What follows belongs to an exercise in optimizing a design on an open flow for small area and a short achievable clock period; a production flow would make more cautious choices.
Where RTL was checked, it was by simulation tests only, not by an equivalence proof against the original.
The series may have gaps, and a smaller design here may also do less where the tests do not look.
Function not checked in runs 13 and 14: the RTL went through the layout flow alone.
Power and IR drop assume default switching activity.

$ cat flow/design.v
`timescale 1ns / 1ps
module sigmoid9slices (
    input wire clk,
    input wire rst_n,
    input wire signed [15:0] x0_in,
    input wire signed [15:0] x1_in,
    input wire valid_in,
    output reg signed [15:0] y0_out,
    output reg signed [15:0] y1_out,
    output reg valid_out
);
    reg v1, v2;
    always @(posedge clk or negedge rst_n)
        if (!rst_n) begin v1 <= 1'b0; v2 <= 1'b0; valid_out <= 1'b0; end
        else begin v1 <= valid_in; v2 <= v1; valid_out <= v2; end
    function [5:0] dec(input [15:0] x);
        reg [14:0] u;
        reg g1, g2, g3, g4, g5;
        begin
            g1 = x[15] ? (x[14:0] <= 15'd31402) : (x[14:0] >= 15'd1365);
            g2 = x[15] ? (x[14:0] <= 15'd28671) : (x[14:0] >= 15'd4096);
            g3 = x[15] ? (x[14:0] <= 15'd25940) : (x[14:0] >= 15'd6827);
            g4 = x[15] ? (x[14:0] <= 15'd23210) : (x[14:0] >= 15'd9557);
            g5 = x[15] ? (x[14:0] <= 15'd20479) : (x[14:0] >= 15'd12288);
            dec = {g5, ~g1, g1 & ~g2, g2 & ~g3, g3 & ~g4, g4 & ~g5};
        end
    endfunction
    reg [12:0] a0, a1;   
    reg [5:0] c0, c1;
    always @(posedge clk) begin
        a0 <= {x0_in[15], x0_in[11:0]}; a1 <= {x1_in[15], x1_in[11:0]};
        c0 <= dec(x0_in); c1 <= dec(x1_in);
    end
    wire [10:0] xr0 = a0[10:0];
    wire [10:0] xn0 = ~a0[10:0];
    wire sat0 = c0[5];
    wire r0_0_0 = (c0[0] & xr0[0]) | (c0[1] & xn0[0]);
    wire r0_0_1 = c0[1];
    wire r0_1_0 = ((c0[0] | c0[2] | c0[3]) & xr0[0]) | (c0[1] & xn0[1]) | (c0[4] & xn0[0]);
    wire r0_1_1 = (c0[0] & xr0[1]) | c0[4];
    wire r0_2_0 = ((c0[0] | c0[2] | c0[3]) & xr0[1]) | (c0[1] & xn0[2]) | (c0[4] & xn0[1]);
    wire r0_2_1 = (c0[0] & xr0[2]);
    wire r0_3_0 = ((c0[0] | c0[2] | c0[3]) & xr0[2]) | (c0[1] & xn0[3]) | (c0[4] & xn0[2]);
    wire r0_3_1 = ((c0[0] | c0[1]) & xr0[0]);
    wire r0_3_2 = (c0[0] & xr0[3]);
    wire r0_4_0 = ((c0[0] | c0[2] | c0[3]) & xr0[3]) | (c0[1] & xn0[4]) | (c0[4] & xn0[0]);
    wire r0_4_1 = ((c0[0] | c0[1]) & xr0[1]) | (c0[3] & xr0[0]) | c0[4];
    wire r0_4_2 = (c0[0] & xr0[4]) | (c0[4] & xn0[3]);
    wire r0_5_0 = ((c0[0] | c0[2] | c0[3]) & xr0[4]) | (c0[1] & xr0[0]) | (c0[4] & xn0[1]);
    wire r0_5_1 = ((c0[0] | c0[1]) & xr0[2]) | (c0[3] & xr0[1]) | (c0[4] & xn0[4]);
    wire r0_5_2 = (c0[0] & xr0[5]) | (c0[1] & xn0[5]);
    wire r0_6_0 = ((c0[0] | c0[2] | c0[3]) & xr0[5]) | (c0[1] & xr0[1]) | (c0[4] & xn0[2]);
    wire r0_6_1 = ((c0[0] | c0[1]) & xr0[3]) | (c0[3] & xr0[0]) | (c0[4] & xn0[5]);
    wire r0_6_2 = (c0[0] & xr0[6]) | (c0[1] & xn0[6]) | (c0[3] & xr0[2]);
    wire r0_7_0 = ((c0[0] | c0[2] | c0[3]) & xr0[6]) | (c0[1] & xr0[2]) | (c0[4] & xn0[3]);
    wire r0_7_1 = ((c0[0] | c0[1]) & xr0[4]) | (c0[2] & xr0[0]) | (c0[3] & xr0[1]) | (c0[4] & xn0[6]);
    wire r0_7_2 = (c0[0] & xr0[7]) | (c0[1] & xn0[7]) | (c0[3] & xr0[3]);
    wire r0_8_0 = ((c0[0] | c0[2] | c0[3]) & xr0[7]) | (c0[1] & xr0[3]) | (c0[4] & xn0[4]);
    wire r0_8_1 = ((c0[0] | c0[1]) & xr0[5]) | (c0[2] & xr0[1]) | (c0[3] & xr0[0]) | (c0[4] & xn0[7]);
    wire r0_8_2 = (c0[0] & xr0[8]) | (c0[1] & xn0[8]) | (c0[3] & xr0[2]);
    wire r0_8_3 = (c0[3] & xr0[4]);
    wire r0_9_0 = ((c0[0] | c0[2] | c0[3]) & xr0[8]) | (c0[1] & xr0[4]) | (c0[4] & xr0[0]);
    wire r0_9_1 = ((c0[0] | c0[1]) & xr0[6]) | (c0[2] & xr0[2]) | (c0[3] & xr0[1]) | (c0[4] & xn0[5]);
    wire r0_9_2 = (c0[0] & xr0[9]) | (c0[1] & xn0[9]) | (c0[3] & xr0[3]) | (c0[4] & xn0[8]);
    wire r0_9_3 = (c0[3] & xr0[5]);
    wire r0_10_0 = ((c0[0] | c0[2] | c0[3]) & xr0[9]) | (c0[1] & xr0[5]) | (c0[4] & xr0[1]);
    wire r0_10_1 = ((c0[0] | c0[1]) & xr0[7]) | (c0[2] & xr0[3]) | (c0[3] & xr0[2]) | (c0[4] & xn0[6]);
    wire r0_10_2 = (c0[0] & xr0[10]) | (c0[1] & xn0[10]) | (c0[3] & xr0[4]) | (c0[4] & xn0[9]);
    wire r0_10_3 = (c0[3] & xr0[6]);
    wire r0_11_0 = ((c0[0] | c0[1]) & xr0[8]) | (c0[2] & xr0[4]) | (c0[3] & xr0[3]) | (c0[4] & xr0[2]) | (sat0 & (a0[12] | ~a0[12]));
    wire r0_11_1 = ((c0[0] | c0[2]) & xr0[10]) | (c0[1] & xr0[6]) | (c0[3] & xr0[5]) | (c0[4] & xn0[7]);
    wire r0_11_2 = ((c0[0] | c0[1]) & ((a0[12] & a0[11]) | (~a0[12] & a0[11]))) | c0[2] | (c0[3] & xr0[7]) | (c0[4] & xn0[10]);
    wire r0_11_3 = (c0[3] & ((a0[12] & ~a0[11] & a0[10]) | (~a0[12] & ~a0[11] & a0[10]) | (~a0[12] & a0[11] & a0[10])));
    wire r0_12_0 = ((c0[0] | c0[1]) & xr0[9]) | (c0[2] & xr0[5]) | (c0[3] & xr0[4]) | (c0[4] & xr0[3]) | (sat0 & (~a0[12]));
    wire r0_12_1 = (c0[0] & ((a0[12] & ~a0[11]) | (~a0[12] & a0[11]))) | (c0[1] & xr0[7]) | (c0[2] & ((a0[12] & a0[11]) | (~a0[12] & ~a0[11]))) | (c0[3] & xr0[6]) | (c0[4] & xn0[8]);
    wire r0_12_2 = (c0[1] & ((a0[12] & a0[11]) | (a0[12] & ~a0[11]))) | (c0[3] & xr0[8]) | (c0[4] & ((~a0[12] & ~a0[11])));
    wire r0_12_3 = (c0[3] & ((a0[12] & a0[11] & ~a0[10]) | (~a0[12] & a0[11] & ~a0[10]) | (~a0[12] & a0[11] & a0[10])));
    wire r0_13_0 = ((c0[0] | c0[1]) & xr0[10]) | (c0[2] & xr0[6]) | (c0[3] & xr0[5]) | (c0[4] & xr0[4]) | (sat0 & (a0[12]));
    wire r0_13_1 = (c0[0] & ((a0[12] & a0[11]))) | (c0[1] & xr0[8]) | (c0[2] & ((~a0[12] & a0[11]))) | (c0[3] & xr0[7]) | (c0[4] & xn0[9]);
    wire r0_13_2 = (c0[1] & ((~a0[12] & a0[11]) | (~a0[12] & ~a0[11]))) | (c0[3] & xr0[9]) | (c0[4] & ((~a0[12] & ~a0[11])));
    wire r0_13_3 = (c0[3] & ((a0[12] & ~a0[11] & ~a0[10]) | (a0[12] & ~a0[11] & a0[10]) | (a0[12] & a0[11] & ~a0[10])));
    wire r0_14_0 = (c0[0] & ((a0[12] & a0[11]) | (~a0[12] & ~a0[11]))) | (c0[1] & xr0[9]) | (c0[2] & xr0[7]) | (c0[3] & xr0[6]) | (c0[4] & xr0[5]) | (sat0 & (~a0[12]));
    wire r0_14_1 = (c0[1] & ((a0[12] & ~a0[11]) | (~a0[12] & a0[11]))) | (c0[2] & ((~a0[12] & ~a0[11]) | (~a0[12] & a0[11]))) | (c0[3] & xr0[8]) | (c0[4] & xn0[10]);
    wire r0_14_2 = (c0[3] & xr0[10]) | (c0[4] & ((~a0[12] & ~a0[11])));
    wire r0_14_3 = (c0[3] & ((~a0[12] & ~a0[11] & a0[10]) | (~a0[12] & a0[11] & ~a0[10]) | (~a0[12] & a0[11] & a0[10])));
    wire r0_15_0 = (c0[0] & ((~a0[12] & a0[11]))) | (c0[1] & xr0[10]) | (c0[2] & xr0[8]) | (c0[3] & xr0[7]) | (c0[4] & xr0[6]) | (sat0 & (~a0[12]));
    wire r0_15_1 = (c0[1] & ((~a0[12] & ~a0[11]))) | (c0[2] & ((a0[12] & ~a0[11]) | (a0[12] & a0[11]))) | (c0[3] & xr0[9]);
    wire r0_15_2 = (c0[3] & ((a0[12] & ~a0[11] & ~a0[10]) | (a0[12] & ~a0[11] & a0[10]) | (~a0[12] & a0[11] & ~a0[10]) | (~a0[12] & a0[11] & a0[10])));
    wire r0_16_0 = (c0[0] & ((~a0[12] & ~a0[11]) | (~a0[12] & a0[11]))) | (c0[1] & ((a0[12] & ~a0[11]) | (~a0[12] & a0[11]))) | (c0[2] & xr0[9]) | (c0[3] & xr0[8]) | (c0[4] & xr0[7]) | (sat0 & (~a0[12]));
    wire r0_16_1 = (c0[2] & ((a0[12] & ~a0[11]) | (a0[12] & a0[11]))) | (c0[3] & xr0[10]) | (c0[4] & ((~a0[12] & ~a0[11])));
    wire r0_16_2 = (c0[3] & ((a0[12] & ~a0[11] & ~a0[10]) | (a0[12] & ~a0[11] & a0[10]) | (~a0[12] & ~a0[11] & a0[10]) | (~a0[12] & a0[11] & ~a0[10]) | (~a0[12] & a0[11] & a0[10])));
    wire r0_17_0 = (c0[0] & ((~a0[12] & ~a0[11]) | (~a0[12] & a0[11]))) | ((c0[1] | c0[4]) & ((~a0[12] & ~a0[11]))) | (c0[2] & xr0[10]) | (c0[3] & xr0[9]) | (sat0 & (~a0[12]));
    wire r0_17_1 = (c0[2] & ((a0[12] & ~a0[11]) | (a0[12] & a0[11]))) | (c0[3] & ((a0[12] & ~a0[11] & ~a0[10]) | (a0[12] & ~a0[11] & a0[10]) | (a0[12] & a0[11] & ~a0[10]) | (~a0[12] & ~a0[11] & a0[10]))) | (c0[4] & xr0[8]);
    wire r0_18_0 = (c0[0] & ((~a0[12] & ~a0[11]) | (~a0[12] & a0[11]))) | (c0[1] & ((~a0[12] & a0[11]) | (~a0[12] & ~a0[11]))) | (c0[2] & ((a0[12] & ~a0[11]) | (~a0[12] & a0[11]))) | (c0[3] & xr0[10]) | (c0[4] & xr0[9]) | (sat0 & (~a0[12]));
    wire r0_18_1 = (c0[3] & ((a0[12] & ~a0[11] & ~a0[10]) | (a0[12] & ~a0[11] & a0[10]) | (~a0[12] & a0[11] & ~a0[10]) | (~a0[12] & a0[11] & a0[10]))) | (c0[4] & ((~a0[12] & ~a0[11])));
    wire r0_19_0 = (c0[0] & ((~a0[12] & ~a0[11]) | (~a0[12] & a0[11]))) | (c0[1] & ((~a0[12] & a0[11]) | (~a0[12] & ~a0[11]))) | (c0[2] & ((a0[12] & ~a0[11]) | (~a0[12] & ~a0[11]) | (~a0[12] & a0[11]))) | (c0[3] & ((~a0[12] & a0[11] & ~a0[10]) | (~a0[12] & a0[11] & a0[10]))) | (c0[4] & xr0[10]) | (sat0 & (~a0[12]));
    wire r0_19_1 = (c0[4] & ((~a0[12] & ~a0[11])));
    wire r0_20_0 = (c0[0] & ((~a0[12] & ~a0[11]) | (~a0[12] & a0[11]))) | (c0[1] & ((~a0[12] & a0[11]) | (~a0[12] & ~a0[11]))) | (c0[2] & ((a0[12] & ~a0[11]) | (~a0[12] & ~a0[11]) | (~a0[12] & a0[11]))) | (c0[3] & ((a0[12] & a0[11] & ~a0[10]))) | c0[4] | (sat0 & (~a0[12]));
    wire r0_21_0 = (c0[0] & ((~a0[12] & ~a0[11]) | (~a0[12] & a0[11]))) | (c0[1] & ((~a0[12] & a0[11]) | (~a0[12] & ~a0[11]))) | (c0[2] & ((a0[12] & ~a0[11]) | (~a0[12] & ~a0[11]) | (~a0[12] & a0[11]))) | (c0[3] & ((~a0[12] & ~a0[11] & a0[10]) | (~a0[12] & a0[11] & ~a0[10]) | (~a0[12] & a0[11] & a0[10]))) | (sat0 & (~a0[12]));
    wire h0_1s = r0_8_0 ^ r0_8_1;
    wire h0_1c = r0_8_0 & r0_8_1;
    wire f0_2s = r0_9_0 ^ r0_9_1 ^ r0_9_2;
    wire f0_2c = (r0_9_0 & r0_9_1) | (r0_9_0 & r0_9_2) | (r0_9_1 & r0_9_2);
    wire f0_3s = r0_10_0 ^ r0_10_1 ^ r0_10_2;
    wire f0_3c = (r0_10_0 & r0_10_1) | (r0_10_0 & r0_10_2) | (r0_10_1 & r0_10_2);
    wire f0_4s = r0_11_0 ^ r0_11_1 ^ r0_11_2;
    wire f0_4c = (r0_11_0 & r0_11_1) | (r0_11_0 & r0_11_2) | (r0_11_1 & r0_11_2);
    wire f0_5s = r0_12_0 ^ r0_12_1 ^ r0_12_2;
    wire f0_5c = (r0_12_0 & r0_12_1) | (r0_12_0 & r0_12_2) | (r0_12_1 & r0_12_2);
    wire f0_6s = r0_13_0 ^ r0_13_1 ^ r0_13_2;
    wire f0_6c = (r0_13_0 & r0_13_1) | (r0_13_0 & r0_13_2) | (r0_13_1 & r0_13_2);
    wire f0_7s = r0_14_0 ^ r0_14_1 ^ r0_14_2;
    wire f0_7c = (r0_14_0 & r0_14_1) | (r0_14_0 & r0_14_2) | (r0_14_1 & r0_14_2);
    wire h0_8s = r0_15_0 ^ r0_15_1;
    wire h0_8c = r0_15_0 & r0_15_1;
    wire h0_9s = r0_16_0 ^ r0_16_1;
    wire h0_9c = r0_16_0 & r0_16_1;
    wire h0_10s = r0_3_0 ^ r0_3_1;
    wire h0_10c = r0_3_0 & r0_3_1;
    wire f0_11s = r0_4_0 ^ r0_4_1 ^ r0_4_2;
    wire f0_11c = (r0_4_0 & r0_4_1) | (r0_4_0 & r0_4_2) | (r0_4_1 & r0_4_2);
    wire f0_12s = r0_5_0 ^ r0_5_1 ^ r0_5_2;
    wire f0_12c = (r0_5_0 & r0_5_1) | (r0_5_0 & r0_5_2) | (r0_5_1 & r0_5_2);
    wire f0_13s = r0_6_0 ^ r0_6_1 ^ r0_6_2;
    wire f0_13c = (r0_6_0 & r0_6_1) | (r0_6_0 & r0_6_2) | (r0_6_1 & r0_6_2);
    wire f0_14s = r0_7_0 ^ r0_7_1 ^ r0_7_2;
    wire f0_14c = (r0_7_0 & r0_7_1) | (r0_7_0 & r0_7_2) | (r0_7_1 & r0_7_2);
    wire f0_15s = r0_8_2 ^ r0_8_3 ^ h0_1s;
    wire f0_15c = (r0_8_2 & r0_8_3) | (r0_8_2 & h0_1s) | (r0_8_3 & h0_1s);
    wire f0_16s = r0_9_3 ^ h0_1c ^ f0_2s;
    wire f0_16c = (r0_9_3 & h0_1c) | (r0_9_3 & f0_2s) | (h0_1c & f0_2s);
    wire f0_17s = r0_10_3 ^ f0_2c ^ f0_3s;
    wire f0_17c = (r0_10_3 & f0_2c) | (r0_10_3 & f0_3s) | (f0_2c & f0_3s);
    wire f0_18s = r0_11_3 ^ f0_3c ^ f0_4s;
    wire f0_18c = (r0_11_3 & f0_3c) | (r0_11_3 & f0_4s) | (f0_3c & f0_4s);
    wire f0_19s = r0_12_3 ^ f0_4c ^ f0_5s;
    wire f0_19c = (r0_12_3 & f0_4c) | (r0_12_3 & f0_5s) | (f0_4c & f0_5s);
    wire f0_20s = r0_13_3 ^ f0_5c ^ f0_6s;
    wire f0_20c = (r0_13_3 & f0_5c) | (r0_13_3 & f0_6s) | (f0_5c & f0_6s);
    wire f0_21s = r0_14_3 ^ f0_6c ^ f0_7s;
    wire f0_21c = (r0_14_3 & f0_6c) | (r0_14_3 & f0_7s) | (f0_6c & f0_7s);
    wire f0_22s = r0_15_2 ^ f0_7c ^ h0_8s;
    wire f0_22c = (r0_15_2 & f0_7c) | (r0_15_2 & h0_8s) | (f0_7c & h0_8s);
    wire f0_23s = r0_16_2 ^ h0_8c ^ h0_9s;
    wire f0_23c = (r0_16_2 & h0_8c) | (r0_16_2 & h0_9s) | (h0_8c & h0_9s);
    wire f0_24s = r0_17_0 ^ r0_17_1 ^ h0_9c;
    wire f0_24c = (r0_17_0 & r0_17_1) | (r0_17_0 & h0_9c) | (r0_17_1 & h0_9c);
    wire h0_25s = r0_18_0 ^ r0_18_1;
    wire h0_25c = r0_18_0 & r0_18_1;
    wire h0_26s = r0_19_0 ^ r0_19_1;
    wire h0_26c = r0_19_0 & r0_19_1;
    wire lg0_27 = (r0_1_0 & r0_1_1) | ((r0_1_0 | r0_1_1) & (r0_0_0 & r0_0_1));
    wire lp0_27 = (r0_1_0 | r0_1_1) & (r0_0_0 | r0_0_1);
    wire lg0_28 = (r0_3_2 & h0_10s) | ((r0_3_2 | h0_10s) & (r0_2_0 & r0_2_1));
    wire lp0_28 = (r0_3_2 | h0_10s) & (r0_2_0 | r0_2_1);
    wire lg0_29 = (f0_11c & f0_12s) | ((f0_11c | f0_12s) & (h0_10c & f0_11s));
    wire lp0_29 = (f0_11c | f0_12s) & (h0_10c | f0_11s);
    wire lg0_30 = lg0_28 | (lp0_28 & lg0_27);
    wire lp0_30 = lp0_28 & lp0_27;
    wire lg0_31 = lg0_29 | (lp0_29 & lg0_30);
    wire lp0_31 = lp0_29 & lp0_30;
    wire lg0_32 = (f0_13c & f0_14s) | ((f0_13c | f0_14s) & (f0_12c & f0_13s));
    wire lp0_32 = (f0_13c | f0_14s) & (f0_12c | f0_13s);
    wire lg0_33 = (f0_15c & f0_16s) | ((f0_15c | f0_16s) & (f0_14c & f0_15s));
    wire lp0_33 = (f0_15c | f0_16s) & (f0_14c | f0_15s);
    wire lg0_34 = lg0_33 | (lp0_33 & lg0_32);
    wire lp0_34 = lp0_33 & lp0_32;
    wire lg0_35 = (f0_16c & f0_17s) | ((f0_16c | f0_17s) & lg0_34);
    wire lp0_35 = (f0_16c | f0_17s) & lp0_34;
    reg [10:0] sa0, sb0;
    reg lgl0, lgh0, lph0;   
    wire lc0 = lgh0 | (lph0 & lgl0);
    always @(posedge clk) begin
        sa0 <= {r0_21_0, r0_20_0, h0_25c, f0_24c, f0_23c, f0_22c, f0_21c, f0_20c, f0_19c, f0_18c, f0_17c};
        sb0 <= {1'b0, h0_26c, h0_26s, h0_25s, f0_24s, f0_23s, f0_22s, f0_21s, f0_20s, f0_19s, f0_18s};
        lgl0 <= lg0_31; lgh0 <= lg0_35; lph0 <= lp0_35;
    end
    wire [10:0] ys0;
    wire ys0_p0 = (sa0[0] ^ sb0[0]);
    wire ys0_p1 = (sa0[1] ^ sb0[1]);
    wire ys0_p2 = (sa0[2] ^ sb0[2]);
    wire ys0_p3 = (sa0[3] ^ sb0[3]);
    wire ys0_p4 = (sa0[4] ^ sb0[4]);
    wire ys0_p5 = (sa0[5] ^ sb0[5]);
    wire ys0_p6 = (sa0[6] ^ sb0[6]);
    wire ys0_p7 = (sa0[7] ^ sb0[7]);
    wire ys0_p8 = (sa0[8] ^ sb0[8]);
    wire ys0_p9 = (sa0[9] ^ sb0[9]);
    wire ys0_p10 = (sa0[10] ^ sb0[10]);
    wire ys0_g0 = (sa0[0] & sb0[0]) | (ys0_p0 & lc0);
    wire ys0_g1 = (sa0[1] & sb0[1]);
    wire ys0_g2 = (sa0[2] & sb0[2]);
    wire ys0_g3 = (sa0[3] & sb0[3]);
    wire ys0_g4 = (sa0[4] & sb0[4]);
    wire ys0_g5 = (sa0[5] & sb0[5]);
    wire ys0_g6 = (sa0[6] & sb0[6]);
    wire ys0_g7 = (sa0[7] & sb0[7]);
    wire ys0_g8 = (sa0[8] & sb0[8]);
    wire ys0_g9 = (sa0[9] & sb0[9]);
    wire ys0_g10 = (sa0[10] & sb0[10]);
    wire ys0_G36 = ys0_g1 | (ys0_p1 & ys0_g0);
    wire ys0_P36 = ys0_p1 & ys0_p0;
    wire ys0_G37 = ys0_g3 | (ys0_p3 & ys0_g2);
    wire ys0_P37 = ys0_p3 & ys0_p2;
    wire ys0_G38 = ys0_g5 | (ys0_p5 & ys0_g4);
    wire ys0_P38 = ys0_p5 & ys0_p4;
    wire ys0_G39 = ys0_g7 | (ys0_p7 & ys0_g6);
    wire ys0_P39 = ys0_p7 & ys0_p6;
    wire ys0_G40 = ys0_g9 | (ys0_p9 & ys0_g8);
    wire ys0_P40 = ys0_p9 & ys0_p8;
    wire ys0_G41 = ys0_G37 | (ys0_P37 & ys0_G36);
    wire ys0_P41 = ys0_P37 & ys0_P36;
    wire ys0_G42 = ys0_G39 | (ys0_P39 & ys0_G38);
    wire ys0_P42 = ys0_P39 & ys0_P38;
    wire ys0_G43 = ys0_G42 | (ys0_P42 & ys0_G41);
    wire ys0_P43 = ys0_P42 & ys0_P41;
    wire ys0_G44 = ys0_G38 | (ys0_P38 & ys0_G41);
    wire ys0_P44 = ys0_P38 & ys0_P41;
    wire ys0_G45 = ys0_G40 | (ys0_P40 & ys0_G43);
    wire ys0_P45 = ys0_P40 & ys0_P43;
    wire ys0_G46 = ys0_g2 | (ys0_p2 & ys0_G36);
    wire ys0_P46 = ys0_p2 & ys0_P36;
    wire ys0_G47 = ys0_g4 | (ys0_p4 & ys0_G41);
    wire ys0_P47 = ys0_p4 & ys0_P41;
    wire ys0_G48 = ys0_g6 | (ys0_p6 & ys0_G44);
    wire ys0_P48 = ys0_p6 & ys0_P44;
    wire ys0_G49 = ys0_g8 | (ys0_p8 & ys0_G43);
    wire ys0_P49 = ys0_p8 & ys0_P43;
    wire ys0_G50 = ys0_g10 | (ys0_p10 & ys0_G45);
    wire ys0_P50 = ys0_p10 & ys0_P45;
    assign ys0[0] = ys0_p0 ^ lc0;
    assign ys0[1] = ys0_p1 ^ ys0_g0;
    assign ys0[2] = ys0_p2 ^ ys0_G36;
    assign ys0[3] = ys0_p3 ^ ys0_G46;
    assign ys0[4] = ys0_p4 ^ ys0_G41;
    assign ys0[5] = ys0_p5 ^ ys0_G47;
    assign ys0[6] = ys0_p6 ^ ys0_G44;
    assign ys0[7] = ys0_p7 ^ ys0_G48;
    assign ys0[8] = ys0_p8 ^ ys0_G43;
    assign ys0[9] = ys0_p9 ^ ys0_G49;
    assign ys0[10] = ys0_p10 ^ ys0_G45;
    always @(posedge clk) y0_out <= {5'b0, ys0};
    wire [10:0] xr1 = a1[10:0];
    wire [10:0] xn1 = ~a1[10:0];
    wire sat1 = c1[5];
    wire r1_0_0 = (c1[0] & xr1[0]) | (c1[1] & xn1[0]);
    wire r1_0_1 = c1[1];
    wire r1_1_0 = ((c1[0] | c1[2] | c1[3]) & xr1[0]) | (c1[1] & xn1[1]) | (c1[4] & xn1[0]);
    wire r1_1_1 = (c1[0] & xr1[1]) | c1[4];
    wire r1_2_0 = ((c1[0] | c1[2] | c1[3]) & xr1[1]) | (c1[1] & xn1[2]) | (c1[4] & xn1[1]);
    wire r1_2_1 = (c1[0] & xr1[2]);
    wire r1_3_0 = ((c1[0] | c1[2] | c1[3]) & xr1[2]) | (c1[1] & xn1[3]) | (c1[4] & xn1[2]);
    wire r1_3_1 = ((c1[0] | c1[1]) & xr1[0]);
    wire r1_3_2 = (c1[0] & xr1[3]);
    wire r1_4_0 = ((c1[0] | c1[2] | c1[3]) & xr1[3]) | (c1[1] & xn1[4]) | (c1[4] & xn1[0]);
    wire r1_4_1 = ((c1[0] | c1[1]) & xr1[1]) | (c1[3] & xr1[0]) | c1[4];
    wire r1_4_2 = (c1[0] & xr1[4]) | (c1[4] & xn1[3]);
    wire r1_5_0 = ((c1[0] | c1[2] | c1[3]) & xr1[4]) | (c1[1] & xr1[0]) | (c1[4] & xn1[1]);
    wire r1_5_1 = ((c1[0] | c1[1]) & xr1[2]) | (c1[3] & xr1[1]) | (c1[4] & xn1[4]);
    wire r1_5_2 = (c1[0] & xr1[5]) | (c1[1] & xn1[5]);
    wire r1_6_0 = ((c1[0] | c1[2] | c1[3]) & xr1[5]) | (c1[1] & xr1[1]) | (c1[4] & xn1[2]);
    wire r1_6_1 = ((c1[0] | c1[1]) & xr1[3]) | (c1[3] & xr1[0]) | (c1[4] & xn1[5]);
    wire r1_6_2 = (c1[0] & xr1[6]) | (c1[1] & xn1[6]) | (c1[3] & xr1[2]);
    wire r1_7_0 = ((c1[0] | c1[2] | c1[3]) & xr1[6]) | (c1[1] & xr1[2]) | (c1[4] & xn1[3]);
    wire r1_7_1 = ((c1[0] | c1[1]) & xr1[4]) | (c1[2] & xr1[0]) | (c1[3] & xr1[1]) | (c1[4] & xn1[6]);
    wire r1_7_2 = (c1[0] & xr1[7]) | (c1[1] & xn1[7]) | (c1[3] & xr1[3]);
    wire r1_8_0 = ((c1[0] | c1[2] | c1[3]) & xr1[7]) | (c1[1] & xr1[3]) | (c1[4] & xn1[4]);
    wire r1_8_1 = ((c1[0] | c1[1]) & xr1[5]) | (c1[2] & xr1[1]) | (c1[3] & xr1[0]) | (c1[4] & xn1[7]);
    wire r1_8_2 = (c1[0] & xr1[8]) | (c1[1] & xn1[8]) | (c1[3] & xr1[2]);
    wire r1_8_3 = (c1[3] & xr1[4]);
    wire r1_9_0 = ((c1[0] | c1[2] | c1[3]) & xr1[8]) | (c1[1] & xr1[4]) | (c1[4] & xr1[0]);
    wire r1_9_1 = ((c1[0] | c1[1]) & xr1[6]) | (c1[2] & xr1[2]) | (c1[3] & xr1[1]) | (c1[4] & xn1[5]);
    wire r1_9_2 = (c1[0] & xr1[9]) | (c1[1] & xn1[9]) | (c1[3] & xr1[3]) | (c1[4] & xn1[8]);
    wire r1_9_3 = (c1[3] & xr1[5]);
    wire r1_10_0 = ((c1[0] | c1[2] | c1[3]) & xr1[9]) | (c1[1] & xr1[5]) | (c1[4] & xr1[1]);
    wire r1_10_1 = ((c1[0] | c1[1]) & xr1[7]) | (c1[2] & xr1[3]) | (c1[3] & xr1[2]) | (c1[4] & xn1[6]);
    wire r1_10_2 = (c1[0] & xr1[10]) | (c1[1] & xn1[10]) | (c1[3] & xr1[4]) | (c1[4] & xn1[9]);
    wire r1_10_3 = (c1[3] & xr1[6]);
    wire r1_11_0 = ((c1[0] | c1[1]) & xr1[8]) | (c1[2] & xr1[4]) | (c1[3] & xr1[3]) | (c1[4] & xr1[2]) | (sat1 & (a1[12] | ~a1[12]));
    wire r1_11_1 = ((c1[0] | c1[2]) & xr1[10]) | (c1[1] & xr1[6]) | (c1[3] & xr1[5]) | (c1[4] & xn1[7]);
    wire r1_11_2 = ((c1[0] | c1[1]) & ((a1[12] & a1[11]) | (~a1[12] & a1[11]))) | c1[2] | (c1[3] & xr1[7]) | (c1[4] & xn1[10]);
    wire r1_11_3 = (c1[3] & ((a1[12] & ~a1[11] & a1[10]) | (~a1[12] & ~a1[11] & a1[10]) | (~a1[12] & a1[11] & a1[10])));
    wire r1_12_0 = ((c1[0] | c1[1]) & xr1[9]) | (c1[2] & xr1[5]) | (c1[3] & xr1[4]) | (c1[4] & xr1[3]) | (sat1 & (~a1[12]));
    wire r1_12_1 = (c1[0] & ((a1[12] & ~a1[11]) | (~a1[12] & a1[11]))) | (c1[1] & xr1[7]) | (c1[2] & ((a1[12] & a1[11]) | (~a1[12] & ~a1[11]))) | (c1[3] & xr1[6]) | (c1[4] & xn1[8]);
    wire r1_12_2 = (c1[1] & ((a1[12] & a1[11]) | (a1[12] & ~a1[11]))) | (c1[3] & xr1[8]) | (c1[4] & ((~a1[12] & ~a1[11])));
    wire r1_12_3 = (c1[3] & ((a1[12] & a1[11] & ~a1[10]) | (~a1[12] & a1[11] & ~a1[10]) | (~a1[12] & a1[11] & a1[10])));
    wire r1_13_0 = ((c1[0] | c1[1]) & xr1[10]) | (c1[2] & xr1[6]) | (c1[3] & xr1[5]) | (c1[4] & xr1[4]) | (sat1 & (a1[12]));
    wire r1_13_1 = (c1[0] & ((a1[12] & a1[11]))) | (c1[1] & xr1[8]) | (c1[2] & ((~a1[12] & a1[11]))) | (c1[3] & xr1[7]) | (c1[4] & xn1[9]);
    wire r1_13_2 = (c1[1] & ((~a1[12] & a1[11]) | (~a1[12] & ~a1[11]))) | (c1[3] & xr1[9]) | (c1[4] & ((~a1[12] & ~a1[11])));
    wire r1_13_3 = (c1[3] & ((a1[12] & ~a1[11] & ~a1[10]) | (a1[12] & ~a1[11] & a1[10]) | (a1[12] & a1[11] & ~a1[10])));
    wire r1_14_0 = (c1[0] & ((a1[12] & a1[11]) | (~a1[12] & ~a1[11]))) | (c1[1] & xr1[9]) | (c1[2] & xr1[7]) | (c1[3] & xr1[6]) | (c1[4] & xr1[5]) | (sat1 & (~a1[12]));
    wire r1_14_1 = (c1[1] & ((a1[12] & ~a1[11]) | (~a1[12] & a1[11]))) | (c1[2] & ((~a1[12] & ~a1[11]) | (~a1[12] & a1[11]))) | (c1[3] & xr1[8]) | (c1[4] & xn1[10]);
    wire r1_14_2 = (c1[3] & xr1[10]) | (c1[4] & ((~a1[12] & ~a1[11])));
    wire r1_14_3 = (c1[3] & ((~a1[12] & ~a1[11] & a1[10]) | (~a1[12] & a1[11] & ~a1[10]) | (~a1[12] & a1[11] & a1[10])));
    wire r1_15_0 = (c1[0] & ((~a1[12] & a1[11]))) | (c1[1] & xr1[10]) | (c1[2] & xr1[8]) | (c1[3] & xr1[7]) | (c1[4] & xr1[6]) | (sat1 & (~a1[12]));
    wire r1_15_1 = (c1[1] & ((~a1[12] & ~a1[11]))) | (c1[2] & ((a1[12] & ~a1[11]) | (a1[12] & a1[11]))) | (c1[3] & xr1[9]);
    wire r1_15_2 = (c1[3] & ((a1[12] & ~a1[11] & ~a1[10]) | (a1[12] & ~a1[11] & a1[10]) | (~a1[12] & a1[11] & ~a1[10]) | (~a1[12] & a1[11] & a1[10])));
    wire r1_16_0 = (c1[0] & ((~a1[12] & ~a1[11]) | (~a1[12] & a1[11]))) | (c1[1] & ((a1[12] & ~a1[11]) | (~a1[12] & a1[11]))) | (c1[2] & xr1[9]) | (c1[3] & xr1[8]) | (c1[4] & xr1[7]) | (sat1 & (~a1[12]));
    wire r1_16_1 = (c1[2] & ((a1[12] & ~a1[11]) | (a1[12] & a1[11]))) | (c1[3] & xr1[10]) | (c1[4] & ((~a1[12] & ~a1[11])));
    wire r1_16_2 = (c1[3] & ((a1[12] & ~a1[11] & ~a1[10]) | (a1[12] & ~a1[11] & a1[10]) | (~a1[12] & ~a1[11] & a1[10]) | (~a1[12] & a1[11] & ~a1[10]) | (~a1[12] & a1[11] & a1[10])));
    wire r1_17_0 = (c1[0] & ((~a1[12] & ~a1[11]) | (~a1[12] & a1[11]))) | ((c1[1] | c1[4]) & ((~a1[12] & ~a1[11]))) | (c1[2] & xr1[10]) | (c1[3] & xr1[9]) | (sat1 & (~a1[12]));
    wire r1_17_1 = (c1[2] & ((a1[12] & ~a1[11]) | (a1[12] & a1[11]))) | (c1[3] & ((a1[12] & ~a1[11] & ~a1[10]) | (a1[12] & ~a1[11] & a1[10]) | (a1[12] & a1[11] & ~a1[10]) | (~a1[12] & ~a1[11] & a1[10]))) | (c1[4] & xr1[8]);
    wire r1_18_0 = (c1[0] & ((~a1[12] & ~a1[11]) | (~a1[12] & a1[11]))) | (c1[1] & ((~a1[12] & a1[11]) | (~a1[12] & ~a1[11]))) | (c1[2] & ((a1[12] & ~a1[11]) | (~a1[12] & a1[11]))) | (c1[3] & xr1[10]) | (c1[4] & xr1[9]) | (sat1 & (~a1[12]));
    wire r1_18_1 = (c1[3] & ((a1[12] & ~a1[11] & ~a1[10]) | (a1[12] & ~a1[11] & a1[10]) | (~a1[12] & a1[11] & ~a1[10]) | (~a1[12] & a1[11] & a1[10]))) | (c1[4] & ((~a1[12] & ~a1[11])));
    wire r1_19_0 = (c1[0] & ((~a1[12] & ~a1[11]) | (~a1[12] & a1[11]))) | (c1[1] & ((~a1[12] & a1[11]) | (~a1[12] & ~a1[11]))) | (c1[2] & ((a1[12] & ~a1[11]) | (~a1[12] & ~a1[11]) | (~a1[12] & a1[11]))) | (c1[3] & ((~a1[12] & a1[11] & ~a1[10]) | (~a1[12] & a1[11] & a1[10]))) | (c1[4] & xr1[10]) | (sat1 & (~a1[12]));
    wire r1_19_1 = (c1[4] & ((~a1[12] & ~a1[11])));
    wire r1_20_0 = (c1[0] & ((~a1[12] & ~a1[11]) | (~a1[12] & a1[11]))) | (c1[1] & ((~a1[12] & a1[11]) | (~a1[12] & ~a1[11]))) | (c1[2] & ((a1[12] & ~a1[11]) | (~a1[12] & ~a1[11]) | (~a1[12] & a1[11]))) | (c1[3] & ((a1[12] & a1[11] & ~a1[10]))) | c1[4] | (sat1 & (~a1[12]));
    wire r1_21_0 = (c1[0] & ((~a1[12] & ~a1[11]) | (~a1[12] & a1[11]))) | (c1[1] & ((~a1[12] & a1[11]) | (~a1[12] & ~a1[11]))) | (c1[2] & ((a1[12] & ~a1[11]) | (~a1[12] & ~a1[11]) | (~a1[12] & a1[11]))) | (c1[3] & ((~a1[12] & ~a1[11] & a1[10]) | (~a1[12] & a1[11] & ~a1[10]) | (~a1[12] & a1[11] & a1[10]))) | (sat1 & (~a1[12]));
    wire h1_51s = r1_8_0 ^ r1_8_1;
    wire h1_51c = r1_8_0 & r1_8_1;
    wire f1_52s = r1_9_0 ^ r1_9_1 ^ r1_9_2;
    wire f1_52c = (r1_9_0 & r1_9_1) | (r1_9_0 & r1_9_2) | (r1_9_1 & r1_9_2);
    wire f1_53s = r1_10_0 ^ r1_10_1 ^ r1_10_2;
    wire f1_53c = (r1_10_0 & r1_10_1) | (r1_10_0 & r1_10_2) | (r1_10_1 & r1_10_2);
    wire f1_54s = r1_11_0 ^ r1_11_1 ^ r1_11_2;
    wire f1_54c = (r1_11_0 & r1_11_1) | (r1_11_0 & r1_11_2) | (r1_11_1 & r1_11_2);
    wire f1_55s = r1_12_0 ^ r1_12_1 ^ r1_12_2;
    wire f1_55c = (r1_12_0 & r1_12_1) | (r1_12_0 & r1_12_2) | (r1_12_1 & r1_12_2);
    wire f1_56s = r1_13_0 ^ r1_13_1 ^ r1_13_2;
    wire f1_56c = (r1_13_0 & r1_13_1) | (r1_13_0 & r1_13_2) | (r1_13_1 & r1_13_2);
    wire f1_57s = r1_14_0 ^ r1_14_1 ^ r1_14_2;
    wire f1_57c = (r1_14_0 & r1_14_1) | (r1_14_0 & r1_14_2) | (r1_14_1 & r1_14_2);
    wire h1_58s = r1_15_0 ^ r1_15_1;
    wire h1_58c = r1_15_0 & r1_15_1;
    wire h1_59s = r1_16_0 ^ r1_16_1;
    wire h1_59c = r1_16_0 & r1_16_1;
    wire h1_60s = r1_3_0 ^ r1_3_1;
    wire h1_60c = r1_3_0 & r1_3_1;
    wire f1_61s = r1_4_0 ^ r1_4_1 ^ r1_4_2;
    wire f1_61c = (r1_4_0 & r1_4_1) | (r1_4_0 & r1_4_2) | (r1_4_1 & r1_4_2);
    wire f1_62s = r1_5_0 ^ r1_5_1 ^ r1_5_2;
    wire f1_62c = (r1_5_0 & r1_5_1) | (r1_5_0 & r1_5_2) | (r1_5_1 & r1_5_2);
    wire f1_63s = r1_6_0 ^ r1_6_1 ^ r1_6_2;
    wire f1_63c = (r1_6_0 & r1_6_1) | (r1_6_0 & r1_6_2) | (r1_6_1 & r1_6_2);
    wire f1_64s = r1_7_0 ^ r1_7_1 ^ r1_7_2;
    wire f1_64c = (r1_7_0 & r1_7_1) | (r1_7_0 & r1_7_2) | (r1_7_1 & r1_7_2);
    wire f1_65s = r1_8_2 ^ r1_8_3 ^ h1_51s;
    wire f1_65c = (r1_8_2 & r1_8_3) | (r1_8_2 & h1_51s) | (r1_8_3 & h1_51s);
    wire f1_66s = r1_9_3 ^ h1_51c ^ f1_52s;
    wire f1_66c = (r1_9_3 & h1_51c) | (r1_9_3 & f1_52s) | (h1_51c & f1_52s);
    wire f1_67s = r1_10_3 ^ f1_52c ^ f1_53s;
    wire f1_67c = (r1_10_3 & f1_52c) | (r1_10_3 & f1_53s) | (f1_52c & f1_53s);
    wire f1_68s = r1_11_3 ^ f1_53c ^ f1_54s;
    wire f1_68c = (r1_11_3 & f1_53c) | (r1_11_3 & f1_54s) | (f1_53c & f1_54s);
    wire f1_69s = r1_12_3 ^ f1_54c ^ f1_55s;
    wire f1_69c = (r1_12_3 & f1_54c) | (r1_12_3 & f1_55s) | (f1_54c & f1_55s);
    wire f1_70s = r1_13_3 ^ f1_55c ^ f1_56s;
    wire f1_70c = (r1_13_3 & f1_55c) | (r1_13_3 & f1_56s) | (f1_55c & f1_56s);
    wire f1_71s = r1_14_3 ^ f1_56c ^ f1_57s;
    wire f1_71c = (r1_14_3 & f1_56c) | (r1_14_3 & f1_57s) | (f1_56c & f1_57s);
    wire f1_72s = r1_15_2 ^ f1_57c ^ h1_58s;
    wire f1_72c = (r1_15_2 & f1_57c) | (r1_15_2 & h1_58s) | (f1_57c & h1_58s);
    wire f1_73s = r1_16_2 ^ h1_58c ^ h1_59s;
    wire f1_73c = (r1_16_2 & h1_58c) | (r1_16_2 & h1_59s) | (h1_58c & h1_59s);
    wire f1_74s = r1_17_0 ^ r1_17_1 ^ h1_59c;
    wire f1_74c = (r1_17_0 & r1_17_1) | (r1_17_0 & h1_59c) | (r1_17_1 & h1_59c);
    wire h1_75s = r1_18_0 ^ r1_18_1;
    wire h1_75c = r1_18_0 & r1_18_1;
    wire h1_76s = r1_19_0 ^ r1_19_1;
    wire h1_76c = r1_19_0 & r1_19_1;
    wire lg1_77 = (r1_1_0 & r1_1_1) | ((r1_1_0 | r1_1_1) & (r1_0_0 & r1_0_1));
    wire lp1_77 = (r1_1_0 | r1_1_1) & (r1_0_0 | r1_0_1);
    wire lg1_78 = (r1_3_2 & h1_60s) | ((r1_3_2 | h1_60s) & (r1_2_0 & r1_2_1));
    wire lp1_78 = (r1_3_2 | h1_60s) & (r1_2_0 | r1_2_1);
    wire lg1_79 = (f1_61c & f1_62s) | ((f1_61c | f1_62s) & (h1_60c & f1_61s));
    wire lp1_79 = (f1_61c | f1_62s) & (h1_60c | f1_61s);
    wire lg1_80 = lg1_78 | (lp1_78 & lg1_77);
    wire lp1_80 = lp1_78 & lp1_77;
    wire lg1_81 = lg1_79 | (lp1_79 & lg1_80);
    wire lp1_81 = lp1_79 & lp1_80;
    wire lg1_82 = (f1_63c & f1_64s) | ((f1_63c | f1_64s) & (f1_62c & f1_63s));
    wire lp1_82 = (f1_63c | f1_64s) & (f1_62c | f1_63s);
    wire lg1_83 = (f1_65c & f1_66s) | ((f1_65c | f1_66s) & (f1_64c & f1_65s));
    wire lp1_83 = (f1_65c | f1_66s) & (f1_64c | f1_65s);
    wire lg1_84 = lg1_83 | (lp1_83 & lg1_82);
    wire lp1_84 = lp1_83 & lp1_82;
    wire lg1_85 = (f1_66c & f1_67s) | ((f1_66c | f1_67s) & lg1_84);
    wire lp1_85 = (f1_66c | f1_67s) & lp1_84;
    reg [10:0] sa1, sb1;
    reg lgl1, lgh1, lph1;   
    wire lc1 = lgh1 | (lph1 & lgl1);
    always @(posedge clk) begin
        sa1 <= {r1_21_0, r1_20_0, h1_75c, f1_74c, f1_73c, f1_72c, f1_71c, f1_70c, f1_69c, f1_68c, f1_67c};
        sb1 <= {1'b0, h1_76c, h1_76s, h1_75s, f1_74s, f1_73s, f1_72s, f1_71s, f1_70s, f1_69s, f1_68s};
        lgl1 <= lg1_81; lgh1 <= lg1_85; lph1 <= lp1_85;
    end
    wire [10:0] ys1;
    wire ys1_p0 = (sa1[0] ^ sb1[0]);
    wire ys1_p1 = (sa1[1] ^ sb1[1]);
    wire ys1_p2 = (sa1[2] ^ sb1[2]);
    wire ys1_p3 = (sa1[3] ^ sb1[3]);
    wire ys1_p4 = (sa1[4] ^ sb1[4]);
    wire ys1_p5 = (sa1[5] ^ sb1[5]);
    wire ys1_p6 = (sa1[6] ^ sb1[6]);
    wire ys1_p7 = (sa1[7] ^ sb1[7]);
    wire ys1_p8 = (sa1[8] ^ sb1[8]);
    wire ys1_p9 = (sa1[9] ^ sb1[9]);
    wire ys1_p10 = (sa1[10] ^ sb1[10]);
    wire ys1_g0 = (sa1[0] & sb1[0]) | (ys1_p0 & lc1);
    wire ys1_g1 = (sa1[1] & sb1[1]);
    wire ys1_g2 = (sa1[2] & sb1[2]);
    wire ys1_g3 = (sa1[3] & sb1[3]);
    wire ys1_g4 = (sa1[4] & sb1[4]);
    wire ys1_g5 = (sa1[5] & sb1[5]);
    wire ys1_g6 = (sa1[6] & sb1[6]);
    wire ys1_g7 = (sa1[7] & sb1[7]);
    wire ys1_g8 = (sa1[8] & sb1[8]);
    wire ys1_g9 = (sa1[9] & sb1[9]);
    wire ys1_g10 = (sa1[10] & sb1[10]);
    wire ys1_G86 = ys1_g1 | (ys1_p1 & ys1_g0);
    wire ys1_P86 = ys1_p1 & ys1_p0;
    wire ys1_G87 = ys1_g3 | (ys1_p3 & ys1_g2);
    wire ys1_P87 = ys1_p3 & ys1_p2;
    wire ys1_G88 = ys1_g5 | (ys1_p5 & ys1_g4);
    wire ys1_P88 = ys1_p5 & ys1_p4;
    wire ys1_G89 = ys1_g7 | (ys1_p7 & ys1_g6);
    wire ys1_P89 = ys1_p7 & ys1_p6;
    wire ys1_G90 = ys1_g9 | (ys1_p9 & ys1_g8);
    wire ys1_P90 = ys1_p9 & ys1_p8;
    wire ys1_G91 = ys1_G87 | (ys1_P87 & ys1_G86);
    wire ys1_P91 = ys1_P87 & ys1_P86;
    wire ys1_G92 = ys1_G89 | (ys1_P89 & ys1_G88);
    wire ys1_P92 = ys1_P89 & ys1_P88;
    wire ys1_G93 = ys1_G92 | (ys1_P92 & ys1_G91);
    wire ys1_P93 = ys1_P92 & ys1_P91;
    wire ys1_G94 = ys1_G88 | (ys1_P88 & ys1_G91);
    wire ys1_P94 = ys1_P88 & ys1_P91;
    wire ys1_G95 = ys1_G90 | (ys1_P90 & ys1_G93);
    wire ys1_P95 = ys1_P90 & ys1_P93;
    wire ys1_G96 = ys1_g2 | (ys1_p2 & ys1_G86);
    wire ys1_P96 = ys1_p2 & ys1_P86;
    wire ys1_G97 = ys1_g4 | (ys1_p4 & ys1_G91);
    wire ys1_P97 = ys1_p4 & ys1_P91;
    wire ys1_G98 = ys1_g6 | (ys1_p6 & ys1_G94);
    wire ys1_P98 = ys1_p6 & ys1_P94;
    wire ys1_G99 = ys1_g8 | (ys1_p8 & ys1_G93);
    wire ys1_P99 = ys1_p8 & ys1_P93;
    wire ys1_G100 = ys1_g10 | (ys1_p10 & ys1_G95);
    wire ys1_P100 = ys1_p10 & ys1_P95;
    assign ys1[0] = ys1_p0 ^ lc1;
    assign ys1[1] = ys1_p1 ^ ys1_g0;
    assign ys1[2] = ys1_p2 ^ ys1_G86;
    assign ys1[3] = ys1_p3 ^ ys1_G96;
    assign ys1[4] = ys1_p4 ^ ys1_G91;
    assign ys1[5] = ys1_p5 ^ ys1_G97;
    assign ys1[6] = ys1_p6 ^ ys1_G94;
    assign ys1[7] = ys1_p7 ^ ys1_G98;
    assign ys1[8] = ys1_p8 ^ ys1_G93;
    assign ys1[9] = ys1_p9 ^ ys1_G99;
    assign ys1[10] = ys1_p10 ^ ys1_G95;
    always @(posedge clk) y1_out <= {5'b0, ys1};
endmodule
$ cat flow/flow/run.sh
#!/bin/bash
# Standard layout, with plain buffers (instead of delay cells) on the ports, and the
# timing repair aimed at a setup slack of 5.0 ns.
set -e
export BUFFER_PORTS_ARGS="-buffer_cell sky130_fd_sc_hd__buf_2"
bash standard.sh finish SETUP_SLACK_MARGIN=5.0 > standard.log 2>&1
$ cat flow/standard.sh
#!/bin/bash
# synth_recipe.tcl (not shown) runs the flow's synth.tcl, then flattens the netlist and writes it again
# the make line also repeats each setting of config.mk as NAME=value (left out here)
make -C /OpenROAD-flow-scripts/flow DESIGN_CONFIG=/design/flow/config.mk WORK_HOME=/design/flow/orfs CLKGATE_MAP_FILE= SYNTH_SCRIPT=/design/flow/synth_recipe.tcl "${@:-finish}"
$ cat flow/config.mk
export PLATFORM = sky130hd
export DESIGN_NAME = sigmoid9slices
export DESIGN_NICKNAME = sigmoid9slices
export VERILOG_FILES = /design/flow/design.v
export SDC_FILE = /design/flow/constraint.sdc
export NUM_CORES = 4
export LEC_CHECK = 0
export ABC_AREA = 1
export CAP_MARGIN = 20
export CORE_MARGIN = 2
export CORE_UTILIZATION = 70
export SETUP_SLACK_MARGIN = 5
export SLEW_MARGIN = 20
$ cat flow/constraint.sdc
create_clock -name core_clock -period 8.0 [get_ports {clk}]
set_input_delay 1.6000 -clock core_clock [delete_from_list [all_inputs] [get_ports {clk}]]
set_output_delay 1.6000 -clock core_clock [all_outputs]
set_load 0.01 [all_outputs]
run_1/gates.png
Scale bar: 20 um.
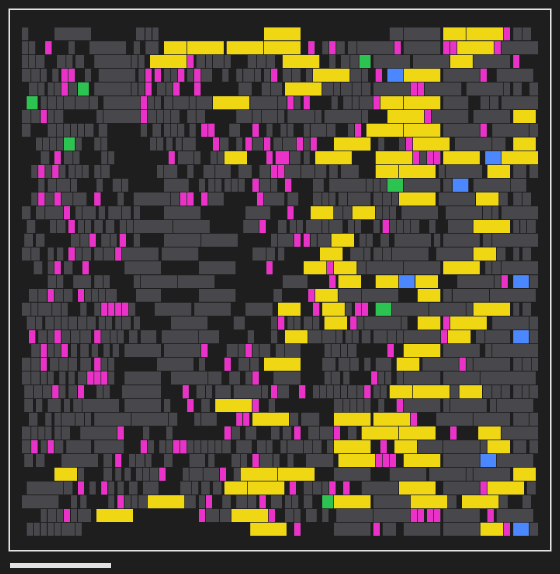
- green: and/or cells (cells 7)
- blue: xor and xnor cells (cells 8)
- yellow: fa/ha/maj cells (cells 90)
- magenta: inv cells (cells 161; where widely spread)

run_1/m1.png
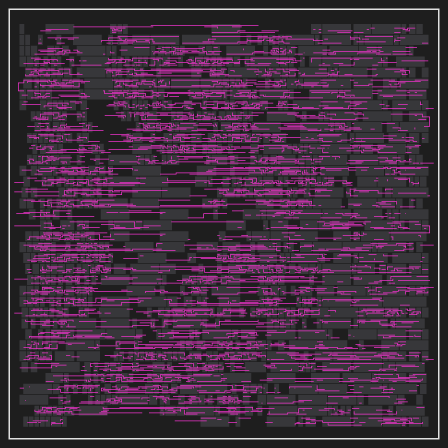
- wire length on this layer: 7,680 um
- share of all routed wire: 41%
- longest straight run: 33.1 um
met1 Resource Use GR: 44.2%
total wire length: 18,900 um
routed vias: 6,902

==> flow_summary.yaml, run 1 <==
status:
  status: "timing/DRC/antenna clean"
floorplan:
  fp.dieW_um: 107
  core_um2: 10300
  die_y_um: 107
  io_pins: 68
  die_area_um2: 11400
drt:
  via_per_inst: 6.01
  drc: 0
  wl_per_cell_um: 16.5
  antenna_left: 0
synthesis:
  synth-simple-area-share_pct: 21.8
  synth_edf_count: 0
  ys_seq_elements: 111
  synth-adder-area-share_pct: 20.5
  synth_xor_area_share_pct: 0.949
  synth_cells: 962
  synthMuxAreaShare_pct: 0
  synthArstFlopShare_pct: 2.70
final_layout:
  fill_cells: 713
  fin_util_pct: 76.9
  diodes: 0
  drive_gt1_share_pct: 9.87
  design_area_um2: 7900
worst_setup_path:
  start_kind: "flip-flop"
  critPathArrivalTime_ns: 3.17
  critical_path.cell_chain: "nor2_1 -> nand2_2 -> nand2_1 -> o221ai_1 -> fa_1 -> inv_1 -> fa_1 -> nand2_1 -> nand2_1 -> a21oi_1 -> a21oi_1 -> a21oi_1"
  worstPathRequired_ns: 8.33
  r2r_slack_ns: 5.16
  cp-end-kind: "flip-flop"
  worst_r2r_endpoint: "lgh0$_DFF_P_"
timing:
  slew_violations: 0
  fmax_ghz: 0.353
  final.min_clock_period_ns: 2.84
  hold_violations: 0
  max_slew.worst_pin.slew_ns: 0.702
  fin_crit_sh_pct: 35.4
  rsz0062_at_grt: "yes"
  fin_tns_setup_ns: 0
cts:
  path_clk_slew_ns: 0.11
  cts_made_buffers: 9
global_route:
  grt_pass1_vias: 6639
  gr-total-overflow: 0
  antenna_found_initial: 0
  grt_first_pass_wirelength_um: 31200
  top_usage_layer: "met2"
  groute.usage.overall_pct: 34.4
  met3_usage_pct: 6.20
  grt_util_met2_pct: 57.0
place:
  io_buffer_count: 57
  dp_cells: 1131
worst_hold_path:
  min_path_cells: 0
  hold_class: "flip-flop to flip-flop"
  hp-start: "v1$_DFF_PN0_"
power:
  power_density_nw_per_um2: 226
  peakVddDrop_v: 0.000195
flow_run:
  max_cap_violations: 0
run_1/sizing.png
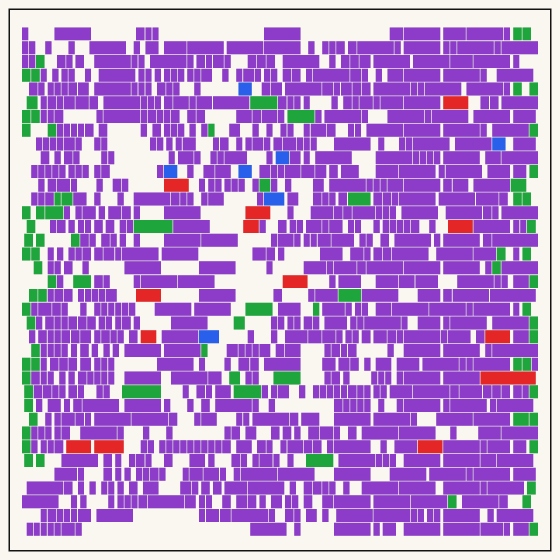
- green: x2 (cells 80; share 7.9%)
- blue: x3 and x4 (cells 7; share 0.69%)
- purple: x1 and smaller (cells 913; share 90%)
- red: x6 and larger (cells 13; share 1.3%)

[run 1: stage by stage]
stage	power, mW	setup WS (ns)	hold WS (ns)
after floorplan	1.20	5.44	0.331
after global placement	1.35	5.17	0.344
after detailed placement	1.42	5.03	0.350
after CTS	1.78	5.03	0.382
after global routing	1.90	4.99	0.384
final	1.78	5.16	0.376
[run 1: where the power goes]
part / internal (mW) / leakage (nW) / switching [mW] / total (mW)
combinational: 0.273 / 3.09 / 0.400 / 0.673
sequential: 0.686 / 0.939 / 0.0790 / 0.765
clock: 0.150 / 0.0963 / 0.194 / 0.343
[run 1: critical path, delay by kind of cell, from the launching register on]
family	cells	cell delay, ns
AO/OA/AOI/OAI	4	0.50
adder cells (fa/ha/maj)	2	1.02
buffers and inverters	1	0.07
flip-flops	1	0.51
AND/OR/NAND/NOR	5	0.68
[run 1: Yosys cell counts, drive strengths merged (3+ instances only)]
library cell / number / share of area (%)
xor2: 6 / 0.71
dfxtp: 108 / 29
nand4: 6 / 0.51
nor3b: 3 / 0.44
a21boi: 3 / 0.30
a21o: 4 / 0.41
o21a: 3 / 0.30
o2111ai: 6 / 0.71
inv: 161 / 8.2
o211ai: 10 / 1.0
ha: 38 / 6.4
buf: 29 / 2.6
o21ai: 41 / 2.8
o221ai: 8 / 0.95
nor3: 16 / 1.2
a2111oi: 10 / 1.7
fa: 52 / 14
nor2: 80 / 4.3
o22ai: 25 / 2.1
a21oi: 51 / 3.5
a221oi: 4 / 0.47
clkbuf: 4 / 0.22
a211oi: 8 / 0.81
dfrtp: 3 / 1.0
nand3: 43 / 2.9
nand2: 223 / 11
[run 1: cell families after synthesis]
family          Yosys count
other cells               1
flops                   111
xor+xnor                  8
buf+inv                 194
simple gates            381
fa+ha+maj                90
compound gates          177
[run 1: sequential cells by signal (all words and copies together), names as in the netlist, 10 cells and up]
| signal | cells |
|---|---|
| a0 | 13 |
| a1 | 13 |
| sa0 | 11 |
| sa1 | 11 |
| sb0 | 10 |
| sb1 | 10 |
| y0_out | 11 |
| y1_out | 11 |
[run 1: repair_timing]
item	4_1_cts	5_1_grt
setup buffers	0	2
resized for setup	0	5
endpoints found under the setup margin	0	6
hold endpoints to repair	0	0
[run 1: area by class of cell]
cell class                 instances  area (um^2)  area share [%]
inverter                         161          608            7.70
sequential                       111         2240            28.3
timing repair buffer              59          300            3.80
tap                              136          170            2.15
multi-input combinational        666         4380            55.4
clock inverter                     6         78.8           0.998
clock buffer                      10          128            1.62
[run 1: worst max-delay path by stage]
| stage | from | endpoint | slack [ns] |
|---|---|---|---|
| after floorplan | a1[12]$_DFF_P_ | sb1[3]$_DFF_P_ | 5.44 |
| after global placement | c1[1]$_DFF_P_ | lgh1$_DFF_P_ | 5.17 |
| after detailed placement | c0[1]$_DFF_P_ | lgh0$_DFF_P_ | 5.03 |
| after CTS | c0[1]$_DFF_P_ | lgh0$_DFF_P_ | 5.03 |
| after global routing | c0[0]$_DFF_P_ | lgh0$_DFF_P_ | 4.99 |
| final | c0[0]$_DFF_P_ | lgh0$_DFF_P_ | 5.16 |
[run 1: routing by layer]
metal  routed length, um  share of wire (%)
met5                   0                  0
met2                8740                 46
met4                 658                3.5
met3                1820                9.6
met1                7680                 41
[run 1: layout by cell type, fill, tap and decap left out, types with 3 or more instances in the layout]
master	Yosys	layout
ha_1	38	38
inv_2	4	4
a21boi_0	3	3
nor2_1	77	77
buf_2	13	57
nand3_1	43	43
clkinvlp_4	0	3
nor3_1	14	14
xor2_1	6	6
o22ai_1	25	25
o21ai_0	37	37
a21oi_1	51	51
dfxtp_1	108	106
fa_1	52	52
nand2_2	3	3
dfrtp_1	3	3
clkbuf_8	0	9
a21o_1	4	4
inv_1	157	156
o21a_1	3	3
o21ai_1	4	4
o2111ai_1	6	6
o211ai_1	10	10
nand2_1	220	220
a2111oi_2	6	6
conb_1	1	10
a211oi_1	8	8
o221ai_1	8	8
a221oi_1	4	4
nand4_1	6	6
==> run 2: changes to the inputs <==
==> flow/flow/run.sh (replaced) <==
#!/bin/bash
# Standard layout, with plain buffers (instead of delay cells) on the ports, and the
# timing repair aimed at a setup slack of 5.6 ns. The make output goes to standard.log,
# each ORFS step's full log to orfs/logs/.
set -e
export BUFFER_PORTS_ARGS="-buffer_cell sky130_fd_sc_hd__buf_1"
bash standard.sh finish SETUP_SLACK_MARGIN=5.6 > standard.log 2>&1
--- a/flow/config.mk
+++ b/flow/config.mk
@@ -10,3 +10,3 @@
 export CORE_MARGIN = 2
-export CORE_UTILIZATION = 70
+export CORE_UTILIZATION = 80
 export SETUP_SLACK_MARGIN = 5
==> run 2 against run 1 <==
Net effect: synthesized cell count unchanged; synthesized area did not move; the run now fails in global routing (5_1_grt).
==> flow_summary.yaml, run 2 <==
synthesis:
  synth_top_cell_by_area: "dfxtp_1"
  ys_seq_area_share_pct: 30.3
  synth_area_um2: 7390
  synth_top_area_share_pct: 29.3
  synth_cells: 962
  synth_edf_count: 0
  synthArstFlopShare_pct: 2.70
  yosysMostFrequentCell: "nand2_1"
  avgSynthCellArea_um2: 7.68
  synth-warning-count: 1
  synthFlopType: "dfxtp_1"
  ys_top_cells_by_area: "dfxtp_1 29%, fa_1 14%, nand2_1 11%"
  synth_common_cells: "220 x nand2_1, 157 x inv_1, 108 x dfxtp_1, 77 x nor2_1, 52 x fa_1"
  ys_seq_elements: 111
  synth_cell_types: 49
floorplan:
  initial_core_util_pct: 81.1
  fp-row-count: 35
  io_pins: 68
  die_y_um: 100
  fp.dieW_um: 100
cts:
  cts_buffer_depth: 2
  cts_made_buffers: 9
  hold_buffers: 0
  cts-root-buf: "clkbuf_8"
  cts.sinks: 111
  clock_tree.htree_level_count: 3
place:
  postPlaceCellArea_um2: 7580
  io_buffer_count: 57
  place_congestion: 1.05
  hpwl_um: 14500
status:
  lastStage: "global routing (5_1_grt)"
  tool.error: "[ERROR GRT-0232] Routing congestion too high. Check the congestion heatmap in the GUI."
  status: "did not finish"
global_route:
  grt_start_max_net_pins: 20
  groute.usage.overall_pct: 76.4
  antenna_found_initial: 5
  gr-total-overflow: 13
timing:
  worst-ep-kind: "register data pin"
  postGrtWorstEndpoint: "lgh1$_DFF_P_/D"
[run 2: cell counts after synthesis]
Identical to the previous run, type by type.
[run 2: per-layer routing]
metal  GRT overflow  global-route usage [%]
met4              8                    80.2
met3              0                    61.2
met2              5                    91.3
met1              0                    76.3
met5              0                    25.1
[run 2: cells by family after synthesis]
| family | Yosys count | synth area share (%) |
|---|---|---|
| AND/OR/NAND/NOR | 381 | 21.8 |
| buffers and inverters | 194 | 11.0 |
| AO/OA/AOI/OAI | 177 | 15.5 |
| flip-flops | 111 | 30.3 |
| adder cells (fa/ha/maj) | 90 | 20.5 |
| XOR/XNOR | 8 | 0.949 |
| other | 1 | 0.0508 |
[run 2: power by group through the flow]
stage          clock (mW)  combinational (mW)  sequential, mW
2_1_floorplan           0               0.430           0.773
3_3_place_gp            0               0.569           0.765
3_5_place_dp            0               0.635           0.776
4_1_cts             0.314               0.711           0.760
[run 2: timing repair]
action | CTS
pin swaps | 11
setup buffers | 27
gates resized for setup | 75
setup endpoints to repair | 48
[run 2: stage by stage]
stage	util [%]	worst slack, ns	std cells	total power [mW]
3_3_place_gp	83.2	5.23	1106	1.33
2_1_floorplan	-	5.61	971	1.20
4_1_cts	89.7	5.51	1148	1.78
3_5_place_dp	83.2	5.00	1106	1.41
[run 2: worst max path at each step]
stage	start	cells past startpoint	end	slack [ns]
after global placement	c1[1]$_DFF_P_	10	lgh1$_DFF_P_	5.23
after detailed placement	c0[1]$_DFF_P_	10	lgh0$_DFF_P_	5.00
after CTS	valid_out$_DFF_PN0_	1	valid_out	5.51
after floorplan	c1[3]$_DFF_P_	9	lgh1$_DFF_P_	5.61
==> run 3: changes to the inputs <==
--- a/flow/design.v
+++ b/flow/design.v
@@ -15,2 +15,15 @@
         else begin v1 <= valid_in; v2 <= v1; valid_out <= v2; end
+    function [4:0] thr(input [14:0] u);
+        reg lo155, lo2ab, g1, g2, g3, g4, g5;
+        begin
+            lo155 = u[9] | (u[8] & u[7]) | (u[8] & u[6] & (u[5] | (u[4] & u[3]) | (u[4] & u[2] & (u[1] | u[0]))));
+            lo2ab = u[10] | (u[9] & u[8]) | (u[9] & u[7] & (u[6] | (u[5] & u[4]) | (u[5] & u[3] & (u[2] | (u[1] & u[0])))));
+            g2 = u[14] | u[13] | u[12];
+            g5 = u[14] | (u[13] & u[12]);
+            g1 = g2 | u[11] | (u[10] & lo155);
+            g3 = u[14] | u[13] | (u[12] & u[11] & lo2ab);
+            g4 = u[14] | (u[13] & (u[12] | u[11] | (u[10] & lo155)));
+            thr = {g5, g4, g3, g2, g1};
+        end
+    endfunction
     function [5:0] dec(input [15:0] x);
@@ -18,8 +31,8 @@
         reg g1, g2, g3, g4, g5;
+        reg [4:0] gp, gn;
         begin
-            g1 = x[15] ? (x[14:0] <= 15'd31402) : (x[14:0] >= 15'd1365);
-            g2 = x[15] ? (x[14:0] <= 15'd28671) : (x[14:0] >= 15'd4096);
-            g3 = x[15] ? (x[14:0] <= 15'd25940) : (x[14:0] >= 15'd6827);
-            g4 = x[15] ? (x[14:0] <= 15'd23210) : (x[14:0] >= 15'd9557);
-            g5 = x[15] ? (x[14:0] <= 15'd20479) : (x[14:0] >= 15'd12288);
+            u = x[14:0];
+            gp = thr(u);
+            gn = thr(~u);
+            {g5, g4, g3, g2, g1} = x[15] ? gn : gp;
             dec = {g5, ~g1, g1 & ~g2, g2 & ~g3, g3 & ~g4, g4 & ~g5};
--- a/flow/flow/run.sh
+++ b/flow/flow/run.sh
@@ -5,3 +5,3 @@
 set -e
-export BUFFER_PORTS_ARGS="-buffer_cell sky130_fd_sc_hd__buf_1"
+export BUFFER_PORTS_ARGS="-buffer_cell sky130_fd_sc_hd__buf_2"
 bash standard.sh finish SETUP_SLACK_MARGIN=5.6 > standard.log 2>&1
--- a/flow/config.mk
+++ b/flow/config.mk
@@ -10,3 +10,3 @@
 export CORE_MARGIN = 2
-export CORE_UTILIZATION = 80
+export CORE_UTILIZATION = 70
 export SETUP_SLACK_MARGIN = 5
run_3/m1.png
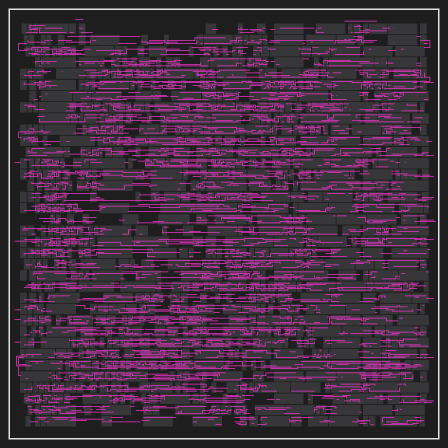
- nets with wire on the layer: 964
- share of all routed wire: 40%
- main direction: horizontal
- wire length on this layer: 7,580 um

run_3/sizing.png
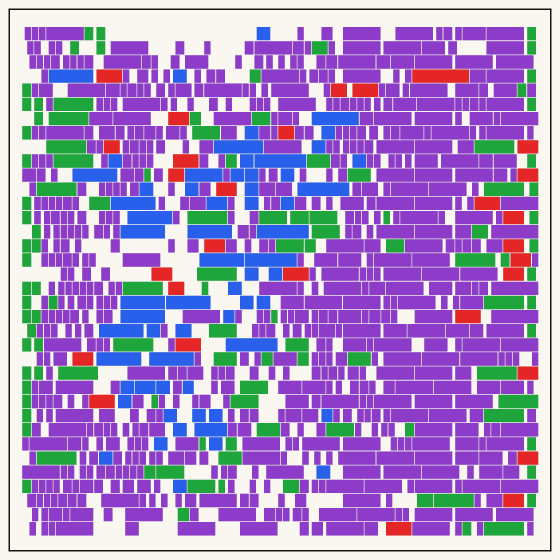
- blue: x3 and x4 (cells 62; share 6.6%)
- purple: x1 and smaller (cells 730; share 78%)
- red: x6 and larger (cells 29; share 3.1%)
- green: x2 (cells 112; share 12%)

==> run 3 against run 2 <==
Net effect: synthesized cell count shrank 12%; synthesized area down 5.5%; the run now finishes clean.
==> flow_summary.yaml, run 3 <==
synthesis:
  yosysMostFrequentCell: "nand2_1"
  synth-adder-area-share_pct: 21.7
  synth_xor_area_share_pct: 1.00
  synth-warning-count: 1
  ys_seq_area_share_pct: 32.1
  synth-simple-area-share_pct: 17.2
  synth_top_cell_by_area: "dfxtp_1"
  synth_cells: 851
  synth_cell_types: 45
  ys_top_cells_by_area: "dfxtp_1 31%, fa_1 15%, nand2_1 10%"
  synth_edf_count: 0
  ys_seq_elements: 111
  avgSynthCellArea_um2: 8.20
worst_setup_path:
  worstPathRequired_ns: 6.40
  critPathArrivalTime_ns: 0.92
  start_kind: "flip-flop"
  crit_buf_inv: 1
  critical-path-top-delay-family: "flip-flops"
  critical_path.cell_chain: "buf_2"
  cp-end-kind: "primary output"
place:
  hpwl_um: 13400
  dp_cells: 1016
  postPlaceCellArea_um2: 7220
final_layout:
  largestRegisters: "a0 (13), a1 (13)"
  drive_gt1_share_pct: 21.8
  diodes: 0
  final_cell_mix: "183 x nand2_1, 118 x inv_1, 75 x dfxtp_1"
  layout_commonest_cell: "nand2_1"
status:
  status: "timing/DRC/antenna clean"
cts:
  cts-root-buf: "clkbuf_8"
  cts.sinks: 111
  cts_buffer_depth: 2
  cts_made_buffers: 9
global_route:
  antenna_found_initial: 0
  gr-total-overflow: 0
  groute.usage.overall_pct: 34.7
  grt_first_pass_wirelength_um: 29900
  grt_pass1_vias: 6383
  grt_start_max_net_pins: 22
drt:
  via_per_inst: 6.06
  antenna_left: 0
  postRouteWirelength_um: 19100
  vias: 6460
  wl_per_cell_um: 17.9
worst_hold_path:
  hold_class: "flip-flop to flip-flop"
power:
  peakVddDrop_v: 0.000169
  power_mw: 1.89
  power_density_nw_per_um2: 234
timing:
  fin_tns_setup_ns: 0
  final.min_clock_period_ns: 2.52
  rsz0062_at_grt: "yes"
  fin_crit_sh_pct: 31.5
  hold_violations: 0
floorplan:
  io_pins: 68
  die_area_um2: 10800
  core_um2: 9730
  initial_core_util_pct: 71.7
  fp-row-count: 36
flow_run:
  max_cap_violations: 0
run_3/pinout.png
Pins as bars across the die edge, other pins in grey.
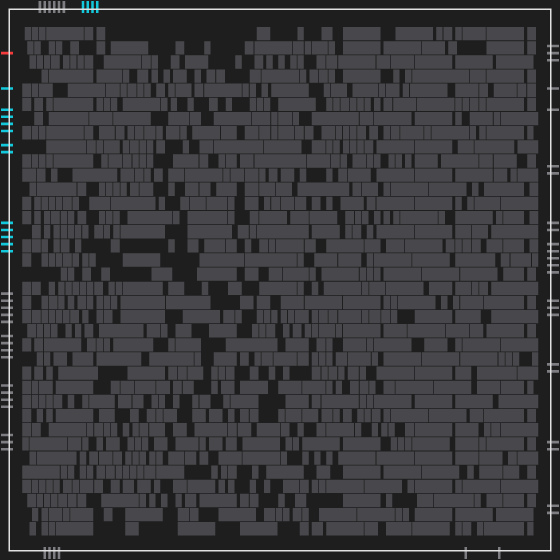
- red: clk (pins 1; direction input; edge west)
- cyan: x1_in (pins 16; direction input; edge 12 west, 4 north)
Die Y: 104 um
Port Buffers: 57
Die Wd: 104 um

==> run 3: cell families (layout without fill, tap and decap cells) <==
logic type,after synthesis,in the layout
other,1,10
and+or+nand+nor,290,290
buffers and inverters,169,242
AOI/OAI and AO/OA,182,182
xor gates and xnor gates,8,8
adders and majority gates,90,90
DFF,111,111
==> run 3: where the power goes <==
group	internal, mW	total (mW)	switching (mW)
registers	0.692	0.772	0.0803
logic	0.331	0.765	0.433
clock network	0.150	0.349	0.200
==> run 3: per-stage QoR <==
step / worst slack, ns / util (%)
5_1_grt: 5.45 / 82.9
4_1_cts: 5.47 / 78.9
3_5_place_dp: 5.01 / 74.2
3_3_place_gp: 5.12 / 74.2
6_report: 5.48 / 82.9
2_1_floorplan: 5.64 / -
==> run 3: repair_timing <==
action	in CTS	in global routing
buffers inserted	14	20
endpoints found under the setup margin	45	37
resized for setup	49	69
pin swaps	3	14
==> run 3: path summary, 6_finish.rpt <==
path	startpoint	to	slack, ns	depth (start not counted)
min in group asynchronous	rst_n	v1$_DFF_PN0_	0.97	1
max in group asynchronous	rst_n	valid_out$_DFF_PN0_	6.92	1
setup reg to reg	a0[12]$_DFF_P_	sb0[3]$_DFF_P_	5.58	7
hold reg to reg	v1$_DFF_PN0_	v2$_DFF_PN0_	0.38	0
setup / recovery	valid_out$_DFF_PN0_	valid_out	5.48	1
hold / removal	v1$_DFF_PN0_	v2$_DFF_PN0_	0.38	0
==> run 3: layout make-up <==
| cell class | count | area (um^2) | area share (%) |
|---|---|---|---|
| multi-input combinational | 580 | 4230 | 52.5 |
| inverter | 135 | 553 | 6.85 |
| clock buffer | 9 | 124 | 1.54 |
| clock inverter | 7 | 80.1 | 0.992 |
| timing repair buffer | 91 | 601 | 7.44 |
| tap | 133 | 166 | 2.06 |
| sequential | 111 | 2310 | 28.6 |
==> run 3: per-layer routing <==
metal | vias up | share of wire [%] | GRT usage (%)
li1 | 2923 | - | -
met5 | - | 0 | 0
met1 | 2989 | 40 | 44.4
met4 | 0 | 3.9 | 19.4
met3 | 86 | 9.4 | 7.93
met2 | 462 | 47 | 54.4
run_3/gates.png
Scale bar: 20 um.
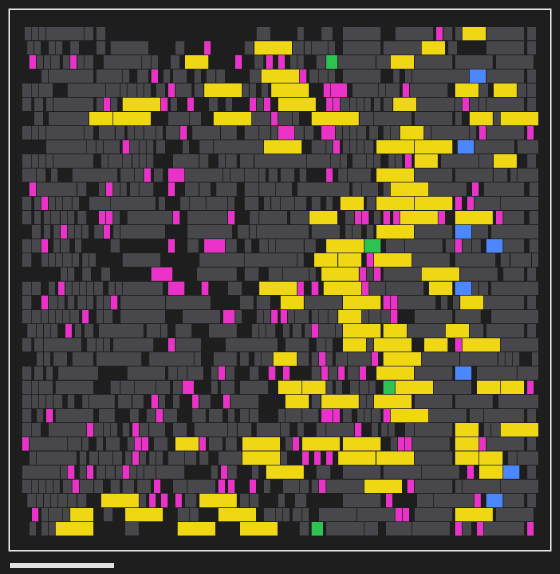

==> run 4: changes to the inputs <==
--- a/flow/config.mk
+++ b/flow/config.mk
@@ -13 +13,2 @@
 export SLEW_MARGIN = 20
+export TNS_END_PERCENT = 0
run_4/gates.png
Scale bar: 20 um.
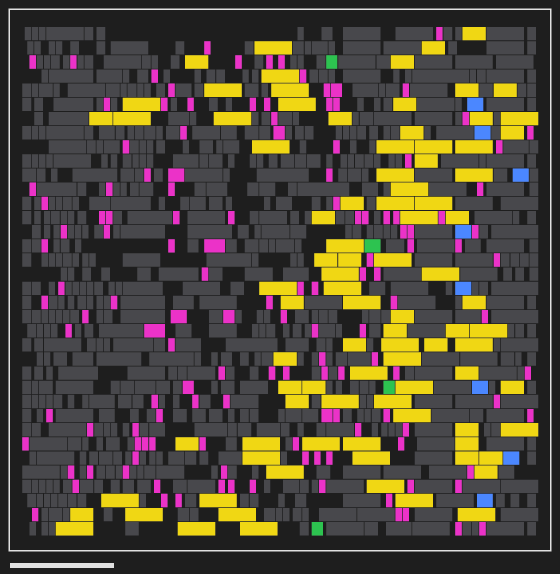
- blue: xor and xnor cells (cells 8)
- magenta: inv cells (cells 135; where widely spread)
- green: and/or cells (cells 4)
- yellow: fa/ha/maj cells (cells 90)

run_4/sizing.png
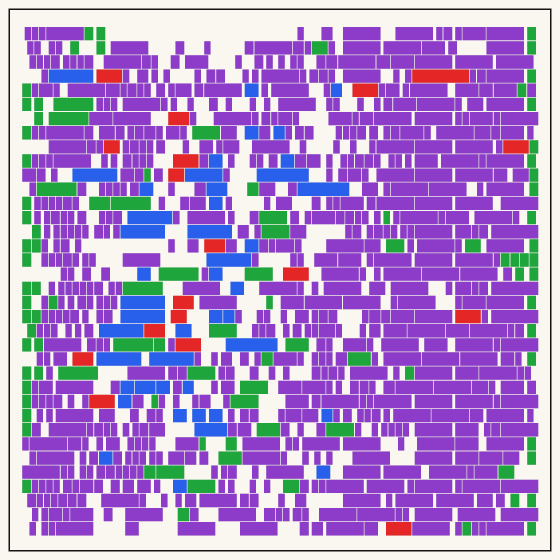
- green: x2 (cells 99; share 11%)
- blue: x3 and x4 (cells 44; share 4.8%)
- red: x6 and larger (cells 18; share 2.0%)
- purple: x1 and smaller (cells 760; share 83%)
Final Cell Area: 7790 um^2
area growth from synthesis to layout: 11.7%
Signal buffers: 78
post-route setup slack: 5.49 ns

run_4/m1.png
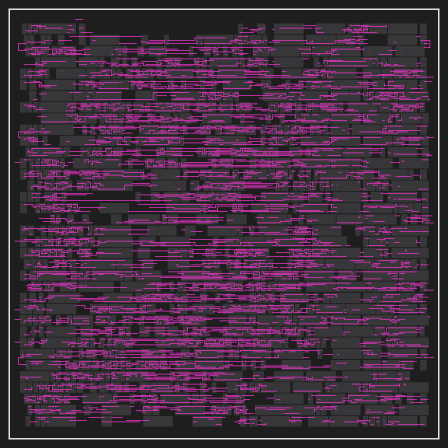
- nets with wire on the layer: 955
- share of all routed wire: 42%
- main direction: horizontal
- wire length on this layer: 7,480 um
routed vias: 6,285
met1 Resource Use GR: 43.3%
total wire length: 18,000 um

==> run 4 against run 3 <==
Net effect: total power shrank 4.6%; design area shrank 3.4%; flip-flop and latch count is the same; synthesized area is the same; die area is the same; clock power is essentially flat; global-route usage shrank 1.1 points; hold slack lost 0.0064 ns; largest cell class unchanged; largest power group unchanged; highest routed layer unchanged.
==> flow_summary.yaml, run 4 <==
status:
  status: "timing/DRC/antenna clean"
synthesis:
  synth_area_um2: 6980
  ys_seq_elements: 111
  synth-warning-count: 1
  synthArstFlopShare_pct: 2.70
  synth_top_cell_by_area: "dfxtp_1"
  synthFlopType: "dfxtp_1"
  synth_common_cells: "191 x nand2_1, 123 x inv_1, 108 x dfxtp_1, 54 x a21oi_1, 54 x nor2_1"
  ys_seq_area_share_pct: 32.1
  synth_cells: 851
cts:
  hold_buffers: 0
  path_clk_slew_ns: 0.10
  cts_buffer_depth: 2
  cts.sinks: 111
  clock_tree.htree_level_count: 3
worst_setup_path:
  start_kind: "flip-flop"
  crit_buf_inv: 1
  critPathArrivalTime_ns: 0.91
  cp-end-kind: "primary output"
  critical_path.cell_chain: "buf_2"
  critical-path-top-delay-family: "flip-flops"
  worstPathRequired_ns: 6.40
global_route:
  groute.usage.overall_pct: 33.6
  grt_start_max_net_pins: 22
  antenna_found_initial: 0
  grt_first_pass_wirelength_um: 29100
  gr-total-overflow: 0
  grt_pass1_vias: 6206
drt:
  antenna_left: 0
  met3_length_um: 1510
  drc: 0
final_layout:
  diodes: 0
  layout_commonest_cell: "nand2_1"
  largestRegisters: "a0 (13), a1 (13)"
  final_cell_mix: "187 x nand2_1, 121 x inv_1, 89 x dfxtp_1"
  drive_gt1_share_pct: 17.5
floorplan:
  core_um2: 9730
  die_y_um: 104
  io_pins: 68
place:
  hpwl_um: 13400
  place_congestion: 0.959
  pre_cts_ws_ns: 5.01
worst_hold_path:
  hold_class: "flip-flop to flip-flop"
timing:
  final.min_clock_period_ns: 2.51
  max_slew.worst_pin.slew_ns: 0.552
  hold_violations: 0
  fmax_ghz: 0.398
  rsz0062_at_grt: "yes"
power:
  power_density_nw_per_um2: 231
run 4: cell counts after synthesis:
No cell type changed its count.
run 4: timing repair:
action	in CTS	in global routing
setup endpoints to repair	45	39
gates resized for setup	23	49
pin swaps	1	9
cloned	0	1
buffers inserted	3	18
run 4: logic make-up (layout without fill, tap and decap cells):
group,Yosys count,count (layout),synth area share [%]
XOR/XNOR,8,8,1.00
AO/OA/AOI/OAI,182,182,17.1
flip-flops,111,111,32.1
buffers and inverters,169,229,10.8
AND/OR/NAND/NOR,290,291,17.2
adder cells (fa/ha/maj),90,90,21.7
other,1,10,0.0538
run 4: through the flow:
stage,instances,utilization [%],hold slack (ns),instance area (um^2)
2_1_floorplan,860,-,0.331,7010
3_3_place_gp,1016,74.2,0.344,7220
3_5_place_dp,1016,74.2,0.359,7220
4_1_cts,1035,77.0,0.382,7490
5_1_grt,1054,80.1,0.386,7790
6_report,1054,80.1,0.378,7790
run 4: layout make-up:
type	instances	area, um^2	share of cell area (%)
multi-input cells	581	4140	53.2
flip-flops and latches	111	2290	29.4
inverters	135	544	6.99
repair buffers	78	447	5.73
well taps	133	166	2.14
clock buffers	9	124	1.59
clock inverters	7	80.1	1.03
run 4: final timing paths:
path,cells after the start,slack (ns),from,endpoint
setup / recovery,1,5.49,valid_out$_DFF_PN0_,valid_out
hold reg to reg,0,0.38,v1$_DFF_PN0_,v2$_DFF_PN0_
hold / removal,0,0.38,v1$_DFF_PN0_,v2$_DFF_PN0_
setup reg to reg,7,5.52,a0[12]$_DFF_P_,sb0[3]$_DFF_P_
min in group asynchronous,1,0.97,rst_n,v1$_DFF_PN0_
max in group asynchronous,1,6.93,rst_n,valid_out$_DFF_PN0_
run 4: per-layer routing:
layer  track usage (%)  up-vias
met5                 0        -
met4              15.7        0
met3              7.87       79
met2              53.6      385
met1              43.3     2923
li1                  -     2898
run 4: where the power goes:
group          switching, mW  total (mW)  internal [mW]
Sequential            0.0719       0.759          0.687
Combinational          0.403       0.692          0.289
Clock                  0.198       0.348          0.149
run_4/pinout.png
Pins as bars across the die edge, other pins in grey.
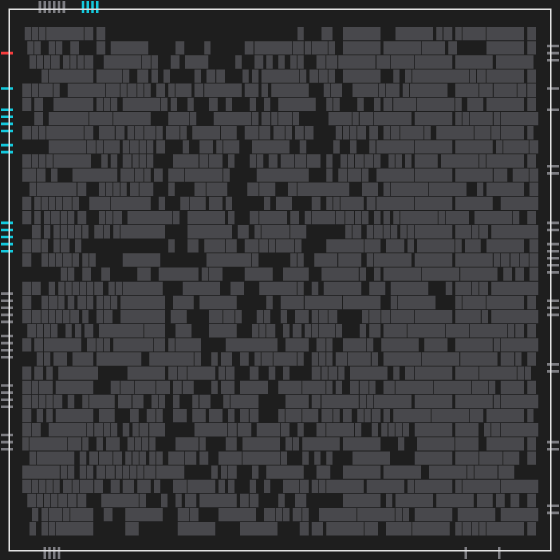

==> run 5: changes to the inputs <==
--- a/flow/flow/run.sh
+++ b/flow/flow/run.sh
@@ -5,3 +5,3 @@
 set -e
-export BUFFER_PORTS_ARGS="-buffer_cell sky130_fd_sc_hd__buf_2"
+export BUFFER_PORTS_ARGS="-buffer_cell sky130_fd_sc_hd__buf_1"
 bash standard.sh finish SETUP_SLACK_MARGIN=5.6 > standard.log 2>&1
run_5/pinout.png
Pins as bars across the die edge, other pins in grey.
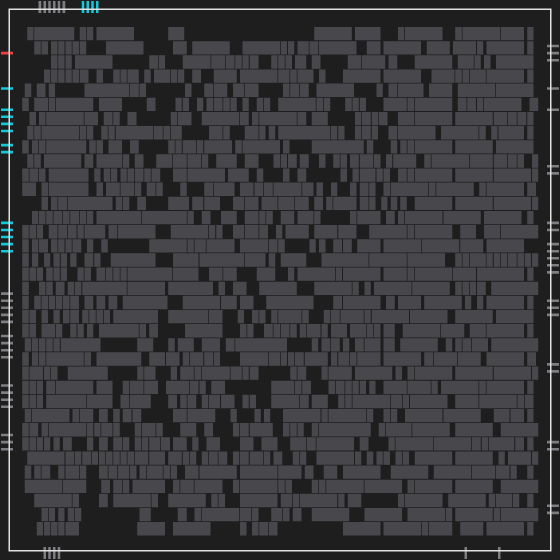
- red: clk (pins 1; direction input; edge west)
- cyan: x1_in (pins 16; direction input; edge 12 west, 4 north)
- all pins by edge: 29 west, 23 east, 10 north, 6 south

run_5/sizing.png
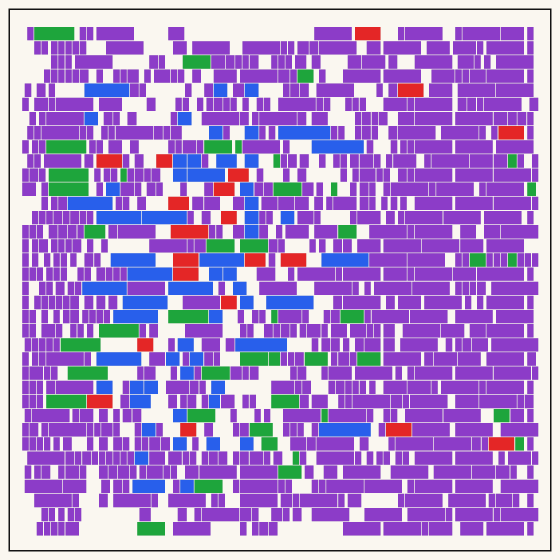
- red: x6 and larger (cells 20; share 2.1%)
- purple: x1 and smaller (cells 812; share 87%)
- blue: x3 and x4 (cells 59; share 6.3%)
- green: x2 (cells 43; share 4.6%)

==> run 5 against run 4 <==
Net effect: setup slack improved by 0.018 ns; non-clock buffer count grew 14; register-to-register slack improved by 0.02 ns; hold slack worse by 0.0092 ns; clock skew down 0.00073 ns; clock power decreased by 8.3%; total power decreased by 1.3%; sequential share of layout area shrank 0.20 points; maximum frequency up 0.71%; critical endpoint unchanged.
==> flow_summary.yaml, run 5 <==
status:
  status: "timing/DRC/antenna clean"
worst_setup_path:
  start_kind: "flip-flop"
  critPathArrivalTime_ns: 0.89
  critical_path.cell_chain: "clkbuf_2"
  worstPathRequired_ns: 6.40
  critical-path-top-delay-family: "flip-flops"
timing:
  fin_crit_sh_pct: 31.2
  fin_tns_setup_ns: 0
  setup_ws_ns: 5.51
  max_slew.worst_pin.slew_ns: 0.696
  fmax_ghz: 0.401
  slew_violations: 0
place:
  hpwl_um: 13500
  io_buffer_count: 57
  place_congestion: 0.960
floorplan:
  die_y_um: 104
  die_area_um2: 10800
  core_um2: 9730
power:
  peakVddDrop_v: 0.000193
  power_density_nw_per_um2: 226
synthesis:
  synth_top_area_share_pct: 31.0
  synth-warning-count: 1
  ys_seq_elements: 111
  synth_top_cell_by_area: "dfxtp_1"
  avgSynthCellArea_um2: 8.20
  synth_common_cells: "191 x nand2_1, 123 x inv_1, 108 x dfxtp_1, 54 x a21oi_1, 54 x nor2_1"
  synth_area_um2: 6980
  synth_cell_types: 45
flow_run:
  max_cap_violations: 0
global_route:
  gr-total-overflow: 0
  grt_start_max_net_pins: 22
  antenna_found_initial: 1
  grt_first_pass_wirelength_um: 29400
final_layout:
  drive_gt1_share_pct: 13.1
  fin_util_pct: 80.8
  area_growth_pct: 12.7
  fill_cells: 627
  largestRegisters: "a0 (13), a1 (13)"
drt:
  dr_wl_met2_um: 8930
  wl_per_cell_um: 17.6
  met3_length_um: 1810
  route.top_layer_used: "met4"
cts:
  clock_tree.htree_level_count: 3
  cts.sinks: 111
  cts-root-buf: "clkbuf_8"
worst_hold_path:
  hold_class: "flip-flop to flip-flop"
run_5/m1.png
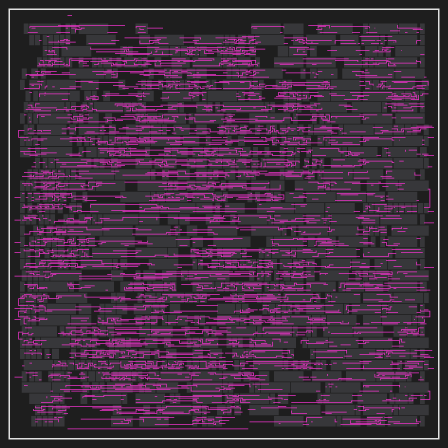
- wire length on this layer: 7,370 um
- longest straight run: 43.7 um
- nets with wire on the layer: 973
- share of all routed wire: 39%
- main direction: horizontal
total wire length: 18,800 um
routed vias: 6,379
met1 Resource Use GR: 44.6%

-- run 5: logic make-up after synthesis --
logic type,Yosys count,synth area share (%)
XOR/XNOR,8,1.00
adder cells (fa/ha/maj),90,21.7
flip-flops,111,32.1
buffers and inverters,169,10.8
other,1,0.0538
AO/OA/AOI/OAI,182,17.1
AND/OR/NAND/NOR,290,17.2
-- run 5: worst paths after layout --
check                                    startpoint                   to  slack [ns]  depth (start not counted)
worst max-delay path            valid_out$_DFF_PN0_            valid_out        5.51                          1
worst min-delay path                   v1$_DFF_PN0_         v2$_DFF_PN0_        0.37                          0
worst max register to register        a1[3]$_DFF_P_         lgh1$_DFF_P_        5.54                         10
worst min register to register         v1$_DFF_PN0_         v2$_DFF_PN0_        0.37                          0
max in group asynchronous                     rst_n  valid_out$_DFF_PN0_        6.85                          1
min in group asynchronous                     rst_n         v2$_DFF_PN0_        0.99                          1
-- run 5: cell type report --
| class | count | area, um^2 | area share (%) |
|---|---|---|---|
| Antenna cell | 1 | 2.50 | 0.0318 |
| Timing Repair Buffer | 92 | 497 | 6.32 |
| Clock inverter | 5 | 41.3 | 0.525 |
| Multi-Input combinational cell | 580 | 4170 | 53.1 |
| Inverter | 135 | 549 | 6.99 |
| Sequential cell | 111 | 2290 | 29.2 |
| Tap cell | 133 | 166 | 2.12 |
| Clock buffer | 11 | 141 | 1.80 |
-- run 5: power breakdown --
part           internal (mW)  switching (mW)
Clock                  0.125           0.194
Combinational          0.282           0.415
Sequential             0.687          0.0731
Total                   1.09           0.683
-- run 5: timing repair --
action / in CTS / in global routing
endpoints found under the setup margin: 44 / 38
gates resized for setup: 31 / 51
buffers inserted: 14 / 21
pin swaps: 1 / 6
hold buffers: 0 / 0
-- run 5: through the flow --
step | power (mW) | hold WS (ns) | instance area, um^2 | cells
after detailed placement | 1.40 | 0.350 | 7150 | 1016
after floorplan | 1.20 | 0.331 | 7010 | 860
after CTS | 1.73 | 0.379 | 7510 | 1046
after global placement | 1.33 | 0.344 | 7150 | 1016
after global routing | 1.90 | 0.381 | 7860 | 1067
final | 1.78 | 0.369 | 7860 | 1068
-- run 5: layer usage --
metal  vias to the layer above  GRT usage, %
met2                       435          55.9
met5                         -             0
met4                         0          13.8
met3                        80          7.74
met1                      2940          44.6
li1                       2924             -
run_5/gates.png
Scale bar: 20 um.
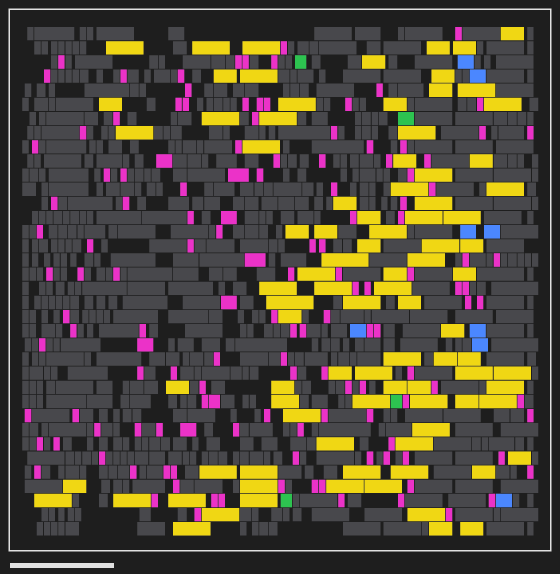

==> run 6: changes to the inputs <==
--- a/flow/flow/run.sh
+++ b/flow/flow/run.sh
@@ -5,3 +5,3 @@
 set -e
-export BUFFER_PORTS_ARGS="-buffer_cell sky130_fd_sc_hd__buf_1"
+export BUFFER_PORTS_ARGS="-buffer_cell sky130_fd_sc_hd__buf_2"
 bash standard.sh finish SETUP_SLACK_MARGIN=5.6 > standard.log 2>&1
--- a/flow/config.mk
+++ b/flow/config.mk
@@ -10,3 +10,3 @@
 export CORE_MARGIN = 2
-export CORE_UTILIZATION = 70
+export CORE_UTILIZATION = 50
 export SETUP_SLACK_MARGIN = 5
run_6/gates.png
Scale bar: 20 um.
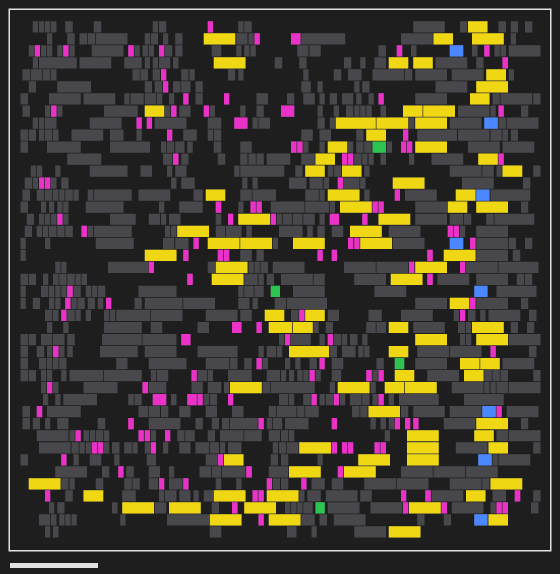
- blue: xor and xnor cells (cells 8)
- yellow: fa/ha/maj cells (cells 90)
- green: and/or cells (cells 4)
- magenta: inv cells (cells 135; where widely spread)
multi-input combinational area share: 52.0%
commonest non-fill, non-tap cell in the layout: nand2_1
Non-Filler Instances: 1,111

run_6/m1.png
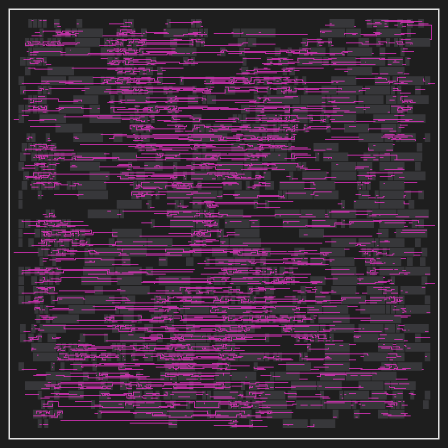
- nets with wire on the layer: 947
- main direction: horizontal
- longest straight run: 48.8 um

==> run 6 against run 5 <==
Net effect: maximum frequency increased by 1.6%; global-route usage decreased by 9.8 points; synthesized area unchanged; critical path type is now flip-flop to flip-flop; setup slack improved by 0.040 ns; still clean on timing, DRC and antenna; wire length decreased by 5.1%; final cell count increased by 4.0%; synthesized cell count unchanged; total power increased by 3.8%; core utilization decreased by 22 points; clock skew decreased by 0.0043 ns; flip-flop and latch count unchanged; critical path depth increased by 7.
==> flow_summary.yaml, run 6 <==
timing:
  fin_crit_sh_pct: 30.7
  hold_violations: 0
  final.min_clock_period_ns: 2.45
  holdWs_ns: 0.364
  setup_ws_ns: 5.55
  rsz0062_at_grt: "yes"
final_layout:
  final_cell_mix: "186 x nand2_1, 119 x inv_1, 85 x dfxtp_1"
  largestRegisters: "a0 (13), a1 (13)"
  area_growth_pct: 15.6
  diodes: 0
  fin_util_pct: 58.6
  drive_gt1_share_pct: 19.9
synthesis:
  ys_seq_elements: 111
  synth_edf_count: 0
  synthArstFlopShare_pct: 2.70
  synth_cells: 851
  synth_top_area_share_pct: 31.0
  synth_top_cell_by_area: "dfxtp_1"
  synth_cell_types: 45
  ys_seq_area_share_pct: 32.1
  ys_top_cells_by_area: "dfxtp_1 31%, fa_1 15%, nand2_1 10%"
drt:
  drc: 0
  postRouteWirelength_um: 17800
  antenna_left: 0
  wl_per_cell_um: 16.1
place:
  pre_cts_ws_ns: 5.01
  dp_cells: 1063
cts:
  cts-root-buf: "clkbuf_16"
  cts_buffer_depth: 2
  path_clk_slew_ns: 0.07
global_route:
  grt_start_max_net_pins: 22
  gr-total-overflow: 0
  antenna_found_initial: 0
worst_setup_path:
  rr_worst_depth: 8
  startpoint: "c0[4]$_DFF_P_"
  critical_path.cell_chain: "inv_4 -> nor2_1 -> a211oi_2 -> fa_1 -> fa_1 -> buf_4 -> nand2_1 -> and3_1"
  critPathArrivalTime_ns: 2.69
  worst_r2r_endpoint: "lph0$_DFF_P_"
  r2r_slack_ns: 5.55
worst_hold_path:
  hold_class: "flip-flop to flip-flop"
  hp-start: "v2$_DFF_PN0_"
floorplan:
  die_area_um2: 14900
power:
  power_mw: 1.84
  peakVddDrop_v: 0.000116
  power_density_nw_per_um2: 228
status:
  status: "timing/DRC/antenna clean"
flow_run:
  max_cap_violations: 0
run_6/sizing.png
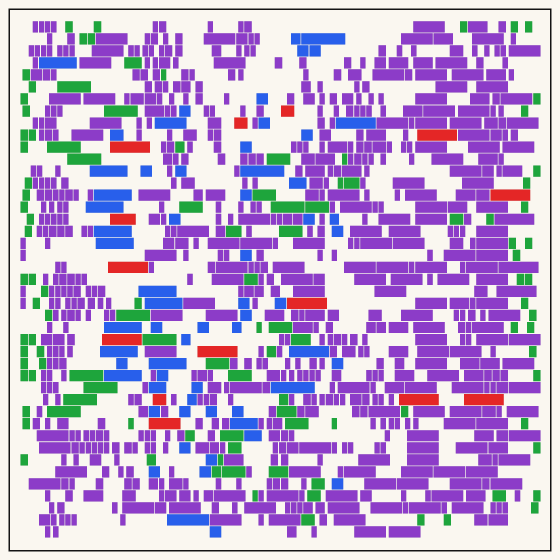
- red: x6 and larger (cells 14; share 1.5%)
- green: x2 (cells 109; share 12%)
- blue: x3 and x4 (cells 62; share 6.7%)
- purple: x1 and smaller (cells 746; share 80%)
Final Cell Area: 8070 um^2
Signal buffers: 90

[run 6: cell counts after synthesis]
No cell type changed its count.
[run 6: power breakdown]
part / total (mW) / switching (mW) / leakage [nW] / internal, mW
combinational: 0.682 / 0.391 / 3.03 / 0.291
clock: 0.405 / 0.194 / 0.130 / 0.211
sequential: 0.755 / 0.0679 / 0.945 / 0.687
[run 6: what timing repair did]
item	CTS	global route
setup endpoints to repair	32	38
gates resized for setup	36	46
buffers inserted	15	18
pin swaps	3	15
[run 6: cell families after synthesis]
group | synth area share [%]
compound gates | 17.1
buf+inv | 10.8
flops | 32.1
other cells | 0.0538
xor+xnor | 1.00
simple gates | 17.2
fa+ha+maj | 21.7
[run 6: critical path, delay by kind of cell, from the launching register on]
family	cells	cell delay (ns)
buf+inv	2	0.26
compound gates	1	0.09
fa+ha+maj	2	1.06
flops	1	0.51
simple gates	3	0.43
[run 6: worst max path at each step]
stage,slack (ns),depth (start not counted),endpoint
finish,5.55,8,lph0$_DFF_P_
global placement,5.06,10,lgh1$_DFF_P_
detailed placement,5.01,6,sb1[2]$_DFF_P_
floorplan,5.64,7,sb1[3]$_DFF_P_
global route,5.48,10,lgh1$_DFF_P_
CTS,5.53,1,valid_out
[run 6: cell type report]
cell class | count | area, um^2
multi-input combinational | 580 | 4190
timing repair buffer | 90 | 543
tap | 180 | 225
sequential | 111 | 2300
clock inverter | 6 | 50.0
fill | 1289 | 5710
inverter | 135 | 534
clock buffer | 9 | 225
[run 6: metal layers]
layer  wire length (um)  track usage [%]  part of all wire, %  vias up
met1               8360             34.2                   47     2868
met3               1020             4.17                  5.7       32
met2               8130             38.5                   46      218
li1                   -                -                    -     2903
met5                  0                0                    0        -
met4                331             8.55                  1.9        0
run_6/pinout.png
Pins as bars across the die edge, other pins in grey.
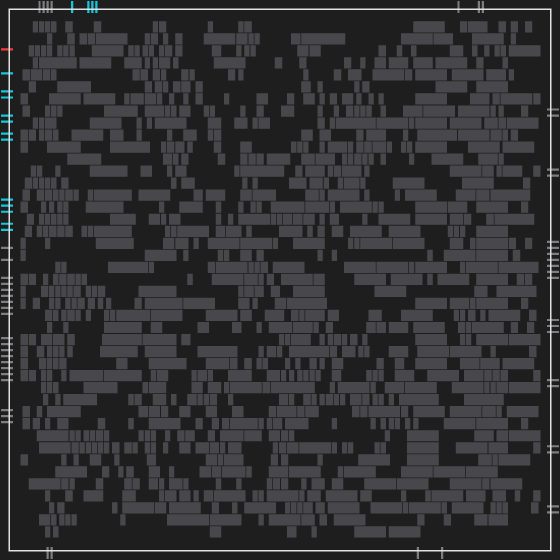

==> run 7: changes to the inputs <==
--- a/flow/config.mk
+++ b/flow/config.mk
@@ -10,3 +10,3 @@
 export CORE_MARGIN = 2
-export CORE_UTILIZATION = 50
+export CORE_UTILIZATION = 65
 export SETUP_SLACK_MARGIN = 5
run_7/pinout.png
Pins as bars across the die edge, other pins in grey.
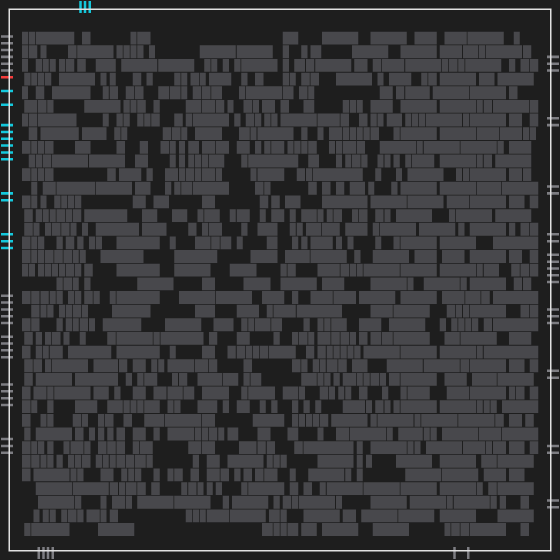
- cyan: x1_in (pins 16; direction input; edge 13 west, 3 north)
- red: clk (pins 1; direction input; edge west)
- all pins by edge: 36 west, 23 east, 6 south, 3 north

run_7/sizing.png
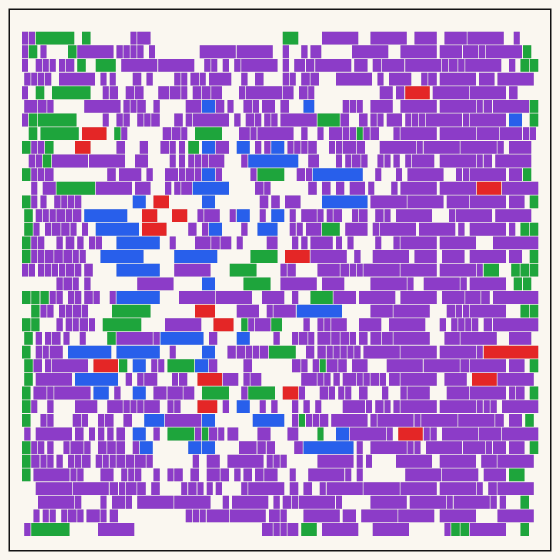
- purple: x1 and smaller (cells 766; share 83%)
- blue: x3 and x4 (cells 46; share 5.0%)
- red: x6 and larger (cells 18; share 1.9%)
- green: x2 (cells 94; share 10%)
Signal buffers: 82
post-route setup slack: 5.50 ns
area growth from synthesis to layout: 11.9%
Final Cell Area: 7800 um^2

==> run 7 against run 6 <==
Net effect: total power down 3.3%; flip-flop and latch count is the same; setup slack worse by 0.046 ns; final cell count is 4.6% lower; non-clock buffer count decreased by 8; sequential power hardly changed.
==> flow_summary.yaml, run 7 <==
timing:
  holdWs_ns: 0.369
  max_slew.worst_pin.slew_ns: 0.576
  slew_violations: 0
  fmax_ghz: 0.400
final_layout:
  largestRegisters: "a0 (13), a1 (13)"
  fill_cells: 787
  layout_commonest_cell: "nand2_1"
  drive_gt1_share_pct: 17.1
  fin_util_pct: 75.3
  diodes: 0
floorplan:
  core_um2: 10400
  die_y_um: 108
  initial_core_util_pct: 67.3
synthesis:
  avgSynthCellArea_um2: 8.20
  synth-warning-count: 1
  synth-adder-area-share_pct: 21.7
  synth_cell_types: 45
  synthMuxAreaShare_pct: 0
  synth_cells: 851
  yosysMostFrequentCell: "nand2_1"
  ys_seq_area_share_pct: 32.1
place:
  place_congestion: 0.953
  hpwl_um: 13300
  postPlaceCellArea_um2: 7220
  io_buffer_count: 57
  pre_cts_ws_ns: 5.01
cts:
  cts_made_buffers: 9
  cts.sinks: 111
worst_setup_path:
  r2r_slack_ns: 5.53
  worstPathRequired_ns: 6.40
  critical_path.cell_chain: "buf_2"
  r2r_start: "c0[4]$_DFF_P_"
  critical-path-top-delay-family: "flip-flops"
  rr_worst_depth: 8
  start_kind: "flip-flop"
  startpoint: "valid_out$_DFF_PN0_"
drt:
  postRouteWirelength_um: 17500
  antenna_left: 0
  wl_per_cell_um: 16.5
power:
  p_comb_share_pct: 37.9
  clkPwrFrac_pct: 19.6
global_route:
  grt_pass1_vias: 6068
  groute.usage.overall_pct: 31.7
  gr-total-overflow: 0
  antenna_found_initial: 0
status:
  status: "timing/DRC/antenna clean"
run_7/m1.png
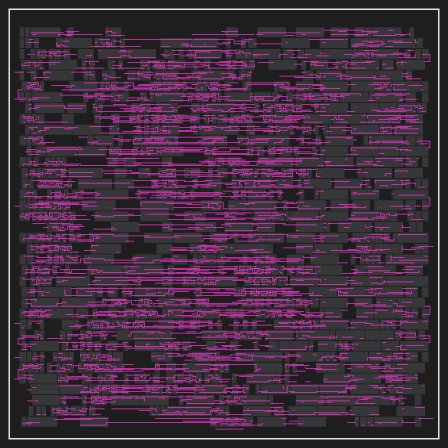
- longest straight run: 40.9 um
- share of all routed wire: 42%
- main direction: horizontal
- wire length on this layer: 7,410 um
- nets with wire on the layer: 940

==> run 7: cell counts after synthesis <==
No cell type changed its count.
==> run 7: worst min path at each step <==
| stage | startpoint | endpoint | slack, ns | cells after the start |
|---|---|---|---|---|
| 6_report | v1$_DFF_PN0_ | v2$_DFF_PN0_ | 0.37 | 0 |
| 5_1_grt | v1$_DFF_PN0_ | v2$_DFF_PN0_ | 0.38 | 0 |
| 4_1_cts | v1$_DFF_PN0_ | v2$_DFF_PN0_ | 0.38 | 0 |
| 3_5_place_dp | v1$_DFF_PN0_ | v2$_DFF_PN0_ | 0.36 | 0 |
| 3_3_place_gp | v1$_DFF_PN0_ | v2$_DFF_PN0_ | 0.34 | 0 |
| 2_1_floorplan | v1$_DFF_PN0_ | v2$_DFF_PN0_ | 0.33 | 0 |
==> run 7: layout make-up <==
cell class	count	area [um^2]	area share, %
clock buffers	10	128	1.64
multi-input cells	580	4140	53.0
inverters	135	539	6.91
clock inverters	6	75.1	0.962
well taps	136	170	2.18
flip-flops and latches	111	2290	29.3
repair buffers	82	468	6.00
==> run 7: power by group through the flow <==
| stage | Combinational, mW | Sequential, mW | Clock (mW) |
|---|---|---|---|
| after CTS | 0.640 | 0.763 | 0.355 |
| final | 0.676 | 0.758 | 0.349 |
| after global routing | 0.765 | 0.772 | 0.378 |
| after global placement | 0.580 | 0.766 | 0 |
| after floorplan | 0.424 | 0.776 | 0 |
| after detailed placement | 0.630 | 0.775 | 0 |
==> run 7: kinds of logic after synthesis <==
kind of cell	Yosys count
adders and majority gates	90
xor gates and xnor gates	8
buffers and inverters	169
other	1
AOI/OAI and AO/OA	182
and+or+nand+nor	290
DFF	111
==> run 7: repair_timing <==
item	CTS	global route
setup buffers	2	23
setup endpoints to repair	45	40
hold endpoints to repair	0	0
gates resized for setup	29	33
pin swaps	1	8
==> run 7: stage by stage <==
stage	total power, mW	std cells
3_3_place_gp	1.35	1019
2_1_floorplan	1.20	860
6_report	1.78	1060
4_1_cts	1.76	1037
5_1_grt	1.91	1060
3_5_place_dp	1.41	1019
==> run 7: metal layers <==
layer,wire (um),vias up,global-route usage (%)
li1,-,2903,-
met3,1460,83,6.72
met5,0,-,0
met4,650,0,13.1
met2,8010,357,50.6
met1,7410,2796,41.8
run_7/gates.png
Scale bar: 20 um.
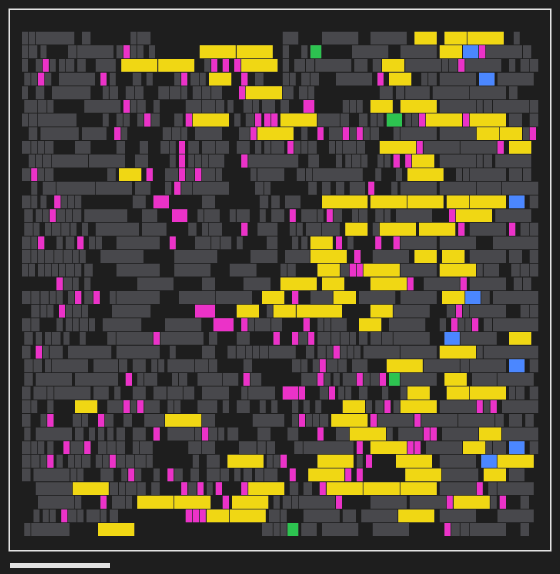

==> run 8: changes to the inputs <==
--- a/flow/config.mk
+++ b/flow/config.mk
@@ -10,3 +10,3 @@
 export CORE_MARGIN = 2
-export CORE_UTILIZATION = 65
+export CORE_UTILIZATION = 60
 export SETUP_SLACK_MARGIN = 5
run_8/gates.png
Scale bar: 20 um.
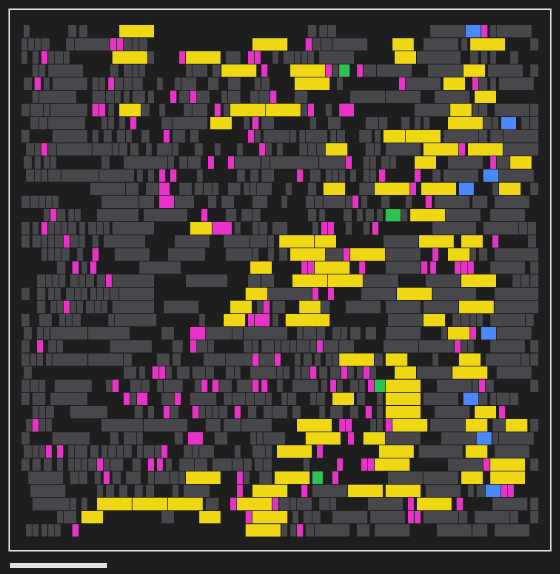
- green: and/or cells (cells 4)
- yellow: fa/ha/maj cells (cells 90)
- magenta: inv cells (cells 135; where widely spread)
- blue: xor and xnor cells (cells 8)

run_8/m1.png
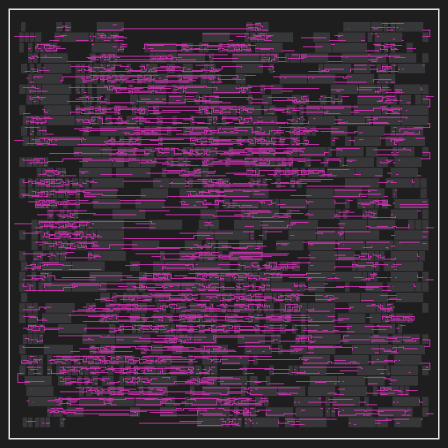
- nets with wire on the layer: 942
- longest straight run: 40.9 um
- wire length on this layer: 7,390 um

run_8/sizing.png
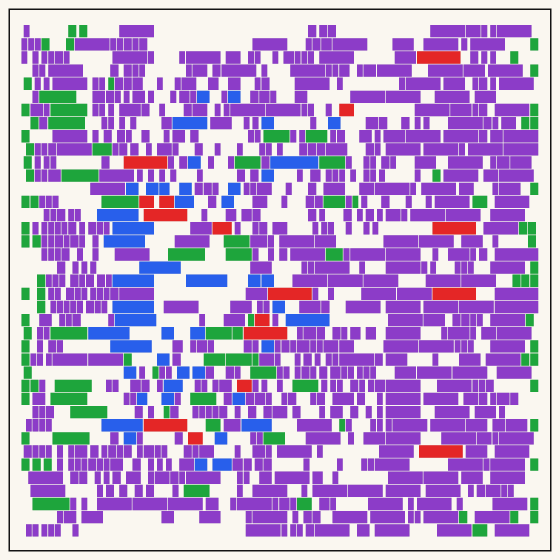
- purple: x1 and smaller (cells 760; share 82%)
- red: x6 and larger (cells 16; share 1.7%)
- blue: x3 and x4 (cells 46; share 5.0%)
- green: x2 (cells 100; share 11%)
area growth from synthesis to layout: 12.6%
post-route setup slack: 5.56 ns

==> run 8 against run 7 <==
Net effect: still clean; clock power is 17% higher; synthesized cell count did not move; global-route usage decreased by 4.2 points; critical path depth did not move; critical path type unchanged.
==> flow_summary.yaml, run 8 <==
status:
  status: "timing/DRC/antenna clean"
global_route:
  grt_first_pass_wirelength_um: 27900
  grt_start_max_net_pins: 22
  gr-total-overflow: 0
  antenna_found_initial: 0
  groute.usage.overall_pct: 27.4
final_layout:
  drive_gt1_share_pct: 17.6
  finalNonFillerCells: 1065
  seqCellArea_um2: 2290
timing:
  max_slew.worst_pin.slew_ns: 0.562
  fin_tns_setup_ns: 0
cts:
  cts_made_buffers: 9
  cts-root-buf: "clkbuf_16"
  cts.sinks: 111
  cts_buffer_depth: 2
  clock_tree.htree_level_count: 3
synthesis:
  ys_top_cells_by_area: "dfxtp_1 31%, fa_1 15%, nand2_1 10%"
  synth-warning-count: 1
  synthArstFlopShare_pct: 2.70
  ys_seq_elements: 111
worst_hold_path:
  min_to: "valid_out$_DFF_PN0_"
  hp-start: "v2$_DFF_PN0_"
floorplan:
  io_pins: 68
  die_area_um2: 12500
drt:
  antenna_left: 0
  postRouteWirelength_um: 16700
worst_setup_path:
  start_kind: "flip-flop"
  crit_buf_inv: 1
power:
  power_density_nw_per_um2: 231
  p_int_mw: 1.17
  power_switching_uw: 640
run 8: per-stage QoR:
step	power [mW]	util [%]	cell area [um^2]	hold WS, ns
finish	1.81	69.1	7860	0.360
global route	1.96	69.1	7860	0.374
CTS	1.81	67.5	7670	0.365
detailed placement	1.39	63.6	7230	0.347
global placement	1.35	63.6	7230	0.344
floorplan	1.20	-	7010	0.331
run 8: worst max-delay path by stage:
stage	endpoint	cells after the start
2_1_floorplan	sb1[3]$_DFF_P_	7
3_3_place_gp	lgh1$_DFF_P_	10
3_5_place_dp	lgh1$_DFF_P_	10
4_1_cts	valid_out	1
5_1_grt	lgh0$_DFF_P_	9
6_report	valid_out	1
run 8: power by group through the flow:
stage	Combinational [mW]	Clock [mW]	Sequential [mW]
6_report	0.650	0.410	0.754
3_3_place_gp	0.587	0	0.766
5_1_grt	0.748	0.440	0.767
3_5_place_dp	0.618	0	0.770
4_1_cts	0.634	0.419	0.755
2_1_floorplan	0.424	0	0.776
run 8: cells by family (layout without fill, tap and decap cells):
kind of cell	after synthesis	after routing	synth area share (%)
simple gates	290	290	17.2
compound gates	182	182	17.1
buf+inv	169	231	10.8
flops	111	111	32.1
fa+ha+maj	90	90	21.7
xor+xnor	8	8	1.00
other cells	1	10	0.0538
run 8: repair_timing:
item,in CTS,in global routing
pin swaps,4,8
gates resized for setup,36,35
gates cloned,0,0
setup endpoints to repair,24,24
setup buffers,12,12
run 8: area by class of cell:
type,count,share of cell area [%]
Sequential cell,111,29.2
Inverter,135,6.93
Timing Repair Buffer,81,5.93
Clock buffer,10,2.91
Multi-Input combinational cell,580,52.3
Clock inverter,5,0.446
Tap cell,143,2.28
run 8: routing by layer:
metal | track usage [%] | up-vias | part of all wire, %
li1 | - | 2894 | -
met1 | 38.6 | 2764 | 44
met2 | 41.9 | 340 | 44
met3 | 4.84 | 57 | 8.5
met4 | 11.5 | 0 | 3.1
met5 | 0 | - | 0
run 8: worst register-to-register path, cell delays in order (launching register included):
cell	delay [ns]
dfxtp_2	0.42
inv_1	0.15
nand2_1	0.12
o2111ai_2	0.14
fa_1	0.51
inv_1	0.05
fa_1	0.44
nand2_1	0.10
nand2_1	0.05
a21oi_1	0.16
a21oi_1	0.09
a21oi_1	0.12
==> run 9: changes to the inputs <==
--- a/flow/config.mk
+++ b/flow/config.mk
@@ -11,2 +11,4 @@
 export CORE_UTILIZATION = 60
+export CTS_CLUSTER_DIAMETER = 200
+export CTS_CLUSTER_SIZE = 60
 export SETUP_SLACK_MARGIN = 5
run_9/pinout.png
Pins as bars across the die edge, other pins in grey.
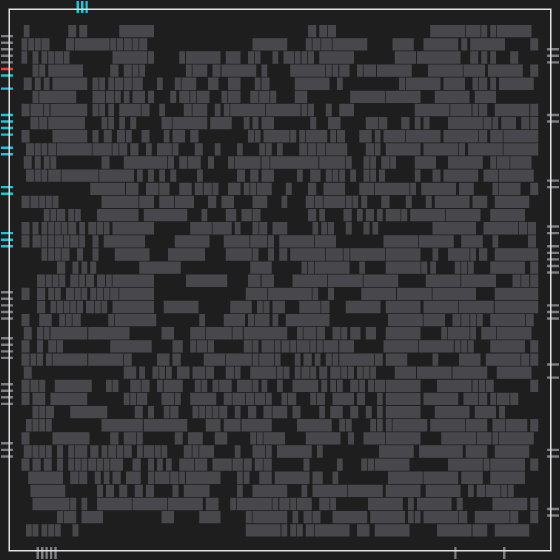
- red: clk (pins 1; direction input; edge west)
- cyan: x1_in (pins 16; direction input; edge 13 west, 3 north)
- all pins by edge: 35 west, 23 east, 7 south, 3 north

==> run 9 against run 8 <==
Net effect: critical path type unchanged; critical endpoint unchanged; combinational power about the same; via count is the same; highest routed layer unchanged; final cell count did not move.
==> flow_summary.yaml, run 9 <==
worst_hold_path:
  hp-start: "v2$_DFF_PN0_"
  min_path_cells: 0
place:
  hpwl_um: 12900
  postPlaceCellArea_um2: 7230
  dp_cells: 1026
  place_congestion: 0.993
worst_setup_path:
  critical_path.cell_chain: "buf_2"
  critical-path-top-delay-family: "flip-flops"
timing:
  hold_violations: 0
  slew_violations: 0
  final.min_clock_period_ns: 2.44
  fin_tns_setup_ns: 0
  fmax_ghz: 0.410
  max_slew.worst_pin.slew_ns: 0.562
floorplan:
  io_pins: 68
  fp-row-count: 39
  initial_core_util_pct: 61.4
  fp.dieW_um: 112
cts:
  cts.sinks: 111
  path_clk_slew_ns: 0.07
  clock_tree.htree_level_count: 3
  cts-root-buf: "clkbuf_16"
  hold_buffers: 0
final_layout:
  drive_gt1_share_pct: 17.6
  largestRegisters: "a0 (13), a1 (13)"
  fill_cells: 952
  final_cell_mix: "190 x nand2_1, 120 x inv_1, 85 x dfxtp_1"
  finalNonFillerCells: 1065
  diodes: 0
  area_growth_pct: 12.6
power:
  p_comb_share_pct: 35.9
  p_int_mw: 1.17
  power_switching_uw: 640
  clkPwrFrac_pct: 22.6
  pwr-share-seq_pct: 41.6
drt:
  wl_per_cell_um: 15.6
  drc: 0
  vias: 6055
  via_per_inst: 5.69
  antenna_left: 0
global_route:
  met3_usage_pct: 4.84
  grt_first_pass_wirelength_um: 27900
  top_usage_layer: "met2"
  grt_util_met2_pct: 41.9
synthesis:
  synth_cells: 851
  synth-warning-count: 1
  synth_top_cell_by_area: "dfxtp_1"
  synthFlopType: "dfxtp_1"
  ys_top_cells_by_area: "dfxtp_1 31%, fa_1 15%, nand2_1 10%"
  synth_cell_types: 45
  yosysMostFrequentCell: "nand2_1"
status:
  status: "timing/DRC/antenna clean"
==> run 9: cell families after synthesis <==
kind of cell / after synthesis / synth area share (%)
compound gates: 182 / 17.1
xor+xnor: 8 / 1.00
fa+ha+maj: 90 / 21.7
buf+inv: 169 / 10.8
flops: 111 / 32.1
other cells: 1 / 0.0538
simple gates: 290 / 17.2
==> run 9: power by group through the flow <==
stage / logic [mW] / clock network, mW / registers (mW)
final: 0.650 / 0.410 / 0.754
after global routing: 0.748 / 0.440 / 0.767
after CTS: 0.634 / 0.419 / 0.755
after detailed placement: 0.618 / 0 / 0.770
after global placement: 0.587 / 0 / 0.766
after floorplan: 0.424 / 0 / 0.776
==> run 9: final cells by class <==
class                      instances  area (um^2)  share of cell area [%]
sequential                       111         2290                    29.2
inverter                         135          544                    6.93
clock inverter                     5         35.0                   0.446
timing repair buffer              81          465                    5.93
clock buffer                      10          229                    2.91
tap                              143          179                    2.28
multi-input combinational        580         4110                    52.3
==> run 9: metal layers <==
metal / routed length [um] / up-vias
met3: 1420 / 57
li1: - / 2894
met1: 7390 / 2764
met4: 511 / 0
met5: 0 / -
met2: 7340 / 340
==> run 9: worst max path at each step <==
stage | depth (start not counted) | start | endpoint
2_1_floorplan | 7 | a1[12]$_DFF_P_ | sb1[3]$_DFF_P_
3_3_place_gp | 10 | c1[0]$_DFF_P_ | lgh1$_DFF_P_
3_5_place_dp | 10 | c1[1]$_DFF_P_ | lgh1$_DFF_P_
4_1_cts | 1 | valid_out$_DFF_PN0_ | valid_out
5_1_grt | 9 | c0[3]$_DFF_P_ | lgh0$_DFF_P_
6_report | 1 | valid_out$_DFF_PN0_ | valid_out
==> run 9: per-stage QoR <==
stage / hold slack, ns / power, mW / utilization (%)
6_report: 0.360 / 1.81 / 69.1
5_1_grt: 0.374 / 1.96 / 69.1
4_1_cts: 0.365 / 1.81 / 67.5
3_5_place_dp: 0.347 / 1.39 / 63.6
3_3_place_gp: 0.344 / 1.35 / 63.6
2_1_floorplan: 0.331 / 1.20 / -
==> run 9: what timing repair did <==
item / in CTS / in global routing
pin swaps: 4 / 8
buffers inserted: 12 / 12
gates cloned: 0 / 0
setup endpoints to repair: 24 / 24
gates resized for setup: 36 / 35
==> run 10: changes to the inputs <==
==> flow/flow/run.sh (replaced) <==
#!/bin/bash
# Standard layout, with plain buffers (instead of delay cells) on the ports, and the
# timing repair aimed at a setup slack of 5.5 ns. The make output goes to standard.log,
# each ORFS step's full log to orfs/logs/.
set -e
export BUFFER_PORTS_ARGS="-buffer_cell sky130_fd_sc_hd__buf_2"
bash standard.sh finish SETUP_SLACK_MARGIN=5.5 > standard.log 2>&1
--- a/flow/config.mk
+++ b/flow/config.mk
@@ -11,4 +11,2 @@
 export CORE_UTILIZATION = 60
-export CTS_CLUSTER_DIAMETER = 200
-export CTS_CLUSTER_SIZE = 60
 export SETUP_SLACK_MARGIN = 5
run_10/pinout.png
Pins as bars across the die edge, other pins in grey.
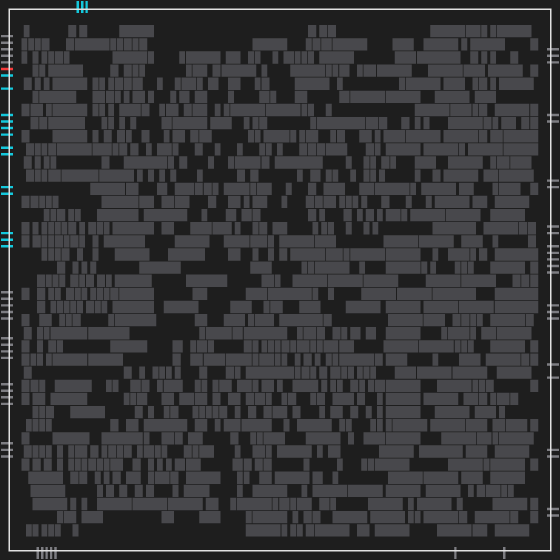
- red: clk (pins 1; direction input; edge west)
- cyan: x1_in (pins 16; direction input; edge 13 west, 3 north)
- all pins by edge: 35 west, 23 east, 7 south, 3 north
Die Wd: 112 um
Die Y: 112 um

run_10/sizing.png
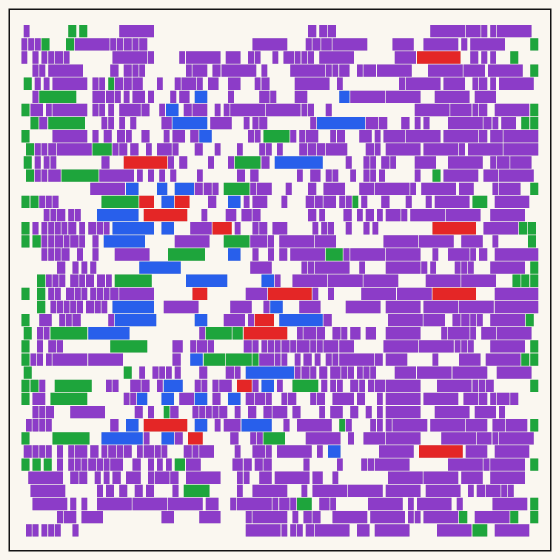
- green: x2 (cells 92; share 10%)
- red: x6 and larger (cells 16; share 1.7%)
- purple: x1 and smaller (cells 769; share 84%)
- blue: x3 and x4 (cells 40; share 4.4%)
Final Cell Area: 7810 um^2
post-route setup slack: 5.50 ns
area growth from synthesis to layout: 11.9%
Signal buffers: 76

run_10/gates.png
Scale bar: 20 um.
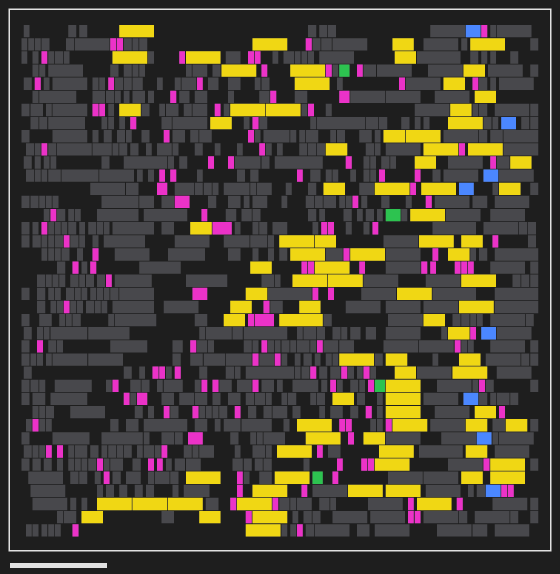
- blue: xor and xnor cells (cells 8)
- magenta: inv cells (cells 135; where widely spread)
- green: and/or cells (cells 4)
- yellow: fa/ha/maj cells (cells 90)
multi-input combinational area share: 52.6%
Non-Filler Instances: 1,060

==> run 10 against run 9 <==
Net effect: die area unchanged; highest routed layer unchanged; synthesized area unchanged; sequential share of layout area up 0.061 points; largest power group unchanged; global-route usage down 0.54 points.
==> flow_summary.yaml, run 10 <==
timing:
  fin_tns_setup_ns: 0
  rsz0062_at_grt: "yes"
  fmax_ghz: 0.400
  slew_violations: 0
  final.min_clock_period_ns: 2.50
  max_slew.worst_pin.slew_ns: 0.576
place:
  place_congestion: 0.993
  hpwl_um: 12900
  dp_cells: 1026
  io_buffer_count: 57
synthesis:
  synthArstFlopShare_pct: 2.70
  synth_cell_types: 45
  yosysMostFrequentCell: "nand2_1"
  synth_top_cell_by_area: "dfxtp_1"
  ys_seq_elements: 111
  synth_cells: 851
  synthFlopType: "dfxtp_1"
  synth_common_cells: "191 x nand2_1, 123 x inv_1, 108 x dfxtp_1, 54 x a21oi_1, 54 x nor2_1"
floorplan:
  die_area_um2: 12500
  core_um2: 11400
  fp-row-count: 39
  initial_core_util_pct: 61.4
drt:
  wl_per_cell_um: 15.7
  drc: 0
  antenna_left: 0
  postRouteWirelength_um: 16600
worst_setup_path:
  critPathArrivalTime_ns: 2.72
  cp-end-kind: "flip-flop"
  start_kind: "flip-flop"
final_layout:
  drive_gt1_share_pct: 16.1
  largestRegisters: "a0 (13), a1 (13)"
  final_cell_mix: "190 x nand2_1, 122 x inv_1, 88 x dfxtp_1"
  fill_cells: 965
  seqCellArea_um2: 2280
  diodes: 0
power:
  peakVddDrop_v: 0.000220
flow_run:
  max_cap_violations: 0
global_route:
  groute.usage.overall_pct: 26.9
  grt_start_max_net_pins: 22
  grt_pass1_vias: 5768
  grt_first_pass_wirelength_um: 27400
cts:
  cts.sinks: 111
  cts_buffer_depth: 2
  clock_tree.htree_level_count: 3
  cts-root-buf: "clkbuf_16"
  cts_made_buffers: 9
  path_clk_slew_ns: 0.07
status:
  status: "timing/DRC/antenna clean"
run 10: final timing paths:
path / slack, ns / end / startpoint / depth (start not counted)
setup / recovery: 5.50 / sb1[1]$_DFF_P_ / a1[12]$_DFF_P_ / 7
hold / removal: 0.36 / valid_out$_DFF_PN0_ / v2$_DFF_PN0_ / 0
setup reg to reg: 5.50 / sb1[1]$_DFF_P_ / a1[12]$_DFF_P_ / 7
hold reg to reg: 0.36 / valid_out$_DFF_PN0_ / v2$_DFF_PN0_ / 0
max in group asynchronous: 6.86 / v2$_DFF_PN0_ / rst_n / 1
min in group asynchronous: 1.03 / valid_out$_DFF_PN0_ / rst_n / 1
run 10: metal layers:
| layer | GRT usage (%) | part of all wire, % |
|---|---|---|
| met5 | 0 | 0 |
| met3 | 4.68 | 8.0 |
| met4 | 11.4 | 2.7 |
| met2 | 40.9 | 44 |
| met1 | 38.0 | 45 |
run 10: final cells by class:
type | count | share of cell area (%)
multi-input combinational | 580 | 52.6
tap | 143 | 2.29
sequential | 111 | 29.3
inverter | 135 | 6.97
timing repair buffer | 76 | 5.48
clock inverter | 5 | 0.449
clock buffer | 10 | 2.93
run 10: report_power, final:
part / switching (mW) / total, mW / internal (mW)
Sequential: 0.0681 / 0.755 / 0.687
Clock: 0.199 / 0.410 / 0.211
Combinational: 0.372 / 0.646 / 0.274
Total: 0.639 / 1.81 / 1.17
run 10: critical path: stages (launching register included):
cell	delay, ns
dfxtp_2	0.41
inv_1	0.13
ha_1	0.37
o22ai_1	0.11
a211oi_1	0.38
fa_1	0.50
inv_1	0.08
fa_1	0.39
run 10: metrics by stage:
step                      setup slack (ns)  area (um^2)  power (mW)  utilization, %  hold WS (ns)
after detailed placement              5.05         7230        1.39            63.6         0.347
after floorplan                       5.64         7010        1.20               -         0.331
after global placement                5.18         7230        1.35            63.6         0.344
after CTS                             5.39         7530        1.80            66.2         0.365
after global routing                  5.39         7810        1.95            68.7         0.374
final                                 5.50         7810        1.81            68.7         0.360
run 10: cell families after synthesis:
logic type / after synthesis / share of synthesized area (%)
adder cells (fa/ha/maj): 90 / 21.7
AND/OR/NAND/NOR: 290 / 17.2
flip-flops: 111 / 32.1
buffers and inverters: 169 / 10.8
other: 1 / 0.0538
AO/OA/AOI/OAI: 182 / 17.1
XOR/XNOR: 8 / 1.00
run 10: what timing repair did:
item,in CTS,in global routing
endpoints found under the setup margin,15,14
resized for setup,14,47
setup buffers,0,19
pin swaps,1,2
run_10/m1.png
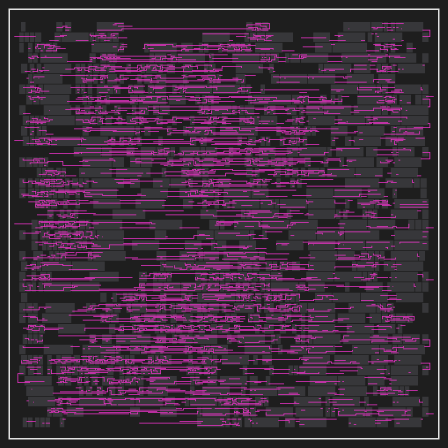

==> run 11: changes to the inputs <==
--- a/flow/flow/run.sh
+++ b/flow/flow/run.sh
@@ -5,3 +5,3 @@
 set -e
-export BUFFER_PORTS_ARGS="-buffer_cell sky130_fd_sc_hd__buf_2"
+export BUFFER_PORTS_ARGS="-buffer_cell sky130_fd_sc_hd__buf_1"
 bash standard.sh finish SETUP_SLACK_MARGIN=5.5 > standard.log 2>&1
--- a/flow/config.mk
+++ b/flow/config.mk
@@ -10,3 +10,3 @@
 export CORE_MARGIN = 2
-export CORE_UTILIZATION = 60
+export CORE_UTILIZATION = 70
 export SETUP_SLACK_MARGIN = 5
run_11/m1.png
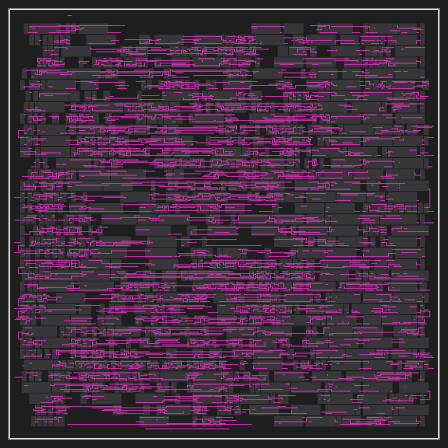
- share of all routed wire: 41%
- nets with wire on the layer: 949
met1 Resource Use GR: 44.0%
total wire length: 18,000 um

run_11/sizing.png
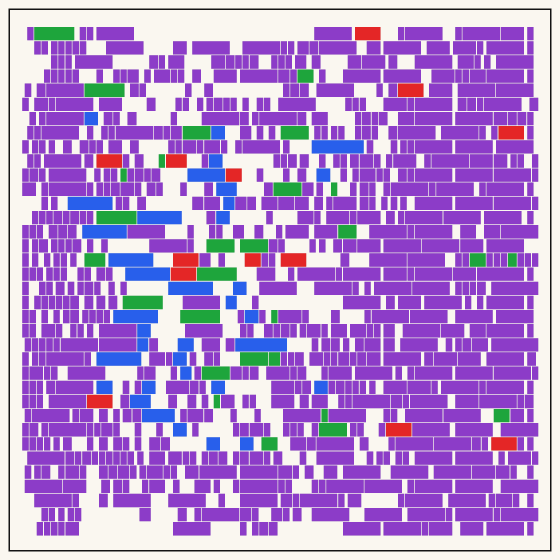
- red: x6 and larger (cells 13; share 1.4%)
- blue: x3 and x4 (cells 35; share 3.8%)
- purple: x1 and smaller (cells 837; share 92%)
- green: x2 (cells 28; share 3.1%)
Final Cell Area: 7540 um^2
post-route setup slack: 5.40 ns
area growth from synthesis to layout: 8.09%
Signal buffers: 71

run_11/gates.png
Scale bar: 20 um.
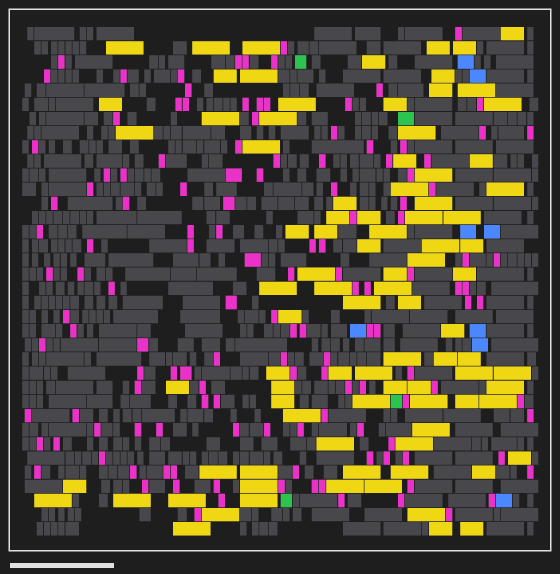
- blue: xor and xnor cells (cells 8)
- magenta: inv cells (cells 135; where widely spread)
- yellow: fa/ha/maj cells (cells 90)
- green: and/or cells (cells 4)
Non-Filler Instances: 1,047
multi-input combinational area share: 54.0%

==> run 11 against run 10 <==
Net effect: non-clock buffer count shrank 5; global-route usage is 6.8 points higher; setup slack worse by 0.11 ns; still clean; critical endpoint is now sb0[0]$_DFF_P_; clock skew shrank 0.0020 ns; final cell count is 1.2% lower; total power down 3.9%; combinational power rose by 2%; sequential power grew 1%; synthesized area stayed put; clock power shrank 22%; die area shrank 14%; highest routed layer unchanged; design area decreased by 3.4%; critical path type unchanged.
==> flow_summary.yaml, run 11 <==
synthesis:
  synth_area_um2: 6980
  synth_cells: 851
  synthArstFlopShare_pct: 2.70
  synth_top_cell_by_area: "dfxtp_1"
  avgSynthCellArea_um2: 8.20
  synthFlopType: "dfxtp_1"
  yosysMostFrequentCell: "nand2_1"
drt:
  wl_per_cell_um: 17.2
place:
  io_buffer_count: 57
power:
  power_density_nw_per_um2: 231
  swShare_pct: 38.4
global_route:
  grt_start_max_net_pins: 22
flow_run:
  max_cap_violations: 0
worst_setup_path:
  critPathArrivalTime_ns: 2.88
  critical_path.cell_chain: "buf_4 -> nand2_1 -> inv_1 -> a2111oi_1 -> fa_1 -> inv_1 -> fa_1"
  worstPathRequired_ns: 8.28
  max_stage_delay_ns: 0.67
cts:
  cts.sinks: 111
  cts-root-buf: "clkbuf_8"
  clock_tree.htree_level_count: 3
timing:
  max_slew.worst_pin.slew_ns: 0.700
  holdWs_ns: 0.374
status:
  status: "timing/DRC/antenna clean"
floorplan:
  die_y_um: 104
  die_area_um2: 10800
run 11: cell counts after synthesis:
No cell type changed its count.
run 11: power groups by stage:
stage	clock, mW	sequential (mW)	combinational [mW]
after global placement	0	0.768	0.563
after global routing	0.340	0.774	0.749
final	0.318	0.763	0.660
after floorplan	0	0.776	0.424
after detailed placement	0	0.776	0.620
after CTS	0.321	0.766	0.640
run 11: logic make-up (layout without fill, tap and decap cells):
kind of cell / after synthesis / after routing / synth area share, %
AOI/OAI and AO/OA: 182 / 182 / 17.1
xor gates and xnor gates: 8 / 8 / 1.00
adders and majority gates: 90 / 90 / 21.7
buffers and inverters: 169 / 222 / 10.8
DFF: 111 / 111 / 32.1
other: 1 / 11 / 0.0538
and+or+nand+nor: 290 / 290 / 17.2
run 11: worst min-delay path by stage:
| stage | from | to | slack, ns | depth (start not counted) |
|---|---|---|---|---|
| finish | v2$_DFF_PN0_ | valid_out$_DFF_PN0_ | 0.37 | 0 |
| global placement | v1$_DFF_PN0_ | v2$_DFF_PN0_ | 0.34 | 0 |
| floorplan | v1$_DFF_PN0_ | v2$_DFF_PN0_ | 0.33 | 0 |
| CTS | v1$_DFF_PN0_ | v2$_DFF_PN0_ | 0.38 | 0 |
| detailed placement | v2$_DFF_PN0_ | valid_out$_DFF_PN0_ | 0.35 | 0 |
| global route | v1$_DFF_PN0_ | v2$_DFF_PN0_ | 0.38 | 0 |
run 11: routing by layer:
| metal | part of all wire (%) | track usage [%] | wire, um |
|---|---|---|---|
| met1 | 41 | 44.0 | 7390 |
| met2 | 47 | 54.5 | 8430 |
| met3 | 8.9 | 8.24 | 1600 |
| met4 | 3.0 | 12.8 | 545 |
| met5 | 0 | 0 | 0 |
run 11: final cells by class:
type	count	area [um^2]
diodes	1	2.50
clock buffers	11	141
clock inverters	5	41.3
fillers	680	2190
inverters	135	527
multi-input cells	580	4070
flip-flops and latches	111	2270
well taps	133	166
repair buffers	71	319
run 11: per-stage QoR:
stage / util (%) / setup WS, ns / instances
after global routing: 77.5 / 5.35 / 1046
after detailed placement: 73.5 / 4.96 / 1016
after global placement: 73.5 / 5.09 / 1016
after CTS: 76.1 / 5.42 / 1037
after floorplan: - / 5.64 / 860
final: 77.5 / 5.40 / 1047
run 11: timing repair:
item / 4_1_cts / 5_1_grt
endpoints found under the hold margin: 0 / 0
endpoints found under the setup margin: 21 / 16
buffers inserted: 5 / 9
pin swaps: 1 / 0
gates cloned: 0 / 0
gates resized for setup: 20 / 19
run_11/pinout.png
Pins as bars across the die edge, other pins in grey.
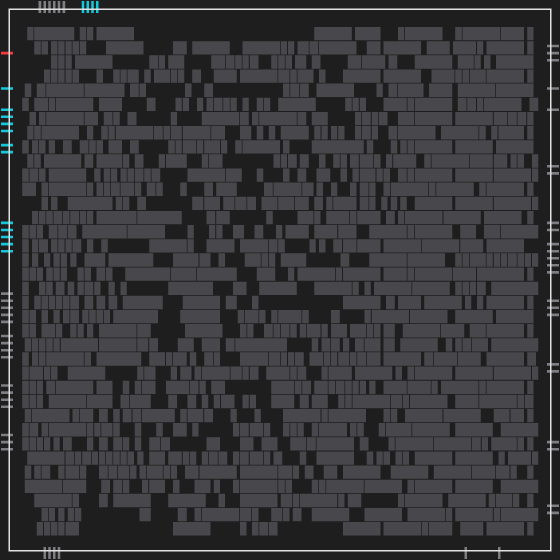

==> run 12: changes to the inputs <==
==> flow/flow/run.sh (replaced) <==
#!/bin/bash
# Standard layout, with plain buffers (instead of delay cells) on the ports, and the
# timing repair aimed at a setup slack of 5.7 ns. The make output goes to standard.log,
# each ORFS step's full log to orfs/logs/.
set -e
export BUFFER_PORTS_ARGS="-buffer_cell sky130_fd_sc_hd__buf_1"
bash standard.sh finish SETUP_SLACK_MARGIN=5.7 > standard.log 2>&1
run_12/pinout.png
Pins as bars across the die edge, other pins in grey.
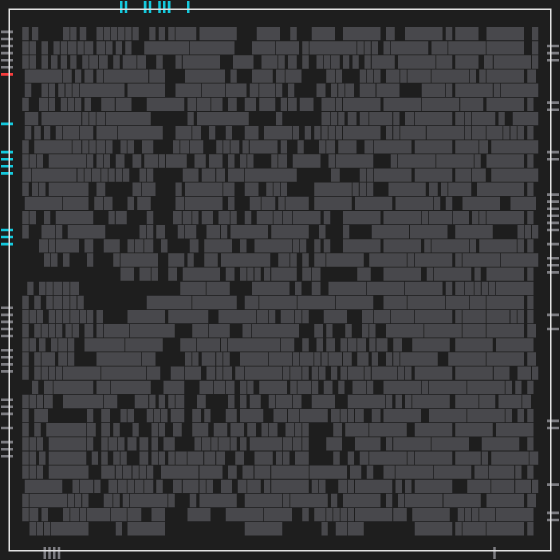
- cyan: x1_in (pins 16; direction input; edge 8 west, 8 north)
- red: clk (pins 1; direction input; edge west)
- all pins by edge: 31 west, 24 east, 8 north, 5 south
Die Y: 104 um
Die Wd: 104 um

run_12/gates.png
Scale bar: 20 um.
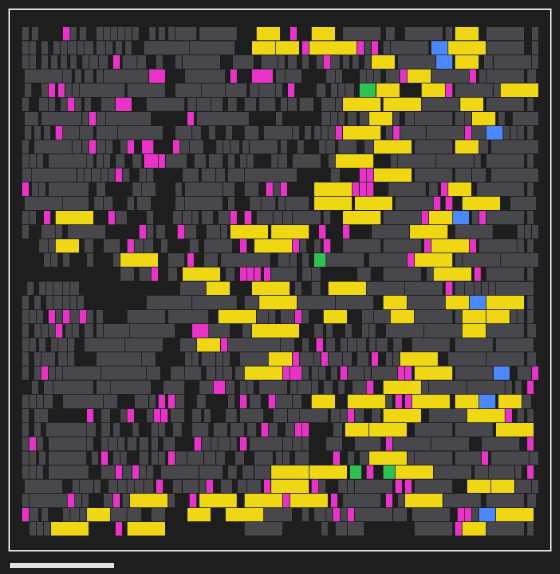
- blue: xor and xnor cells (cells 8)
- magenta: inv cells (cells 135; where widely spread)
- green: and/or cells (cells 4)
- yellow: fa/ha/maj cells (cells 90)
Non-Filler Instances: 1,060
multi-input combinational area share: 53.3%

==> run 12 against run 11 <==
Net effect: design area grew 4.2%; synthesized area is the same; sequential share of layout area shrank 0.97 points; final cell count grew 1.2%; critical path type unchanged; largest cell class unchanged.
==> flow_summary.yaml, run 12 <==
status:
  status: "timing/DRC/antenna clean"
synthesis:
  synth_area_um2: 6980
  synthFlopType: "dfxtp_1"
  synth_top_cell_by_area: "dfxtp_1"
  ys_seq_area_share_pct: 32.1
  synth_cell_types: 45
  ys_seq_elements: 111
  avgSynthCellArea_um2: 8.20
  synth_edf_count: 0
  synth_cells: 851
cts:
  path_clk_slew_ns: 0.09
  cts.sinks: 111
  cts_buffer_depth: 2
timing:
  fin_crit_sh_pct: 31.0
  rsz0062_at_grt: "yes"
place:
  hpwl_um: 13300
worst_setup_path:
  worst_r2r_endpoint: "lgh1$_DFF_P_"
  start_kind: "flip-flop"
  critical_path.cell_chain: "inv_6 -> o2111ai_1 -> fa_1 -> inv_2 -> fa_1 -> nand2_1 -> nand2_1 -> a21oi_2 -> a21oi_1 -> a21oi_1"
  rr_worst_depth: 10
floorplan:
  initial_core_util_pct: 71.7
  fp-row-count: 36
drt:
  wl_per_cell_um: 17.0
  postRouteWirelength_um: 18100
  antenna_left: 0
  vias: 6277
  drc: 0
global_route:
  grt_first_pass_wirelength_um: 28700
  groute.usage.overall_pct: 33.1
  grt_pass1_vias: 5975
worst_hold_path:
  min_to: "v2$_DFF_PN0_"
final_layout:
  diodes: 0
run_12/sizing.png
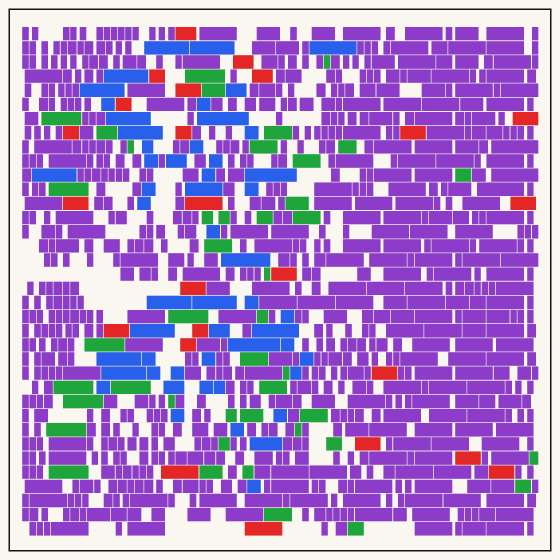
- green: x2 (cells 43; share 4.6%)
- red: x6 and larger (cells 24; share 2.6%)
- blue: x3 and x4 (cells 52; share 5.6%)
- purple: x1 and smaller (cells 808; share 87%)

run 12: worst max-delay path by stage:
stage                                   start              to  cells past startpoint
after floorplan                 c0[4]$_DFF_P_    lgh0$_DFF_P_                     10
after global placement          c1[1]$_DFF_P_    lgh1$_DFF_P_                     10
after detailed placement        c1[1]$_DFF_P_  sb1[2]$_DFF_P_                      6
after CTS                 valid_out$_DFF_PN0_       valid_out                      1
after global routing            a1[5]$_DFF_P_    lgh1$_DFF_P_                     11
final                           c1[4]$_DFF_P_    lgh1$_DFF_P_                     10
run 12: cell families after synthesis:
| kind of cell | after synthesis | share of synthesized area [%] |
|---|---|---|
| AND/OR/NAND/NOR | 290 | 17.2 |
| XOR/XNOR | 8 | 1.00 |
| other | 1 | 0.0538 |
| AO/OA/AOI/OAI | 182 | 17.1 |
| buffers and inverters | 169 | 10.8 |
| flip-flops | 111 | 32.1 |
| adder cells (fa/ha/maj) | 90 | 21.7 |
run 12: layer usage:
| layer | GRT usage (%) | part of all wire (%) | wire, um |
|---|---|---|---|
| met1 | 44.2 | 41 | 7480 |
| met2 | 53.9 | 47 | 8470 |
| met5 | 0 | 0 | 0 |
| met3 | 7.93 | 9.0 | 1620 |
| met4 | 10.0 | 2.8 | 501 |
run 12: worst register-to-register path, cell delays in order (launching register included):
cell	delay [ns]
dfxtp_4	0.46
inv_6	0.11
o2111ai_1	0.30
fa_1	0.49
inv_2	0.07
fa_1	0.46
nand2_1	0.12
nand2_1	0.08
a21oi_2	0.14
a21oi_1	0.08
a21oi_1	0.12
run 12: repair_timing:
item,CTS,global route
pin swaps,1,14
endpoints found under the setup margin,52,56
gates resized for setup,31,53
setup buffers,10,18
run 12: through the flow:
stage          area [um^2]  cells  util, %
5_1_grt               7860   1060     80.8
4_1_cts               7530   1042     77.4
3_5_place_dp          7150   1016     73.5
2_1_floorplan         7010    860        -
6_report              7860   1060     80.8
3_3_place_gp          7150   1016     73.5
run 12: report_power, final:
part | leakage (nW) | internal (mW) | switching [mW]
Sequential | 0.945 | 0.687 | 0.0720
Clock | 0.100 | 0.142 | 0.186
Combinational | 2.87 | 0.280 | 0.417
run 12: area by class of cell:
cell class / count / share of cell area [%]
flip-flops and latches: 111 / 29.2
clock inverters: 4 / 0.430
inverters: 135 / 6.88
multi-input cells: 580 / 53.3
clock buffers: 12 / 2.10
repair buffers: 85 / 5.99
well taps: 133 / 2.12
run_12/m1.png
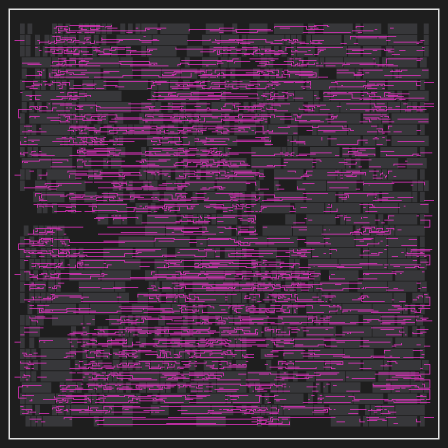

==> run 13: changes to the inputs <==
--- a/flow/design.v
+++ b/flow/design.v
@@ -15,15 +15,2 @@
         else begin v1 <= valid_in; v2 <= v1; valid_out <= v2; end
-    function [4:0] thr(input [14:0] u);
-        reg lo155, lo2ab, g1, g2, g3, g4, g5;
-        begin
-            lo155 = u[9] | (u[8] & u[7]) | (u[8] & u[6] & (u[5] | (u[4] & u[3]) | (u[4] & u[2] & (u[1] | u[0]))));
-            lo2ab = u[10] | (u[9] & u[8]) | (u[9] & u[7] & (u[6] | (u[5] & u[4]) | (u[5] & u[3] & (u[2] | (u[1] & u[0])))));
-            g2 = u[14] | u[13] | u[12];
-            g5 = u[14] | (u[13] & u[12]);
-            g1 = g2 | u[11] | (u[10] & lo155);
-            g3 = u[14] | u[13] | (u[12] & u[11] & lo2ab);
-            g4 = u[14] | (u[13] & (u[12] | u[11] | (u[10] & lo155)));
-            thr = {g5, g4, g3, g2, g1};
-        end
-    endfunction
     function [5:0] dec(input [15:0] x);
@@ -31,8 +18,8 @@
         reg g1, g2, g3, g4, g5;
-        reg [4:0] gp, gn;
         begin
-            u = x[14:0];
-            gp = thr(u);
-            gn = thr(~u);
-            {g5, g4, g3, g2, g1} = x[15] ? gn : gp;
+            g1 = x[15] ? (x[14:0] <= 15'd31402) : (x[14:0] >= 15'd1365);
+            g2 = x[15] ? (x[14:0] <= 15'd28671) : (x[14:0] >= 15'd4096);
+            g3 = x[15] ? (x[14:0] <= 15'd25940) : (x[14:0] >= 15'd6827);
+            g4 = x[15] ? (x[14:0] <= 15'd23210) : (x[14:0] >= 15'd9557);
+            g5 = x[15] ? (x[14:0] <= 15'd20479) : (x[14:0] >= 15'd12288);
             dec = {g5, ~g1, g1 & ~g2, g2 & ~g3, g3 & ~g4, g4 & ~g5};
@@ -40,2 +27,22 @@
     endfunction
+    function [4:0] clsoh(input [15:0] x);
+        reg g1, g2, g3, g4, g5;
+        begin
+            g1 = x[15] ? (x[14:0] <= 15'd31402) : (x[14:0] >= 15'd1365);
+            g2 = x[15] ? (x[14:0] <= 15'd28671) : (x[14:0] >= 15'd4096);
+            g3 = x[15] ? (x[14:0] <= 15'd25940) : (x[14:0] >= 15'd6827);
+            g4 = x[15] ? (x[14:0] <= 15'd23210) : (x[14:0] >= 15'd9557);
+            g5 = x[15] ? (x[14:0] <= 15'd20479) : (x[14:0] >= 15'd12288);
+            clsoh = {~g1, g1 & ~g2, g2 & ~g3, g3 & ~g4, g4 & ~g5};
+        end
+    endfunction
+    reg [1:0] gs0, gs1;
+    wire [4:0] oh0 = clsoh(x0_in);
+    wire [4:0] oh1 = clsoh(x1_in);
+    always @(posedge clk) begin
+        gs0[0] <= oh0[0] | oh0[1];
+        gs0[1] <= oh0[0] | oh0[2] | oh0[3];
+        gs1[0] <= oh1[0] | oh1[1];
+        gs1[1] <= oh1[0] | oh1[2] | oh1[3];
+    end
     reg [12:0] a0, a1;   
@@ -51,38 +58,38 @@
     wire r0_0_1 = c0[1];
-    wire r0_1_0 = ((c0[0] | c0[2] | c0[3]) & xr0[0]) | (c0[1] & xn0[1]) | (c0[4] & xn0[0]);
+    wire r0_1_0 = (gs0[1] & xr0[0]) | (c0[1] & xn0[1]) | (c0[4] & xn0[0]);
     wire r0_1_1 = (c0[0] & xr0[1]) | c0[4];
-    wire r0_2_0 = ((c0[0] | c0[2] | c0[3]) & xr0[1]) | (c0[1] & xn0[2]) | (c0[4] & xn0[1]);
+    wire r0_2_0 = (gs0[1] & xr0[1]) | (c0[1] & xn0[2]) | (c0[4] & xn0[1]);
     wire r0_2_1 = (c0[0] & xr0[2]);
-    wire r0_3_0 = ((c0[0] | c0[2] | c0[3]) & xr0[2]) | (c0[1] & xn0[3]) | (c0[4] & xn0[2]);
-    wire r0_3_1 = ((c0[0] | c0[1]) & xr0[0]);
+    wire r0_3_0 = (gs0[1] & xr0[2]) | (c0[1] & xn0[3]) | (c0[4] & xn0[2]);
+    wire r0_3_1 = (gs0[0] & xr0[0]);
     wire r0_3_2 = (c0[0] & xr0[3]);
-    wire r0_4_0 = ((c0[0] | c0[2] | c0[3]) & xr0[3]) | (c0[1] & xn0[4]) | (c0[4] & xn0[0]);
-    wire r0_4_1 = ((c0[0] | c0[1]) & xr0[1]) | (c0[3] & xr0[0]) | c0[4];
+    wire r0_4_0 = (gs0[1] & xr0[3]) | (c0[1] & xn0[4]) | (c0[4] & xn0[0]);
+    wire r0_4_1 = (gs0[0] & xr0[1]) | (c0[3] & xr0[0]) | c0[4];
     wire r0_4_2 = (c0[0] & xr0[4]) | (c0[4] & xn0[3]);
-    wire r0_5_0 = ((c0[0] | c0[2] | c0[3]) & xr0[4]) | (c0[1] & xr0[0]) | (c0[4] & xn0[1]);
-    wire r0_5_1 = ((c0[0] | c0[1]) & xr0[2]) | (c0[3] & xr0[1]) | (c0[4] & xn0[4]);
+    wire r0_5_0 = (gs0[1] & xr0[4]) | (c0[1] & xr0[0]) | (c0[4] & xn0[1]);
+    wire r0_5_1 = (gs0[0] & xr0[2]) | (c0[3] & xr0[1]) | (c0[4] & xn0[4]);
     wire r0_5_2 = (c0[0] & xr0[5]) | (c0[1] & xn0[5]);
-    wire r0_6_0 = ((c0[0] | c0[2] | c0[3]) & xr0[5]) | (c0[1] & xr0[1]) | (c0[4] & xn0[2]);
-    wire r0_6_1 = ((c0[0] | c0[1]) & xr0[3]) | (c0[3] & xr0[0]) | (c0[4] & xn0[5]);
+    wire r0_6_0 = (gs0[1] & xr0[5]) | (c0[1] & xr0[1]) | (c0[4] & xn0[2]);
+    wire r0_6_1 = (gs0[0] & xr0[3]) | (c0[3] & xr0[0]) | (c0[4] & xn0[5]);
     wire r0_6_2 = (c0[0] & xr0[6]) | (c0[1] & xn0[6]) | (c0[3] & xr0[2]);
-    wire r0_7_0 = ((c0[0] | c0[2] | c0[3]) & xr0[6]) | (c0[1] & xr0[2]) | (c0[4] & xn0[3]);
-    wire r0_7_1 = ((c0[0] | c0[1]) & xr0[4]) | (c0[2] & xr0[0]) | (c0[3] & xr0[1]) | (c0[4] & xn0[6]);
+    wire r0_7_0 = (gs0[1] & xr0[6]) | (c0[1] & xr0[2]) | (c0[4] & xn0[3]);
+    wire r0_7_1 = (gs0[0] & xr0[4]) | (c0[2] & xr0[0]) | (c0[3] & xr0[1]) | (c0[4] & xn0[6]);
     wire r0_7_2 = (c0[0] & xr0[7]) | (c0[1] & xn0[7]) | (c0[3] & xr0[3]);
-    wire r0_8_0 = ((c0[0] | c0[2] | c0[3]) & xr0[7]) | (c0[1] & xr0[3]) | (c0[4] & xn0[4]);
-    wire r0_8_1 = ((c0[0] | c0[1]) & xr0[5]) | (c0[2] & xr0[1]) | (c0[3] & xr0[0]) | (c0[4] & xn0[7]);
+    wire r0_8_0 = (gs0[1] & xr0[7]) | (c0[1] & xr0[3]) | (c0[4] & xn0[4]);
+    wire r0_8_1 = (gs0[0] & xr0[5]) | (c0[2] & xr0[1]) | (c0[3] & xr0[0]) | (c0[4] & xn0[7]);
     wire r0_8_2 = (c0[0] & xr0[8]) | (c0[1] & xn0[8]) | (c0[3] & xr0[2]);
     wire r0_8_3 = (c0[3] & xr0[4]);
-    wire r0_9_0 = ((c0[0] | c0[2] | c0[3]) & xr0[8]) | (c0[1] & xr0[4]) | (c0[4] & xr0[0]);
-    wire r0_9_1 = ((c0[0] | c0[1]) & xr0[6]) | (c0[2] & xr0[2]) | (c0[3] & xr0[1]) | (c0[4] & xn0[5]);
+    wire r0_9_0 = (gs0[1] & xr0[8]) | (c0[1] & xr0[4]) | (c0[4] & xr0[0]);
+    wire r0_9_1 = (gs0[0] & xr0[6]) | (c0[2] & xr0[2]) | (c0[3] & xr0[1]) | (c0[4] & xn0[5]);
     wire r0_9_2 = (c0[0] & xr0[9]) | (c0[1] & xn0[9]) | (c0[3] & xr0[3]) | (c0[4] & xn0[8]);
     wire r0_9_3 = (c0[3] & xr0[5]);
-    wire r0_10_0 = ((c0[0] | c0[2] | c0[3]) & xr0[9]) | (c0[1] & xr0[5]) | (c0[4] & xr0[1]);
-    wire r0_10_1 = ((c0[0] | c0[1]) & xr0[7]) | (c0[2] & xr0[3]) | (c0[3] & xr0[2]) | (c0[4] & xn0[6]);
+    wire r0_10_0 = (gs0[1] & xr0[9]) | (c0[1] & xr0[5]) | (c0[4] & xr0[1]);
+    wire r0_10_1 = (gs0[0] & xr0[7]) | (c0[2] & xr0[3]) | (c0[3] & xr0[2]) | (c0[4] & xn0[6]);
     wire r0_10_2 = (c0[0] & xr0[10]) | (c0[1] & xn0[10]) | (c0[3] & xr0[4]) | (c0[4] & xn0[9]);
     wire r0_10_3 = (c0[3] & xr0[6]);
-    wire r0_11_0 = ((c0[0] | c0[1]) & xr0[8]) | (c0[2] & xr0[4]) | (c0[3] & xr0[3]) | (c0[4] & xr0[2]) | (sat0 & (a0[12] | ~a0[12]));
+    wire r0_11_0 = (gs0[0] & xr0[8]) | (c0[2] & xr0[4]) | (c0[3] & xr0[3]) | (c0[4] & xr0[2]) | (sat0 & (a0[12] | ~a0[12]));
     wire r0_11_1 = ((c0[0] | c0[2]) & xr0[10]) | (c0[1] & xr0[6]) | (c0[3] & xr0[5]) | (c0[4] & xn0[7]);
-    wire r0_11_2 = ((c0[0] | c0[1]) & ((a0[12] & a0[11]) | (~a0[12] & a0[11]))) | c0[2] | (c0[3] & xr0[7]) | (c0[4] & xn0[10]);
+    wire r0_11_2 = (gs0[0] & ((a0[12] & a0[11]) | (~a0[12] & a0[11]))) | c0[2] | (c0[3] & xr0[7]) | (c0[4] & xn0[10]);
     wire r0_11_3 = (c0[3] & ((a0[12] & ~a0[11] & a0[10]) | (~a0[12] & ~a0[11] & a0[10]) | (~a0[12] & a0[11] & a0[10])));
-    wire r0_12_0 = ((c0[0] | c0[1]) & xr0[9]) | (c0[2] & xr0[5]) | (c0[3] & xr0[4]) | (c0[4] & xr0[3]) | (sat0 & (~a0[12]));
+    wire r0_12_0 = (gs0[0] & xr0[9]) | (c0[2] & xr0[5]) | (c0[3] & xr0[4]) | (c0[4] & xr0[3]) | (sat0 & (~a0[12]));
     wire r0_12_1 = (c0[0] & ((a0[12] & ~a0[11]) | (~a0[12] & a0[11]))) | (c0[1] & xr0[7]) | (c0[2] & ((a0[12] & a0[11]) | (~a0[12] & ~a0[11]))) | (c0[3] & xr0[6]) | (c0[4] & xn0[8]);
@@ -90,3 +97,3 @@
     wire r0_12_3 = (c0[3] & ((a0[12] & a0[11] & ~a0[10]) | (~a0[12] & a0[11] & ~a0[10]) | (~a0[12] & a0[11] & a0[10])));
-    wire r0_13_0 = ((c0[0] | c0[1]) & xr0[10]) | (c0[2] & xr0[6]) | (c0[3] & xr0[5]) | (c0[4] & xr0[4]) | (sat0 & (a0[12]));
+    wire r0_13_0 = (gs0[0] & xr0[10]) | (c0[2] & xr0[6]) | (c0[3] & xr0[5]) | (c0[4] & xr0[4]) | (sat0 & (a0[12]));
     wire r0_13_1 = (c0[0] & ((a0[12] & a0[11]))) | (c0[1] & xr0[8]) | (c0[2] & ((~a0[12] & a0[11]))) | (c0[3] & xr0[7]) | (c0[4] & xn0[9]);
@@ -260,38 +267,38 @@
     wire r1_0_1 = c1[1];
-    wire r1_1_0 = ((c1[0] | c1[2] | c1[3]) & xr1[0]) | (c1[1] & xn1[1]) | (c1[4] & xn1[0]);
+    wire r1_1_0 = (gs1[1] & xr1[0]) | (c1[1] & xn1[1]) | (c1[4] & xn1[0]);
     wire r1_1_1 = (c1[0] & xr1[1]) | c1[4];
-    wire r1_2_0 = ((c1[0] | c1[2] | c1[3]) & xr1[1]) | (c1[1] & xn1[2]) | (c1[4] & xn1[1]);
+    wire r1_2_0 = (gs1[1] & xr1[1]) | (c1[1] & xn1[2]) | (c1[4] & xn1[1]);
     wire r1_2_1 = (c1[0] & xr1[2]);
-    wire r1_3_0 = ((c1[0] | c1[2] | c1[3]) & xr1[2]) | (c1[1] & xn1[3]) | (c1[4] & xn1[2]);
-    wire r1_3_1 = ((c1[0] | c1[1]) & xr1[0]);
+    wire r1_3_0 = (gs1[1] & xr1[2]) | (c1[1] & xn1[3]) | (c1[4] & xn1[2]);
+    wire r1_3_1 = (gs1[0] & xr1[0]);
     wire r1_3_2 = (c1[0] & xr1[3]);
-    wire r1_4_0 = ((c1[0] | c1[2] | c1[3]) & xr1[3]) | (c1[1] & xn1[4]) | (c1[4] & xn1[0]);
-    wire r1_4_1 = ((c1[0] | c1[1]) & xr1[1]) | (c1[3] & xr1[0]) | c1[4];
+    wire r1_4_0 = (gs1[1] & xr1[3]) | (c1[1] & xn1[4]) | (c1[4] & xn1[0]);
+    wire r1_4_1 = (gs1[0] & xr1[1]) | (c1[3] & xr1[0]) | c1[4];
     wire r1_4_2 = (c1[0] & xr1[4]) | (c1[4] & xn1[3]);
-    wire r1_5_0 = ((c1[0] | c1[2] | c1[3]) & xr1[4]) | (c1[1] & xr1[0]) | (c1[4] & xn1[1]);
-    wire r1_5_1 = ((c1[0] | c1[1]) & xr1[2]) | (c1[3] & xr1[1]) | (c1[4] & xn1[4]);
+    wire r1_5_0 = (gs1[1] & xr1[4]) | (c1[1] & xr1[0]) | (c1[4] & xn1[1]);
+    wire r1_5_1 = (gs1[0] & xr1[2]) | (c1[3] & xr1[1]) | (c1[4] & xn1[4]);
     wire r1_5_2 = (c1[0] & xr1[5]) | (c1[1] & xn1[5]);
-    wire r1_6_0 = ((c1[0] | c1[2] | c1[3]) & xr1[5]) | (c1[1] & xr1[1]) | (c1[4] & xn1[2]);
-    wire r1_6_1 = ((c1[0] | c1[1]) & xr1[3]) | (c1[3] & xr1[0]) | (c1[4] & xn1[5]);
+    wire r1_6_0 = (gs1[1] & xr1[5]) | (c1[1] & xr1[1]) | (c1[4] & xn1[2]);
+    wire r1_6_1 = (gs1[0] & xr1[3]) | (c1[3] & xr1[0]) | (c1[4] & xn1[5]);
     wire r1_6_2 = (c1[0] & xr1[6]) | (c1[1] & xn1[6]) | (c1[3] & xr1[2]);
-    wire r1_7_0 = ((c1[0] | c1[2] | c1[3]) & xr1[6]) | (c1[1] & xr1[2]) | (c1[4] & xn1[3]);
-    wire r1_7_1 = ((c1[0] | c1[1]) & xr1[4]) | (c1[2] & xr1[0]) | (c1[3] & xr1[1]) | (c1[4] & xn1[6]);
+    wire r1_7_0 = (gs1[1] & xr1[6]) | (c1[1] & xr1[2]) | (c1[4] & xn1[3]);
+    wire r1_7_1 = (gs1[0] & xr1[4]) | (c1[2] & xr1[0]) | (c1[3] & xr1[1]) | (c1[4] & xn1[6]);
     wire r1_7_2 = (c1[0] & xr1[7]) | (c1[1] & xn1[7]) | (c1[3] & xr1[3]);
-    wire r1_8_0 = ((c1[0] | c1[2] | c1[3]) & xr1[7]) | (c1[1] & xr1[3]) | (c1[4] & xn1[4]);
-    wire r1_8_1 = ((c1[0] | c1[1]) & xr1[5]) | (c1[2] & xr1[1]) | (c1[3] & xr1[0]) | (c1[4] & xn1[7]);
+    wire r1_8_0 = (gs1[1] & xr1[7]) | (c1[1] & xr1[3]) | (c1[4] & xn1[4]);
+    wire r1_8_1 = (gs1[0] & xr1[5]) | (c1[2] & xr1[1]) | (c1[3] & xr1[0]) | (c1[4] & xn1[7]);
     wire r1_8_2 = (c1[0] & xr1[8]) | (c1[1] & xn1[8]) | (c1[3] & xr1[2]);
     wire r1_8_3 = (c1[3] & xr1[4]);
-    wire r1_9_0 = ((c1[0] | c1[2] | c1[3]) & xr1[8]) | (c1[1] & xr1[4]) | (c1[4] & xr1[0]);
-    wire r1_9_1 = ((c1[0] | c1[1]) & xr1[6]) | (c1[2] & xr1[2]) | (c1[3] & xr1[1]) | (c1[4] & xn1[5]);
+    wire r1_9_0 = (gs1[1] & xr1[8]) | (c1[1] & xr1[4]) | (c1[4] & xr1[0]);
+    wire r1_9_1 = (gs1[0] & xr1[6]) | (c1[2] & xr1[2]) | (c1[3] & xr1[1]) | (c1[4] & xn1[5]);
     wire r1_9_2 = (c1[0] & xr1[9]) | (c1[1] & xn1[9]) | (c1[3] & xr1[3]) | (c1[4] & xn1[8]);
     wire r1_9_3 = (c1[3] & xr1[5]);
-    wire r1_10_0 = ((c1[0] | c1[2] | c1[3]) & xr1[9]) | (c1[1] & xr1[5]) | (c1[4] & xr1[1]);
-    wire r1_10_1 = ((c1[0] | c1[1]) & xr1[7]) | (c1[2] & xr1[3]) | (c1[3] & xr1[2]) | (c1[4] & xn1[6]);
+    wire r1_10_0 = (gs1[1] & xr1[9]) | (c1[1] & xr1[5]) | (c1[4] & xr1[1]);
+    wire r1_10_1 = (gs1[0] & xr1[7]) | (c1[2] & xr1[3]) | (c1[3] & xr1[2]) | (c1[4] & xn1[6]);
     wire r1_10_2 = (c1[0] & xr1[10]) | (c1[1] & xn1[10]) | (c1[3] & xr1[4]) | (c1[4] & xn1[9]);
     wire r1_10_3 = (c1[3] & xr1[6]);
-    wire r1_11_0 = ((c1[0] | c1[1]) & xr1[8]) | (c1[2] & xr1[4]) | (c1[3] & xr1[3]) | (c1[4] & xr1[2]) | (sat1 & (a1[12] | ~a1[12]));
+    wire r1_11_0 = (gs1[0] & xr1[8]) | (c1[2] & xr1[4]) | (c1[3] & xr1[3]) | (c1[4] & xr1[2]) | (sat1 & (a1[12] | ~a1[12]));
     wire r1_11_1 = ((c1[0] | c1[2]) & xr1[10]) | (c1[1] & xr1[6]) | (c1[3] & xr1[5]) | (c1[4] & xn1[7]);
-    wire r1_11_2 = ((c1[0] | c1[1]) & ((a1[12] & a1[11]) | (~a1[12] & a1[11]))) | c1[2] | (c1[3] & xr1[7]) | (c1[4] & xn1[10]);
+    wire r1_11_2 = (gs1[0] & ((a1[12] & a1[11]) | (~a1[12] & a1[11]))) | c1[2] | (c1[3] & xr1[7]) | (c1[4] & xn1[10]);
     wire r1_11_3 = (c1[3] & ((a1[12] & ~a1[11] & a1[10]) | (~a1[12] & ~a1[11] & a1[10]) | (~a1[12] & a1[11] & a1[10])));
-    wire r1_12_0 = ((c1[0] | c1[1]) & xr1[9]) | (c1[2] & xr1[5]) | (c1[3] & xr1[4]) | (c1[4] & xr1[3]) | (sat1 & (~a1[12]));
+    wire r1_12_0 = (gs1[0] & xr1[9]) | (c1[2] & xr1[5]) | (c1[3] & xr1[4]) | (c1[4] & xr1[3]) | (sat1 & (~a1[12]));
     wire r1_12_1 = (c1[0] & ((a1[12] & ~a1[11]) | (~a1[12] & a1[11]))) | (c1[1] & xr1[7]) | (c1[2] & ((a1[12] & a1[11]) | (~a1[12] & ~a1[11]))) | (c1[3] & xr1[6]) | (c1[4] & xn1[8]);
@@ -299,3 +306,3 @@
     wire r1_12_3 = (c1[3] & ((a1[12] & a1[11] & ~a1[10]) | (~a1[12] & a1[11] & ~a1[10]) | (~a1[12] & a1[11] & a1[10])));
-    wire r1_13_0 = ((c1[0] | c1[1]) & xr1[10]) | (c1[2] & xr1[6]) | (c1[3] & xr1[5]) | (c1[4] & xr1[4]) | (sat1 & (a1[12]));
+    wire r1_13_0 = (gs1[0] & xr1[10]) | (c1[2] & xr1[6]) | (c1[3] & xr1[5]) | (c1[4] & xr1[4]) | (sat1 & (a1[12]));
     wire r1_13_1 = (c1[0] & ((a1[12] & a1[11]))) | (c1[1] & xr1[8]) | (c1[2] & ((~a1[12] & a1[11]))) | (c1[3] & xr1[7]) | (c1[4] & xn1[9]);
==> flow/flow/run.sh (replaced) <==
#!/bin/bash
# Standard layout, with plain buffers (instead of delay cells) on the ports, and the
# timing repair aimed at a setup slack of 5.6 ns.
set -e
export BUFFER_PORTS_ARGS="-buffer_cell sky130_fd_sc_hd__buf_2"
bash standard.sh finish SETUP_SLACK_MARGIN=5.6 > standard.log 2>&1
--- a/flow/config.mk
+++ b/flow/config.mk
@@ -7,3 +7,2 @@
 export LEC_CHECK = 0
-export ABC_AREA = 1
 export CAP_MARGIN = 20
@@ -13,2 +12 @@
 export SLEW_MARGIN = 20
-export TNS_END_PERCENT = 0
run_13/m1.png
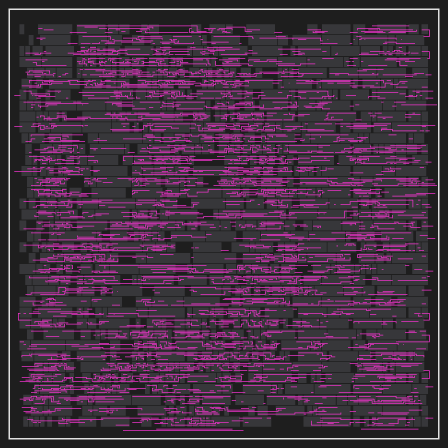
- main direction: horizontal
- nets with wire on the layer: 942
- wire length on this layer: 7,870 um
met1 Resource Use GR: 44.4%
total wire length: 21,100 um
routed vias: 6,870

run_13/sizing.png
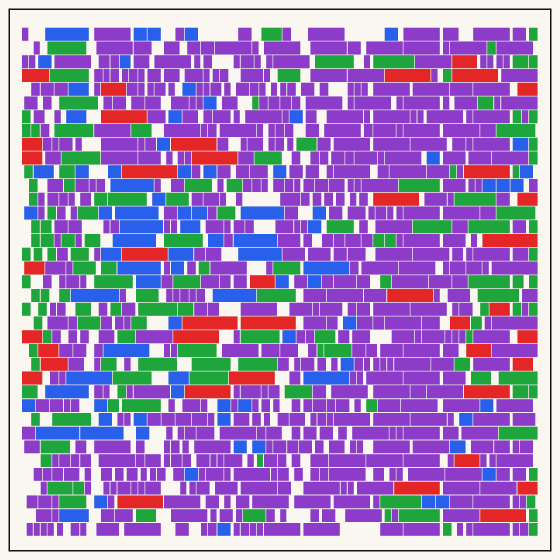
- red: x6 and larger (cells 40; share 4.4%)
- blue: x3 and x4 (cells 84; share 9.1%)
- green: x2 (cells 139; share 15%)
- purple: x1 and smaller (cells 656; share 71%)

run_13/gates.png
Scale bar: 20 um.
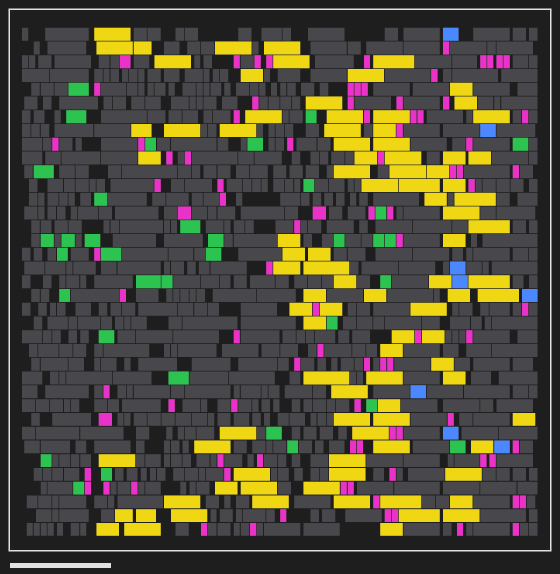
- green: and/or cells (cells 35)
- blue: xor and xnor cells (cells 8)
- magenta: inv cells (cells 91; where widely spread)
- yellow: fa/ha/maj cells (cells 94)
multi-input combinational area share: 52.7%
Non-Filler Instances: 1,055

==> run 13 against run 12 <==
Net effect: sequential power increased by 5.5%; first-iteration DRC count up 47%; register-to-register slack worse by 0.18 ns; sequential share of layout area fell by 2.8 points; core utilization rose by 7.5 points; clock-buffer cell count is 11 higher; global-route usage increased by 1.4 points; final cell count down 0.47%; clock power grew 140%; largest cell class unchanged; largest power group unchanged.
==> flow_summary.yaml, run 13 <==
floorplan:
  fp-row-count: 37
  die_y_um: 107
  initial_core_util_pct: 72.0
  core_um2: 10300
  die_area_um2: 11400
synthesis:
  synth-compound-area-share_pct: 21.3
  synth-warning-count: 1
  synth_edf_count: 0
  avgSynthCellArea_um2: 8.84
  ys_seq_area_share_pct: 31.3
  synth_top_family_by_area: "compound AO/OA/AOI/OAI gates"
  synth_top_area_share_pct: 30.3
  synthMuxAreaShare_pct: 0.829
  synth_common_cells: "112 x dfxtp_1, 98 x nand2_1, 90 x inv_1, 52 x fa_1, 48 x a21oi_1"
  yosysMostFrequentCell: "dfxtp_1"
  synth_top_cell_by_area: "dfxtp_1"
worst_setup_path:
  max_stage_delay_ns: 0.50
  rr_worst_depth: 12
  critical_path.cell_chain: "buf_8 -> or3b_4 -> or4_4 -> nor2_2 -> nand2_1 -> a32o_2 -> and3_4 -> or3b_1"
  critPathSlowestCell: "or4_4"
  r2r_slack_ns: 5.34
  cp-end-kind: "flip-flop"
power:
  swShare_pct: 32.1
  clkPwrFrac_pct: 34.3
  p_comb_share_pct: 31.3
  power_density_nw_per_um2: 257
final_layout:
  area_growth_pct: 22.6
  drive_gt1_share_pct: 28.6
  final_cell_mix: "94 x nand2_1, 80 x inv_1, 74 x dfxtp_1"
timing:
  max_slew.worst_pin.slew_ns: 0.583
  setup_ws_ns: 4.95
place:
  postPlaceCellArea_um2: 7660
  place_congestion: 0.938
  hpwl_um: 12400
drt:
  wl_per_cell_um: 20.0
global_route:
  antenna_found_initial: 0
  gr-total-overflow: 0
cts:
  cts_made_buffers: 17
  cts.sinks: 115
status:
  status: "timing/DRC/antenna clean"
worst_hold_path:
  hold_class: "flip-flop to flip-flop"
==> run 13: cell types whose count changed after synthesis, sizes merged, moves of 15 or more <==
cell / delta
a22oi: +29
buf: -15
clkbuf: +43
inv: -45
nand2: -94
nand2b: +22
nor2: -26
o21ai: -18
==> run 13: worst max-delay path: cells and delay by family <==
family | cells | cell delay [ns]
AO/OA/AOI/OAI | 1 | 0.25
buffers and inverters | 1 | 0.09
AND/OR/NAND/NOR | 6 | 1.51
==> run 13: repair_timing <==
item,4_1_cts,5_1_grt
setup endpoints to repair,69,63
setup buffers,24,23
pin swaps,19,38
resized for setup,73,76
==> run 13: metal layers <==
metal  global-route usage [%]  up-vias  part of all wire (%)
met4                     13.0        0                   4.1
li1                         -     3035                     -
met3                     8.09      108                    11
met2                     56.7      529                    48
met1                     44.4     3198                    37
met5                        0        -                     0
==> run 13: through the flow <==
stage | hold slack (ns) | power (mW)
after floorplan | 0.331 | 1.18
final | 0.361 | 2.33
after detailed placement | 0.343 | 1.37
after global routing | 0.361 | 2.43
after CTS | 0.364 | 2.22
after global placement | 0.344 | 1.31
==> run 13: power groups by stage <==
| stage | clock, mW | combinational, mW | sequential (mW) |
|---|---|---|---|
| after floorplan | 0 | 0.399 | 0.781 |
| after global placement | 0 | 0.523 | 0.792 |
| after detailed placement | 0 | 0.567 | 0.799 |
| after CTS | 0.798 | 0.629 | 0.789 |
| after global routing | 0.827 | 0.795 | 0.810 |
| final | 0.800 | 0.730 | 0.801 |
==> run 13: kinds of logic (layout without fill, tap and decap cells) <==
| logic type | after synthesis | after routing |
|---|---|---|
| AOI/OAI and AO/OA | 222 | 222 |
| xor gates and xnor gates | 8 | 8 |
| adders and majority gates | 94 | 94 |
| buffers and inverters | 153 | 226 |
| DFF | 115 | 115 |
| muxes | 6 | 6 |
| other | 1 | 10 |
| and+or+nand+nor | 238 | 238 |
==> run 13: worst min path at each step <==
stage            startpoint             endpoint  cells after the start
3_3_place_gp   v1$_DFF_PN0_         v2$_DFF_PN0_                      0
4_1_cts        v2$_DFF_PN0_  valid_out$_DFF_PN0_                      0
2_1_floorplan  v1$_DFF_PN0_         v2$_DFF_PN0_                      0
6_report       v2$_DFF_PN0_  valid_out$_DFF_PN0_                      0
3_5_place_dp   v2$_DFF_PN0_  valid_out$_DFF_PN0_                      0
5_1_grt        v1$_DFF_PN0_         v2$_DFF_PN0_                      0
==> run 13: layout make-up <==
class / count / area (um^2)
tap: 136 / 170
fill: 496 / 1210
inverter: 91 / 355
multi-input combinational: 578 / 4780
sequential: 115 / 2400
clock inverter: 8 / 149
timing repair buffer: 104 / 739
clock buffer: 23 / 477
run_13/pinout.png
Pins as bars across the die edge, other pins in grey.
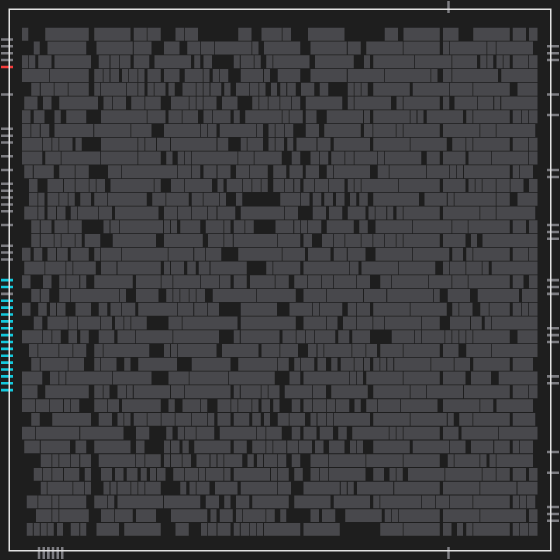

==> run 14: a larger rewrite; changed files in full <==
==> flow/design.v <==
`timescale 1ns / 1ps
module sigmoid9slices (
    input wire clk,
    input wire rst_n,
    input wire signed [15:0] x0_in,
    input wire signed [15:0] x1_in,
    input wire valid_in,
    output reg signed [15:0] y0_out,
    output reg signed [15:0] y1_out,
    output reg valid_out
);
    reg v1, v2;
    always @(posedge clk or negedge rst_n)
        if (!rst_n) begin v1 <= 1'b0; v2 <= 1'b0; valid_out <= 1'b0; end
        else begin v1 <= valid_in; v2 <= v1; valid_out <= v2; end
    function [4:0] thr(input [14:0] u);
        reg lo155, lo2ab, g1, g2, g3, g4, g5;
        begin
            lo155 = u[9] | (u[8] & u[7]) | (u[8] & u[6] & (u[5] | (u[4] & u[3]) | (u[4] & u[2] & (u[1] | u[0]))));
            lo2ab = u[10] | (u[9] & u[8]) | (u[9] & u[7] & (u[6] | (u[5] & u[4]) | (u[5] & u[3] & (u[2] | (u[1] & u[0])))));
            g2 = u[14] | u[13] | u[12];
            g5 = u[14] | (u[13] & u[12]);
            g1 = g2 | u[11] | (u[10] & lo155);
            g3 = u[14] | u[13] | (u[12] & u[11] & lo2ab);
            g4 = u[14] | (u[13] & (u[12] | u[11] | (u[10] & lo155)));
            thr = {g5, g4, g3, g2, g1};
        end
    endfunction
    function [4:0] dec(input [15:0] x);
        reg [14:0] u;
        reg g1, g2, g3, g4, g5;
        reg [4:0] gp, gn;
        begin
            u = x[14:0];
            gp = thr(u);
            gn = thr(~u);
            {g5, g4, g3, g2, g1} = x[15] ? gn : gp;
            dec = {~g1, g1 & ~g2, g2 & ~g3, g3 & ~g4, g4};   
        end
    endfunction
    function [12:0] satx(input [15:0] x);
        reg sat;
        begin
            sat = x[15] ? (~x[14] | (~x[13] & ~x[12])) : (x[14] | (x[13] & x[12]));
            satx = {x[15], sat ? {~x[15], ~x[15], 1'b1, 1'b0, 1'b0, x[15]} : x[11:6], x[5:0]};
        end
    endfunction
    reg [12:0] a0, a1;   
    reg [4:0] c0, c1;
    always @(posedge clk) begin
        a0 <= satx(x0_in); a1 <= satx(x1_in);
        c0 <= dec(x0_in); c1 <= dec(x1_in);
    end
    wire [10:0] xr0 = a0[10:0];
    wire [10:0] xn0 = ~a0[10:0];
    wire r0_0_0 = (c0[0] & xr0[0]) | (c0[1] & xn0[0]);
    wire r0_0_1 = c0[1];
    wire r0_1_0 = ((c0[0] | c0[2] | c0[3]) & xr0[0]) | (c0[1] & xn0[1]) | (c0[4] & xn0[0]);
    wire r0_1_1 = (c0[0] & xr0[1]) | c0[4];
    wire r0_2_0 = ((c0[0] | c0[2] | c0[3]) & xr0[1]) | (c0[1] & xn0[2]) | (c0[4] & xn0[1]);
    wire r0_2_1 = (c0[0] & xr0[2]);
    wire r0_3_0 = ((c0[0] | c0[2] | c0[3]) & xr0[2]) | (c0[1] & xn0[3]) | (c0[4] & xn0[2]);
    wire r0_3_1 = ((c0[0] | c0[1]) & xr0[0]);
    wire r0_3_2 = (c0[0] & xr0[3]);
    wire r0_4_0 = ((c0[0] | c0[2] | c0[3]) & xr0[3]) | (c0[1] & xn0[4]) | (c0[4] & xn0[0]);
    wire r0_4_1 = ((c0[0] | c0[1]) & xr0[1]) | (c0[3] & xr0[0]) | c0[4];
    wire r0_4_2 = (c0[0] & xr0[4]) | (c0[4] & xn0[3]);
    wire r0_5_0 = ((c0[0] | c0[2] | c0[3]) & xr0[4]) | (c0[1] & xr0[0]) | (c0[4] & xn0[1]);
    wire r0_5_1 = ((c0[0] | c0[1]) & xr0[2]) | (c0[3] & xr0[1]) | (c0[4] & xn0[4]);
    wire r0_5_2 = (c0[0] & xr0[5]) | (c0[1] & xn0[5]);
    wire r0_6_0 = ((c0[0] | c0[2] | c0[3]) & xr0[5]) | (c0[1] & xr0[1]) | (c0[4] & xn0[2]);
    wire r0_6_1 = ((c0[0] | c0[1]) & xr0[3]) | (c0[3] & xr0[0]) | (c0[4] & xn0[5]);
    wire r0_6_2 = (c0[0] & xr0[6]) | (c0[1] & xn0[6]) | (c0[3] & xr0[2]);
    wire r0_7_0 = ((c0[0] | c0[2] | c0[3]) & xr0[6]) | (c0[1] & xr0[2]) | (c0[4] & xn0[3]);
    wire r0_7_1 = ((c0[0] | c0[1]) & xr0[4]) | (c0[2] & xr0[0]) | (c0[3] & xr0[1]) | (c0[4] & xn0[6]);
    wire r0_7_2 = (c0[0] & xr0[7]) | (c0[1] & xn0[7]) | (c0[3] & xr0[3]);
    wire r0_8_0 = ((c0[0] | c0[2] | c0[3]) & xr0[7]) | (c0[1] & xr0[3]) | (c0[4] & xn0[4]);
    wire r0_8_1 = ((c0[0] | c0[1]) & xr0[5]) | (c0[2] & xr0[1]) | (c0[3] & xr0[0]) | (c0[4] & xn0[7]);
    wire r0_8_2 = (c0[0] & xr0[8]) | (c0[1] & xn0[8]) | (c0[3] & xr0[2]);
    wire r0_8_3 = (c0[3] & xr0[4]);
    wire r0_9_0 = ((c0[0] | c0[2] | c0[3]) & xr0[8]) | (c0[1] & xr0[4]) | (c0[4] & xr0[0]);
    wire r0_9_1 = ((c0[0] | c0[1]) & xr0[6]) | (c0[2] & xr0[2]) | (c0[3] & xr0[1]) | (c0[4] & xn0[5]);
    wire r0_9_2 = (c0[0] & xr0[9]) | (c0[1] & xn0[9]) | (c0[3] & xr0[3]) | (c0[4] & xn0[8]);
    wire r0_9_3 = (c0[3] & xr0[5]);
    wire r0_10_0 = ((c0[0] | c0[2] | c0[3]) & xr0[9]) | (c0[1] & xr0[5]) | (c0[4] & xr0[1]);
    wire r0_10_1 = ((c0[0] | c0[1]) & xr0[7]) | (c0[2] & xr0[3]) | (c0[3] & xr0[2]) | (c0[4] & xn0[6]);
    wire r0_10_2 = (c0[0] & xr0[10]) | (c0[1] & xn0[10]) | (c0[3] & xr0[4]) | (c0[4] & xn0[9]);
    wire r0_10_3 = (c0[3] & xr0[6]);
    wire r0_11_0 = ((c0[0] | c0[1]) & xr0[8]) | (c0[2] & xr0[4]) | (c0[3] & xr0[3]) | (c0[4] & xr0[2]);
    wire r0_11_1 = ((c0[0] | c0[2]) & xr0[10]) | (c0[1] & xr0[6]) | (c0[3] & xr0[5]) | (c0[4] & xn0[7]);
    wire r0_11_2 = (c0[3] & xr0[7]) | (c0[4] & xn0[10]);
    wire r0_11_3 = ((c0[0] | c0[1]) & a0[11]) | c0[2] | (c0[3] & a0[10]);
    wire r0_12_0 = ((c0[0] | c0[1]) & xr0[9]) | (c0[2] & xr0[5]) | (c0[3] & xr0[4]) | (c0[4] & xr0[3]);
    wire r0_12_1 = (c0[1] & xr0[7]) | (c0[3] & xr0[6]) | (c0[4] & xn0[8]);
    wire r0_12_2 = (c0[3] & xr0[8]);
    wire r0_12_3 = (c0[0] & (a0[12] ^ a0[11])) | (c0[1] & a0[12]) | (c0[2] & ~(a0[12] ^ a0[11])) | (c0[3] & a0[11]) | (c0[4] & ~a0[12]);
    wire r0_13_0 = ((c0[0] | c0[1]) & xr0[10]) | (c0[2] & xr0[6]) | (c0[3] & xr0[5]) | (c0[4] & xr0[4]);
    wire r0_13_1 = (c0[1] & xr0[8]) | (c0[3] & xr0[7]) | (c0[4] & xn0[9]);
    wire r0_13_2 = (c0[3] & xr0[9]);
    wire r0_13_3 = (c0[0] & (a0[12] & a0[11])) | ((c0[1] | c0[4]) & ~a0[12]) | (c0[2] & (~a0[12] & a0[11])) | (c0[3] & a0[12]);
    wire r0_14_0 = (c0[1] & xr0[9]) | (c0[2] & xr0[7]) | (c0[3] & xr0[6]) | (c0[4] & xr0[5]);
    wire r0_14_1 = (c0[3] & xr0[8]) | (c0[4] & xn0[10]);
    wire r0_14_2 = (c0[3] & xr0[10]);
    wire r0_14_3 = (c0[0] & ~(a0[12] ^ a0[11])) | (c0[1] & (a0[12] ^ a0[11])) | ((c0[2] | c0[3] | c0[4]) & ~a0[12]);
    wire r0_15_0 = (c0[1] & xr0[10]) | (c0[2] & xr0[8]) | (c0[3] & xr0[7]) | (c0[4] & xr0[6]);
    wire r0_15_1 = (c0[3] & xr0[9]);
    wire r0_15_2 = (c0[0] & (~a0[12] & a0[11])) | (c0[1] & (~a0[12] & ~a0[11])) | (c0[2] & a0[12]) | (c0[3] & (a0[12] ^ a0[11]));
    wire r0_16_0 = (c0[2] & xr0[9]) | (c0[3] & xr0[8]) | (c0[4] & xr0[7]);
    wire r0_16_1 = (c0[3] & xr0[10]);
    wire r0_16_2 = ((c0[0] | c0[4]) & ~a0[12]) | (c0[1] & (a0[12] ^ a0[11])) | (c0[2] & a0[12]) | (c0[3] & (~a0[12] | ~a0[11]));
    wire r0_17_0 = (c0[2] & xr0[10]) | (c0[3] & xr0[9]) | (c0[4] & xr0[8]);
    wire r0_17_1 = ((c0[0] | c0[4]) & ~a0[12]) | (c0[1] & (~a0[12] & ~a0[11])) | (c0[2] & a0[12]) | (c0[3] & (a0[12] | ~a0[11]));
    wire r0_18_0 = (c0[3] & xr0[10]) | (c0[4] & xr0[9]);
    wire r0_18_1 = ((c0[0] | c0[1] | c0[4]) & ~a0[12]) | ((c0[2] | c0[3]) & (a0[12] ^ a0[11]));
    wire r0_19_0 = (c0[4] & xr0[10]);
    wire r0_19_1 = ((c0[0] | c0[1] | c0[4]) & ~a0[12]) | (c0[2] & (~a0[12] | ~a0[11])) | (c0[3] & (~a0[12] & a0[11]));
    wire r0_20_0 = ((c0[0] | c0[1]) & ~a0[12]) | (c0[2] & (~a0[12] | ~a0[11])) | (c0[3] & (a0[12] & a0[11])) | c0[4];
    wire r0_21_0 = ((c0[0] | c0[1] | c0[3]) & ~a0[12]) | (c0[2] & (~a0[12] | ~a0[11]));
    wire h0_1s = r0_8_0 ^ r0_8_1;
    wire h0_1c = r0_8_0 & r0_8_1;
    wire f0_2s = r0_9_0 ^ r0_9_1 ^ r0_9_2;
    wire f0_2c = (r0_9_0 & r0_9_1) | (r0_9_0 & r0_9_2) | (r0_9_1 & r0_9_2);
    wire f0_3s = r0_10_0 ^ r0_10_1 ^ r0_10_2;
    wire f0_3c = (r0_10_0 & r0_10_1) | (r0_10_0 & r0_10_2) | (r0_10_1 & r0_10_2);
    wire f0_4s = r0_11_0 ^ r0_11_1 ^ r0_11_2;
    wire f0_4c = (r0_11_0 & r0_11_1) | (r0_11_0 & r0_11_2) | (r0_11_1 & r0_11_2);
    wire f0_5s = r0_12_0 ^ r0_12_1 ^ r0_12_2;
    wire f0_5c = (r0_12_0 & r0_12_1) | (r0_12_0 & r0_12_2) | (r0_12_1 & r0_12_2);
    wire f0_6s = r0_13_0 ^ r0_13_1 ^ r0_13_2;
    wire f0_6c = (r0_13_0 & r0_13_1) | (r0_13_0 & r0_13_2) | (r0_13_1 & r0_13_2);
    wire f0_7s = r0_14_0 ^ r0_14_1 ^ r0_14_2;
    wire f0_7c = (r0_14_0 & r0_14_1) | (r0_14_0 & r0_14_2) | (r0_14_1 & r0_14_2);
    wire h0_8s = r0_15_0 ^ r0_15_1;
    wire h0_8c = r0_15_0 & r0_15_1;
    wire h0_9s = r0_16_0 ^ r0_16_1;
    wire h0_9c = r0_16_0 & r0_16_1;
    wire h0_10s = r0_3_0 ^ r0_3_1;
    wire h0_10c = r0_3_0 & r0_3_1;
    wire f0_11s = r0_4_0 ^ r0_4_1 ^ r0_4_2;
    wire f0_11c = (r0_4_0 & r0_4_1) | (r0_4_0 & r0_4_2) | (r0_4_1 & r0_4_2);
    wire f0_12s = r0_5_0 ^ r0_5_1 ^ r0_5_2;
    wire f0_12c = (r0_5_0 & r0_5_1) | (r0_5_0 & r0_5_2) | (r0_5_1 & r0_5_2);
    wire f0_13s = r0_6_0 ^ r0_6_1 ^ r0_6_2;
    wire f0_13c = (r0_6_0 & r0_6_1) | (r0_6_0 & r0_6_2) | (r0_6_1 & r0_6_2);
    wire f0_14s = r0_7_0 ^ r0_7_1 ^ r0_7_2;
    wire f0_14c = (r0_7_0 & r0_7_1) | (r0_7_0 & r0_7_2) | (r0_7_1 & r0_7_2);
    wire f0_15s = r0_8_2 ^ r0_8_3 ^ h0_1s;
    wire f0_15c = (r0_8_2 & r0_8_3) | (r0_8_2 & h0_1s) | (r0_8_3 & h0_1s);
    wire f0_16s = r0_9_3 ^ h0_1c ^ f0_2s;
    wire f0_16c = (r0_9_3 & h0_1c) | (r0_9_3 & f0_2s) | (h0_1c & f0_2s);
    wire f0_17s = r0_10_3 ^ f0_2c ^ f0_3s;
    wire f0_17c = (r0_10_3 & f0_2c) | (r0_10_3 & f0_3s) | (f0_2c & f0_3s);
    wire f0_18s = r0_11_3 ^ f0_3c ^ f0_4s;
    wire f0_18c = (r0_11_3 & f0_3c) | (r0_11_3 & f0_4s) | (f0_3c & f0_4s);
    wire f0_19s = r0_12_3 ^ f0_4c ^ f0_5s;
    wire f0_19c = (r0_12_3 & f0_4c) | (r0_12_3 & f0_5s) | (f0_4c & f0_5s);
    wire f0_20s = r0_13_3 ^ f0_5c ^ f0_6s;
    wire f0_20c = (r0_13_3 & f0_5c) | (r0_13_3 & f0_6s) | (f0_5c & f0_6s);
    wire f0_21s = r0_14_3 ^ f0_6c ^ f0_7s;
    wire f0_21c = (r0_14_3 & f0_6c) | (r0_14_3 & f0_7s) | (f0_6c & f0_7s);
    wire f0_22s = r0_15_2 ^ f0_7c ^ h0_8s;
    wire f0_22c = (r0_15_2 & f0_7c) | (r0_15_2 & h0_8s) | (f0_7c & h0_8s);
    wire f0_23s = r0_16_2 ^ h0_8c ^ h0_9s;
    wire f0_23c = (r0_16_2 & h0_8c) | (r0_16_2 & h0_9s) | (h0_8c & h0_9s);
    wire f0_24s = r0_17_0 ^ r0_17_1 ^ h0_9c;
    wire f0_24c = (r0_17_0 & r0_17_1) | (r0_17_0 & h0_9c) | (r0_17_1 & h0_9c);
    wire h0_25s = r0_18_0 ^ r0_18_1;
    wire h0_25c = r0_18_0 & r0_18_1;
    wire h0_26s = r0_19_0 ^ r0_19_1;
    wire h0_26c = r0_19_0 & r0_19_1;
    wire lg0_27 = (r0_1_0 & r0_1_1) | ((r0_1_0 | r0_1_1) & (r0_0_0 & r0_0_1));
    wire lp0_27 = (r0_1_0 | r0_1_1) & (r0_0_0 | r0_0_1);
    wire lg0_28 = (r0_3_2 & h0_10s) | ((r0_3_2 | h0_10s) & (r0_2_0 & r0_2_1));
    wire lp0_28 = (r0_3_2 | h0_10s) & (r0_2_0 | r0_2_1);
    wire lg0_29 = (f0_11c & f0_12s) | ((f0_11c | f0_12s) & (h0_10c & f0_11s));
    wire lp0_29 = (f0_11c | f0_12s) & (h0_10c | f0_11s);
    wire lg0_30 = lg0_28 | (lp0_28 & lg0_27);
    wire lp0_30 = lp0_28 & lp0_27;
    wire lg0_31 = lg0_29 | (lp0_29 & lg0_30);
    wire lp0_31 = lp0_29 & lp0_30;
    wire lg0_32 = (f0_13c & f0_14s) | ((f0_13c | f0_14s) & (f0_12c & f0_13s));
    wire lp0_32 = (f0_13c | f0_14s) & (f0_12c | f0_13s);
    wire lg0_33 = (f0_15c & f0_16s) | ((f0_15c | f0_16s) & (f0_14c & f0_15s));
    wire lp0_33 = (f0_15c | f0_16s) & (f0_14c | f0_15s);
    wire lg0_34 = lg0_33 | (lp0_33 & lg0_32);
    wire lp0_34 = lp0_33 & lp0_32;
    wire lg0_35 = (f0_16c & f0_17s) | ((f0_16c | f0_17s) & lg0_34);
    wire lp0_35 = (f0_16c | f0_17s) & lp0_34;
    reg [10:0] sa0, sb0;
    reg lgl0, lgh0, lph0;   
    wire lc0 = lgh0 | (lph0 & lgl0);
    always @(posedge clk) begin
        sa0 <= {r0_21_0, r0_20_0, h0_25c, f0_24c, f0_23c, f0_22c, f0_21c, f0_20c, f0_19c, f0_18c, f0_17c};
        sb0 <= {1'b0, h0_26c, h0_26s, h0_25s, f0_24s, f0_23s, f0_22s, f0_21s, f0_20s, f0_19s, f0_18s};
        lgl0 <= lg0_31; lgh0 <= lg0_35; lph0 <= lp0_35;
    end
    wire [10:0] ys0;
    wire ys0_p0 = (sa0[0] ^ sb0[0]);
    wire ys0_p1 = (sa0[1] ^ sb0[1]);
    wire ys0_p2 = (sa0[2] ^ sb0[2]);
    wire ys0_p3 = (sa0[3] ^ sb0[3]);
    wire ys0_p4 = (sa0[4] ^ sb0[4]);
    wire ys0_p5 = (sa0[5] ^ sb0[5]);
    wire ys0_p6 = (sa0[6] ^ sb0[6]);
    wire ys0_p7 = (sa0[7] ^ sb0[7]);
    wire ys0_p8 = (sa0[8] ^ sb0[8]);
    wire ys0_p9 = (sa0[9] ^ sb0[9]);
    wire ys0_p10 = (sa0[10] ^ sb0[10]);
    wire ys0_g0 = (sa0[0] & sb0[0]) | (ys0_p0 & lc0);
    wire ys0_g1 = (sa0[1] & sb0[1]);
    wire ys0_g2 = (sa0[2] & sb0[2]);
    wire ys0_g3 = (sa0[3] & sb0[3]);
    wire ys0_g4 = (sa0[4] & sb0[4]);
    wire ys0_g5 = (sa0[5] & sb0[5]);
    wire ys0_g6 = (sa0[6] & sb0[6]);
    wire ys0_g7 = (sa0[7] & sb0[7]);
    wire ys0_g8 = (sa0[8] & sb0[8]);
    wire ys0_g9 = (sa0[9] & sb0[9]);
    wire ys0_g10 = (sa0[10] & sb0[10]);
    wire ys0_G36 = ys0_g1 | (ys0_p1 & ys0_g0);
    wire ys0_P36 = ys0_p1 & ys0_p0;
    wire ys0_G37 = ys0_g3 | (ys0_p3 & ys0_g2);
    wire ys0_P37 = ys0_p3 & ys0_p2;
    wire ys0_G38 = ys0_g5 | (ys0_p5 & ys0_g4);
    wire ys0_P38 = ys0_p5 & ys0_p4;
    wire ys0_G39 = ys0_g7 | (ys0_p7 & ys0_g6);
    wire ys0_P39 = ys0_p7 & ys0_p6;
    wire ys0_G40 = ys0_g9 | (ys0_p9 & ys0_g8);
    wire ys0_P40 = ys0_p9 & ys0_p8;
    wire ys0_G41 = ys0_G37 | (ys0_P37 & ys0_G36);
    wire ys0_P41 = ys0_P37 & ys0_P36;
    wire ys0_G42 = ys0_G39 | (ys0_P39 & ys0_G38);
    wire ys0_P42 = ys0_P39 & ys0_P38;
    wire ys0_G43 = ys0_G42 | (ys0_P42 & ys0_G41);
    wire ys0_P43 = ys0_P42 & ys0_P41;
    wire ys0_G44 = ys0_G38 | (ys0_P38 & ys0_G41);
    wire ys0_P44 = ys0_P38 & ys0_P41;
    wire ys0_G45 = ys0_G40 | (ys0_P40 & ys0_G43);
    wire ys0_P45 = ys0_P40 & ys0_P43;
    wire ys0_G46 = ys0_g2 | (ys0_p2 & ys0_G36);
    wire ys0_P46 = ys0_p2 & ys0_P36;
    wire ys0_G47 = ys0_g4 | (ys0_p4 & ys0_G41);
    wire ys0_P47 = ys0_p4 & ys0_P41;
    wire ys0_G48 = ys0_g6 | (ys0_p6 & ys0_G44);
    wire ys0_P48 = ys0_p6 & ys0_P44;
    wire ys0_G49 = ys0_g8 | (ys0_p8 & ys0_G43);
    wire ys0_P49 = ys0_p8 & ys0_P43;
    wire ys0_G50 = ys0_g10 | (ys0_p10 & ys0_G45);
    wire ys0_P50 = ys0_p10 & ys0_P45;
    assign ys0[0] = ys0_p0 ^ lc0;
    assign ys0[1] = ys0_p1 ^ ys0_g0;
    assign ys0[2] = ys0_p2 ^ ys0_G36;
    assign ys0[3] = ys0_p3 ^ ys0_G46;
    assign ys0[4] = ys0_p4 ^ ys0_G41;
    assign ys0[5] = ys0_p5 ^ ys0_G47;
    assign ys0[6] = ys0_p6 ^ ys0_G44;
    assign ys0[7] = ys0_p7 ^ ys0_G48;
    assign ys0[8] = ys0_p8 ^ ys0_G43;
    assign ys0[9] = ys0_p9 ^ ys0_G49;
    assign ys0[10] = ys0_p10 ^ ys0_G45;
    wire ys0_co = ys0_G50;
    always @(posedge clk) y0_out <= {5'b0, ys0};
    wire [10:0] xr1 = a1[10:0];
    wire [10:0] xn1 = ~a1[10:0];
    wire r1_0_0 = (c1[0] & xr1[0]) | (c1[1] & xn1[0]);
    wire r1_0_1 = c1[1];
    wire r1_1_0 = ((c1[0] | c1[2] | c1[3]) & xr1[0]) | (c1[1] & xn1[1]) | (c1[4] & xn1[0]);
    wire r1_1_1 = (c1[0] & xr1[1]) | c1[4];
    wire r1_2_0 = ((c1[0] | c1[2] | c1[3]) & xr1[1]) | (c1[1] & xn1[2]) | (c1[4] & xn1[1]);
    wire r1_2_1 = (c1[0] & xr1[2]);
    wire r1_3_0 = ((c1[0] | c1[2] | c1[3]) & xr1[2]) | (c1[1] & xn1[3]) | (c1[4] & xn1[2]);
    wire r1_3_1 = ((c1[0] | c1[1]) & xr1[0]);
    wire r1_3_2 = (c1[0] & xr1[3]);
    wire r1_4_0 = ((c1[0] | c1[2] | c1[3]) & xr1[3]) | (c1[1] & xn1[4]) | (c1[4] & xn1[0]);
    wire r1_4_1 = ((c1[0] | c1[1]) & xr1[1]) | (c1[3] & xr1[0]) | c1[4];
    wire r1_4_2 = (c1[0] & xr1[4]) | (c1[4] & xn1[3]);
    wire r1_5_0 = ((c1[0] | c1[2] | c1[3]) & xr1[4]) | (c1[1] & xr1[0]) | (c1[4] & xn1[1]);
    wire r1_5_1 = ((c1[0] | c1[1]) & xr1[2]) | (c1[3] & xr1[1]) | (c1[4] & xn1[4]);
    wire r1_5_2 = (c1[0] & xr1[5]) | (c1[1] & xn1[5]);
    wire r1_6_0 = ((c1[0] | c1[2] | c1[3]) & xr1[5]) | (c1[1] & xr1[1]) | (c1[4] & xn1[2]);
    wire r1_6_1 = ((c1[0] | c1[1]) & xr1[3]) | (c1[3] & xr1[0]) | (c1[4] & xn1[5]);
    wire r1_6_2 = (c1[0] & xr1[6]) | (c1[1] & xn1[6]) | (c1[3] & xr1[2]);
    wire r1_7_0 = ((c1[0] | c1[2] | c1[3]) & xr1[6]) | (c1[1] & xr1[2]) | (c1[4] & xn1[3]);
    wire r1_7_1 = ((c1[0] | c1[1]) & xr1[4]) | (c1[2] & xr1[0]) | (c1[3] & xr1[1]) | (c1[4] & xn1[6]);
    wire r1_7_2 = (c1[0] & xr1[7]) | (c1[1] & xn1[7]) | (c1[3] & xr1[3]);
    wire r1_8_0 = ((c1[0] | c1[2] | c1[3]) & xr1[7]) | (c1[1] & xr1[3]) | (c1[4] & xn1[4]);
    wire r1_8_1 = ((c1[0] | c1[1]) & xr1[5]) | (c1[2] & xr1[1]) | (c1[3] & xr1[0]) | (c1[4] & xn1[7]);
    wire r1_8_2 = (c1[0] & xr1[8]) | (c1[1] & xn1[8]) | (c1[3] & xr1[2]);
    wire r1_8_3 = (c1[3] & xr1[4]);
    wire r1_9_0 = ((c1[0] | c1[2] | c1[3]) & xr1[8]) | (c1[1] & xr1[4]) | (c1[4] & xr1[0]);
    wire r1_9_1 = ((c1[0] | c1[1]) & xr1[6]) | (c1[2] & xr1[2]) | (c1[3] & xr1[1]) | (c1[4] & xn1[5]);
    wire r1_9_2 = (c1[0] & xr1[9]) | (c1[1] & xn1[9]) | (c1[3] & xr1[3]) | (c1[4] & xn1[8]);
    wire r1_9_3 = (c1[3] & xr1[5]);
    wire r1_10_0 = ((c1[0] | c1[2] | c1[3]) & xr1[9]) | (c1[1] & xr1[5]) | (c1[4] & xr1[1]);
    wire r1_10_1 = ((c1[0] | c1[1]) & xr1[7]) | (c1[2] & xr1[3]) | (c1[3] & xr1[2]) | (c1[4] & xn1[6]);
    wire r1_10_2 = (c1[0] & xr1[10]) | (c1[1] & xn1[10]) | (c1[3] & xr1[4]) | (c1[4] & xn1[9]);
    wire r1_10_3 = (c1[3] & xr1[6]);
    wire r1_11_0 = ((c1[0] | c1[1]) & xr1[8]) | (c1[2] & xr1[4]) | (c1[3] & xr1[3]) | (c1[4] & xr1[2]);
    wire r1_11_1 = ((c1[0] | c1[2]) & xr1[10]) | (c1[1] & xr1[6]) | (c1[3] & xr1[5]) | (c1[4] & xn1[7]);
    wire r1_11_2 = (c1[3] & xr1[7]) | (c1[4] & xn1[10]);
    wire r1_11_3 = ((c1[0] | c1[1]) & a1[11]) | c1[2] | (c1[3] & a1[10]);
    wire r1_12_0 = ((c1[0] | c1[1]) & xr1[9]) | (c1[2] & xr1[5]) | (c1[3] & xr1[4]) | (c1[4] & xr1[3]);
    wire r1_12_1 = (c1[1] & xr1[7]) | (c1[3] & xr1[6]) | (c1[4] & xn1[8]);
    wire r1_12_2 = (c1[3] & xr1[8]);
    wire r1_12_3 = (c1[0] & (a1[12] ^ a1[11])) | (c1[1] & a1[12]) | (c1[2] & ~(a1[12] ^ a1[11])) | (c1[3] & a1[11]) | (c1[4] & ~a1[12]);
    wire r1_13_0 = ((c1[0] | c1[1]) & xr1[10]) | (c1[2] & xr1[6]) | (c1[3] & xr1[5]) | (c1[4] & xr1[4]);
    wire r1_13_1 = (c1[1] & xr1[8]) | (c1[3] & xr1[7]) | (c1[4] & xn1[9]);
    wire r1_13_2 = (c1[3] & xr1[9]);
    wire r1_13_3 = (c1[0] & (a1[12] & a1[11])) | ((c1[1] | c1[4]) & ~a1[12]) | (c1[2] & (~a1[12] & a1[11])) | (c1[3] & a1[12]);
    wire r1_14_0 = (c1[1] & xr1[9]) | (c1[2] & xr1[7]) | (c1[3] & xr1[6]) | (c1[4] & xr1[5]);
    wire r1_14_1 = (c1[3] & xr1[8]) | (c1[4] & xn1[10]);
    wire r1_14_2 = (c1[3] & xr1[10]);
    wire r1_14_3 = (c1[0] & ~(a1[12] ^ a1[11])) | (c1[1] & (a1[12] ^ a1[11])) | ((c1[2] | c1[3] | c1[4]) & ~a1[12]);
    wire r1_15_0 = (c1[1] & xr1[10]) | (c1[2] & xr1[8]) | (c1[3] & xr1[7]) | (c1[4] & xr1[6]);
    wire r1_15_1 = (c1[3] & xr1[9]);
    wire r1_15_2 = (c1[0] & (~a1[12] & a1[11])) | (c1[1] & (~a1[12] & ~a1[11])) | (c1[2] & a1[12]) | (c1[3] & (a1[12] ^ a1[11]));
    wire r1_16_0 = (c1[2] & xr1[9]) | (c1[3] & xr1[8]) | (c1[4] & xr1[7]);
    wire r1_16_1 = (c1[3] & xr1[10]);
    wire r1_16_2 = ((c1[0] | c1[4]) & ~a1[12]) | (c1[1] & (a1[12] ^ a1[11])) | (c1[2] & a1[12]) | (c1[3] & (~a1[12] | ~a1[11]));
    wire r1_17_0 = (c1[2] & xr1[10]) | (c1[3] & xr1[9]) | (c1[4] & xr1[8]);
    wire r1_17_1 = ((c1[0] | c1[4]) & ~a1[12]) | (c1[1] & (~a1[12] & ~a1[11])) | (c1[2] & a1[12]) | (c1[3] & (a1[12] | ~a1[11]));
    wire r1_18_0 = (c1[3] & xr1[10]) | (c1[4] & xr1[9]);
    wire r1_18_1 = ((c1[0] | c1[1] | c1[4]) & ~a1[12]) | ((c1[2] | c1[3]) & (a1[12] ^ a1[11]));
    wire r1_19_0 = (c1[4] & xr1[10]);
    wire r1_19_1 = ((c1[0] | c1[1] | c1[4]) & ~a1[12]) | (c1[2] & (~a1[12] | ~a1[11])) | (c1[3] & (~a1[12] & a1[11]));
    wire r1_20_0 = ((c1[0] | c1[1]) & ~a1[12]) | (c1[2] & (~a1[12] | ~a1[11])) | (c1[3] & (a1[12] & a1[11])) | c1[4];
    wire r1_21_0 = ((c1[0] | c1[1] | c1[3]) & ~a1[12]) | (c1[2] & (~a1[12] | ~a1[11]));
    wire h1_51s = r1_8_0 ^ r1_8_1;
    wire h1_51c = r1_8_0 & r1_8_1;
    wire f1_52s = r1_9_0 ^ r1_9_1 ^ r1_9_2;
    wire f1_52c = (r1_9_0 & r1_9_1) | (r1_9_0 & r1_9_2) | (r1_9_1 & r1_9_2);
    wire f1_53s = r1_10_0 ^ r1_10_1 ^ r1_10_2;
    wire f1_53c = (r1_10_0 & r1_10_1) | (r1_10_0 & r1_10_2) | (r1_10_1 & r1_10_2);
    wire f1_54s = r1_11_0 ^ r1_11_1 ^ r1_11_2;
    wire f1_54c = (r1_11_0 & r1_11_1) | (r1_11_0 & r1_11_2) | (r1_11_1 & r1_11_2);
    wire f1_55s = r1_12_0 ^ r1_12_1 ^ r1_12_2;
    wire f1_55c = (r1_12_0 & r1_12_1) | (r1_12_0 & r1_12_2) | (r1_12_1 & r1_12_2);
    wire f1_56s = r1_13_0 ^ r1_13_1 ^ r1_13_2;
    wire f1_56c = (r1_13_0 & r1_13_1) | (r1_13_0 & r1_13_2) | (r1_13_1 & r1_13_2);
    wire f1_57s = r1_14_0 ^ r1_14_1 ^ r1_14_2;
    wire f1_57c = (r1_14_0 & r1_14_1) | (r1_14_0 & r1_14_2) | (r1_14_1 & r1_14_2);
    wire h1_58s = r1_15_0 ^ r1_15_1;
    wire h1_58c = r1_15_0 & r1_15_1;
    wire h1_59s = r1_16_0 ^ r1_16_1;
    wire h1_59c = r1_16_0 & r1_16_1;
    wire h1_60s = r1_3_0 ^ r1_3_1;
    wire h1_60c = r1_3_0 & r1_3_1;
    wire f1_61s = r1_4_0 ^ r1_4_1 ^ r1_4_2;
    wire f1_61c = (r1_4_0 & r1_4_1) | (r1_4_0 & r1_4_2) | (r1_4_1 & r1_4_2);
    wire f1_62s = r1_5_0 ^ r1_5_1 ^ r1_5_2;
    wire f1_62c = (r1_5_0 & r1_5_1) | (r1_5_0 & r1_5_2) | (r1_5_1 & r1_5_2);
    wire f1_63s = r1_6_0 ^ r1_6_1 ^ r1_6_2;
    wire f1_63c = (r1_6_0 & r1_6_1) | (r1_6_0 & r1_6_2) | (r1_6_1 & r1_6_2);
    wire f1_64s = r1_7_0 ^ r1_7_1 ^ r1_7_2;
    wire f1_64c = (r1_7_0 & r1_7_1) | (r1_7_0 & r1_7_2) | (r1_7_1 & r1_7_2);
    wire f1_65s = r1_8_2 ^ r1_8_3 ^ h1_51s;
    wire f1_65c = (r1_8_2 & r1_8_3) | (r1_8_2 & h1_51s) | (r1_8_3 & h1_51s);
    wire f1_66s = r1_9_3 ^ h1_51c ^ f1_52s;
    wire f1_66c = (r1_9_3 & h1_51c) | (r1_9_3 & f1_52s) | (h1_51c & f1_52s);
    wire f1_67s = r1_10_3 ^ f1_52c ^ f1_53s;
    wire f1_67c = (r1_10_3 & f1_52c) | (r1_10_3 & f1_53s) | (f1_52c & f1_53s);
    wire f1_68s = r1_11_3 ^ f1_53c ^ f1_54s;
    wire f1_68c = (r1_11_3 & f1_53c) | (r1_11_3 & f1_54s) | (f1_53c & f1_54s);
    wire f1_69s = r1_12_3 ^ f1_54c ^ f1_55s;
    wire f1_69c = (r1_12_3 & f1_54c) | (r1_12_3 & f1_55s) | (f1_54c & f1_55s);
    wire f1_70s = r1_13_3 ^ f1_55c ^ f1_56s;
    wire f1_70c = (r1_13_3 & f1_55c) | (r1_13_3 & f1_56s) | (f1_55c & f1_56s);
    wire f1_71s = r1_14_3 ^ f1_56c ^ f1_57s;
    wire f1_71c = (r1_14_3 & f1_56c) | (r1_14_3 & f1_57s) | (f1_56c & f1_57s);
    wire f1_72s = r1_15_2 ^ f1_57c ^ h1_58s;
    wire f1_72c = (r1_15_2 & f1_57c) | (r1_15_2 & h1_58s) | (f1_57c & h1_58s);
    wire f1_73s = r1_16_2 ^ h1_58c ^ h1_59s;
    wire f1_73c = (r1_16_2 & h1_58c) | (r1_16_2 & h1_59s) | (h1_58c & h1_59s);
    wire f1_74s = r1_17_0 ^ r1_17_1 ^ h1_59c;
    wire f1_74c = (r1_17_0 & r1_17_1) | (r1_17_0 & h1_59c) | (r1_17_1 & h1_59c);
    wire h1_75s = r1_18_0 ^ r1_18_1;
    wire h1_75c = r1_18_0 & r1_18_1;
    wire h1_76s = r1_19_0 ^ r1_19_1;
    wire h1_76c = r1_19_0 & r1_19_1;
    wire lg1_77 = (r1_1_0 & r1_1_1) | ((r1_1_0 | r1_1_1) & (r1_0_0 & r1_0_1));
    wire lp1_77 = (r1_1_0 | r1_1_1) & (r1_0_0 | r1_0_1);
    wire lg1_78 = (r1_3_2 & h1_60s) | ((r1_3_2 | h1_60s) & (r1_2_0 & r1_2_1));
    wire lp1_78 = (r1_3_2 | h1_60s) & (r1_2_0 | r1_2_1);
    wire lg1_79 = (f1_61c & f1_62s) | ((f1_61c | f1_62s) & (h1_60c & f1_61s));
    wire lp1_79 = (f1_61c | f1_62s) & (h1_60c | f1_61s);
    wire lg1_80 = lg1_78 | (lp1_78 & lg1_77);
    wire lp1_80 = lp1_78 & lp1_77;
    wire lg1_81 = lg1_79 | (lp1_79 & lg1_80);
    wire lp1_81 = lp1_79 & lp1_80;
    wire lg1_82 = (f1_63c & f1_64s) | ((f1_63c | f1_64s) & (f1_62c & f1_63s));
    wire lp1_82 = (f1_63c | f1_64s) & (f1_62c | f1_63s);
    wire lg1_83 = (f1_65c & f1_66s) | ((f1_65c | f1_66s) & (f1_64c & f1_65s));
    wire lp1_83 = (f1_65c | f1_66s) & (f1_64c | f1_65s);
    wire lg1_84 = lg1_83 | (lp1_83 & lg1_82);
    wire lp1_84 = lp1_83 & lp1_82;
    wire lg1_85 = (f1_66c & f1_67s) | ((f1_66c | f1_67s) & lg1_84);
    wire lp1_85 = (f1_66c | f1_67s) & lp1_84;
    reg [10:0] sa1, sb1;
    reg lgl1, lgh1, lph1;   
    wire lc1 = lgh1 | (lph1 & lgl1);
    always @(posedge clk) begin
        sa1 <= {r1_21_0, r1_20_0, h1_75c, f1_74c, f1_73c, f1_72c, f1_71c, f1_70c, f1_69c, f1_68c, f1_67c};
        sb1 <= {1'b0, h1_76c, h1_76s, h1_75s, f1_74s, f1_73s, f1_72s, f1_71s, f1_70s, f1_69s, f1_68s};
        lgl1 <= lg1_81; lgh1 <= lg1_85; lph1 <= lp1_85;
    end
    wire [10:0] ys1;
    wire ys1_p0 = (sa1[0] ^ sb1[0]);
    wire ys1_p1 = (sa1[1] ^ sb1[1]);
    wire ys1_p2 = (sa1[2] ^ sb1[2]);
    wire ys1_p3 = (sa1[3] ^ sb1[3]);
    wire ys1_p4 = (sa1[4] ^ sb1[4]);
    wire ys1_p5 = (sa1[5] ^ sb1[5]);
    wire ys1_p6 = (sa1[6] ^ sb1[6]);
    wire ys1_p7 = (sa1[7] ^ sb1[7]);
    wire ys1_p8 = (sa1[8] ^ sb1[8]);
    wire ys1_p9 = (sa1[9] ^ sb1[9]);
    wire ys1_p10 = (sa1[10] ^ sb1[10]);
    wire ys1_g0 = (sa1[0] & sb1[0]) | (ys1_p0 & lc1);
    wire ys1_g1 = (sa1[1] & sb1[1]);
    wire ys1_g2 = (sa1[2] & sb1[2]);
    wire ys1_g3 = (sa1[3] & sb1[3]);
    wire ys1_g4 = (sa1[4] & sb1[4]);
    wire ys1_g5 = (sa1[5] & sb1[5]);
    wire ys1_g6 = (sa1[6] & sb1[6]);
    wire ys1_g7 = (sa1[7] & sb1[7]);
    wire ys1_g8 = (sa1[8] & sb1[8]);
    wire ys1_g9 = (sa1[9] & sb1[9]);
    wire ys1_g10 = (sa1[10] & sb1[10]);
    wire ys1_G86 = ys1_g1 | (ys1_p1 & ys1_g0);
    wire ys1_P86 = ys1_p1 & ys1_p0;
    wire ys1_G87 = ys1_g3 | (ys1_p3 & ys1_g2);
    wire ys1_P87 = ys1_p3 & ys1_p2;
    wire ys1_G88 = ys1_g5 | (ys1_p5 & ys1_g4);
    wire ys1_P88 = ys1_p5 & ys1_p4;
    wire ys1_G89 = ys1_g7 | (ys1_p7 & ys1_g6);
    wire ys1_P89 = ys1_p7 & ys1_p6;
    wire ys1_G90 = ys1_g9 | (ys1_p9 & ys1_g8);
    wire ys1_P90 = ys1_p9 & ys1_p8;
    wire ys1_G91 = ys1_G87 | (ys1_P87 & ys1_G86);
    wire ys1_P91 = ys1_P87 & ys1_P86;
    wire ys1_G92 = ys1_G89 | (ys1_P89 & ys1_G88);
    wire ys1_P92 = ys1_P89 & ys1_P88;
    wire ys1_G93 = ys1_G92 | (ys1_P92 & ys1_G91);
    wire ys1_P93 = ys1_P92 & ys1_P91;
    wire ys1_G94 = ys1_G88 | (ys1_P88 & ys1_G91);
    wire ys1_P94 = ys1_P88 & ys1_P91;
    wire ys1_G95 = ys1_G90 | (ys1_P90 & ys1_G93);
    wire ys1_P95 = ys1_P90 & ys1_P93;
    wire ys1_G96 = ys1_g2 | (ys1_p2 & ys1_G86);
    wire ys1_P96 = ys1_p2 & ys1_P86;
    wire ys1_G97 = ys1_g4 | (ys1_p4 & ys1_G91);
    wire ys1_P97 = ys1_p4 & ys1_P91;
    wire ys1_G98 = ys1_g6 | (ys1_p6 & ys1_G94);
    wire ys1_P98 = ys1_p6 & ys1_P94;
    wire ys1_G99 = ys1_g8 | (ys1_p8 & ys1_G93);
    wire ys1_P99 = ys1_p8 & ys1_P93;
    wire ys1_G100 = ys1_g10 | (ys1_p10 & ys1_G95);
    wire ys1_P100 = ys1_p10 & ys1_P95;
    assign ys1[0] = ys1_p0 ^ lc1;
    assign ys1[1] = ys1_p1 ^ ys1_g0;
    assign ys1[2] = ys1_p2 ^ ys1_G86;
    assign ys1[3] = ys1_p3 ^ ys1_G96;
    assign ys1[4] = ys1_p4 ^ ys1_G91;
    assign ys1[5] = ys1_p5 ^ ys1_G97;
    assign ys1[6] = ys1_p6 ^ ys1_G94;
    assign ys1[7] = ys1_p7 ^ ys1_G98;
    assign ys1[8] = ys1_p8 ^ ys1_G93;
    assign ys1[9] = ys1_p9 ^ ys1_G99;
    assign ys1[10] = ys1_p10 ^ ys1_G95;
    wire ys1_co = ys1_G100;
    always @(posedge clk) y1_out <= {5'b0, ys1};
endmodule
==> flow/flow/run.sh <==
#!/bin/bash
# Standard layout, with plain buffers (instead of delay cells) on the ports, and the
# timing repair aimed at a setup slack of 5.6 ns. The make output goes to standard.log,
# each ORFS step's full log to orfs/logs/.
set -e
export BUFFER_PORTS_ARGS="-buffer_cell sky130_fd_sc_hd__buf_2"
bash standard.sh finish SETUP_SLACK_MARGIN=5.6 > standard.log 2>&1
==> flow/config.mk <==
export PLATFORM = sky130hd
export DESIGN_NAME = sigmoid9slices
export DESIGN_NICKNAME = sigmoid9slices
export VERILOG_FILES = /design/flow/design.v
export SDC_FILE = /design/flow/constraint.sdc
export NUM_CORES = 4
export LEC_CHECK = 0
export ABC_AREA = 1
export CAP_MARGIN = 20
export CORE_MARGIN = 2
export CORE_UTILIZATION = 60
export SETUP_SLACK_MARGIN = 5
export SLEW_MARGIN = 20
export TNS_END_PERCENT = 0
run_14/pinout.png
Pins as bars across the die edge, other pins in grey.
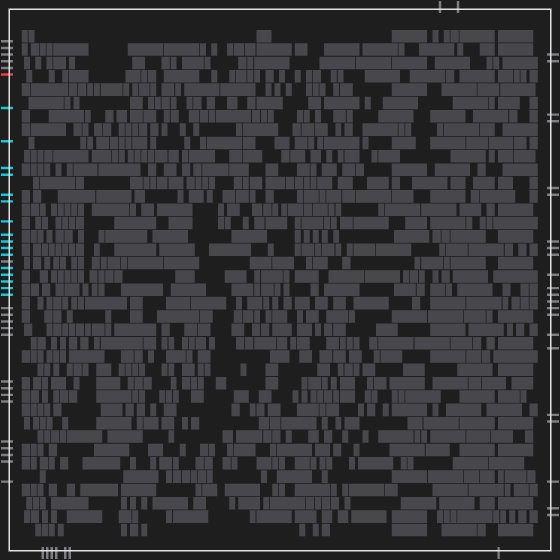
- cyan: x1_in (pins 16; direction input; edge west)
- red: clk (pins 1; direction input; edge west)
- all pins by edge: 37 west, 22 east, 7 south, 2 north
Die Wd: 110 um
Die Y: 110 um

run_14/sizing.png
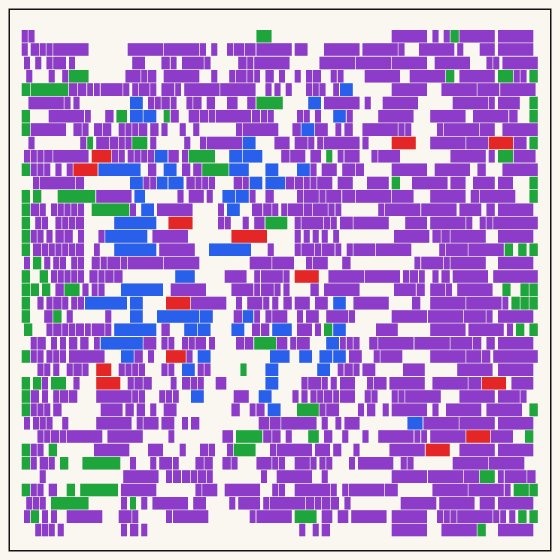
- red: x6 and larger (cells 14; share 1.5%)
- purple: x1 and smaller (cells 756; share 82%)
- green: x2 (cells 90; share 9.8%)
- blue: x3 and x4 (cells 61; share 6.6%)

==> run 14 against run 13 <==
Net effect: still clean; clock-buffer cell count down 13; wire length down 21%; maximum frequency up 23%; total power down 22%; global-route usage down 5.8 points; core utilization down 18 points; register-to-register slack better by 0.18 ns; design area down 16%; critical path type is now flip-flop to primary output; largest cell class unchanged; highest routed layer unchanged.
==> flow_summary.yaml, run 14 <==
synthesis:
  synth_top_cell_by_area: "dfxtp_1"
  synth_cell_types: 44
  synth_common_cells: "198 x nand2_1, 128 x inv_1, 106 x dfxtp_1, 52 x fa_1, 50 x a21oi_1"
  yosysMostFrequentCell: "nand2_1"
  synthFlopType: "dfxtp_1"
  synth_top_area_share_pct: 31.4
  synth_cells: 830
timing:
  hold_violations: 0
  final.min_clock_period_ns: 2.49
  rsz0062_at_grt: "yes"
  fmax_ghz: 0.402
  fin_tns_setup_ns: 0
  fin_crit_sh_pct: 31.1
final_layout:
  design_area_um2: 7660
  largestRegisters: "a0 (13), a1 (13)"
  seqCellArea_um2: 2240
  area_growth_pct: 13.5
  diodes: 0
  multi_input_area_um2: 3940
  final_cell_mix: "197 x nand2_1, 122 x inv_1, 90 x dfxtp_1"
  fill_cells: 885
cts:
  cts_made_buffers: 9
  path_clk_slew_ns: 0.11
  cts_buffer_depth: 2
  clock_tree.htree_level_count: 3
power:
  clkPwrFrac_pct: 17.9
  p_int_mw: 1.12
  pwr-share-seq_pct: 41.9
  power_switching_uw: 695
  power_density_nw_per_um2: 237
  swShare_pct: 38.2
place:
  hpwl_um: 12700
  io_buffer_count: 57
  place_congestion: 0.989
  postPlaceCellArea_um2: 7050
global_route:
  grt_pass1_vias: 5643
  gr-total-overflow: 0
  grt_start_max_net_pins: 20
  antenna_found_initial: 0
drt:
  postRouteWirelength_um: 16700
  drc: 0
  via_per_inst: 5.58
  vias: 5924
  wl_per_cell_um: 15.8
  antenna_left: 0
worst_setup_path:
  critical_path.cell_chain: "buf_2"
  max_stage_delay_ns: 0.37
  critPathSlowestCell: "dfrtp_1"
  critPathArrivalTime_ns: 0.89
  start_kind: "flip-flop"
  worstPathRequired_ns: 6.40
  critical-path-top-delay-family: "flip-flops"
status:
  status: "timing/DRC/antenna clean"
worst_hold_path:
  hold_class: "flip-flop to flip-flop"
floorplan:
  fp-row-count: 38
  core_um2: 10900
  io_pins: 68
flow_run:
  max_cap_violations: 0
run_14/gates.png
Scale bar: 20 um.
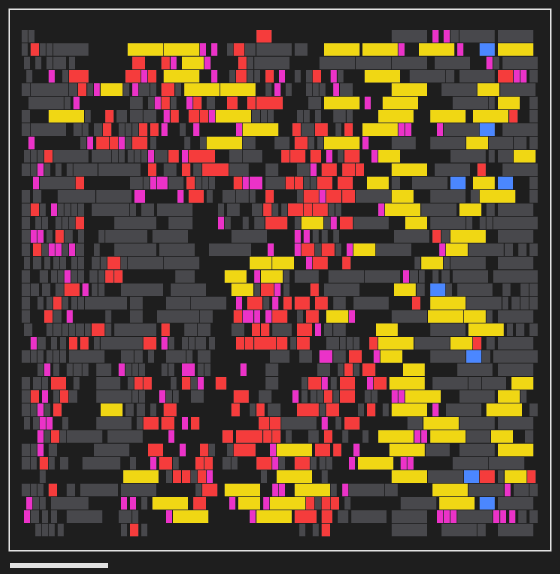
- red: aoi and oai cells (cells 168)
- blue: xor and xnor cells (cells 8)
- magenta: inv cells (cells 133; where widely spread)
- yellow: fa/ha/maj cells (cells 86)

## run 14: worst register-to-register path: stages (launching register included)
cell and delay [ns]:
dfxtp_4 0.40, nand2_1 0.14, inv_1 0.07, a2111oi_2 0.42
fa_1 0.50, fa_1 0.55, o21ai_0 0.11, a21oi_1 0.14
a21oi_1 0.05
## run 14: path summary, 6_finish.rpt
path                                     startpoint             endpoint  slack, ns  depth (start not counted)
worst max register to register        c1[3]$_DFF_P_         lgh1$_DFF_P_       5.52                          8
min in group asynchronous                     rst_n  valid_out$_DFF_PN0_       0.99                          1
worst min-delay path                   v2$_DFF_PN0_  valid_out$_DFF_PN0_       0.38                          0
worst min register to register         v2$_DFF_PN0_  valid_out$_DFF_PN0_       0.38                          0
worst max-delay path            valid_out$_DFF_PN0_            valid_out       5.51                          1
max in group asynchronous                     rst_n         v2$_DFF_PN0_       6.91                          1
## run 14: logic make-up (layout without fill, tap and decap cells)
family	after synthesis	in the layout	synth area share, %
AO/OA/AOI/OAI	177	177	17.1
XOR/XNOR	8	8	1.04
adder cells (fa/ha/maj)	86	86	21.7
buffers and inverters	163	245	10.2
flip-flops	109	109	32.5
other	1	10	0.0556
AND/OR/NAND/NOR	286	286	17.3
## run 14: stage by stage
stage               cells  setup slack (ns)  hold slack [ns]  total power, mW  utilization [%]
finish               1061              5.51            0.379             1.82             70.3
global placement     1006              5.21            0.344             1.41             64.8
global route         1061              5.39            0.401             1.97             70.3
detailed placement   1006              5.13            0.358             1.46             64.8
floorplan             839              5.61            0.331             1.25                -
CTS                  1034              5.49            0.389             1.80             67.8
## run 14: cell type report
type | instances | share of cell area (%)
clock inverters | 6 | 0.702
flip-flops and latches | 109 | 29.3
inverters | 133 | 6.76
repair buffers | 96 | 7.68
well taps | 140 | 2.29
clock buffers | 10 | 1.80
multi-input cells | 567 | 51.5
## run 14: layer usage
| layer | global-route usage (%) | vias up | share of wire, % |
|---|---|---|---|
| met5 | 0 | - | 0 |
| met3 | 5.41 | 31 | 8.0 |
| li1 | - | 2877 | - |
| met2 | 45.1 | 316 | 45 |
| met1 | 40.0 | 2700 | 46 |
| met4 | 9.40 | 0 | 1.6 |
## run 14: power by group through the flow
stage,Clock (mW),Sequential (mW),Combinational [mW]
2_1_floorplan,0,0.776,0.470
3_3_place_gp,0,0.774,0.638
3_5_place_dp,0,0.780,0.684
4_1_cts,0.333,0.769,0.695
5_1_grt,0.353,0.778,0.836
6_report,0.326,0.762,0.731
## run 14: what timing repair did
action / in CTS / in global routing
pin swaps: 2 / 3
setup buffers: 12 / 27
gates resized for setup: 21 / 23
endpoints found under the setup margin: 35 / 28
cloned: 0 / 0
run_14/m1.png
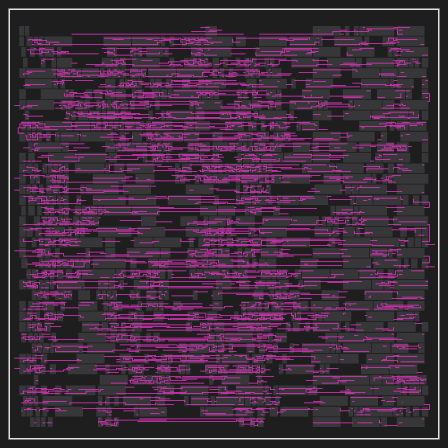

==> run 15: changes to the inputs <==
--- a/flow/design.v
+++ b/flow/design.v
@@ -28,3 +28,3 @@
     endfunction
-    function [4:0] dec(input [15:0] x);
+    function [5:0] dec(input [15:0] x);
         reg [14:0] u;
@@ -37,10 +37,3 @@
             {g5, g4, g3, g2, g1} = x[15] ? gn : gp;
-            dec = {~g1, g1 & ~g2, g2 & ~g3, g3 & ~g4, g4};   
-        end
-    endfunction
-    function [12:0] satx(input [15:0] x);
-        reg sat;
-        begin
-            sat = x[15] ? (~x[14] | (~x[13] & ~x[12])) : (x[14] | (x[13] & x[12]));
-            satx = {x[15], sat ? {~x[15], ~x[15], 1'b1, 1'b0, 1'b0, x[15]} : x[11:6], x[5:0]};
+            dec = {g5, ~g1, g1 & ~g2, g2 & ~g3, g3 & ~g4, g4 & ~g5};
         end
@@ -48,5 +41,5 @@
     reg [12:0] a0, a1;   
-    reg [4:0] c0, c1;
+    reg [5:0] c0, c1;
     always @(posedge clk) begin
-        a0 <= satx(x0_in); a1 <= satx(x1_in);
+        a0 <= {x0_in[15], x0_in[11:0]}; a1 <= {x1_in[15], x1_in[11:0]};
         c0 <= dec(x0_in); c1 <= dec(x1_in);
@@ -55,2 +48,3 @@
     wire [10:0] xn0 = ~a0[10:0];
+    wire sat0 = c0[5];
     wire r0_0_0 = (c0[0] & xr0[0]) | (c0[1] & xn0[0]);
@@ -91,3 +85,3 @@
     wire r0_11_2 = (c0[3] & xr0[7]) | (c0[4] & xn0[10]);
-    wire r0_11_3 = ((c0[0] | c0[1]) & a0[11]) | c0[2] | (c0[3] & a0[10]);
+    wire r0_11_3 = ((c0[0] | c0[1]) & a0[11]) | c0[2] | (c0[3] & a0[10]) | (sat0 & (a0[12] | ~a0[12]));
     wire r0_12_0 = ((c0[0] | c0[1]) & xr0[9]) | (c0[2] & xr0[5]) | (c0[3] & xr0[4]) | (c0[4] & xr0[3]);
@@ -95,3 +89,3 @@
     wire r0_12_2 = (c0[3] & xr0[8]);
-    wire r0_12_3 = (c0[0] & (a0[12] ^ a0[11])) | (c0[1] & a0[12]) | (c0[2] & ~(a0[12] ^ a0[11])) | (c0[3] & a0[11]) | (c0[4] & ~a0[12]);
+    wire r0_12_3 = (c0[0] & (a0[12] ^ a0[11])) | (c0[1] & a0[12]) | (c0[2] & ~(a0[12] ^ a0[11])) | (c0[3] & a0[11]) | (c0[4] & ~a0[12]) | (sat0 & (~a0[12]));
     wire r0_13_0 = ((c0[0] | c0[1]) & xr0[10]) | (c0[2] & xr0[6]) | (c0[3] & xr0[5]) | (c0[4] & xr0[4]);
@@ -99,3 +93,3 @@
     wire r0_13_2 = (c0[3] & xr0[9]);
-    wire r0_13_3 = (c0[0] & (a0[12] & a0[11])) | ((c0[1] | c0[4]) & ~a0[12]) | (c0[2] & (~a0[12] & a0[11])) | (c0[3] & a0[12]);
+    wire r0_13_3 = (c0[0] & (a0[12] & a0[11])) | ((c0[1] | c0[4]) & ~a0[12]) | (c0[2] & (~a0[12] & a0[11])) | (c0[3] & a0[12]) | (sat0 & (a0[12]));
     wire r0_14_0 = (c0[1] & xr0[9]) | (c0[2] & xr0[7]) | (c0[3] & xr0[6]) | (c0[4] & xr0[5]);
@@ -103,17 +97,17 @@
     wire r0_14_2 = (c0[3] & xr0[10]);
-    wire r0_14_3 = (c0[0] & ~(a0[12] ^ a0[11])) | (c0[1] & (a0[12] ^ a0[11])) | ((c0[2] | c0[3] | c0[4]) & ~a0[12]);
+    wire r0_14_3 = (c0[0] & ~(a0[12] ^ a0[11])) | (c0[1] & (a0[12] ^ a0[11])) | ((c0[2] | c0[3] | c0[4]) & ~a0[12]) | (sat0 & (~a0[12]));
     wire r0_15_0 = (c0[1] & xr0[10]) | (c0[2] & xr0[8]) | (c0[3] & xr0[7]) | (c0[4] & xr0[6]);
     wire r0_15_1 = (c0[3] & xr0[9]);
-    wire r0_15_2 = (c0[0] & (~a0[12] & a0[11])) | (c0[1] & (~a0[12] & ~a0[11])) | (c0[2] & a0[12]) | (c0[3] & (a0[12] ^ a0[11]));
+    wire r0_15_2 = (c0[0] & (~a0[12] & a0[11])) | (c0[1] & (~a0[12] & ~a0[11])) | (c0[2] & a0[12]) | (c0[3] & (a0[12] ^ a0[11])) | (sat0 & (~a0[12]));
     wire r0_16_0 = (c0[2] & xr0[9]) | (c0[3] & xr0[8]) | (c0[4] & xr0[7]);
     wire r0_16_1 = (c0[3] & xr0[10]);
-    wire r0_16_2 = ((c0[0] | c0[4]) & ~a0[12]) | (c0[1] & (a0[12] ^ a0[11])) | (c0[2] & a0[12]) | (c0[3] & (~a0[12] | ~a0[11]));
+    wire r0_16_2 = ((c0[0] | c0[4]) & ~a0[12]) | (c0[1] & (a0[12] ^ a0[11])) | (c0[2] & a0[12]) | (c0[3] & (~a0[12] | ~a0[11])) | (sat0 & (~a0[12]));
     wire r0_17_0 = (c0[2] & xr0[10]) | (c0[3] & xr0[9]) | (c0[4] & xr0[8]);
-    wire r0_17_1 = ((c0[0] | c0[4]) & ~a0[12]) | (c0[1] & (~a0[12] & ~a0[11])) | (c0[2] & a0[12]) | (c0[3] & (a0[12] | ~a0[11]));
+    wire r0_17_1 = ((c0[0] | c0[4]) & ~a0[12]) | (c0[1] & (~a0[12] & ~a0[11])) | (c0[2] & a0[12]) | (c0[3] & (a0[12] | ~a0[11])) | (sat0 & (~a0[12]));
     wire r0_18_0 = (c0[3] & xr0[10]) | (c0[4] & xr0[9]);
-    wire r0_18_1 = ((c0[0] | c0[1] | c0[4]) & ~a0[12]) | ((c0[2] | c0[3]) & (a0[12] ^ a0[11]));
+    wire r0_18_1 = ((c0[0] | c0[1] | c0[4]) & ~a0[12]) | ((c0[2] | c0[3]) & (a0[12] ^ a0[11])) | (sat0 & (~a0[12]));
     wire r0_19_0 = (c0[4] & xr0[10]);
-    wire r0_19_1 = ((c0[0] | c0[1] | c0[4]) & ~a0[12]) | (c0[2] & (~a0[12] | ~a0[11])) | (c0[3] & (~a0[12] & a0[11]));
-    wire r0_20_0 = ((c0[0] | c0[1]) & ~a0[12]) | (c0[2] & (~a0[12] | ~a0[11])) | (c0[3] & (a0[12] & a0[11])) | c0[4];
-    wire r0_21_0 = ((c0[0] | c0[1] | c0[3]) & ~a0[12]) | (c0[2] & (~a0[12] | ~a0[11]));
+    wire r0_19_1 = ((c0[0] | c0[1] | c0[4]) & ~a0[12]) | (c0[2] & (~a0[12] | ~a0[11])) | (c0[3] & (~a0[12] & a0[11])) | (sat0 & (~a0[12]));
+    wire r0_20_0 = ((c0[0] | c0[1]) & ~a0[12]) | (c0[2] & (~a0[12] | ~a0[11])) | (c0[3] & (a0[12] & a0[11])) | c0[4] | (sat0 & (~a0[12]));
+    wire r0_21_0 = ((c0[0] | c0[1] | c0[3]) & ~a0[12]) | (c0[2] & (~a0[12] | ~a0[11])) | (sat0 & (~a0[12]));
     wire h0_1s = r0_8_0 ^ r0_8_1;
@@ -264,2 +258,3 @@
     wire [10:0] xn1 = ~a1[10:0];
+    wire sat1 = c1[5];
     wire r1_0_0 = (c1[0] & xr1[0]) | (c1[1] & xn1[0]);
@@ -300,3 +295,3 @@
     wire r1_11_2 = (c1[3] & xr1[7]) | (c1[4] & xn1[10]);
-    wire r1_11_3 = ((c1[0] | c1[1]) & a1[11]) | c1[2] | (c1[3] & a1[10]);
+    wire r1_11_3 = ((c1[0] | c1[1]) & a1[11]) | c1[2] | (c1[3] & a1[10]) | (sat1 & (a1[12] | ~a1[12]));
     wire r1_12_0 = ((c1[0] | c1[1]) & xr1[9]) | (c1[2] & xr1[5]) | (c1[3] & xr1[4]) | (c1[4] & xr1[3]);
@@ -304,3 +299,3 @@
     wire r1_12_2 = (c1[3] & xr1[8]);
-    wire r1_12_3 = (c1[0] & (a1[12] ^ a1[11])) | (c1[1] & a1[12]) | (c1[2] & ~(a1[12] ^ a1[11])) | (c1[3] & a1[11]) | (c1[4] & ~a1[12]);
+    wire r1_12_3 = (c1[0] & (a1[12] ^ a1[11])) | (c1[1] & a1[12]) | (c1[2] & ~(a1[12] ^ a1[11])) | (c1[3] & a1[11]) | (c1[4] & ~a1[12]) | (sat1 & (~a1[12]));
     wire r1_13_0 = ((c1[0] | c1[1]) & xr1[10]) | (c1[2] & xr1[6]) | (c1[3] & xr1[5]) | (c1[4] & xr1[4]);
@@ -308,3 +303,3 @@
     wire r1_13_2 = (c1[3] & xr1[9]);
-    wire r1_13_3 = (c1[0] & (a1[12] & a1[11])) | ((c1[1] | c1[4]) & ~a1[12]) | (c1[2] & (~a1[12] & a1[11])) | (c1[3] & a1[12]);
+    wire r1_13_3 = (c1[0] & (a1[12] & a1[11])) | ((c1[1] | c1[4]) & ~a1[12]) | (c1[2] & (~a1[12] & a1[11])) | (c1[3] & a1[12]) | (sat1 & (a1[12]));
     wire r1_14_0 = (c1[1] & xr1[9]) | (c1[2] & xr1[7]) | (c1[3] & xr1[6]) | (c1[4] & xr1[5]);
@@ -312,17 +307,17 @@
     wire r1_14_2 = (c1[3] & xr1[10]);
-    wire r1_14_3 = (c1[0] & ~(a1[12] ^ a1[11])) | (c1[1] & (a1[12] ^ a1[11])) | ((c1[2] | c1[3] | c1[4]) & ~a1[12]);
+    wire r1_14_3 = (c1[0] & ~(a1[12] ^ a1[11])) | (c1[1] & (a1[12] ^ a1[11])) | ((c1[2] | c1[3] | c1[4]) & ~a1[12]) | (sat1 & (~a1[12]));
     wire r1_15_0 = (c1[1] & xr1[10]) | (c1[2] & xr1[8]) | (c1[3] & xr1[7]) | (c1[4] & xr1[6]);
     wire r1_15_1 = (c1[3] & xr1[9]);
-    wire r1_15_2 = (c1[0] & (~a1[12] & a1[11])) | (c1[1] & (~a1[12] & ~a1[11])) | (c1[2] & a1[12]) | (c1[3] & (a1[12] ^ a1[11]));
+    wire r1_15_2 = (c1[0] & (~a1[12] & a1[11])) | (c1[1] & (~a1[12] & ~a1[11])) | (c1[2] & a1[12]) | (c1[3] & (a1[12] ^ a1[11])) | (sat1 & (~a1[12]));
     wire r1_16_0 = (c1[2] & xr1[9]) | (c1[3] & xr1[8]) | (c1[4] & xr1[7]);
     wire r1_16_1 = (c1[3] & xr1[10]);
-    wire r1_16_2 = ((c1[0] | c1[4]) & ~a1[12]) | (c1[1] & (a1[12] ^ a1[11])) | (c1[2] & a1[12]) | (c1[3] & (~a1[12] | ~a1[11]));
+    wire r1_16_2 = ((c1[0] | c1[4]) & ~a1[12]) | (c1[1] & (a1[12] ^ a1[11])) | (c1[2] & a1[12]) | (c1[3] & (~a1[12] | ~a1[11])) | (sat1 & (~a1[12]));
     wire r1_17_0 = (c1[2] & xr1[10]) | (c1[3] & xr1[9]) | (c1[4] & xr1[8]);
-    wire r1_17_1 = ((c1[0] | c1[4]) & ~a1[12]) | (c1[1] & (~a1[12] & ~a1[11])) | (c1[2] & a1[12]) | (c1[3] & (a1[12] | ~a1[11]));
+    wire r1_17_1 = ((c1[0] | c1[4]) & ~a1[12]) | (c1[1] & (~a1[12] & ~a1[11])) | (c1[2] & a1[12]) | (c1[3] & (a1[12] | ~a1[11])) | (sat1 & (~a1[12]));
     wire r1_18_0 = (c1[3] & xr1[10]) | (c1[4] & xr1[9]);
-    wire r1_18_1 = ((c1[0] | c1[1] | c1[4]) & ~a1[12]) | ((c1[2] | c1[3]) & (a1[12] ^ a1[11]));
+    wire r1_18_1 = ((c1[0] | c1[1] | c1[4]) & ~a1[12]) | ((c1[2] | c1[3]) & (a1[12] ^ a1[11])) | (sat1 & (~a1[12]));
     wire r1_19_0 = (c1[4] & xr1[10]);
-    wire r1_19_1 = ((c1[0] | c1[1] | c1[4]) & ~a1[12]) | (c1[2] & (~a1[12] | ~a1[11])) | (c1[3] & (~a1[12] & a1[11]));
-    wire r1_20_0 = ((c1[0] | c1[1]) & ~a1[12]) | (c1[2] & (~a1[12] | ~a1[11])) | (c1[3] & (a1[12] & a1[11])) | c1[4];
-    wire r1_21_0 = ((c1[0] | c1[1] | c1[3]) & ~a1[12]) | (c1[2] & (~a1[12] | ~a1[11]));
+    wire r1_19_1 = ((c1[0] | c1[1] | c1[4]) & ~a1[12]) | (c1[2] & (~a1[12] | ~a1[11])) | (c1[3] & (~a1[12] & a1[11])) | (sat1 & (~a1[12]));
+    wire r1_20_0 = ((c1[0] | c1[1]) & ~a1[12]) | (c1[2] & (~a1[12] | ~a1[11])) | (c1[3] & (a1[12] & a1[11])) | c1[4] | (sat1 & (~a1[12]));
+    wire r1_21_0 = ((c1[0] | c1[1] | c1[3]) & ~a1[12]) | (c1[2] & (~a1[12] | ~a1[11])) | (sat1 & (~a1[12]));
     wire h1_51s = r1_8_0 ^ r1_8_1;
--- a/flow/config.mk
+++ b/flow/config.mk
@@ -10,3 +10,3 @@
 export CORE_MARGIN = 2
-export CORE_UTILIZATION = 60
+export CORE_UTILIZATION = 65
 export SETUP_SLACK_MARGIN = 5
run_15/m1.png
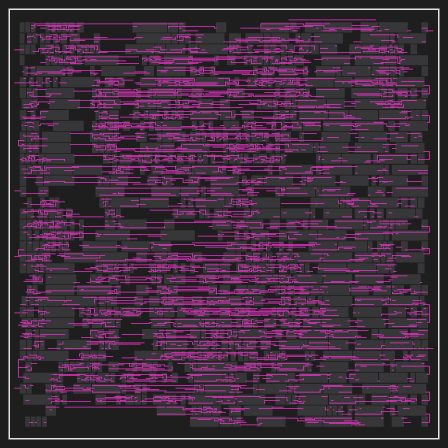
- longest straight run: 36.8 um
- share of all routed wire: 42%
- wire length on this layer: 7,460 um
- nets with wire on the layer: 939
total wire length: 17,900 um
routed vias: 6,154
met1 Resource Use GR: 41.5%

run_15/pinout.png
Pins as bars across the die edge, other pins in grey.
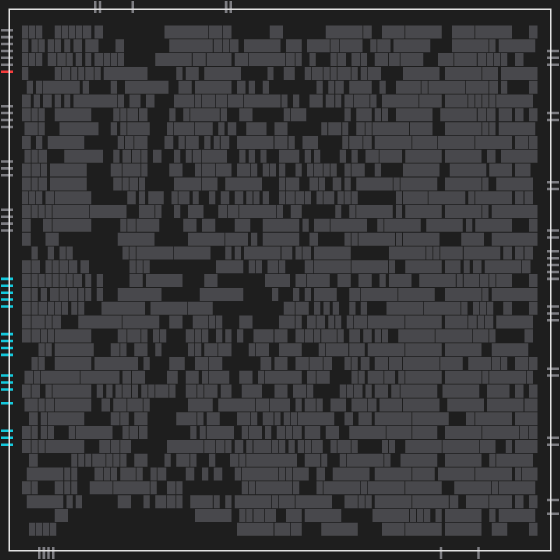
- cyan: x1_in (pins 16; direction input; edge west)
- red: clk (pins 1; direction input; edge west)
- all pins by edge: 34 west, 23 east, 6 south, 5 north
Die Y: 106 um
Die Wd: 106 um

run_15/gates.png
Scale bar: 20 um.
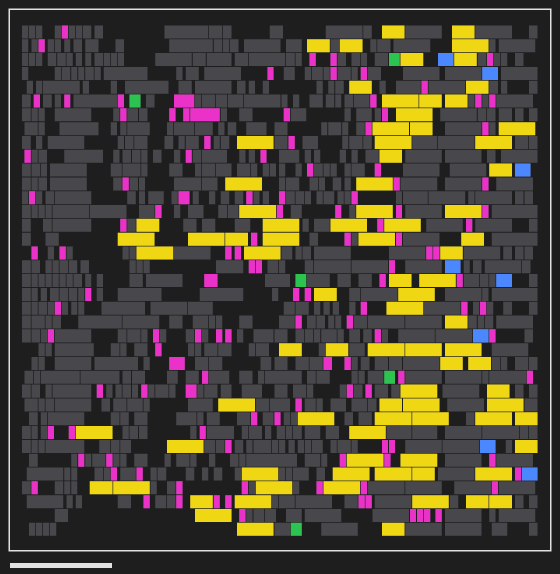
- blue: xor and xnor cells (cells 8)
- green: and/or cells (cells 5)
- yellow: fa/ha/maj cells (cells 86)
- magenta: inv cells (cells 124; where widely spread)

==> run 15 against run 14 <==
Net effect: final cell count fell by 1.1%; sequential power shrank 1%; still clean on timing, DRC and antenna; critical path depth is 7 higher; largest cell class unchanged; non-clock buffer count fell by 2; combinational power down 6.6%; core utilization grew 5.2 points.
==> flow_summary.yaml, run 15 <==
final_layout:
  diodes: 0
  area_growth_pct: 13.6
  fill_cells: 758
  largestRegisters: "a0 (13), a1 (13)"
  finalNonFillerCells: 1049
  final_cell_mix: "197 x nand2_1, 104 x inv_1, 90 x dfxtp_1"
worst_setup_path:
  r2r_slack_ns: 5.48
  r2r_start: "a0[3]$_DFF_P_"
  max_stage_delay_ns: 0.57
  critical_path.cell_chain: "inv_1 -> o2111ai_1 -> nor2_1 -> fa_1 -> fa_1 -> o21ai_1 -> a21oi_1 -> a21oi_1"
  critPathSlowestCell: "dfxtp_1"
  critPathArrivalTime_ns: 2.80
  worst_r2r_endpoint: "lgh0$_DFF_P_"
  rr_worst_depth: 8
synthesis:
  synth_cell_types: 44
  synthArstFlopShare_pct: 2.70
  ys_seq_elements: 111
  synth-warning-count: 1
  synth_top_area_share_pct: 31.8
  ys_seq_area_share_pct: 32.9
  avgSynthCellArea_um2: 8.24
  synth_cells: 826
  ys_top_cells_by_area: "dfxtp_1 32%, fa_1 15%, nand2_1 11%"
floorplan:
  fp-row-count: 37
  core_um2: 10200
  initial_core_util_pct: 66.5
worst_hold_path:
  hp-start: "v1$_DFF_PN0_"
  hold_class: "flip-flop to flip-flop"
  min_to: "v2$_DFF_PN0_"
place:
  io_buffer_count: 57
  dp_cells: 995
  place_congestion: 0.989
  hpwl_um: 13100
flow_run:
  max_cap_violations: 0
timing:
  max_slew.worst_pin.slew_ns: 0.536
  slew_violations: 0
  fin_crit_sh_pct: 31.5
  rsz0062_at_grt: "yes"
  fin_tns_setup_ns: 0
  hold_violations: 0
power:
  power_density_nw_per_um2: 227
  power_mw: 1.76
drt:
  via_per_inst: 5.87
  drc: 0
  wl_per_cell_um: 17.0
cts:
  cts_made_buffers: 9
  path_clk_slew_ns: 0.11
  cts_buffer_depth: 2
  cts-root-buf: "clkbuf_8"
  clock_tree.htree_level_count: 3
global_route:
  antenna_found_initial: 0
  gr-total-overflow: 0
  grt_pass1_vias: 5807
status:
  status: "timing/DRC/antenna clean"
## run 15: where the power goes
group	internal, mW	total, mW	switching [mW]
logic	0.285	0.683	0.398
registers	0.685	0.751	0.0667
clock network	0.125	0.323	0.198
total	1.09	1.76	0.662
## run 15: kinds of logic after synthesis
kind of cell    Yosys count  synth area share, %
fa+ha+maj                86                 21.5
simple gates            288                 17.8
compound gates          176                 16.5
buf+inv                 156                 10.1
flops                   111                 32.9
other cells               1               0.0551
xor+xnor                  8                 1.03
## run 15: how the worst max path moves through the flow
stage | slack (ns) | startpoint | cells past startpoint | endpoint
CTS | 5.51 | valid_out$_DFF_PN0_ | 1 | valid_out
finish | 5.48 | a0[3]$_DFF_P_ | 8 | lgh0$_DFF_P_
global placement | 5.21 | c1[4]$_DFF_P_ | 8 | lgh1$_DFF_P_
floorplan | 5.63 | c0[4]$_DFF_P_ | 12 | lgh0$_DFF_P_
global route | 5.36 | c0[3]$_DFF_P_ | 13 | lgh0$_DFF_P_
detailed placement | 5.07 | c1[1]$_DFF_P_ | 12 | lgh1$_DFF_P_
## run 15: what timing repair did
| item | 4_1_cts | 5_1_grt |
|---|---|---|
| setup buffers | 19 | 18 |
| gates resized for setup | 28 | 43 |
| hold buffers | 0 | 0 |
| cloned | 1 | 0 |
| setup endpoints to repair | 36 | 28 |
| pin swaps | 2 | 22 |
## run 15: layer usage
layer	GRT usage [%]	share of wire [%]
met5	0	0
met4	11.4	2.9
met3	4.90	8.8
met2	50.7	47
met1	41.5	42
## run 15: metrics by stage
step | hold slack [ns] | setup slack [ns] | cell area (um^2) | util (%)
2_1_floorplan | 0.331 | 5.63 | 6840 | -
3_3_place_gp | 0.344 | 5.21 | 7070 | 69.1
3_5_place_dp | 0.352 | 5.07 | 7070 | 69.1
4_1_cts | 0.380 | 5.51 | 7460 | 72.9
5_1_grt | 0.388 | 5.36 | 7730 | 75.5
6_report | 0.371 | 5.48 | 7730 | 75.5
## run 15: critical path: cells and delay by family, from the launching register on
family          cells  cell delay [ns]
compound gates      4             0.52
flops               1             0.57
buf+inv             1             0.19
simple gates        1             0.12
fa+ha+maj           2             1.02
## run 15: final cells by class
| cell class | count | area (um^2) | share of cell area, % |
|---|---|---|---|
| Multi-Input combinational cell | 568 | 4000 | 51.8 |
| Sequential cell | 111 | 2280 | 29.6 |
| Timing Repair Buffer | 94 | 592 | 7.66 |
| Inverter | 123 | 495 | 6.41 |
| Tap cell | 136 | 170 | 2.20 |
| Clock buffer | 11 | 141 | 1.83 |
| Clock inverter | 5 | 40.0 | 0.518 |
| Timing Repair inverter | 1 | 5.00 | 0.0648 |
run_15/sizing.png
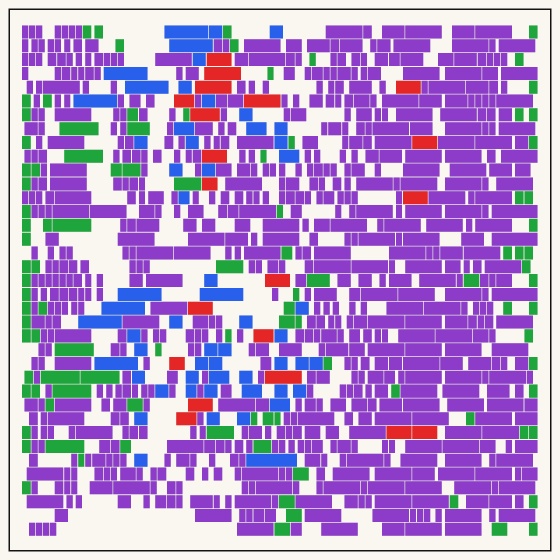

==> run 16: changes to the inputs <==
--- a/flow/config.mk
+++ b/flow/config.mk
@@ -10,3 +10,3 @@
 export CORE_MARGIN = 2
-export CORE_UTILIZATION = 65
+export CORE_UTILIZATION = 60
 export SETUP_SLACK_MARGIN = 5
run_16/sizing.png
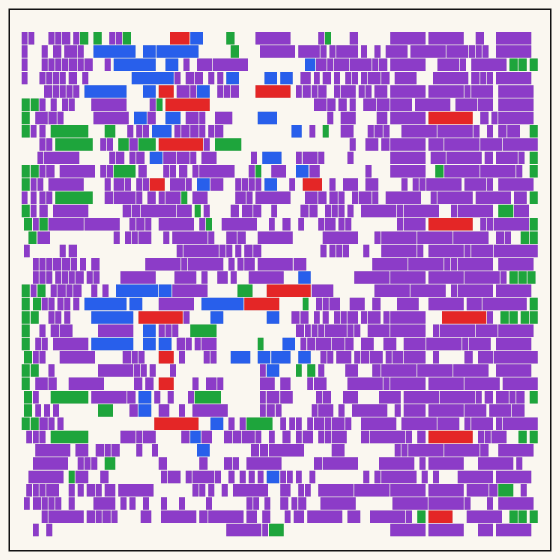
- blue: x3 and x4 (cells 49; share 5.4%)
- purple: x1 and smaller (cells 750; share 83%)
- red: x6 and larger (cells 18; share 2.0%)
- green: x2 (cells 89; share 9.8%)

run_16/m1.png
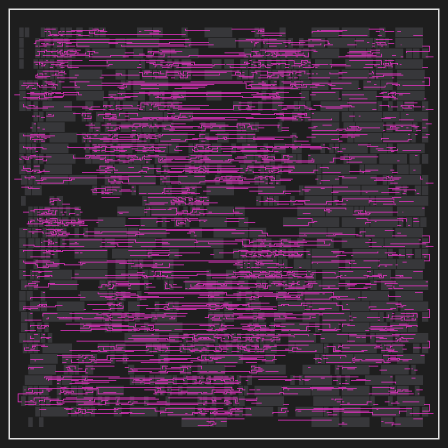
- main direction: horizontal
- longest straight run: 38.6 um
- share of all routed wire: 45%
- wire length on this layer: 7,820 um
- nets with wire on the layer: 929
met1 Resource Use GR: 40.9%
routed vias: 5,970

==> run 16 against run 15 <==
Net effect: maximum frequency grew 3.0%; global-route usage shrank 2.3 points; critical endpoint unchanged; highest routed layer unchanged; still clean on timing, DRC and antenna; critical path depth up 4; largest cell class unchanged; setup slack better by 0.074 ns.
==> flow_summary.yaml, run 16 <==
synthesis:
  synth_edf_count: 0
  synthMuxAreaShare_pct: 0
  synth-simple-area-share_pct: 17.8
  synth_xor_area_share_pct: 1.03
  avgSynthCellArea_um2: 8.24
  synthArstFlopShare_pct: 2.70
  synth-adder-area-share_pct: 21.5
  synth_top_family_by_area: "adder cells"
  ys_top_cells_by_area: "dfxtp_1 32%, fa_1 15%, nand2_1 11%"
  yosysMostFrequentCell: "nand2_1"
  ys_seq_elements: 111
  synth-compound-area-share_pct: 16.5
  synth_cells: 826
  synth_cell_types: 44
  synth_area_um2: 6810
  synth_top_area_share_pct: 31.8
power:
  clkPwrFrac_pct: 23.5
  power_mw: 1.83
  p_comb_share_pct: 35.5
  pwr-share-seq_pct: 41.0
  swShare_pct: 35.8
  peakVddDrop_v: 0.000233
  power_switching_uw: 658
flow_run:
  max_cap_violations: 0
place:
  io_buffer_count: 57
  hpwl_um: 12800
floorplan:
  initial_core_util_pct: 62.2
  die_area_um2: 12200
  io_pins: 68
  core_um2: 10900
timing:
  rsz0062_at_grt: "yes"
  final.min_clock_period_ns: 2.44
  max_slew.worst_pin.slew_ns: 0.608
  fmax_ghz: 0.409
  setup_ws_ns: 5.56
final_layout:
  area_growth_pct: 13.1
  layout_commonest_cell: "nand2_1"
  drive_gt1_share_pct: 17.2
  final_cell_mix: "200 x nand2_1, 106 x inv_1, 93 x dfxtp_1"
  largestRegisters: "a0 (13), a1 (13)"
worst_setup_path:
  critical_path.cell_chain: "nor2_4 -> inv_2 -> nand2_1 -> o2111ai_1 -> fa_1 -> inv_2 -> fa_1 -> o22ai_1 -> nand2_1 -> o21ai_1 -> a21oi_1 -> a21oi_1"
  cp-end-kind: "flip-flop"
  start_kind: "flip-flop"
  worstPathRequired_ns: 8.28
cts:
  cts-root-buf: "clkbuf_16"
  path_clk_slew_ns: 0.07
  clock_tree.htree_level_count: 3
  cts_buffer_depth: 2
  cts_made_buffers: 9
drt:
  via_per_inst: 5.71
  postRouteWirelength_um: 17400
  drc: 0
  antenna_left: 0
  wl_per_cell_um: 16.6
status:
  status: "timing/DRC/antenna clean"
global_route:
  grt_first_pass_wirelength_um: 28400
  grt_start_max_net_pins: 19
  grt_pass1_vias: 5807
  antenna_found_initial: 0
worst_hold_path:
  hold_class: "flip-flop to flip-flop"
run_16/pinout.png
Pins as bars across the die edge, other pins in grey.
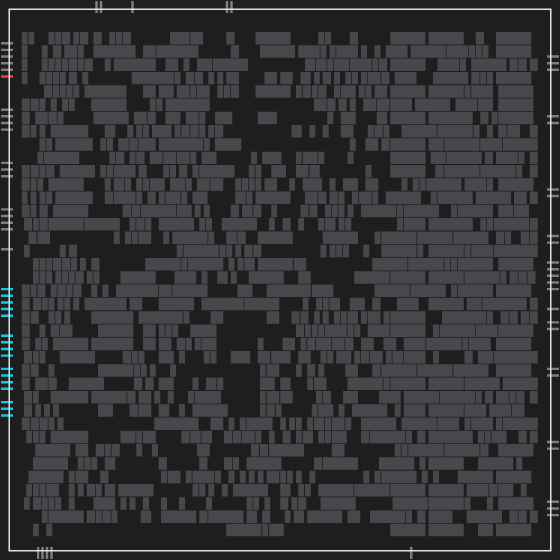
- cyan: x1_in (pins 16; direction input; edge west)
- red: clk (pins 1; direction input; edge west)
Die Wd: 111 um
Die Y: 111 um

run 16: final timing paths:
check / end / cells after the start / slack [ns] / start
max in group asynchronous: v1$_DFF_PN0_ / 1 / 6.86 / rst_n
worst min register to register: valid_out$_DFF_PN0_ / 0 / 0.37 / v2$_DFF_PN0_
min in group asynchronous: v2$_DFF_PN0_ / 1 / 1.03 / rst_n
worst max-delay path: lgh0$_DFF_P_ / 12 / 5.56 / c0[0]$_DFF_P_
worst min-delay path: valid_out$_DFF_PN0_ / 0 / 0.37 / v2$_DFF_PN0_
worst max register to register: lgh0$_DFF_P_ / 12 / 5.56 / c0[0]$_DFF_P_
run 16: cells by family (layout without fill, tap and decap cells):
family,Yosys count,after routing
other cells,1,10
compound gates,176,176
xor+xnor,8,8
flops,111,111
simple gates,288,288
fa+ha+maj,86,86
buf+inv,156,227
run 16: worst register-to-register path, stage by stage (launching register included):
cell and delay (ns):
dfxtp_4 0.37, nor2_4 0.16, inv_2 0.08, nand2_1 0.07, o2111ai_1 0.13, fa_1 0.59, inv_2 0.04, fa_1 0.45
o22ai_1 0.18, nand2_1 0.08, o21ai_1 0.07, a21oi_1 0.05, a21oi_1 0.11
run 16: what timing repair did:
| action | in CTS | in global routing |
|---|---|---|
| setup endpoints to repair | 20 | 15 |
| cloned | 2 | 0 |
| pin swaps | 7 | 8 |
| hold buffers | 0 | 0 |
| resized for setup | 36 | 12 |
| setup buffers | 22 | 7 |
run 16: layer usage:
| layer | GRT usage [%] | share of wire (%) | vias up |
|---|---|---|---|
| li1 | - | - | 2846 |
| met3 | 4.99 | 8.0 | 48 |
| met2 | 43.6 | 44 | 324 |
| met4 | 11.2 | 2.6 | 0 |
| met1 | 40.9 | 45 | 2752 |
| met5 | 0 | 0 | - |
run 16: area by class of cell:
type | instances | area [um^2]
clock buffers | 11 | 243
fillers | 898 | 3240
well taps | 140 | 175
repair buffers | 86 | 507
clock inverters | 5 | 38.8
multi-input cells | 568 | 3950
inverters | 123 | 488
flip-flops and latches | 111 | 2280
repair inverters | 2 | 11.3
run 16: power by group through the flow:
stage / Sequential [mW] / Combinational, mW / Clock, mW
after global placement: 0.765 / 0.570 / 0
final: 0.752 / 0.651 / 0.431
after floorplan: 0.772 / 0.416 / 0
after CTS: 0.754 / 0.643 / 0.431
after detailed placement: 0.771 / 0.608 / 0
after global routing: 0.764 / 0.740 / 0.452
run 16: per-stage QoR:
step	instance area (um^2)	util, %
3_3_place_gp	7080	64.7
3_5_place_dp	7080	64.7
5_1_grt	7690	70.4
6_report	7690	70.4
2_1_floorplan	6840	-
4_1_cts	7610	69.6
run_16/gates.png
Scale bar: 20 um.
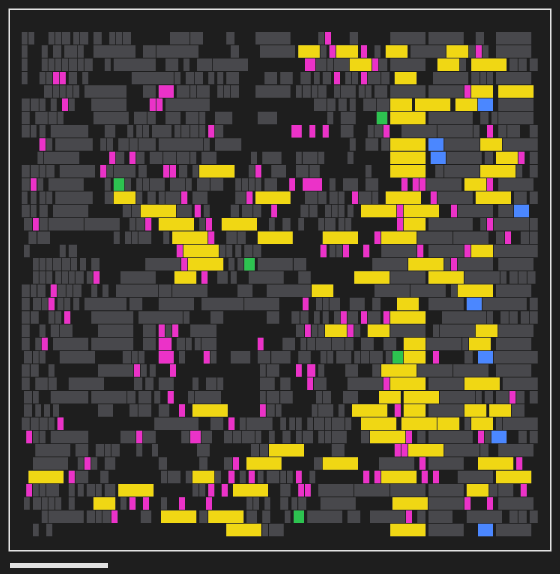

==> run 17: changes to the inputs <==
--- a/flow/config.mk
+++ b/flow/config.mk
@@ -11,2 +11,3 @@
 export CORE_UTILIZATION = 60
+export CTS_BUF_LIST = sky130_fd_sc_hd__clkbuf_8
 export SETUP_SLACK_MARGIN = 5
run_17/gates.png
Scale bar: 20 um.
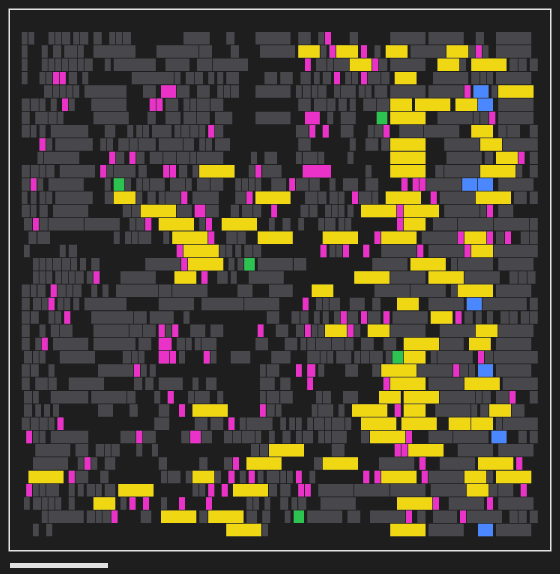
- yellow: fa/ha/maj cells (cells 86)
- green: and/or cells (cells 5)
- magenta: inv cells (cells 125; where widely spread)
- blue: xor and xnor cells (cells 8)
Non-Filler Instances: 1,050
multi-input combinational area share: 51.8%

run_17/sizing.png
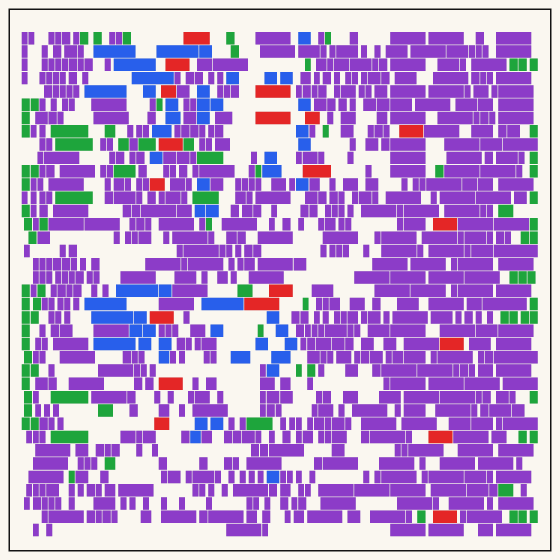
- blue: x3 and x4 (cells 52; share 5.7%)
- red: x6 and larger (cells 19; share 2.1%)
- green: x2 (cells 87; share 9.6%)
- purple: x1 and smaller (cells 752; share 83%)
post-route setup slack: 5.51 ns
area growth from synthesis to layout: 12.2%
Signal buffers: 90
Final Cell Area: 7630 um^2

run_17/pinout.png
Pins as bars across the die edge, other pins in grey.
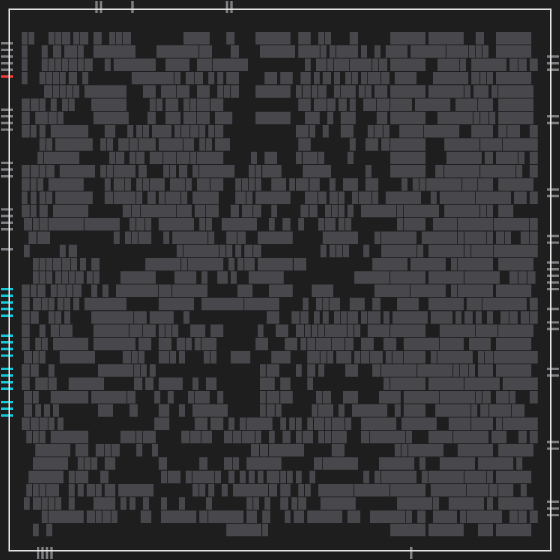
- red: clk (pins 1; direction input; edge west)
- cyan: x1_in (pins 16; direction input; edge west)
- all pins by edge: 34 west, 24 east, 5 north, 5 south

==> run 17 against run 16 <==
Net effect: wire length fell by 4.2%; global-route usage fell by 1.3 points; critical path type unchanged; final cell count rose by 0.38%; clock power fell by 27%; synthesized area did not move; synthesized cell count did not move; still clean on timing, DRC and antenna.
==> flow_summary.yaml, run 17 <==
worst_setup_path:
  cp-end-kind: "flip-flop"
  critPathSlowestCell: "fa_1"
  startpoint: "c1[1]$_DFF_P_"
  critPathArrivalTime_ns: 2.81
final_layout:
  final_cell_mix: "199 x nand2_1, 108 x inv_1, 93 x dfxtp_1"
  drive_gt1_share_pct: 17.4
cts:
  cts.sinks: 111
timing:
  slew_violations: 0
  fmax_ghz: 0.402
  fin_crit_sh_pct: 31.1
  hold_violations: 0
drt:
  drc: 0
  wl_per_cell_um: 15.9
  vias: 5976
  m1WireLength_um: 7490
  via_per_inst: 5.69
  antenna_left: 0
floorplan:
  die_area_um2: 12200
  initial_core_util_pct: 62.2
power:
  power_density_nw_per_um2: 223
  p_int_mw: 1.08
worst_hold_path:
  hp-start: "v2$_DFF_PN0_"
global_route:
  grt_pass1_vias: 5690
synthesis:
  synthArstFlopShare_pct: 2.70
  yosysMostFrequentCell: "nand2_1"
place:
  hpwl_um: 12800
status:
  status: "timing/DRC/antenna clean"
## run 17: layout make-up
type | instances | area (um^2)
inverter | 123 | 490
timing repair inverter | 2 | 13.8
timing repair buffer | 90 | 541
fill | 912 | 3300
sequential | 111 | 2280
clock inverter | 6 | 42.5
tap | 140 | 175
multi-input combinational | 568 | 3950
clock buffer | 10 | 138
## run 17: path summary, 6_finish.rpt
path / slack [ns] / to / depth (start not counted)
setup / recovery: 5.51 / lgh1$_DFF_P_ / 12
hold / removal: 0.38 / valid_out$_DFF_PN0_ / 0
setup reg to reg: 5.51 / lgh1$_DFF_P_ / 12
hold reg to reg: 0.38 / valid_out$_DFF_PN0_ / 0
max in group asynchronous: 6.89 / v1$_DFF_PN0_ / 1
min in group asynchronous: 1.00 / valid_out$_DFF_PN0_ / 1
## run 17: metal layers
metal | up-vias | GRT usage, %
li1 | 2853 | -
met1 | 2739 | 39.1
met2 | 338 | 42.5
met3 | 46 | 4.34
met4 | 0 | 9.42
met5 | - | 0
## run 17: power groups by stage
stage	registers, mW	logic (mW)	clock network, mW
final	0.750	0.642	0.313
after global routing	0.762	0.735	0.336
after CTS	0.751	0.629	0.317
after detailed placement	0.771	0.608	0
after global placement	0.765	0.570	0
after floorplan	0.772	0.416	0
## run 17: stage by stage
| step | util (%) | cell area, um^2 | total power [mW] | hold WS, ns | worst slack [ns] |
|---|---|---|---|---|---|
| after floorplan | - | 6840 | 1.19 | 0.331 | 5.63 |
| after global placement | 64.7 | 7080 | 1.34 | 0.344 | 5.19 |
| after CTS | 68.2 | 7450 | 1.70 | 0.385 | 5.51 |
| after detailed placement | 64.7 | 7080 | 1.38 | 0.350 | 5.05 |
| final | 69.8 | 7630 | 1.70 | 0.378 | 5.51 |
| after global routing | 69.8 | 7630 | 1.83 | 0.392 | 5.39 |
## run 17: repair_timing
action,in CTS,in global routing
endpoints found under the setup margin,40,27
buffers inserted,19,14
pin swaps,1,7
gates resized for setup,26,23
cloned,1,1
endpoints found under the hold margin,0,0
## run 17: logic make-up (layout without fill, tap and decap cells)
kind of cell | after synthesis | count (layout) | synth area share, %
compound gates | 176 | 176 | 16.5
xor+xnor | 8 | 8 | 1.03
fa+ha+maj | 86 | 86 | 21.5
buf+inv | 156 | 231 | 10.1
flops | 111 | 111 | 32.9
other cells | 1 | 10 | 0.0551
simple gates | 288 | 288 | 17.8
## run 17: worst register-to-register path: stages (launching register included)
cell and delay (ns):
dfxtp_4 0.38, nor2_4 0.19, inv_2 0.09, nand2_1 0.07, o2111ai_1 0.15, fa_1 0.53, inv_1 0.06, fa_1 0.45
nand2_1 0.10, nand2_1 0.05, a21oi_1 0.15, a21oi_1 0.08, a21oi_1 0.12

static timing again, ports no longer ideal:
No port has a modelled driver above. Below, the same layouts with a new extraction and two added sets of constraints. Step 1, drivers: a clkbuf_16 drives clk and a buf_2 each remaining input, both assumed. Step 2 also shifts input and output timing later by t, the mid clock arrival at the registers, as if the neighbouring blocks saw the same clock. Three values: ideal ports, drivers, drivers and shift; two values: the first two.
run	t (ns)	slack for setup (ns)	worst setup path after step 2	worst data-port slew with drivers (ns)	cell pins on the clock port's net
run 1	0.415	5.164 / 5.164 / 5.164	register to register	0.03	1
run 3	0.436	5.478 / 5.441 / 5.381	input to register	0.03	1
run 4	0.438	5.488 / 5.451 / 5.367	input to register	0.03	1
run 5	0.423	5.506 / 5.469 / 5.301	input to register	0.03	1
run 6	0.389	5.546 / 5.511 / 5.401	input to register	0.03	1
run 7	0.427	5.500 / 5.464 / 5.399	input to register	0.03	1
run 8	0.388	5.562 / 5.522 / 5.383	input to register	0.03	1
run 9	0.388	5.562 / 5.522 / 5.383	input to register	0.03	1
run 10	0.387	5.502 / 5.502 / 5.379	input to register	0.03	1
run 11	0.423	5.397 / 5.397 / 5.366	input to register	0.03	1
run 12	0.416	5.517 / 5.494 / 5.344	input to register	0.04	1
run 13	0.569	4.947 / 4.945 / 4.376	input to register	0.05	1
run 14	0.419	5.511 / 5.474 / 5.445	input to register	0.03	1
run 15	0.412	5.481 / 5.481 / 5.442	input to register	0.03	1
run 16	0.392	5.555 / 5.523 / 5.471	input to register	0.03	1
run 17	0.414	5.514 / 5.494 / 5.486	input to register	0.03	1
After both steps every run listed still meets setup and hold. The setup slack of run 13, which loses most, moves by -0.002 ns with the drivers and by -0.571 ns with both steps.
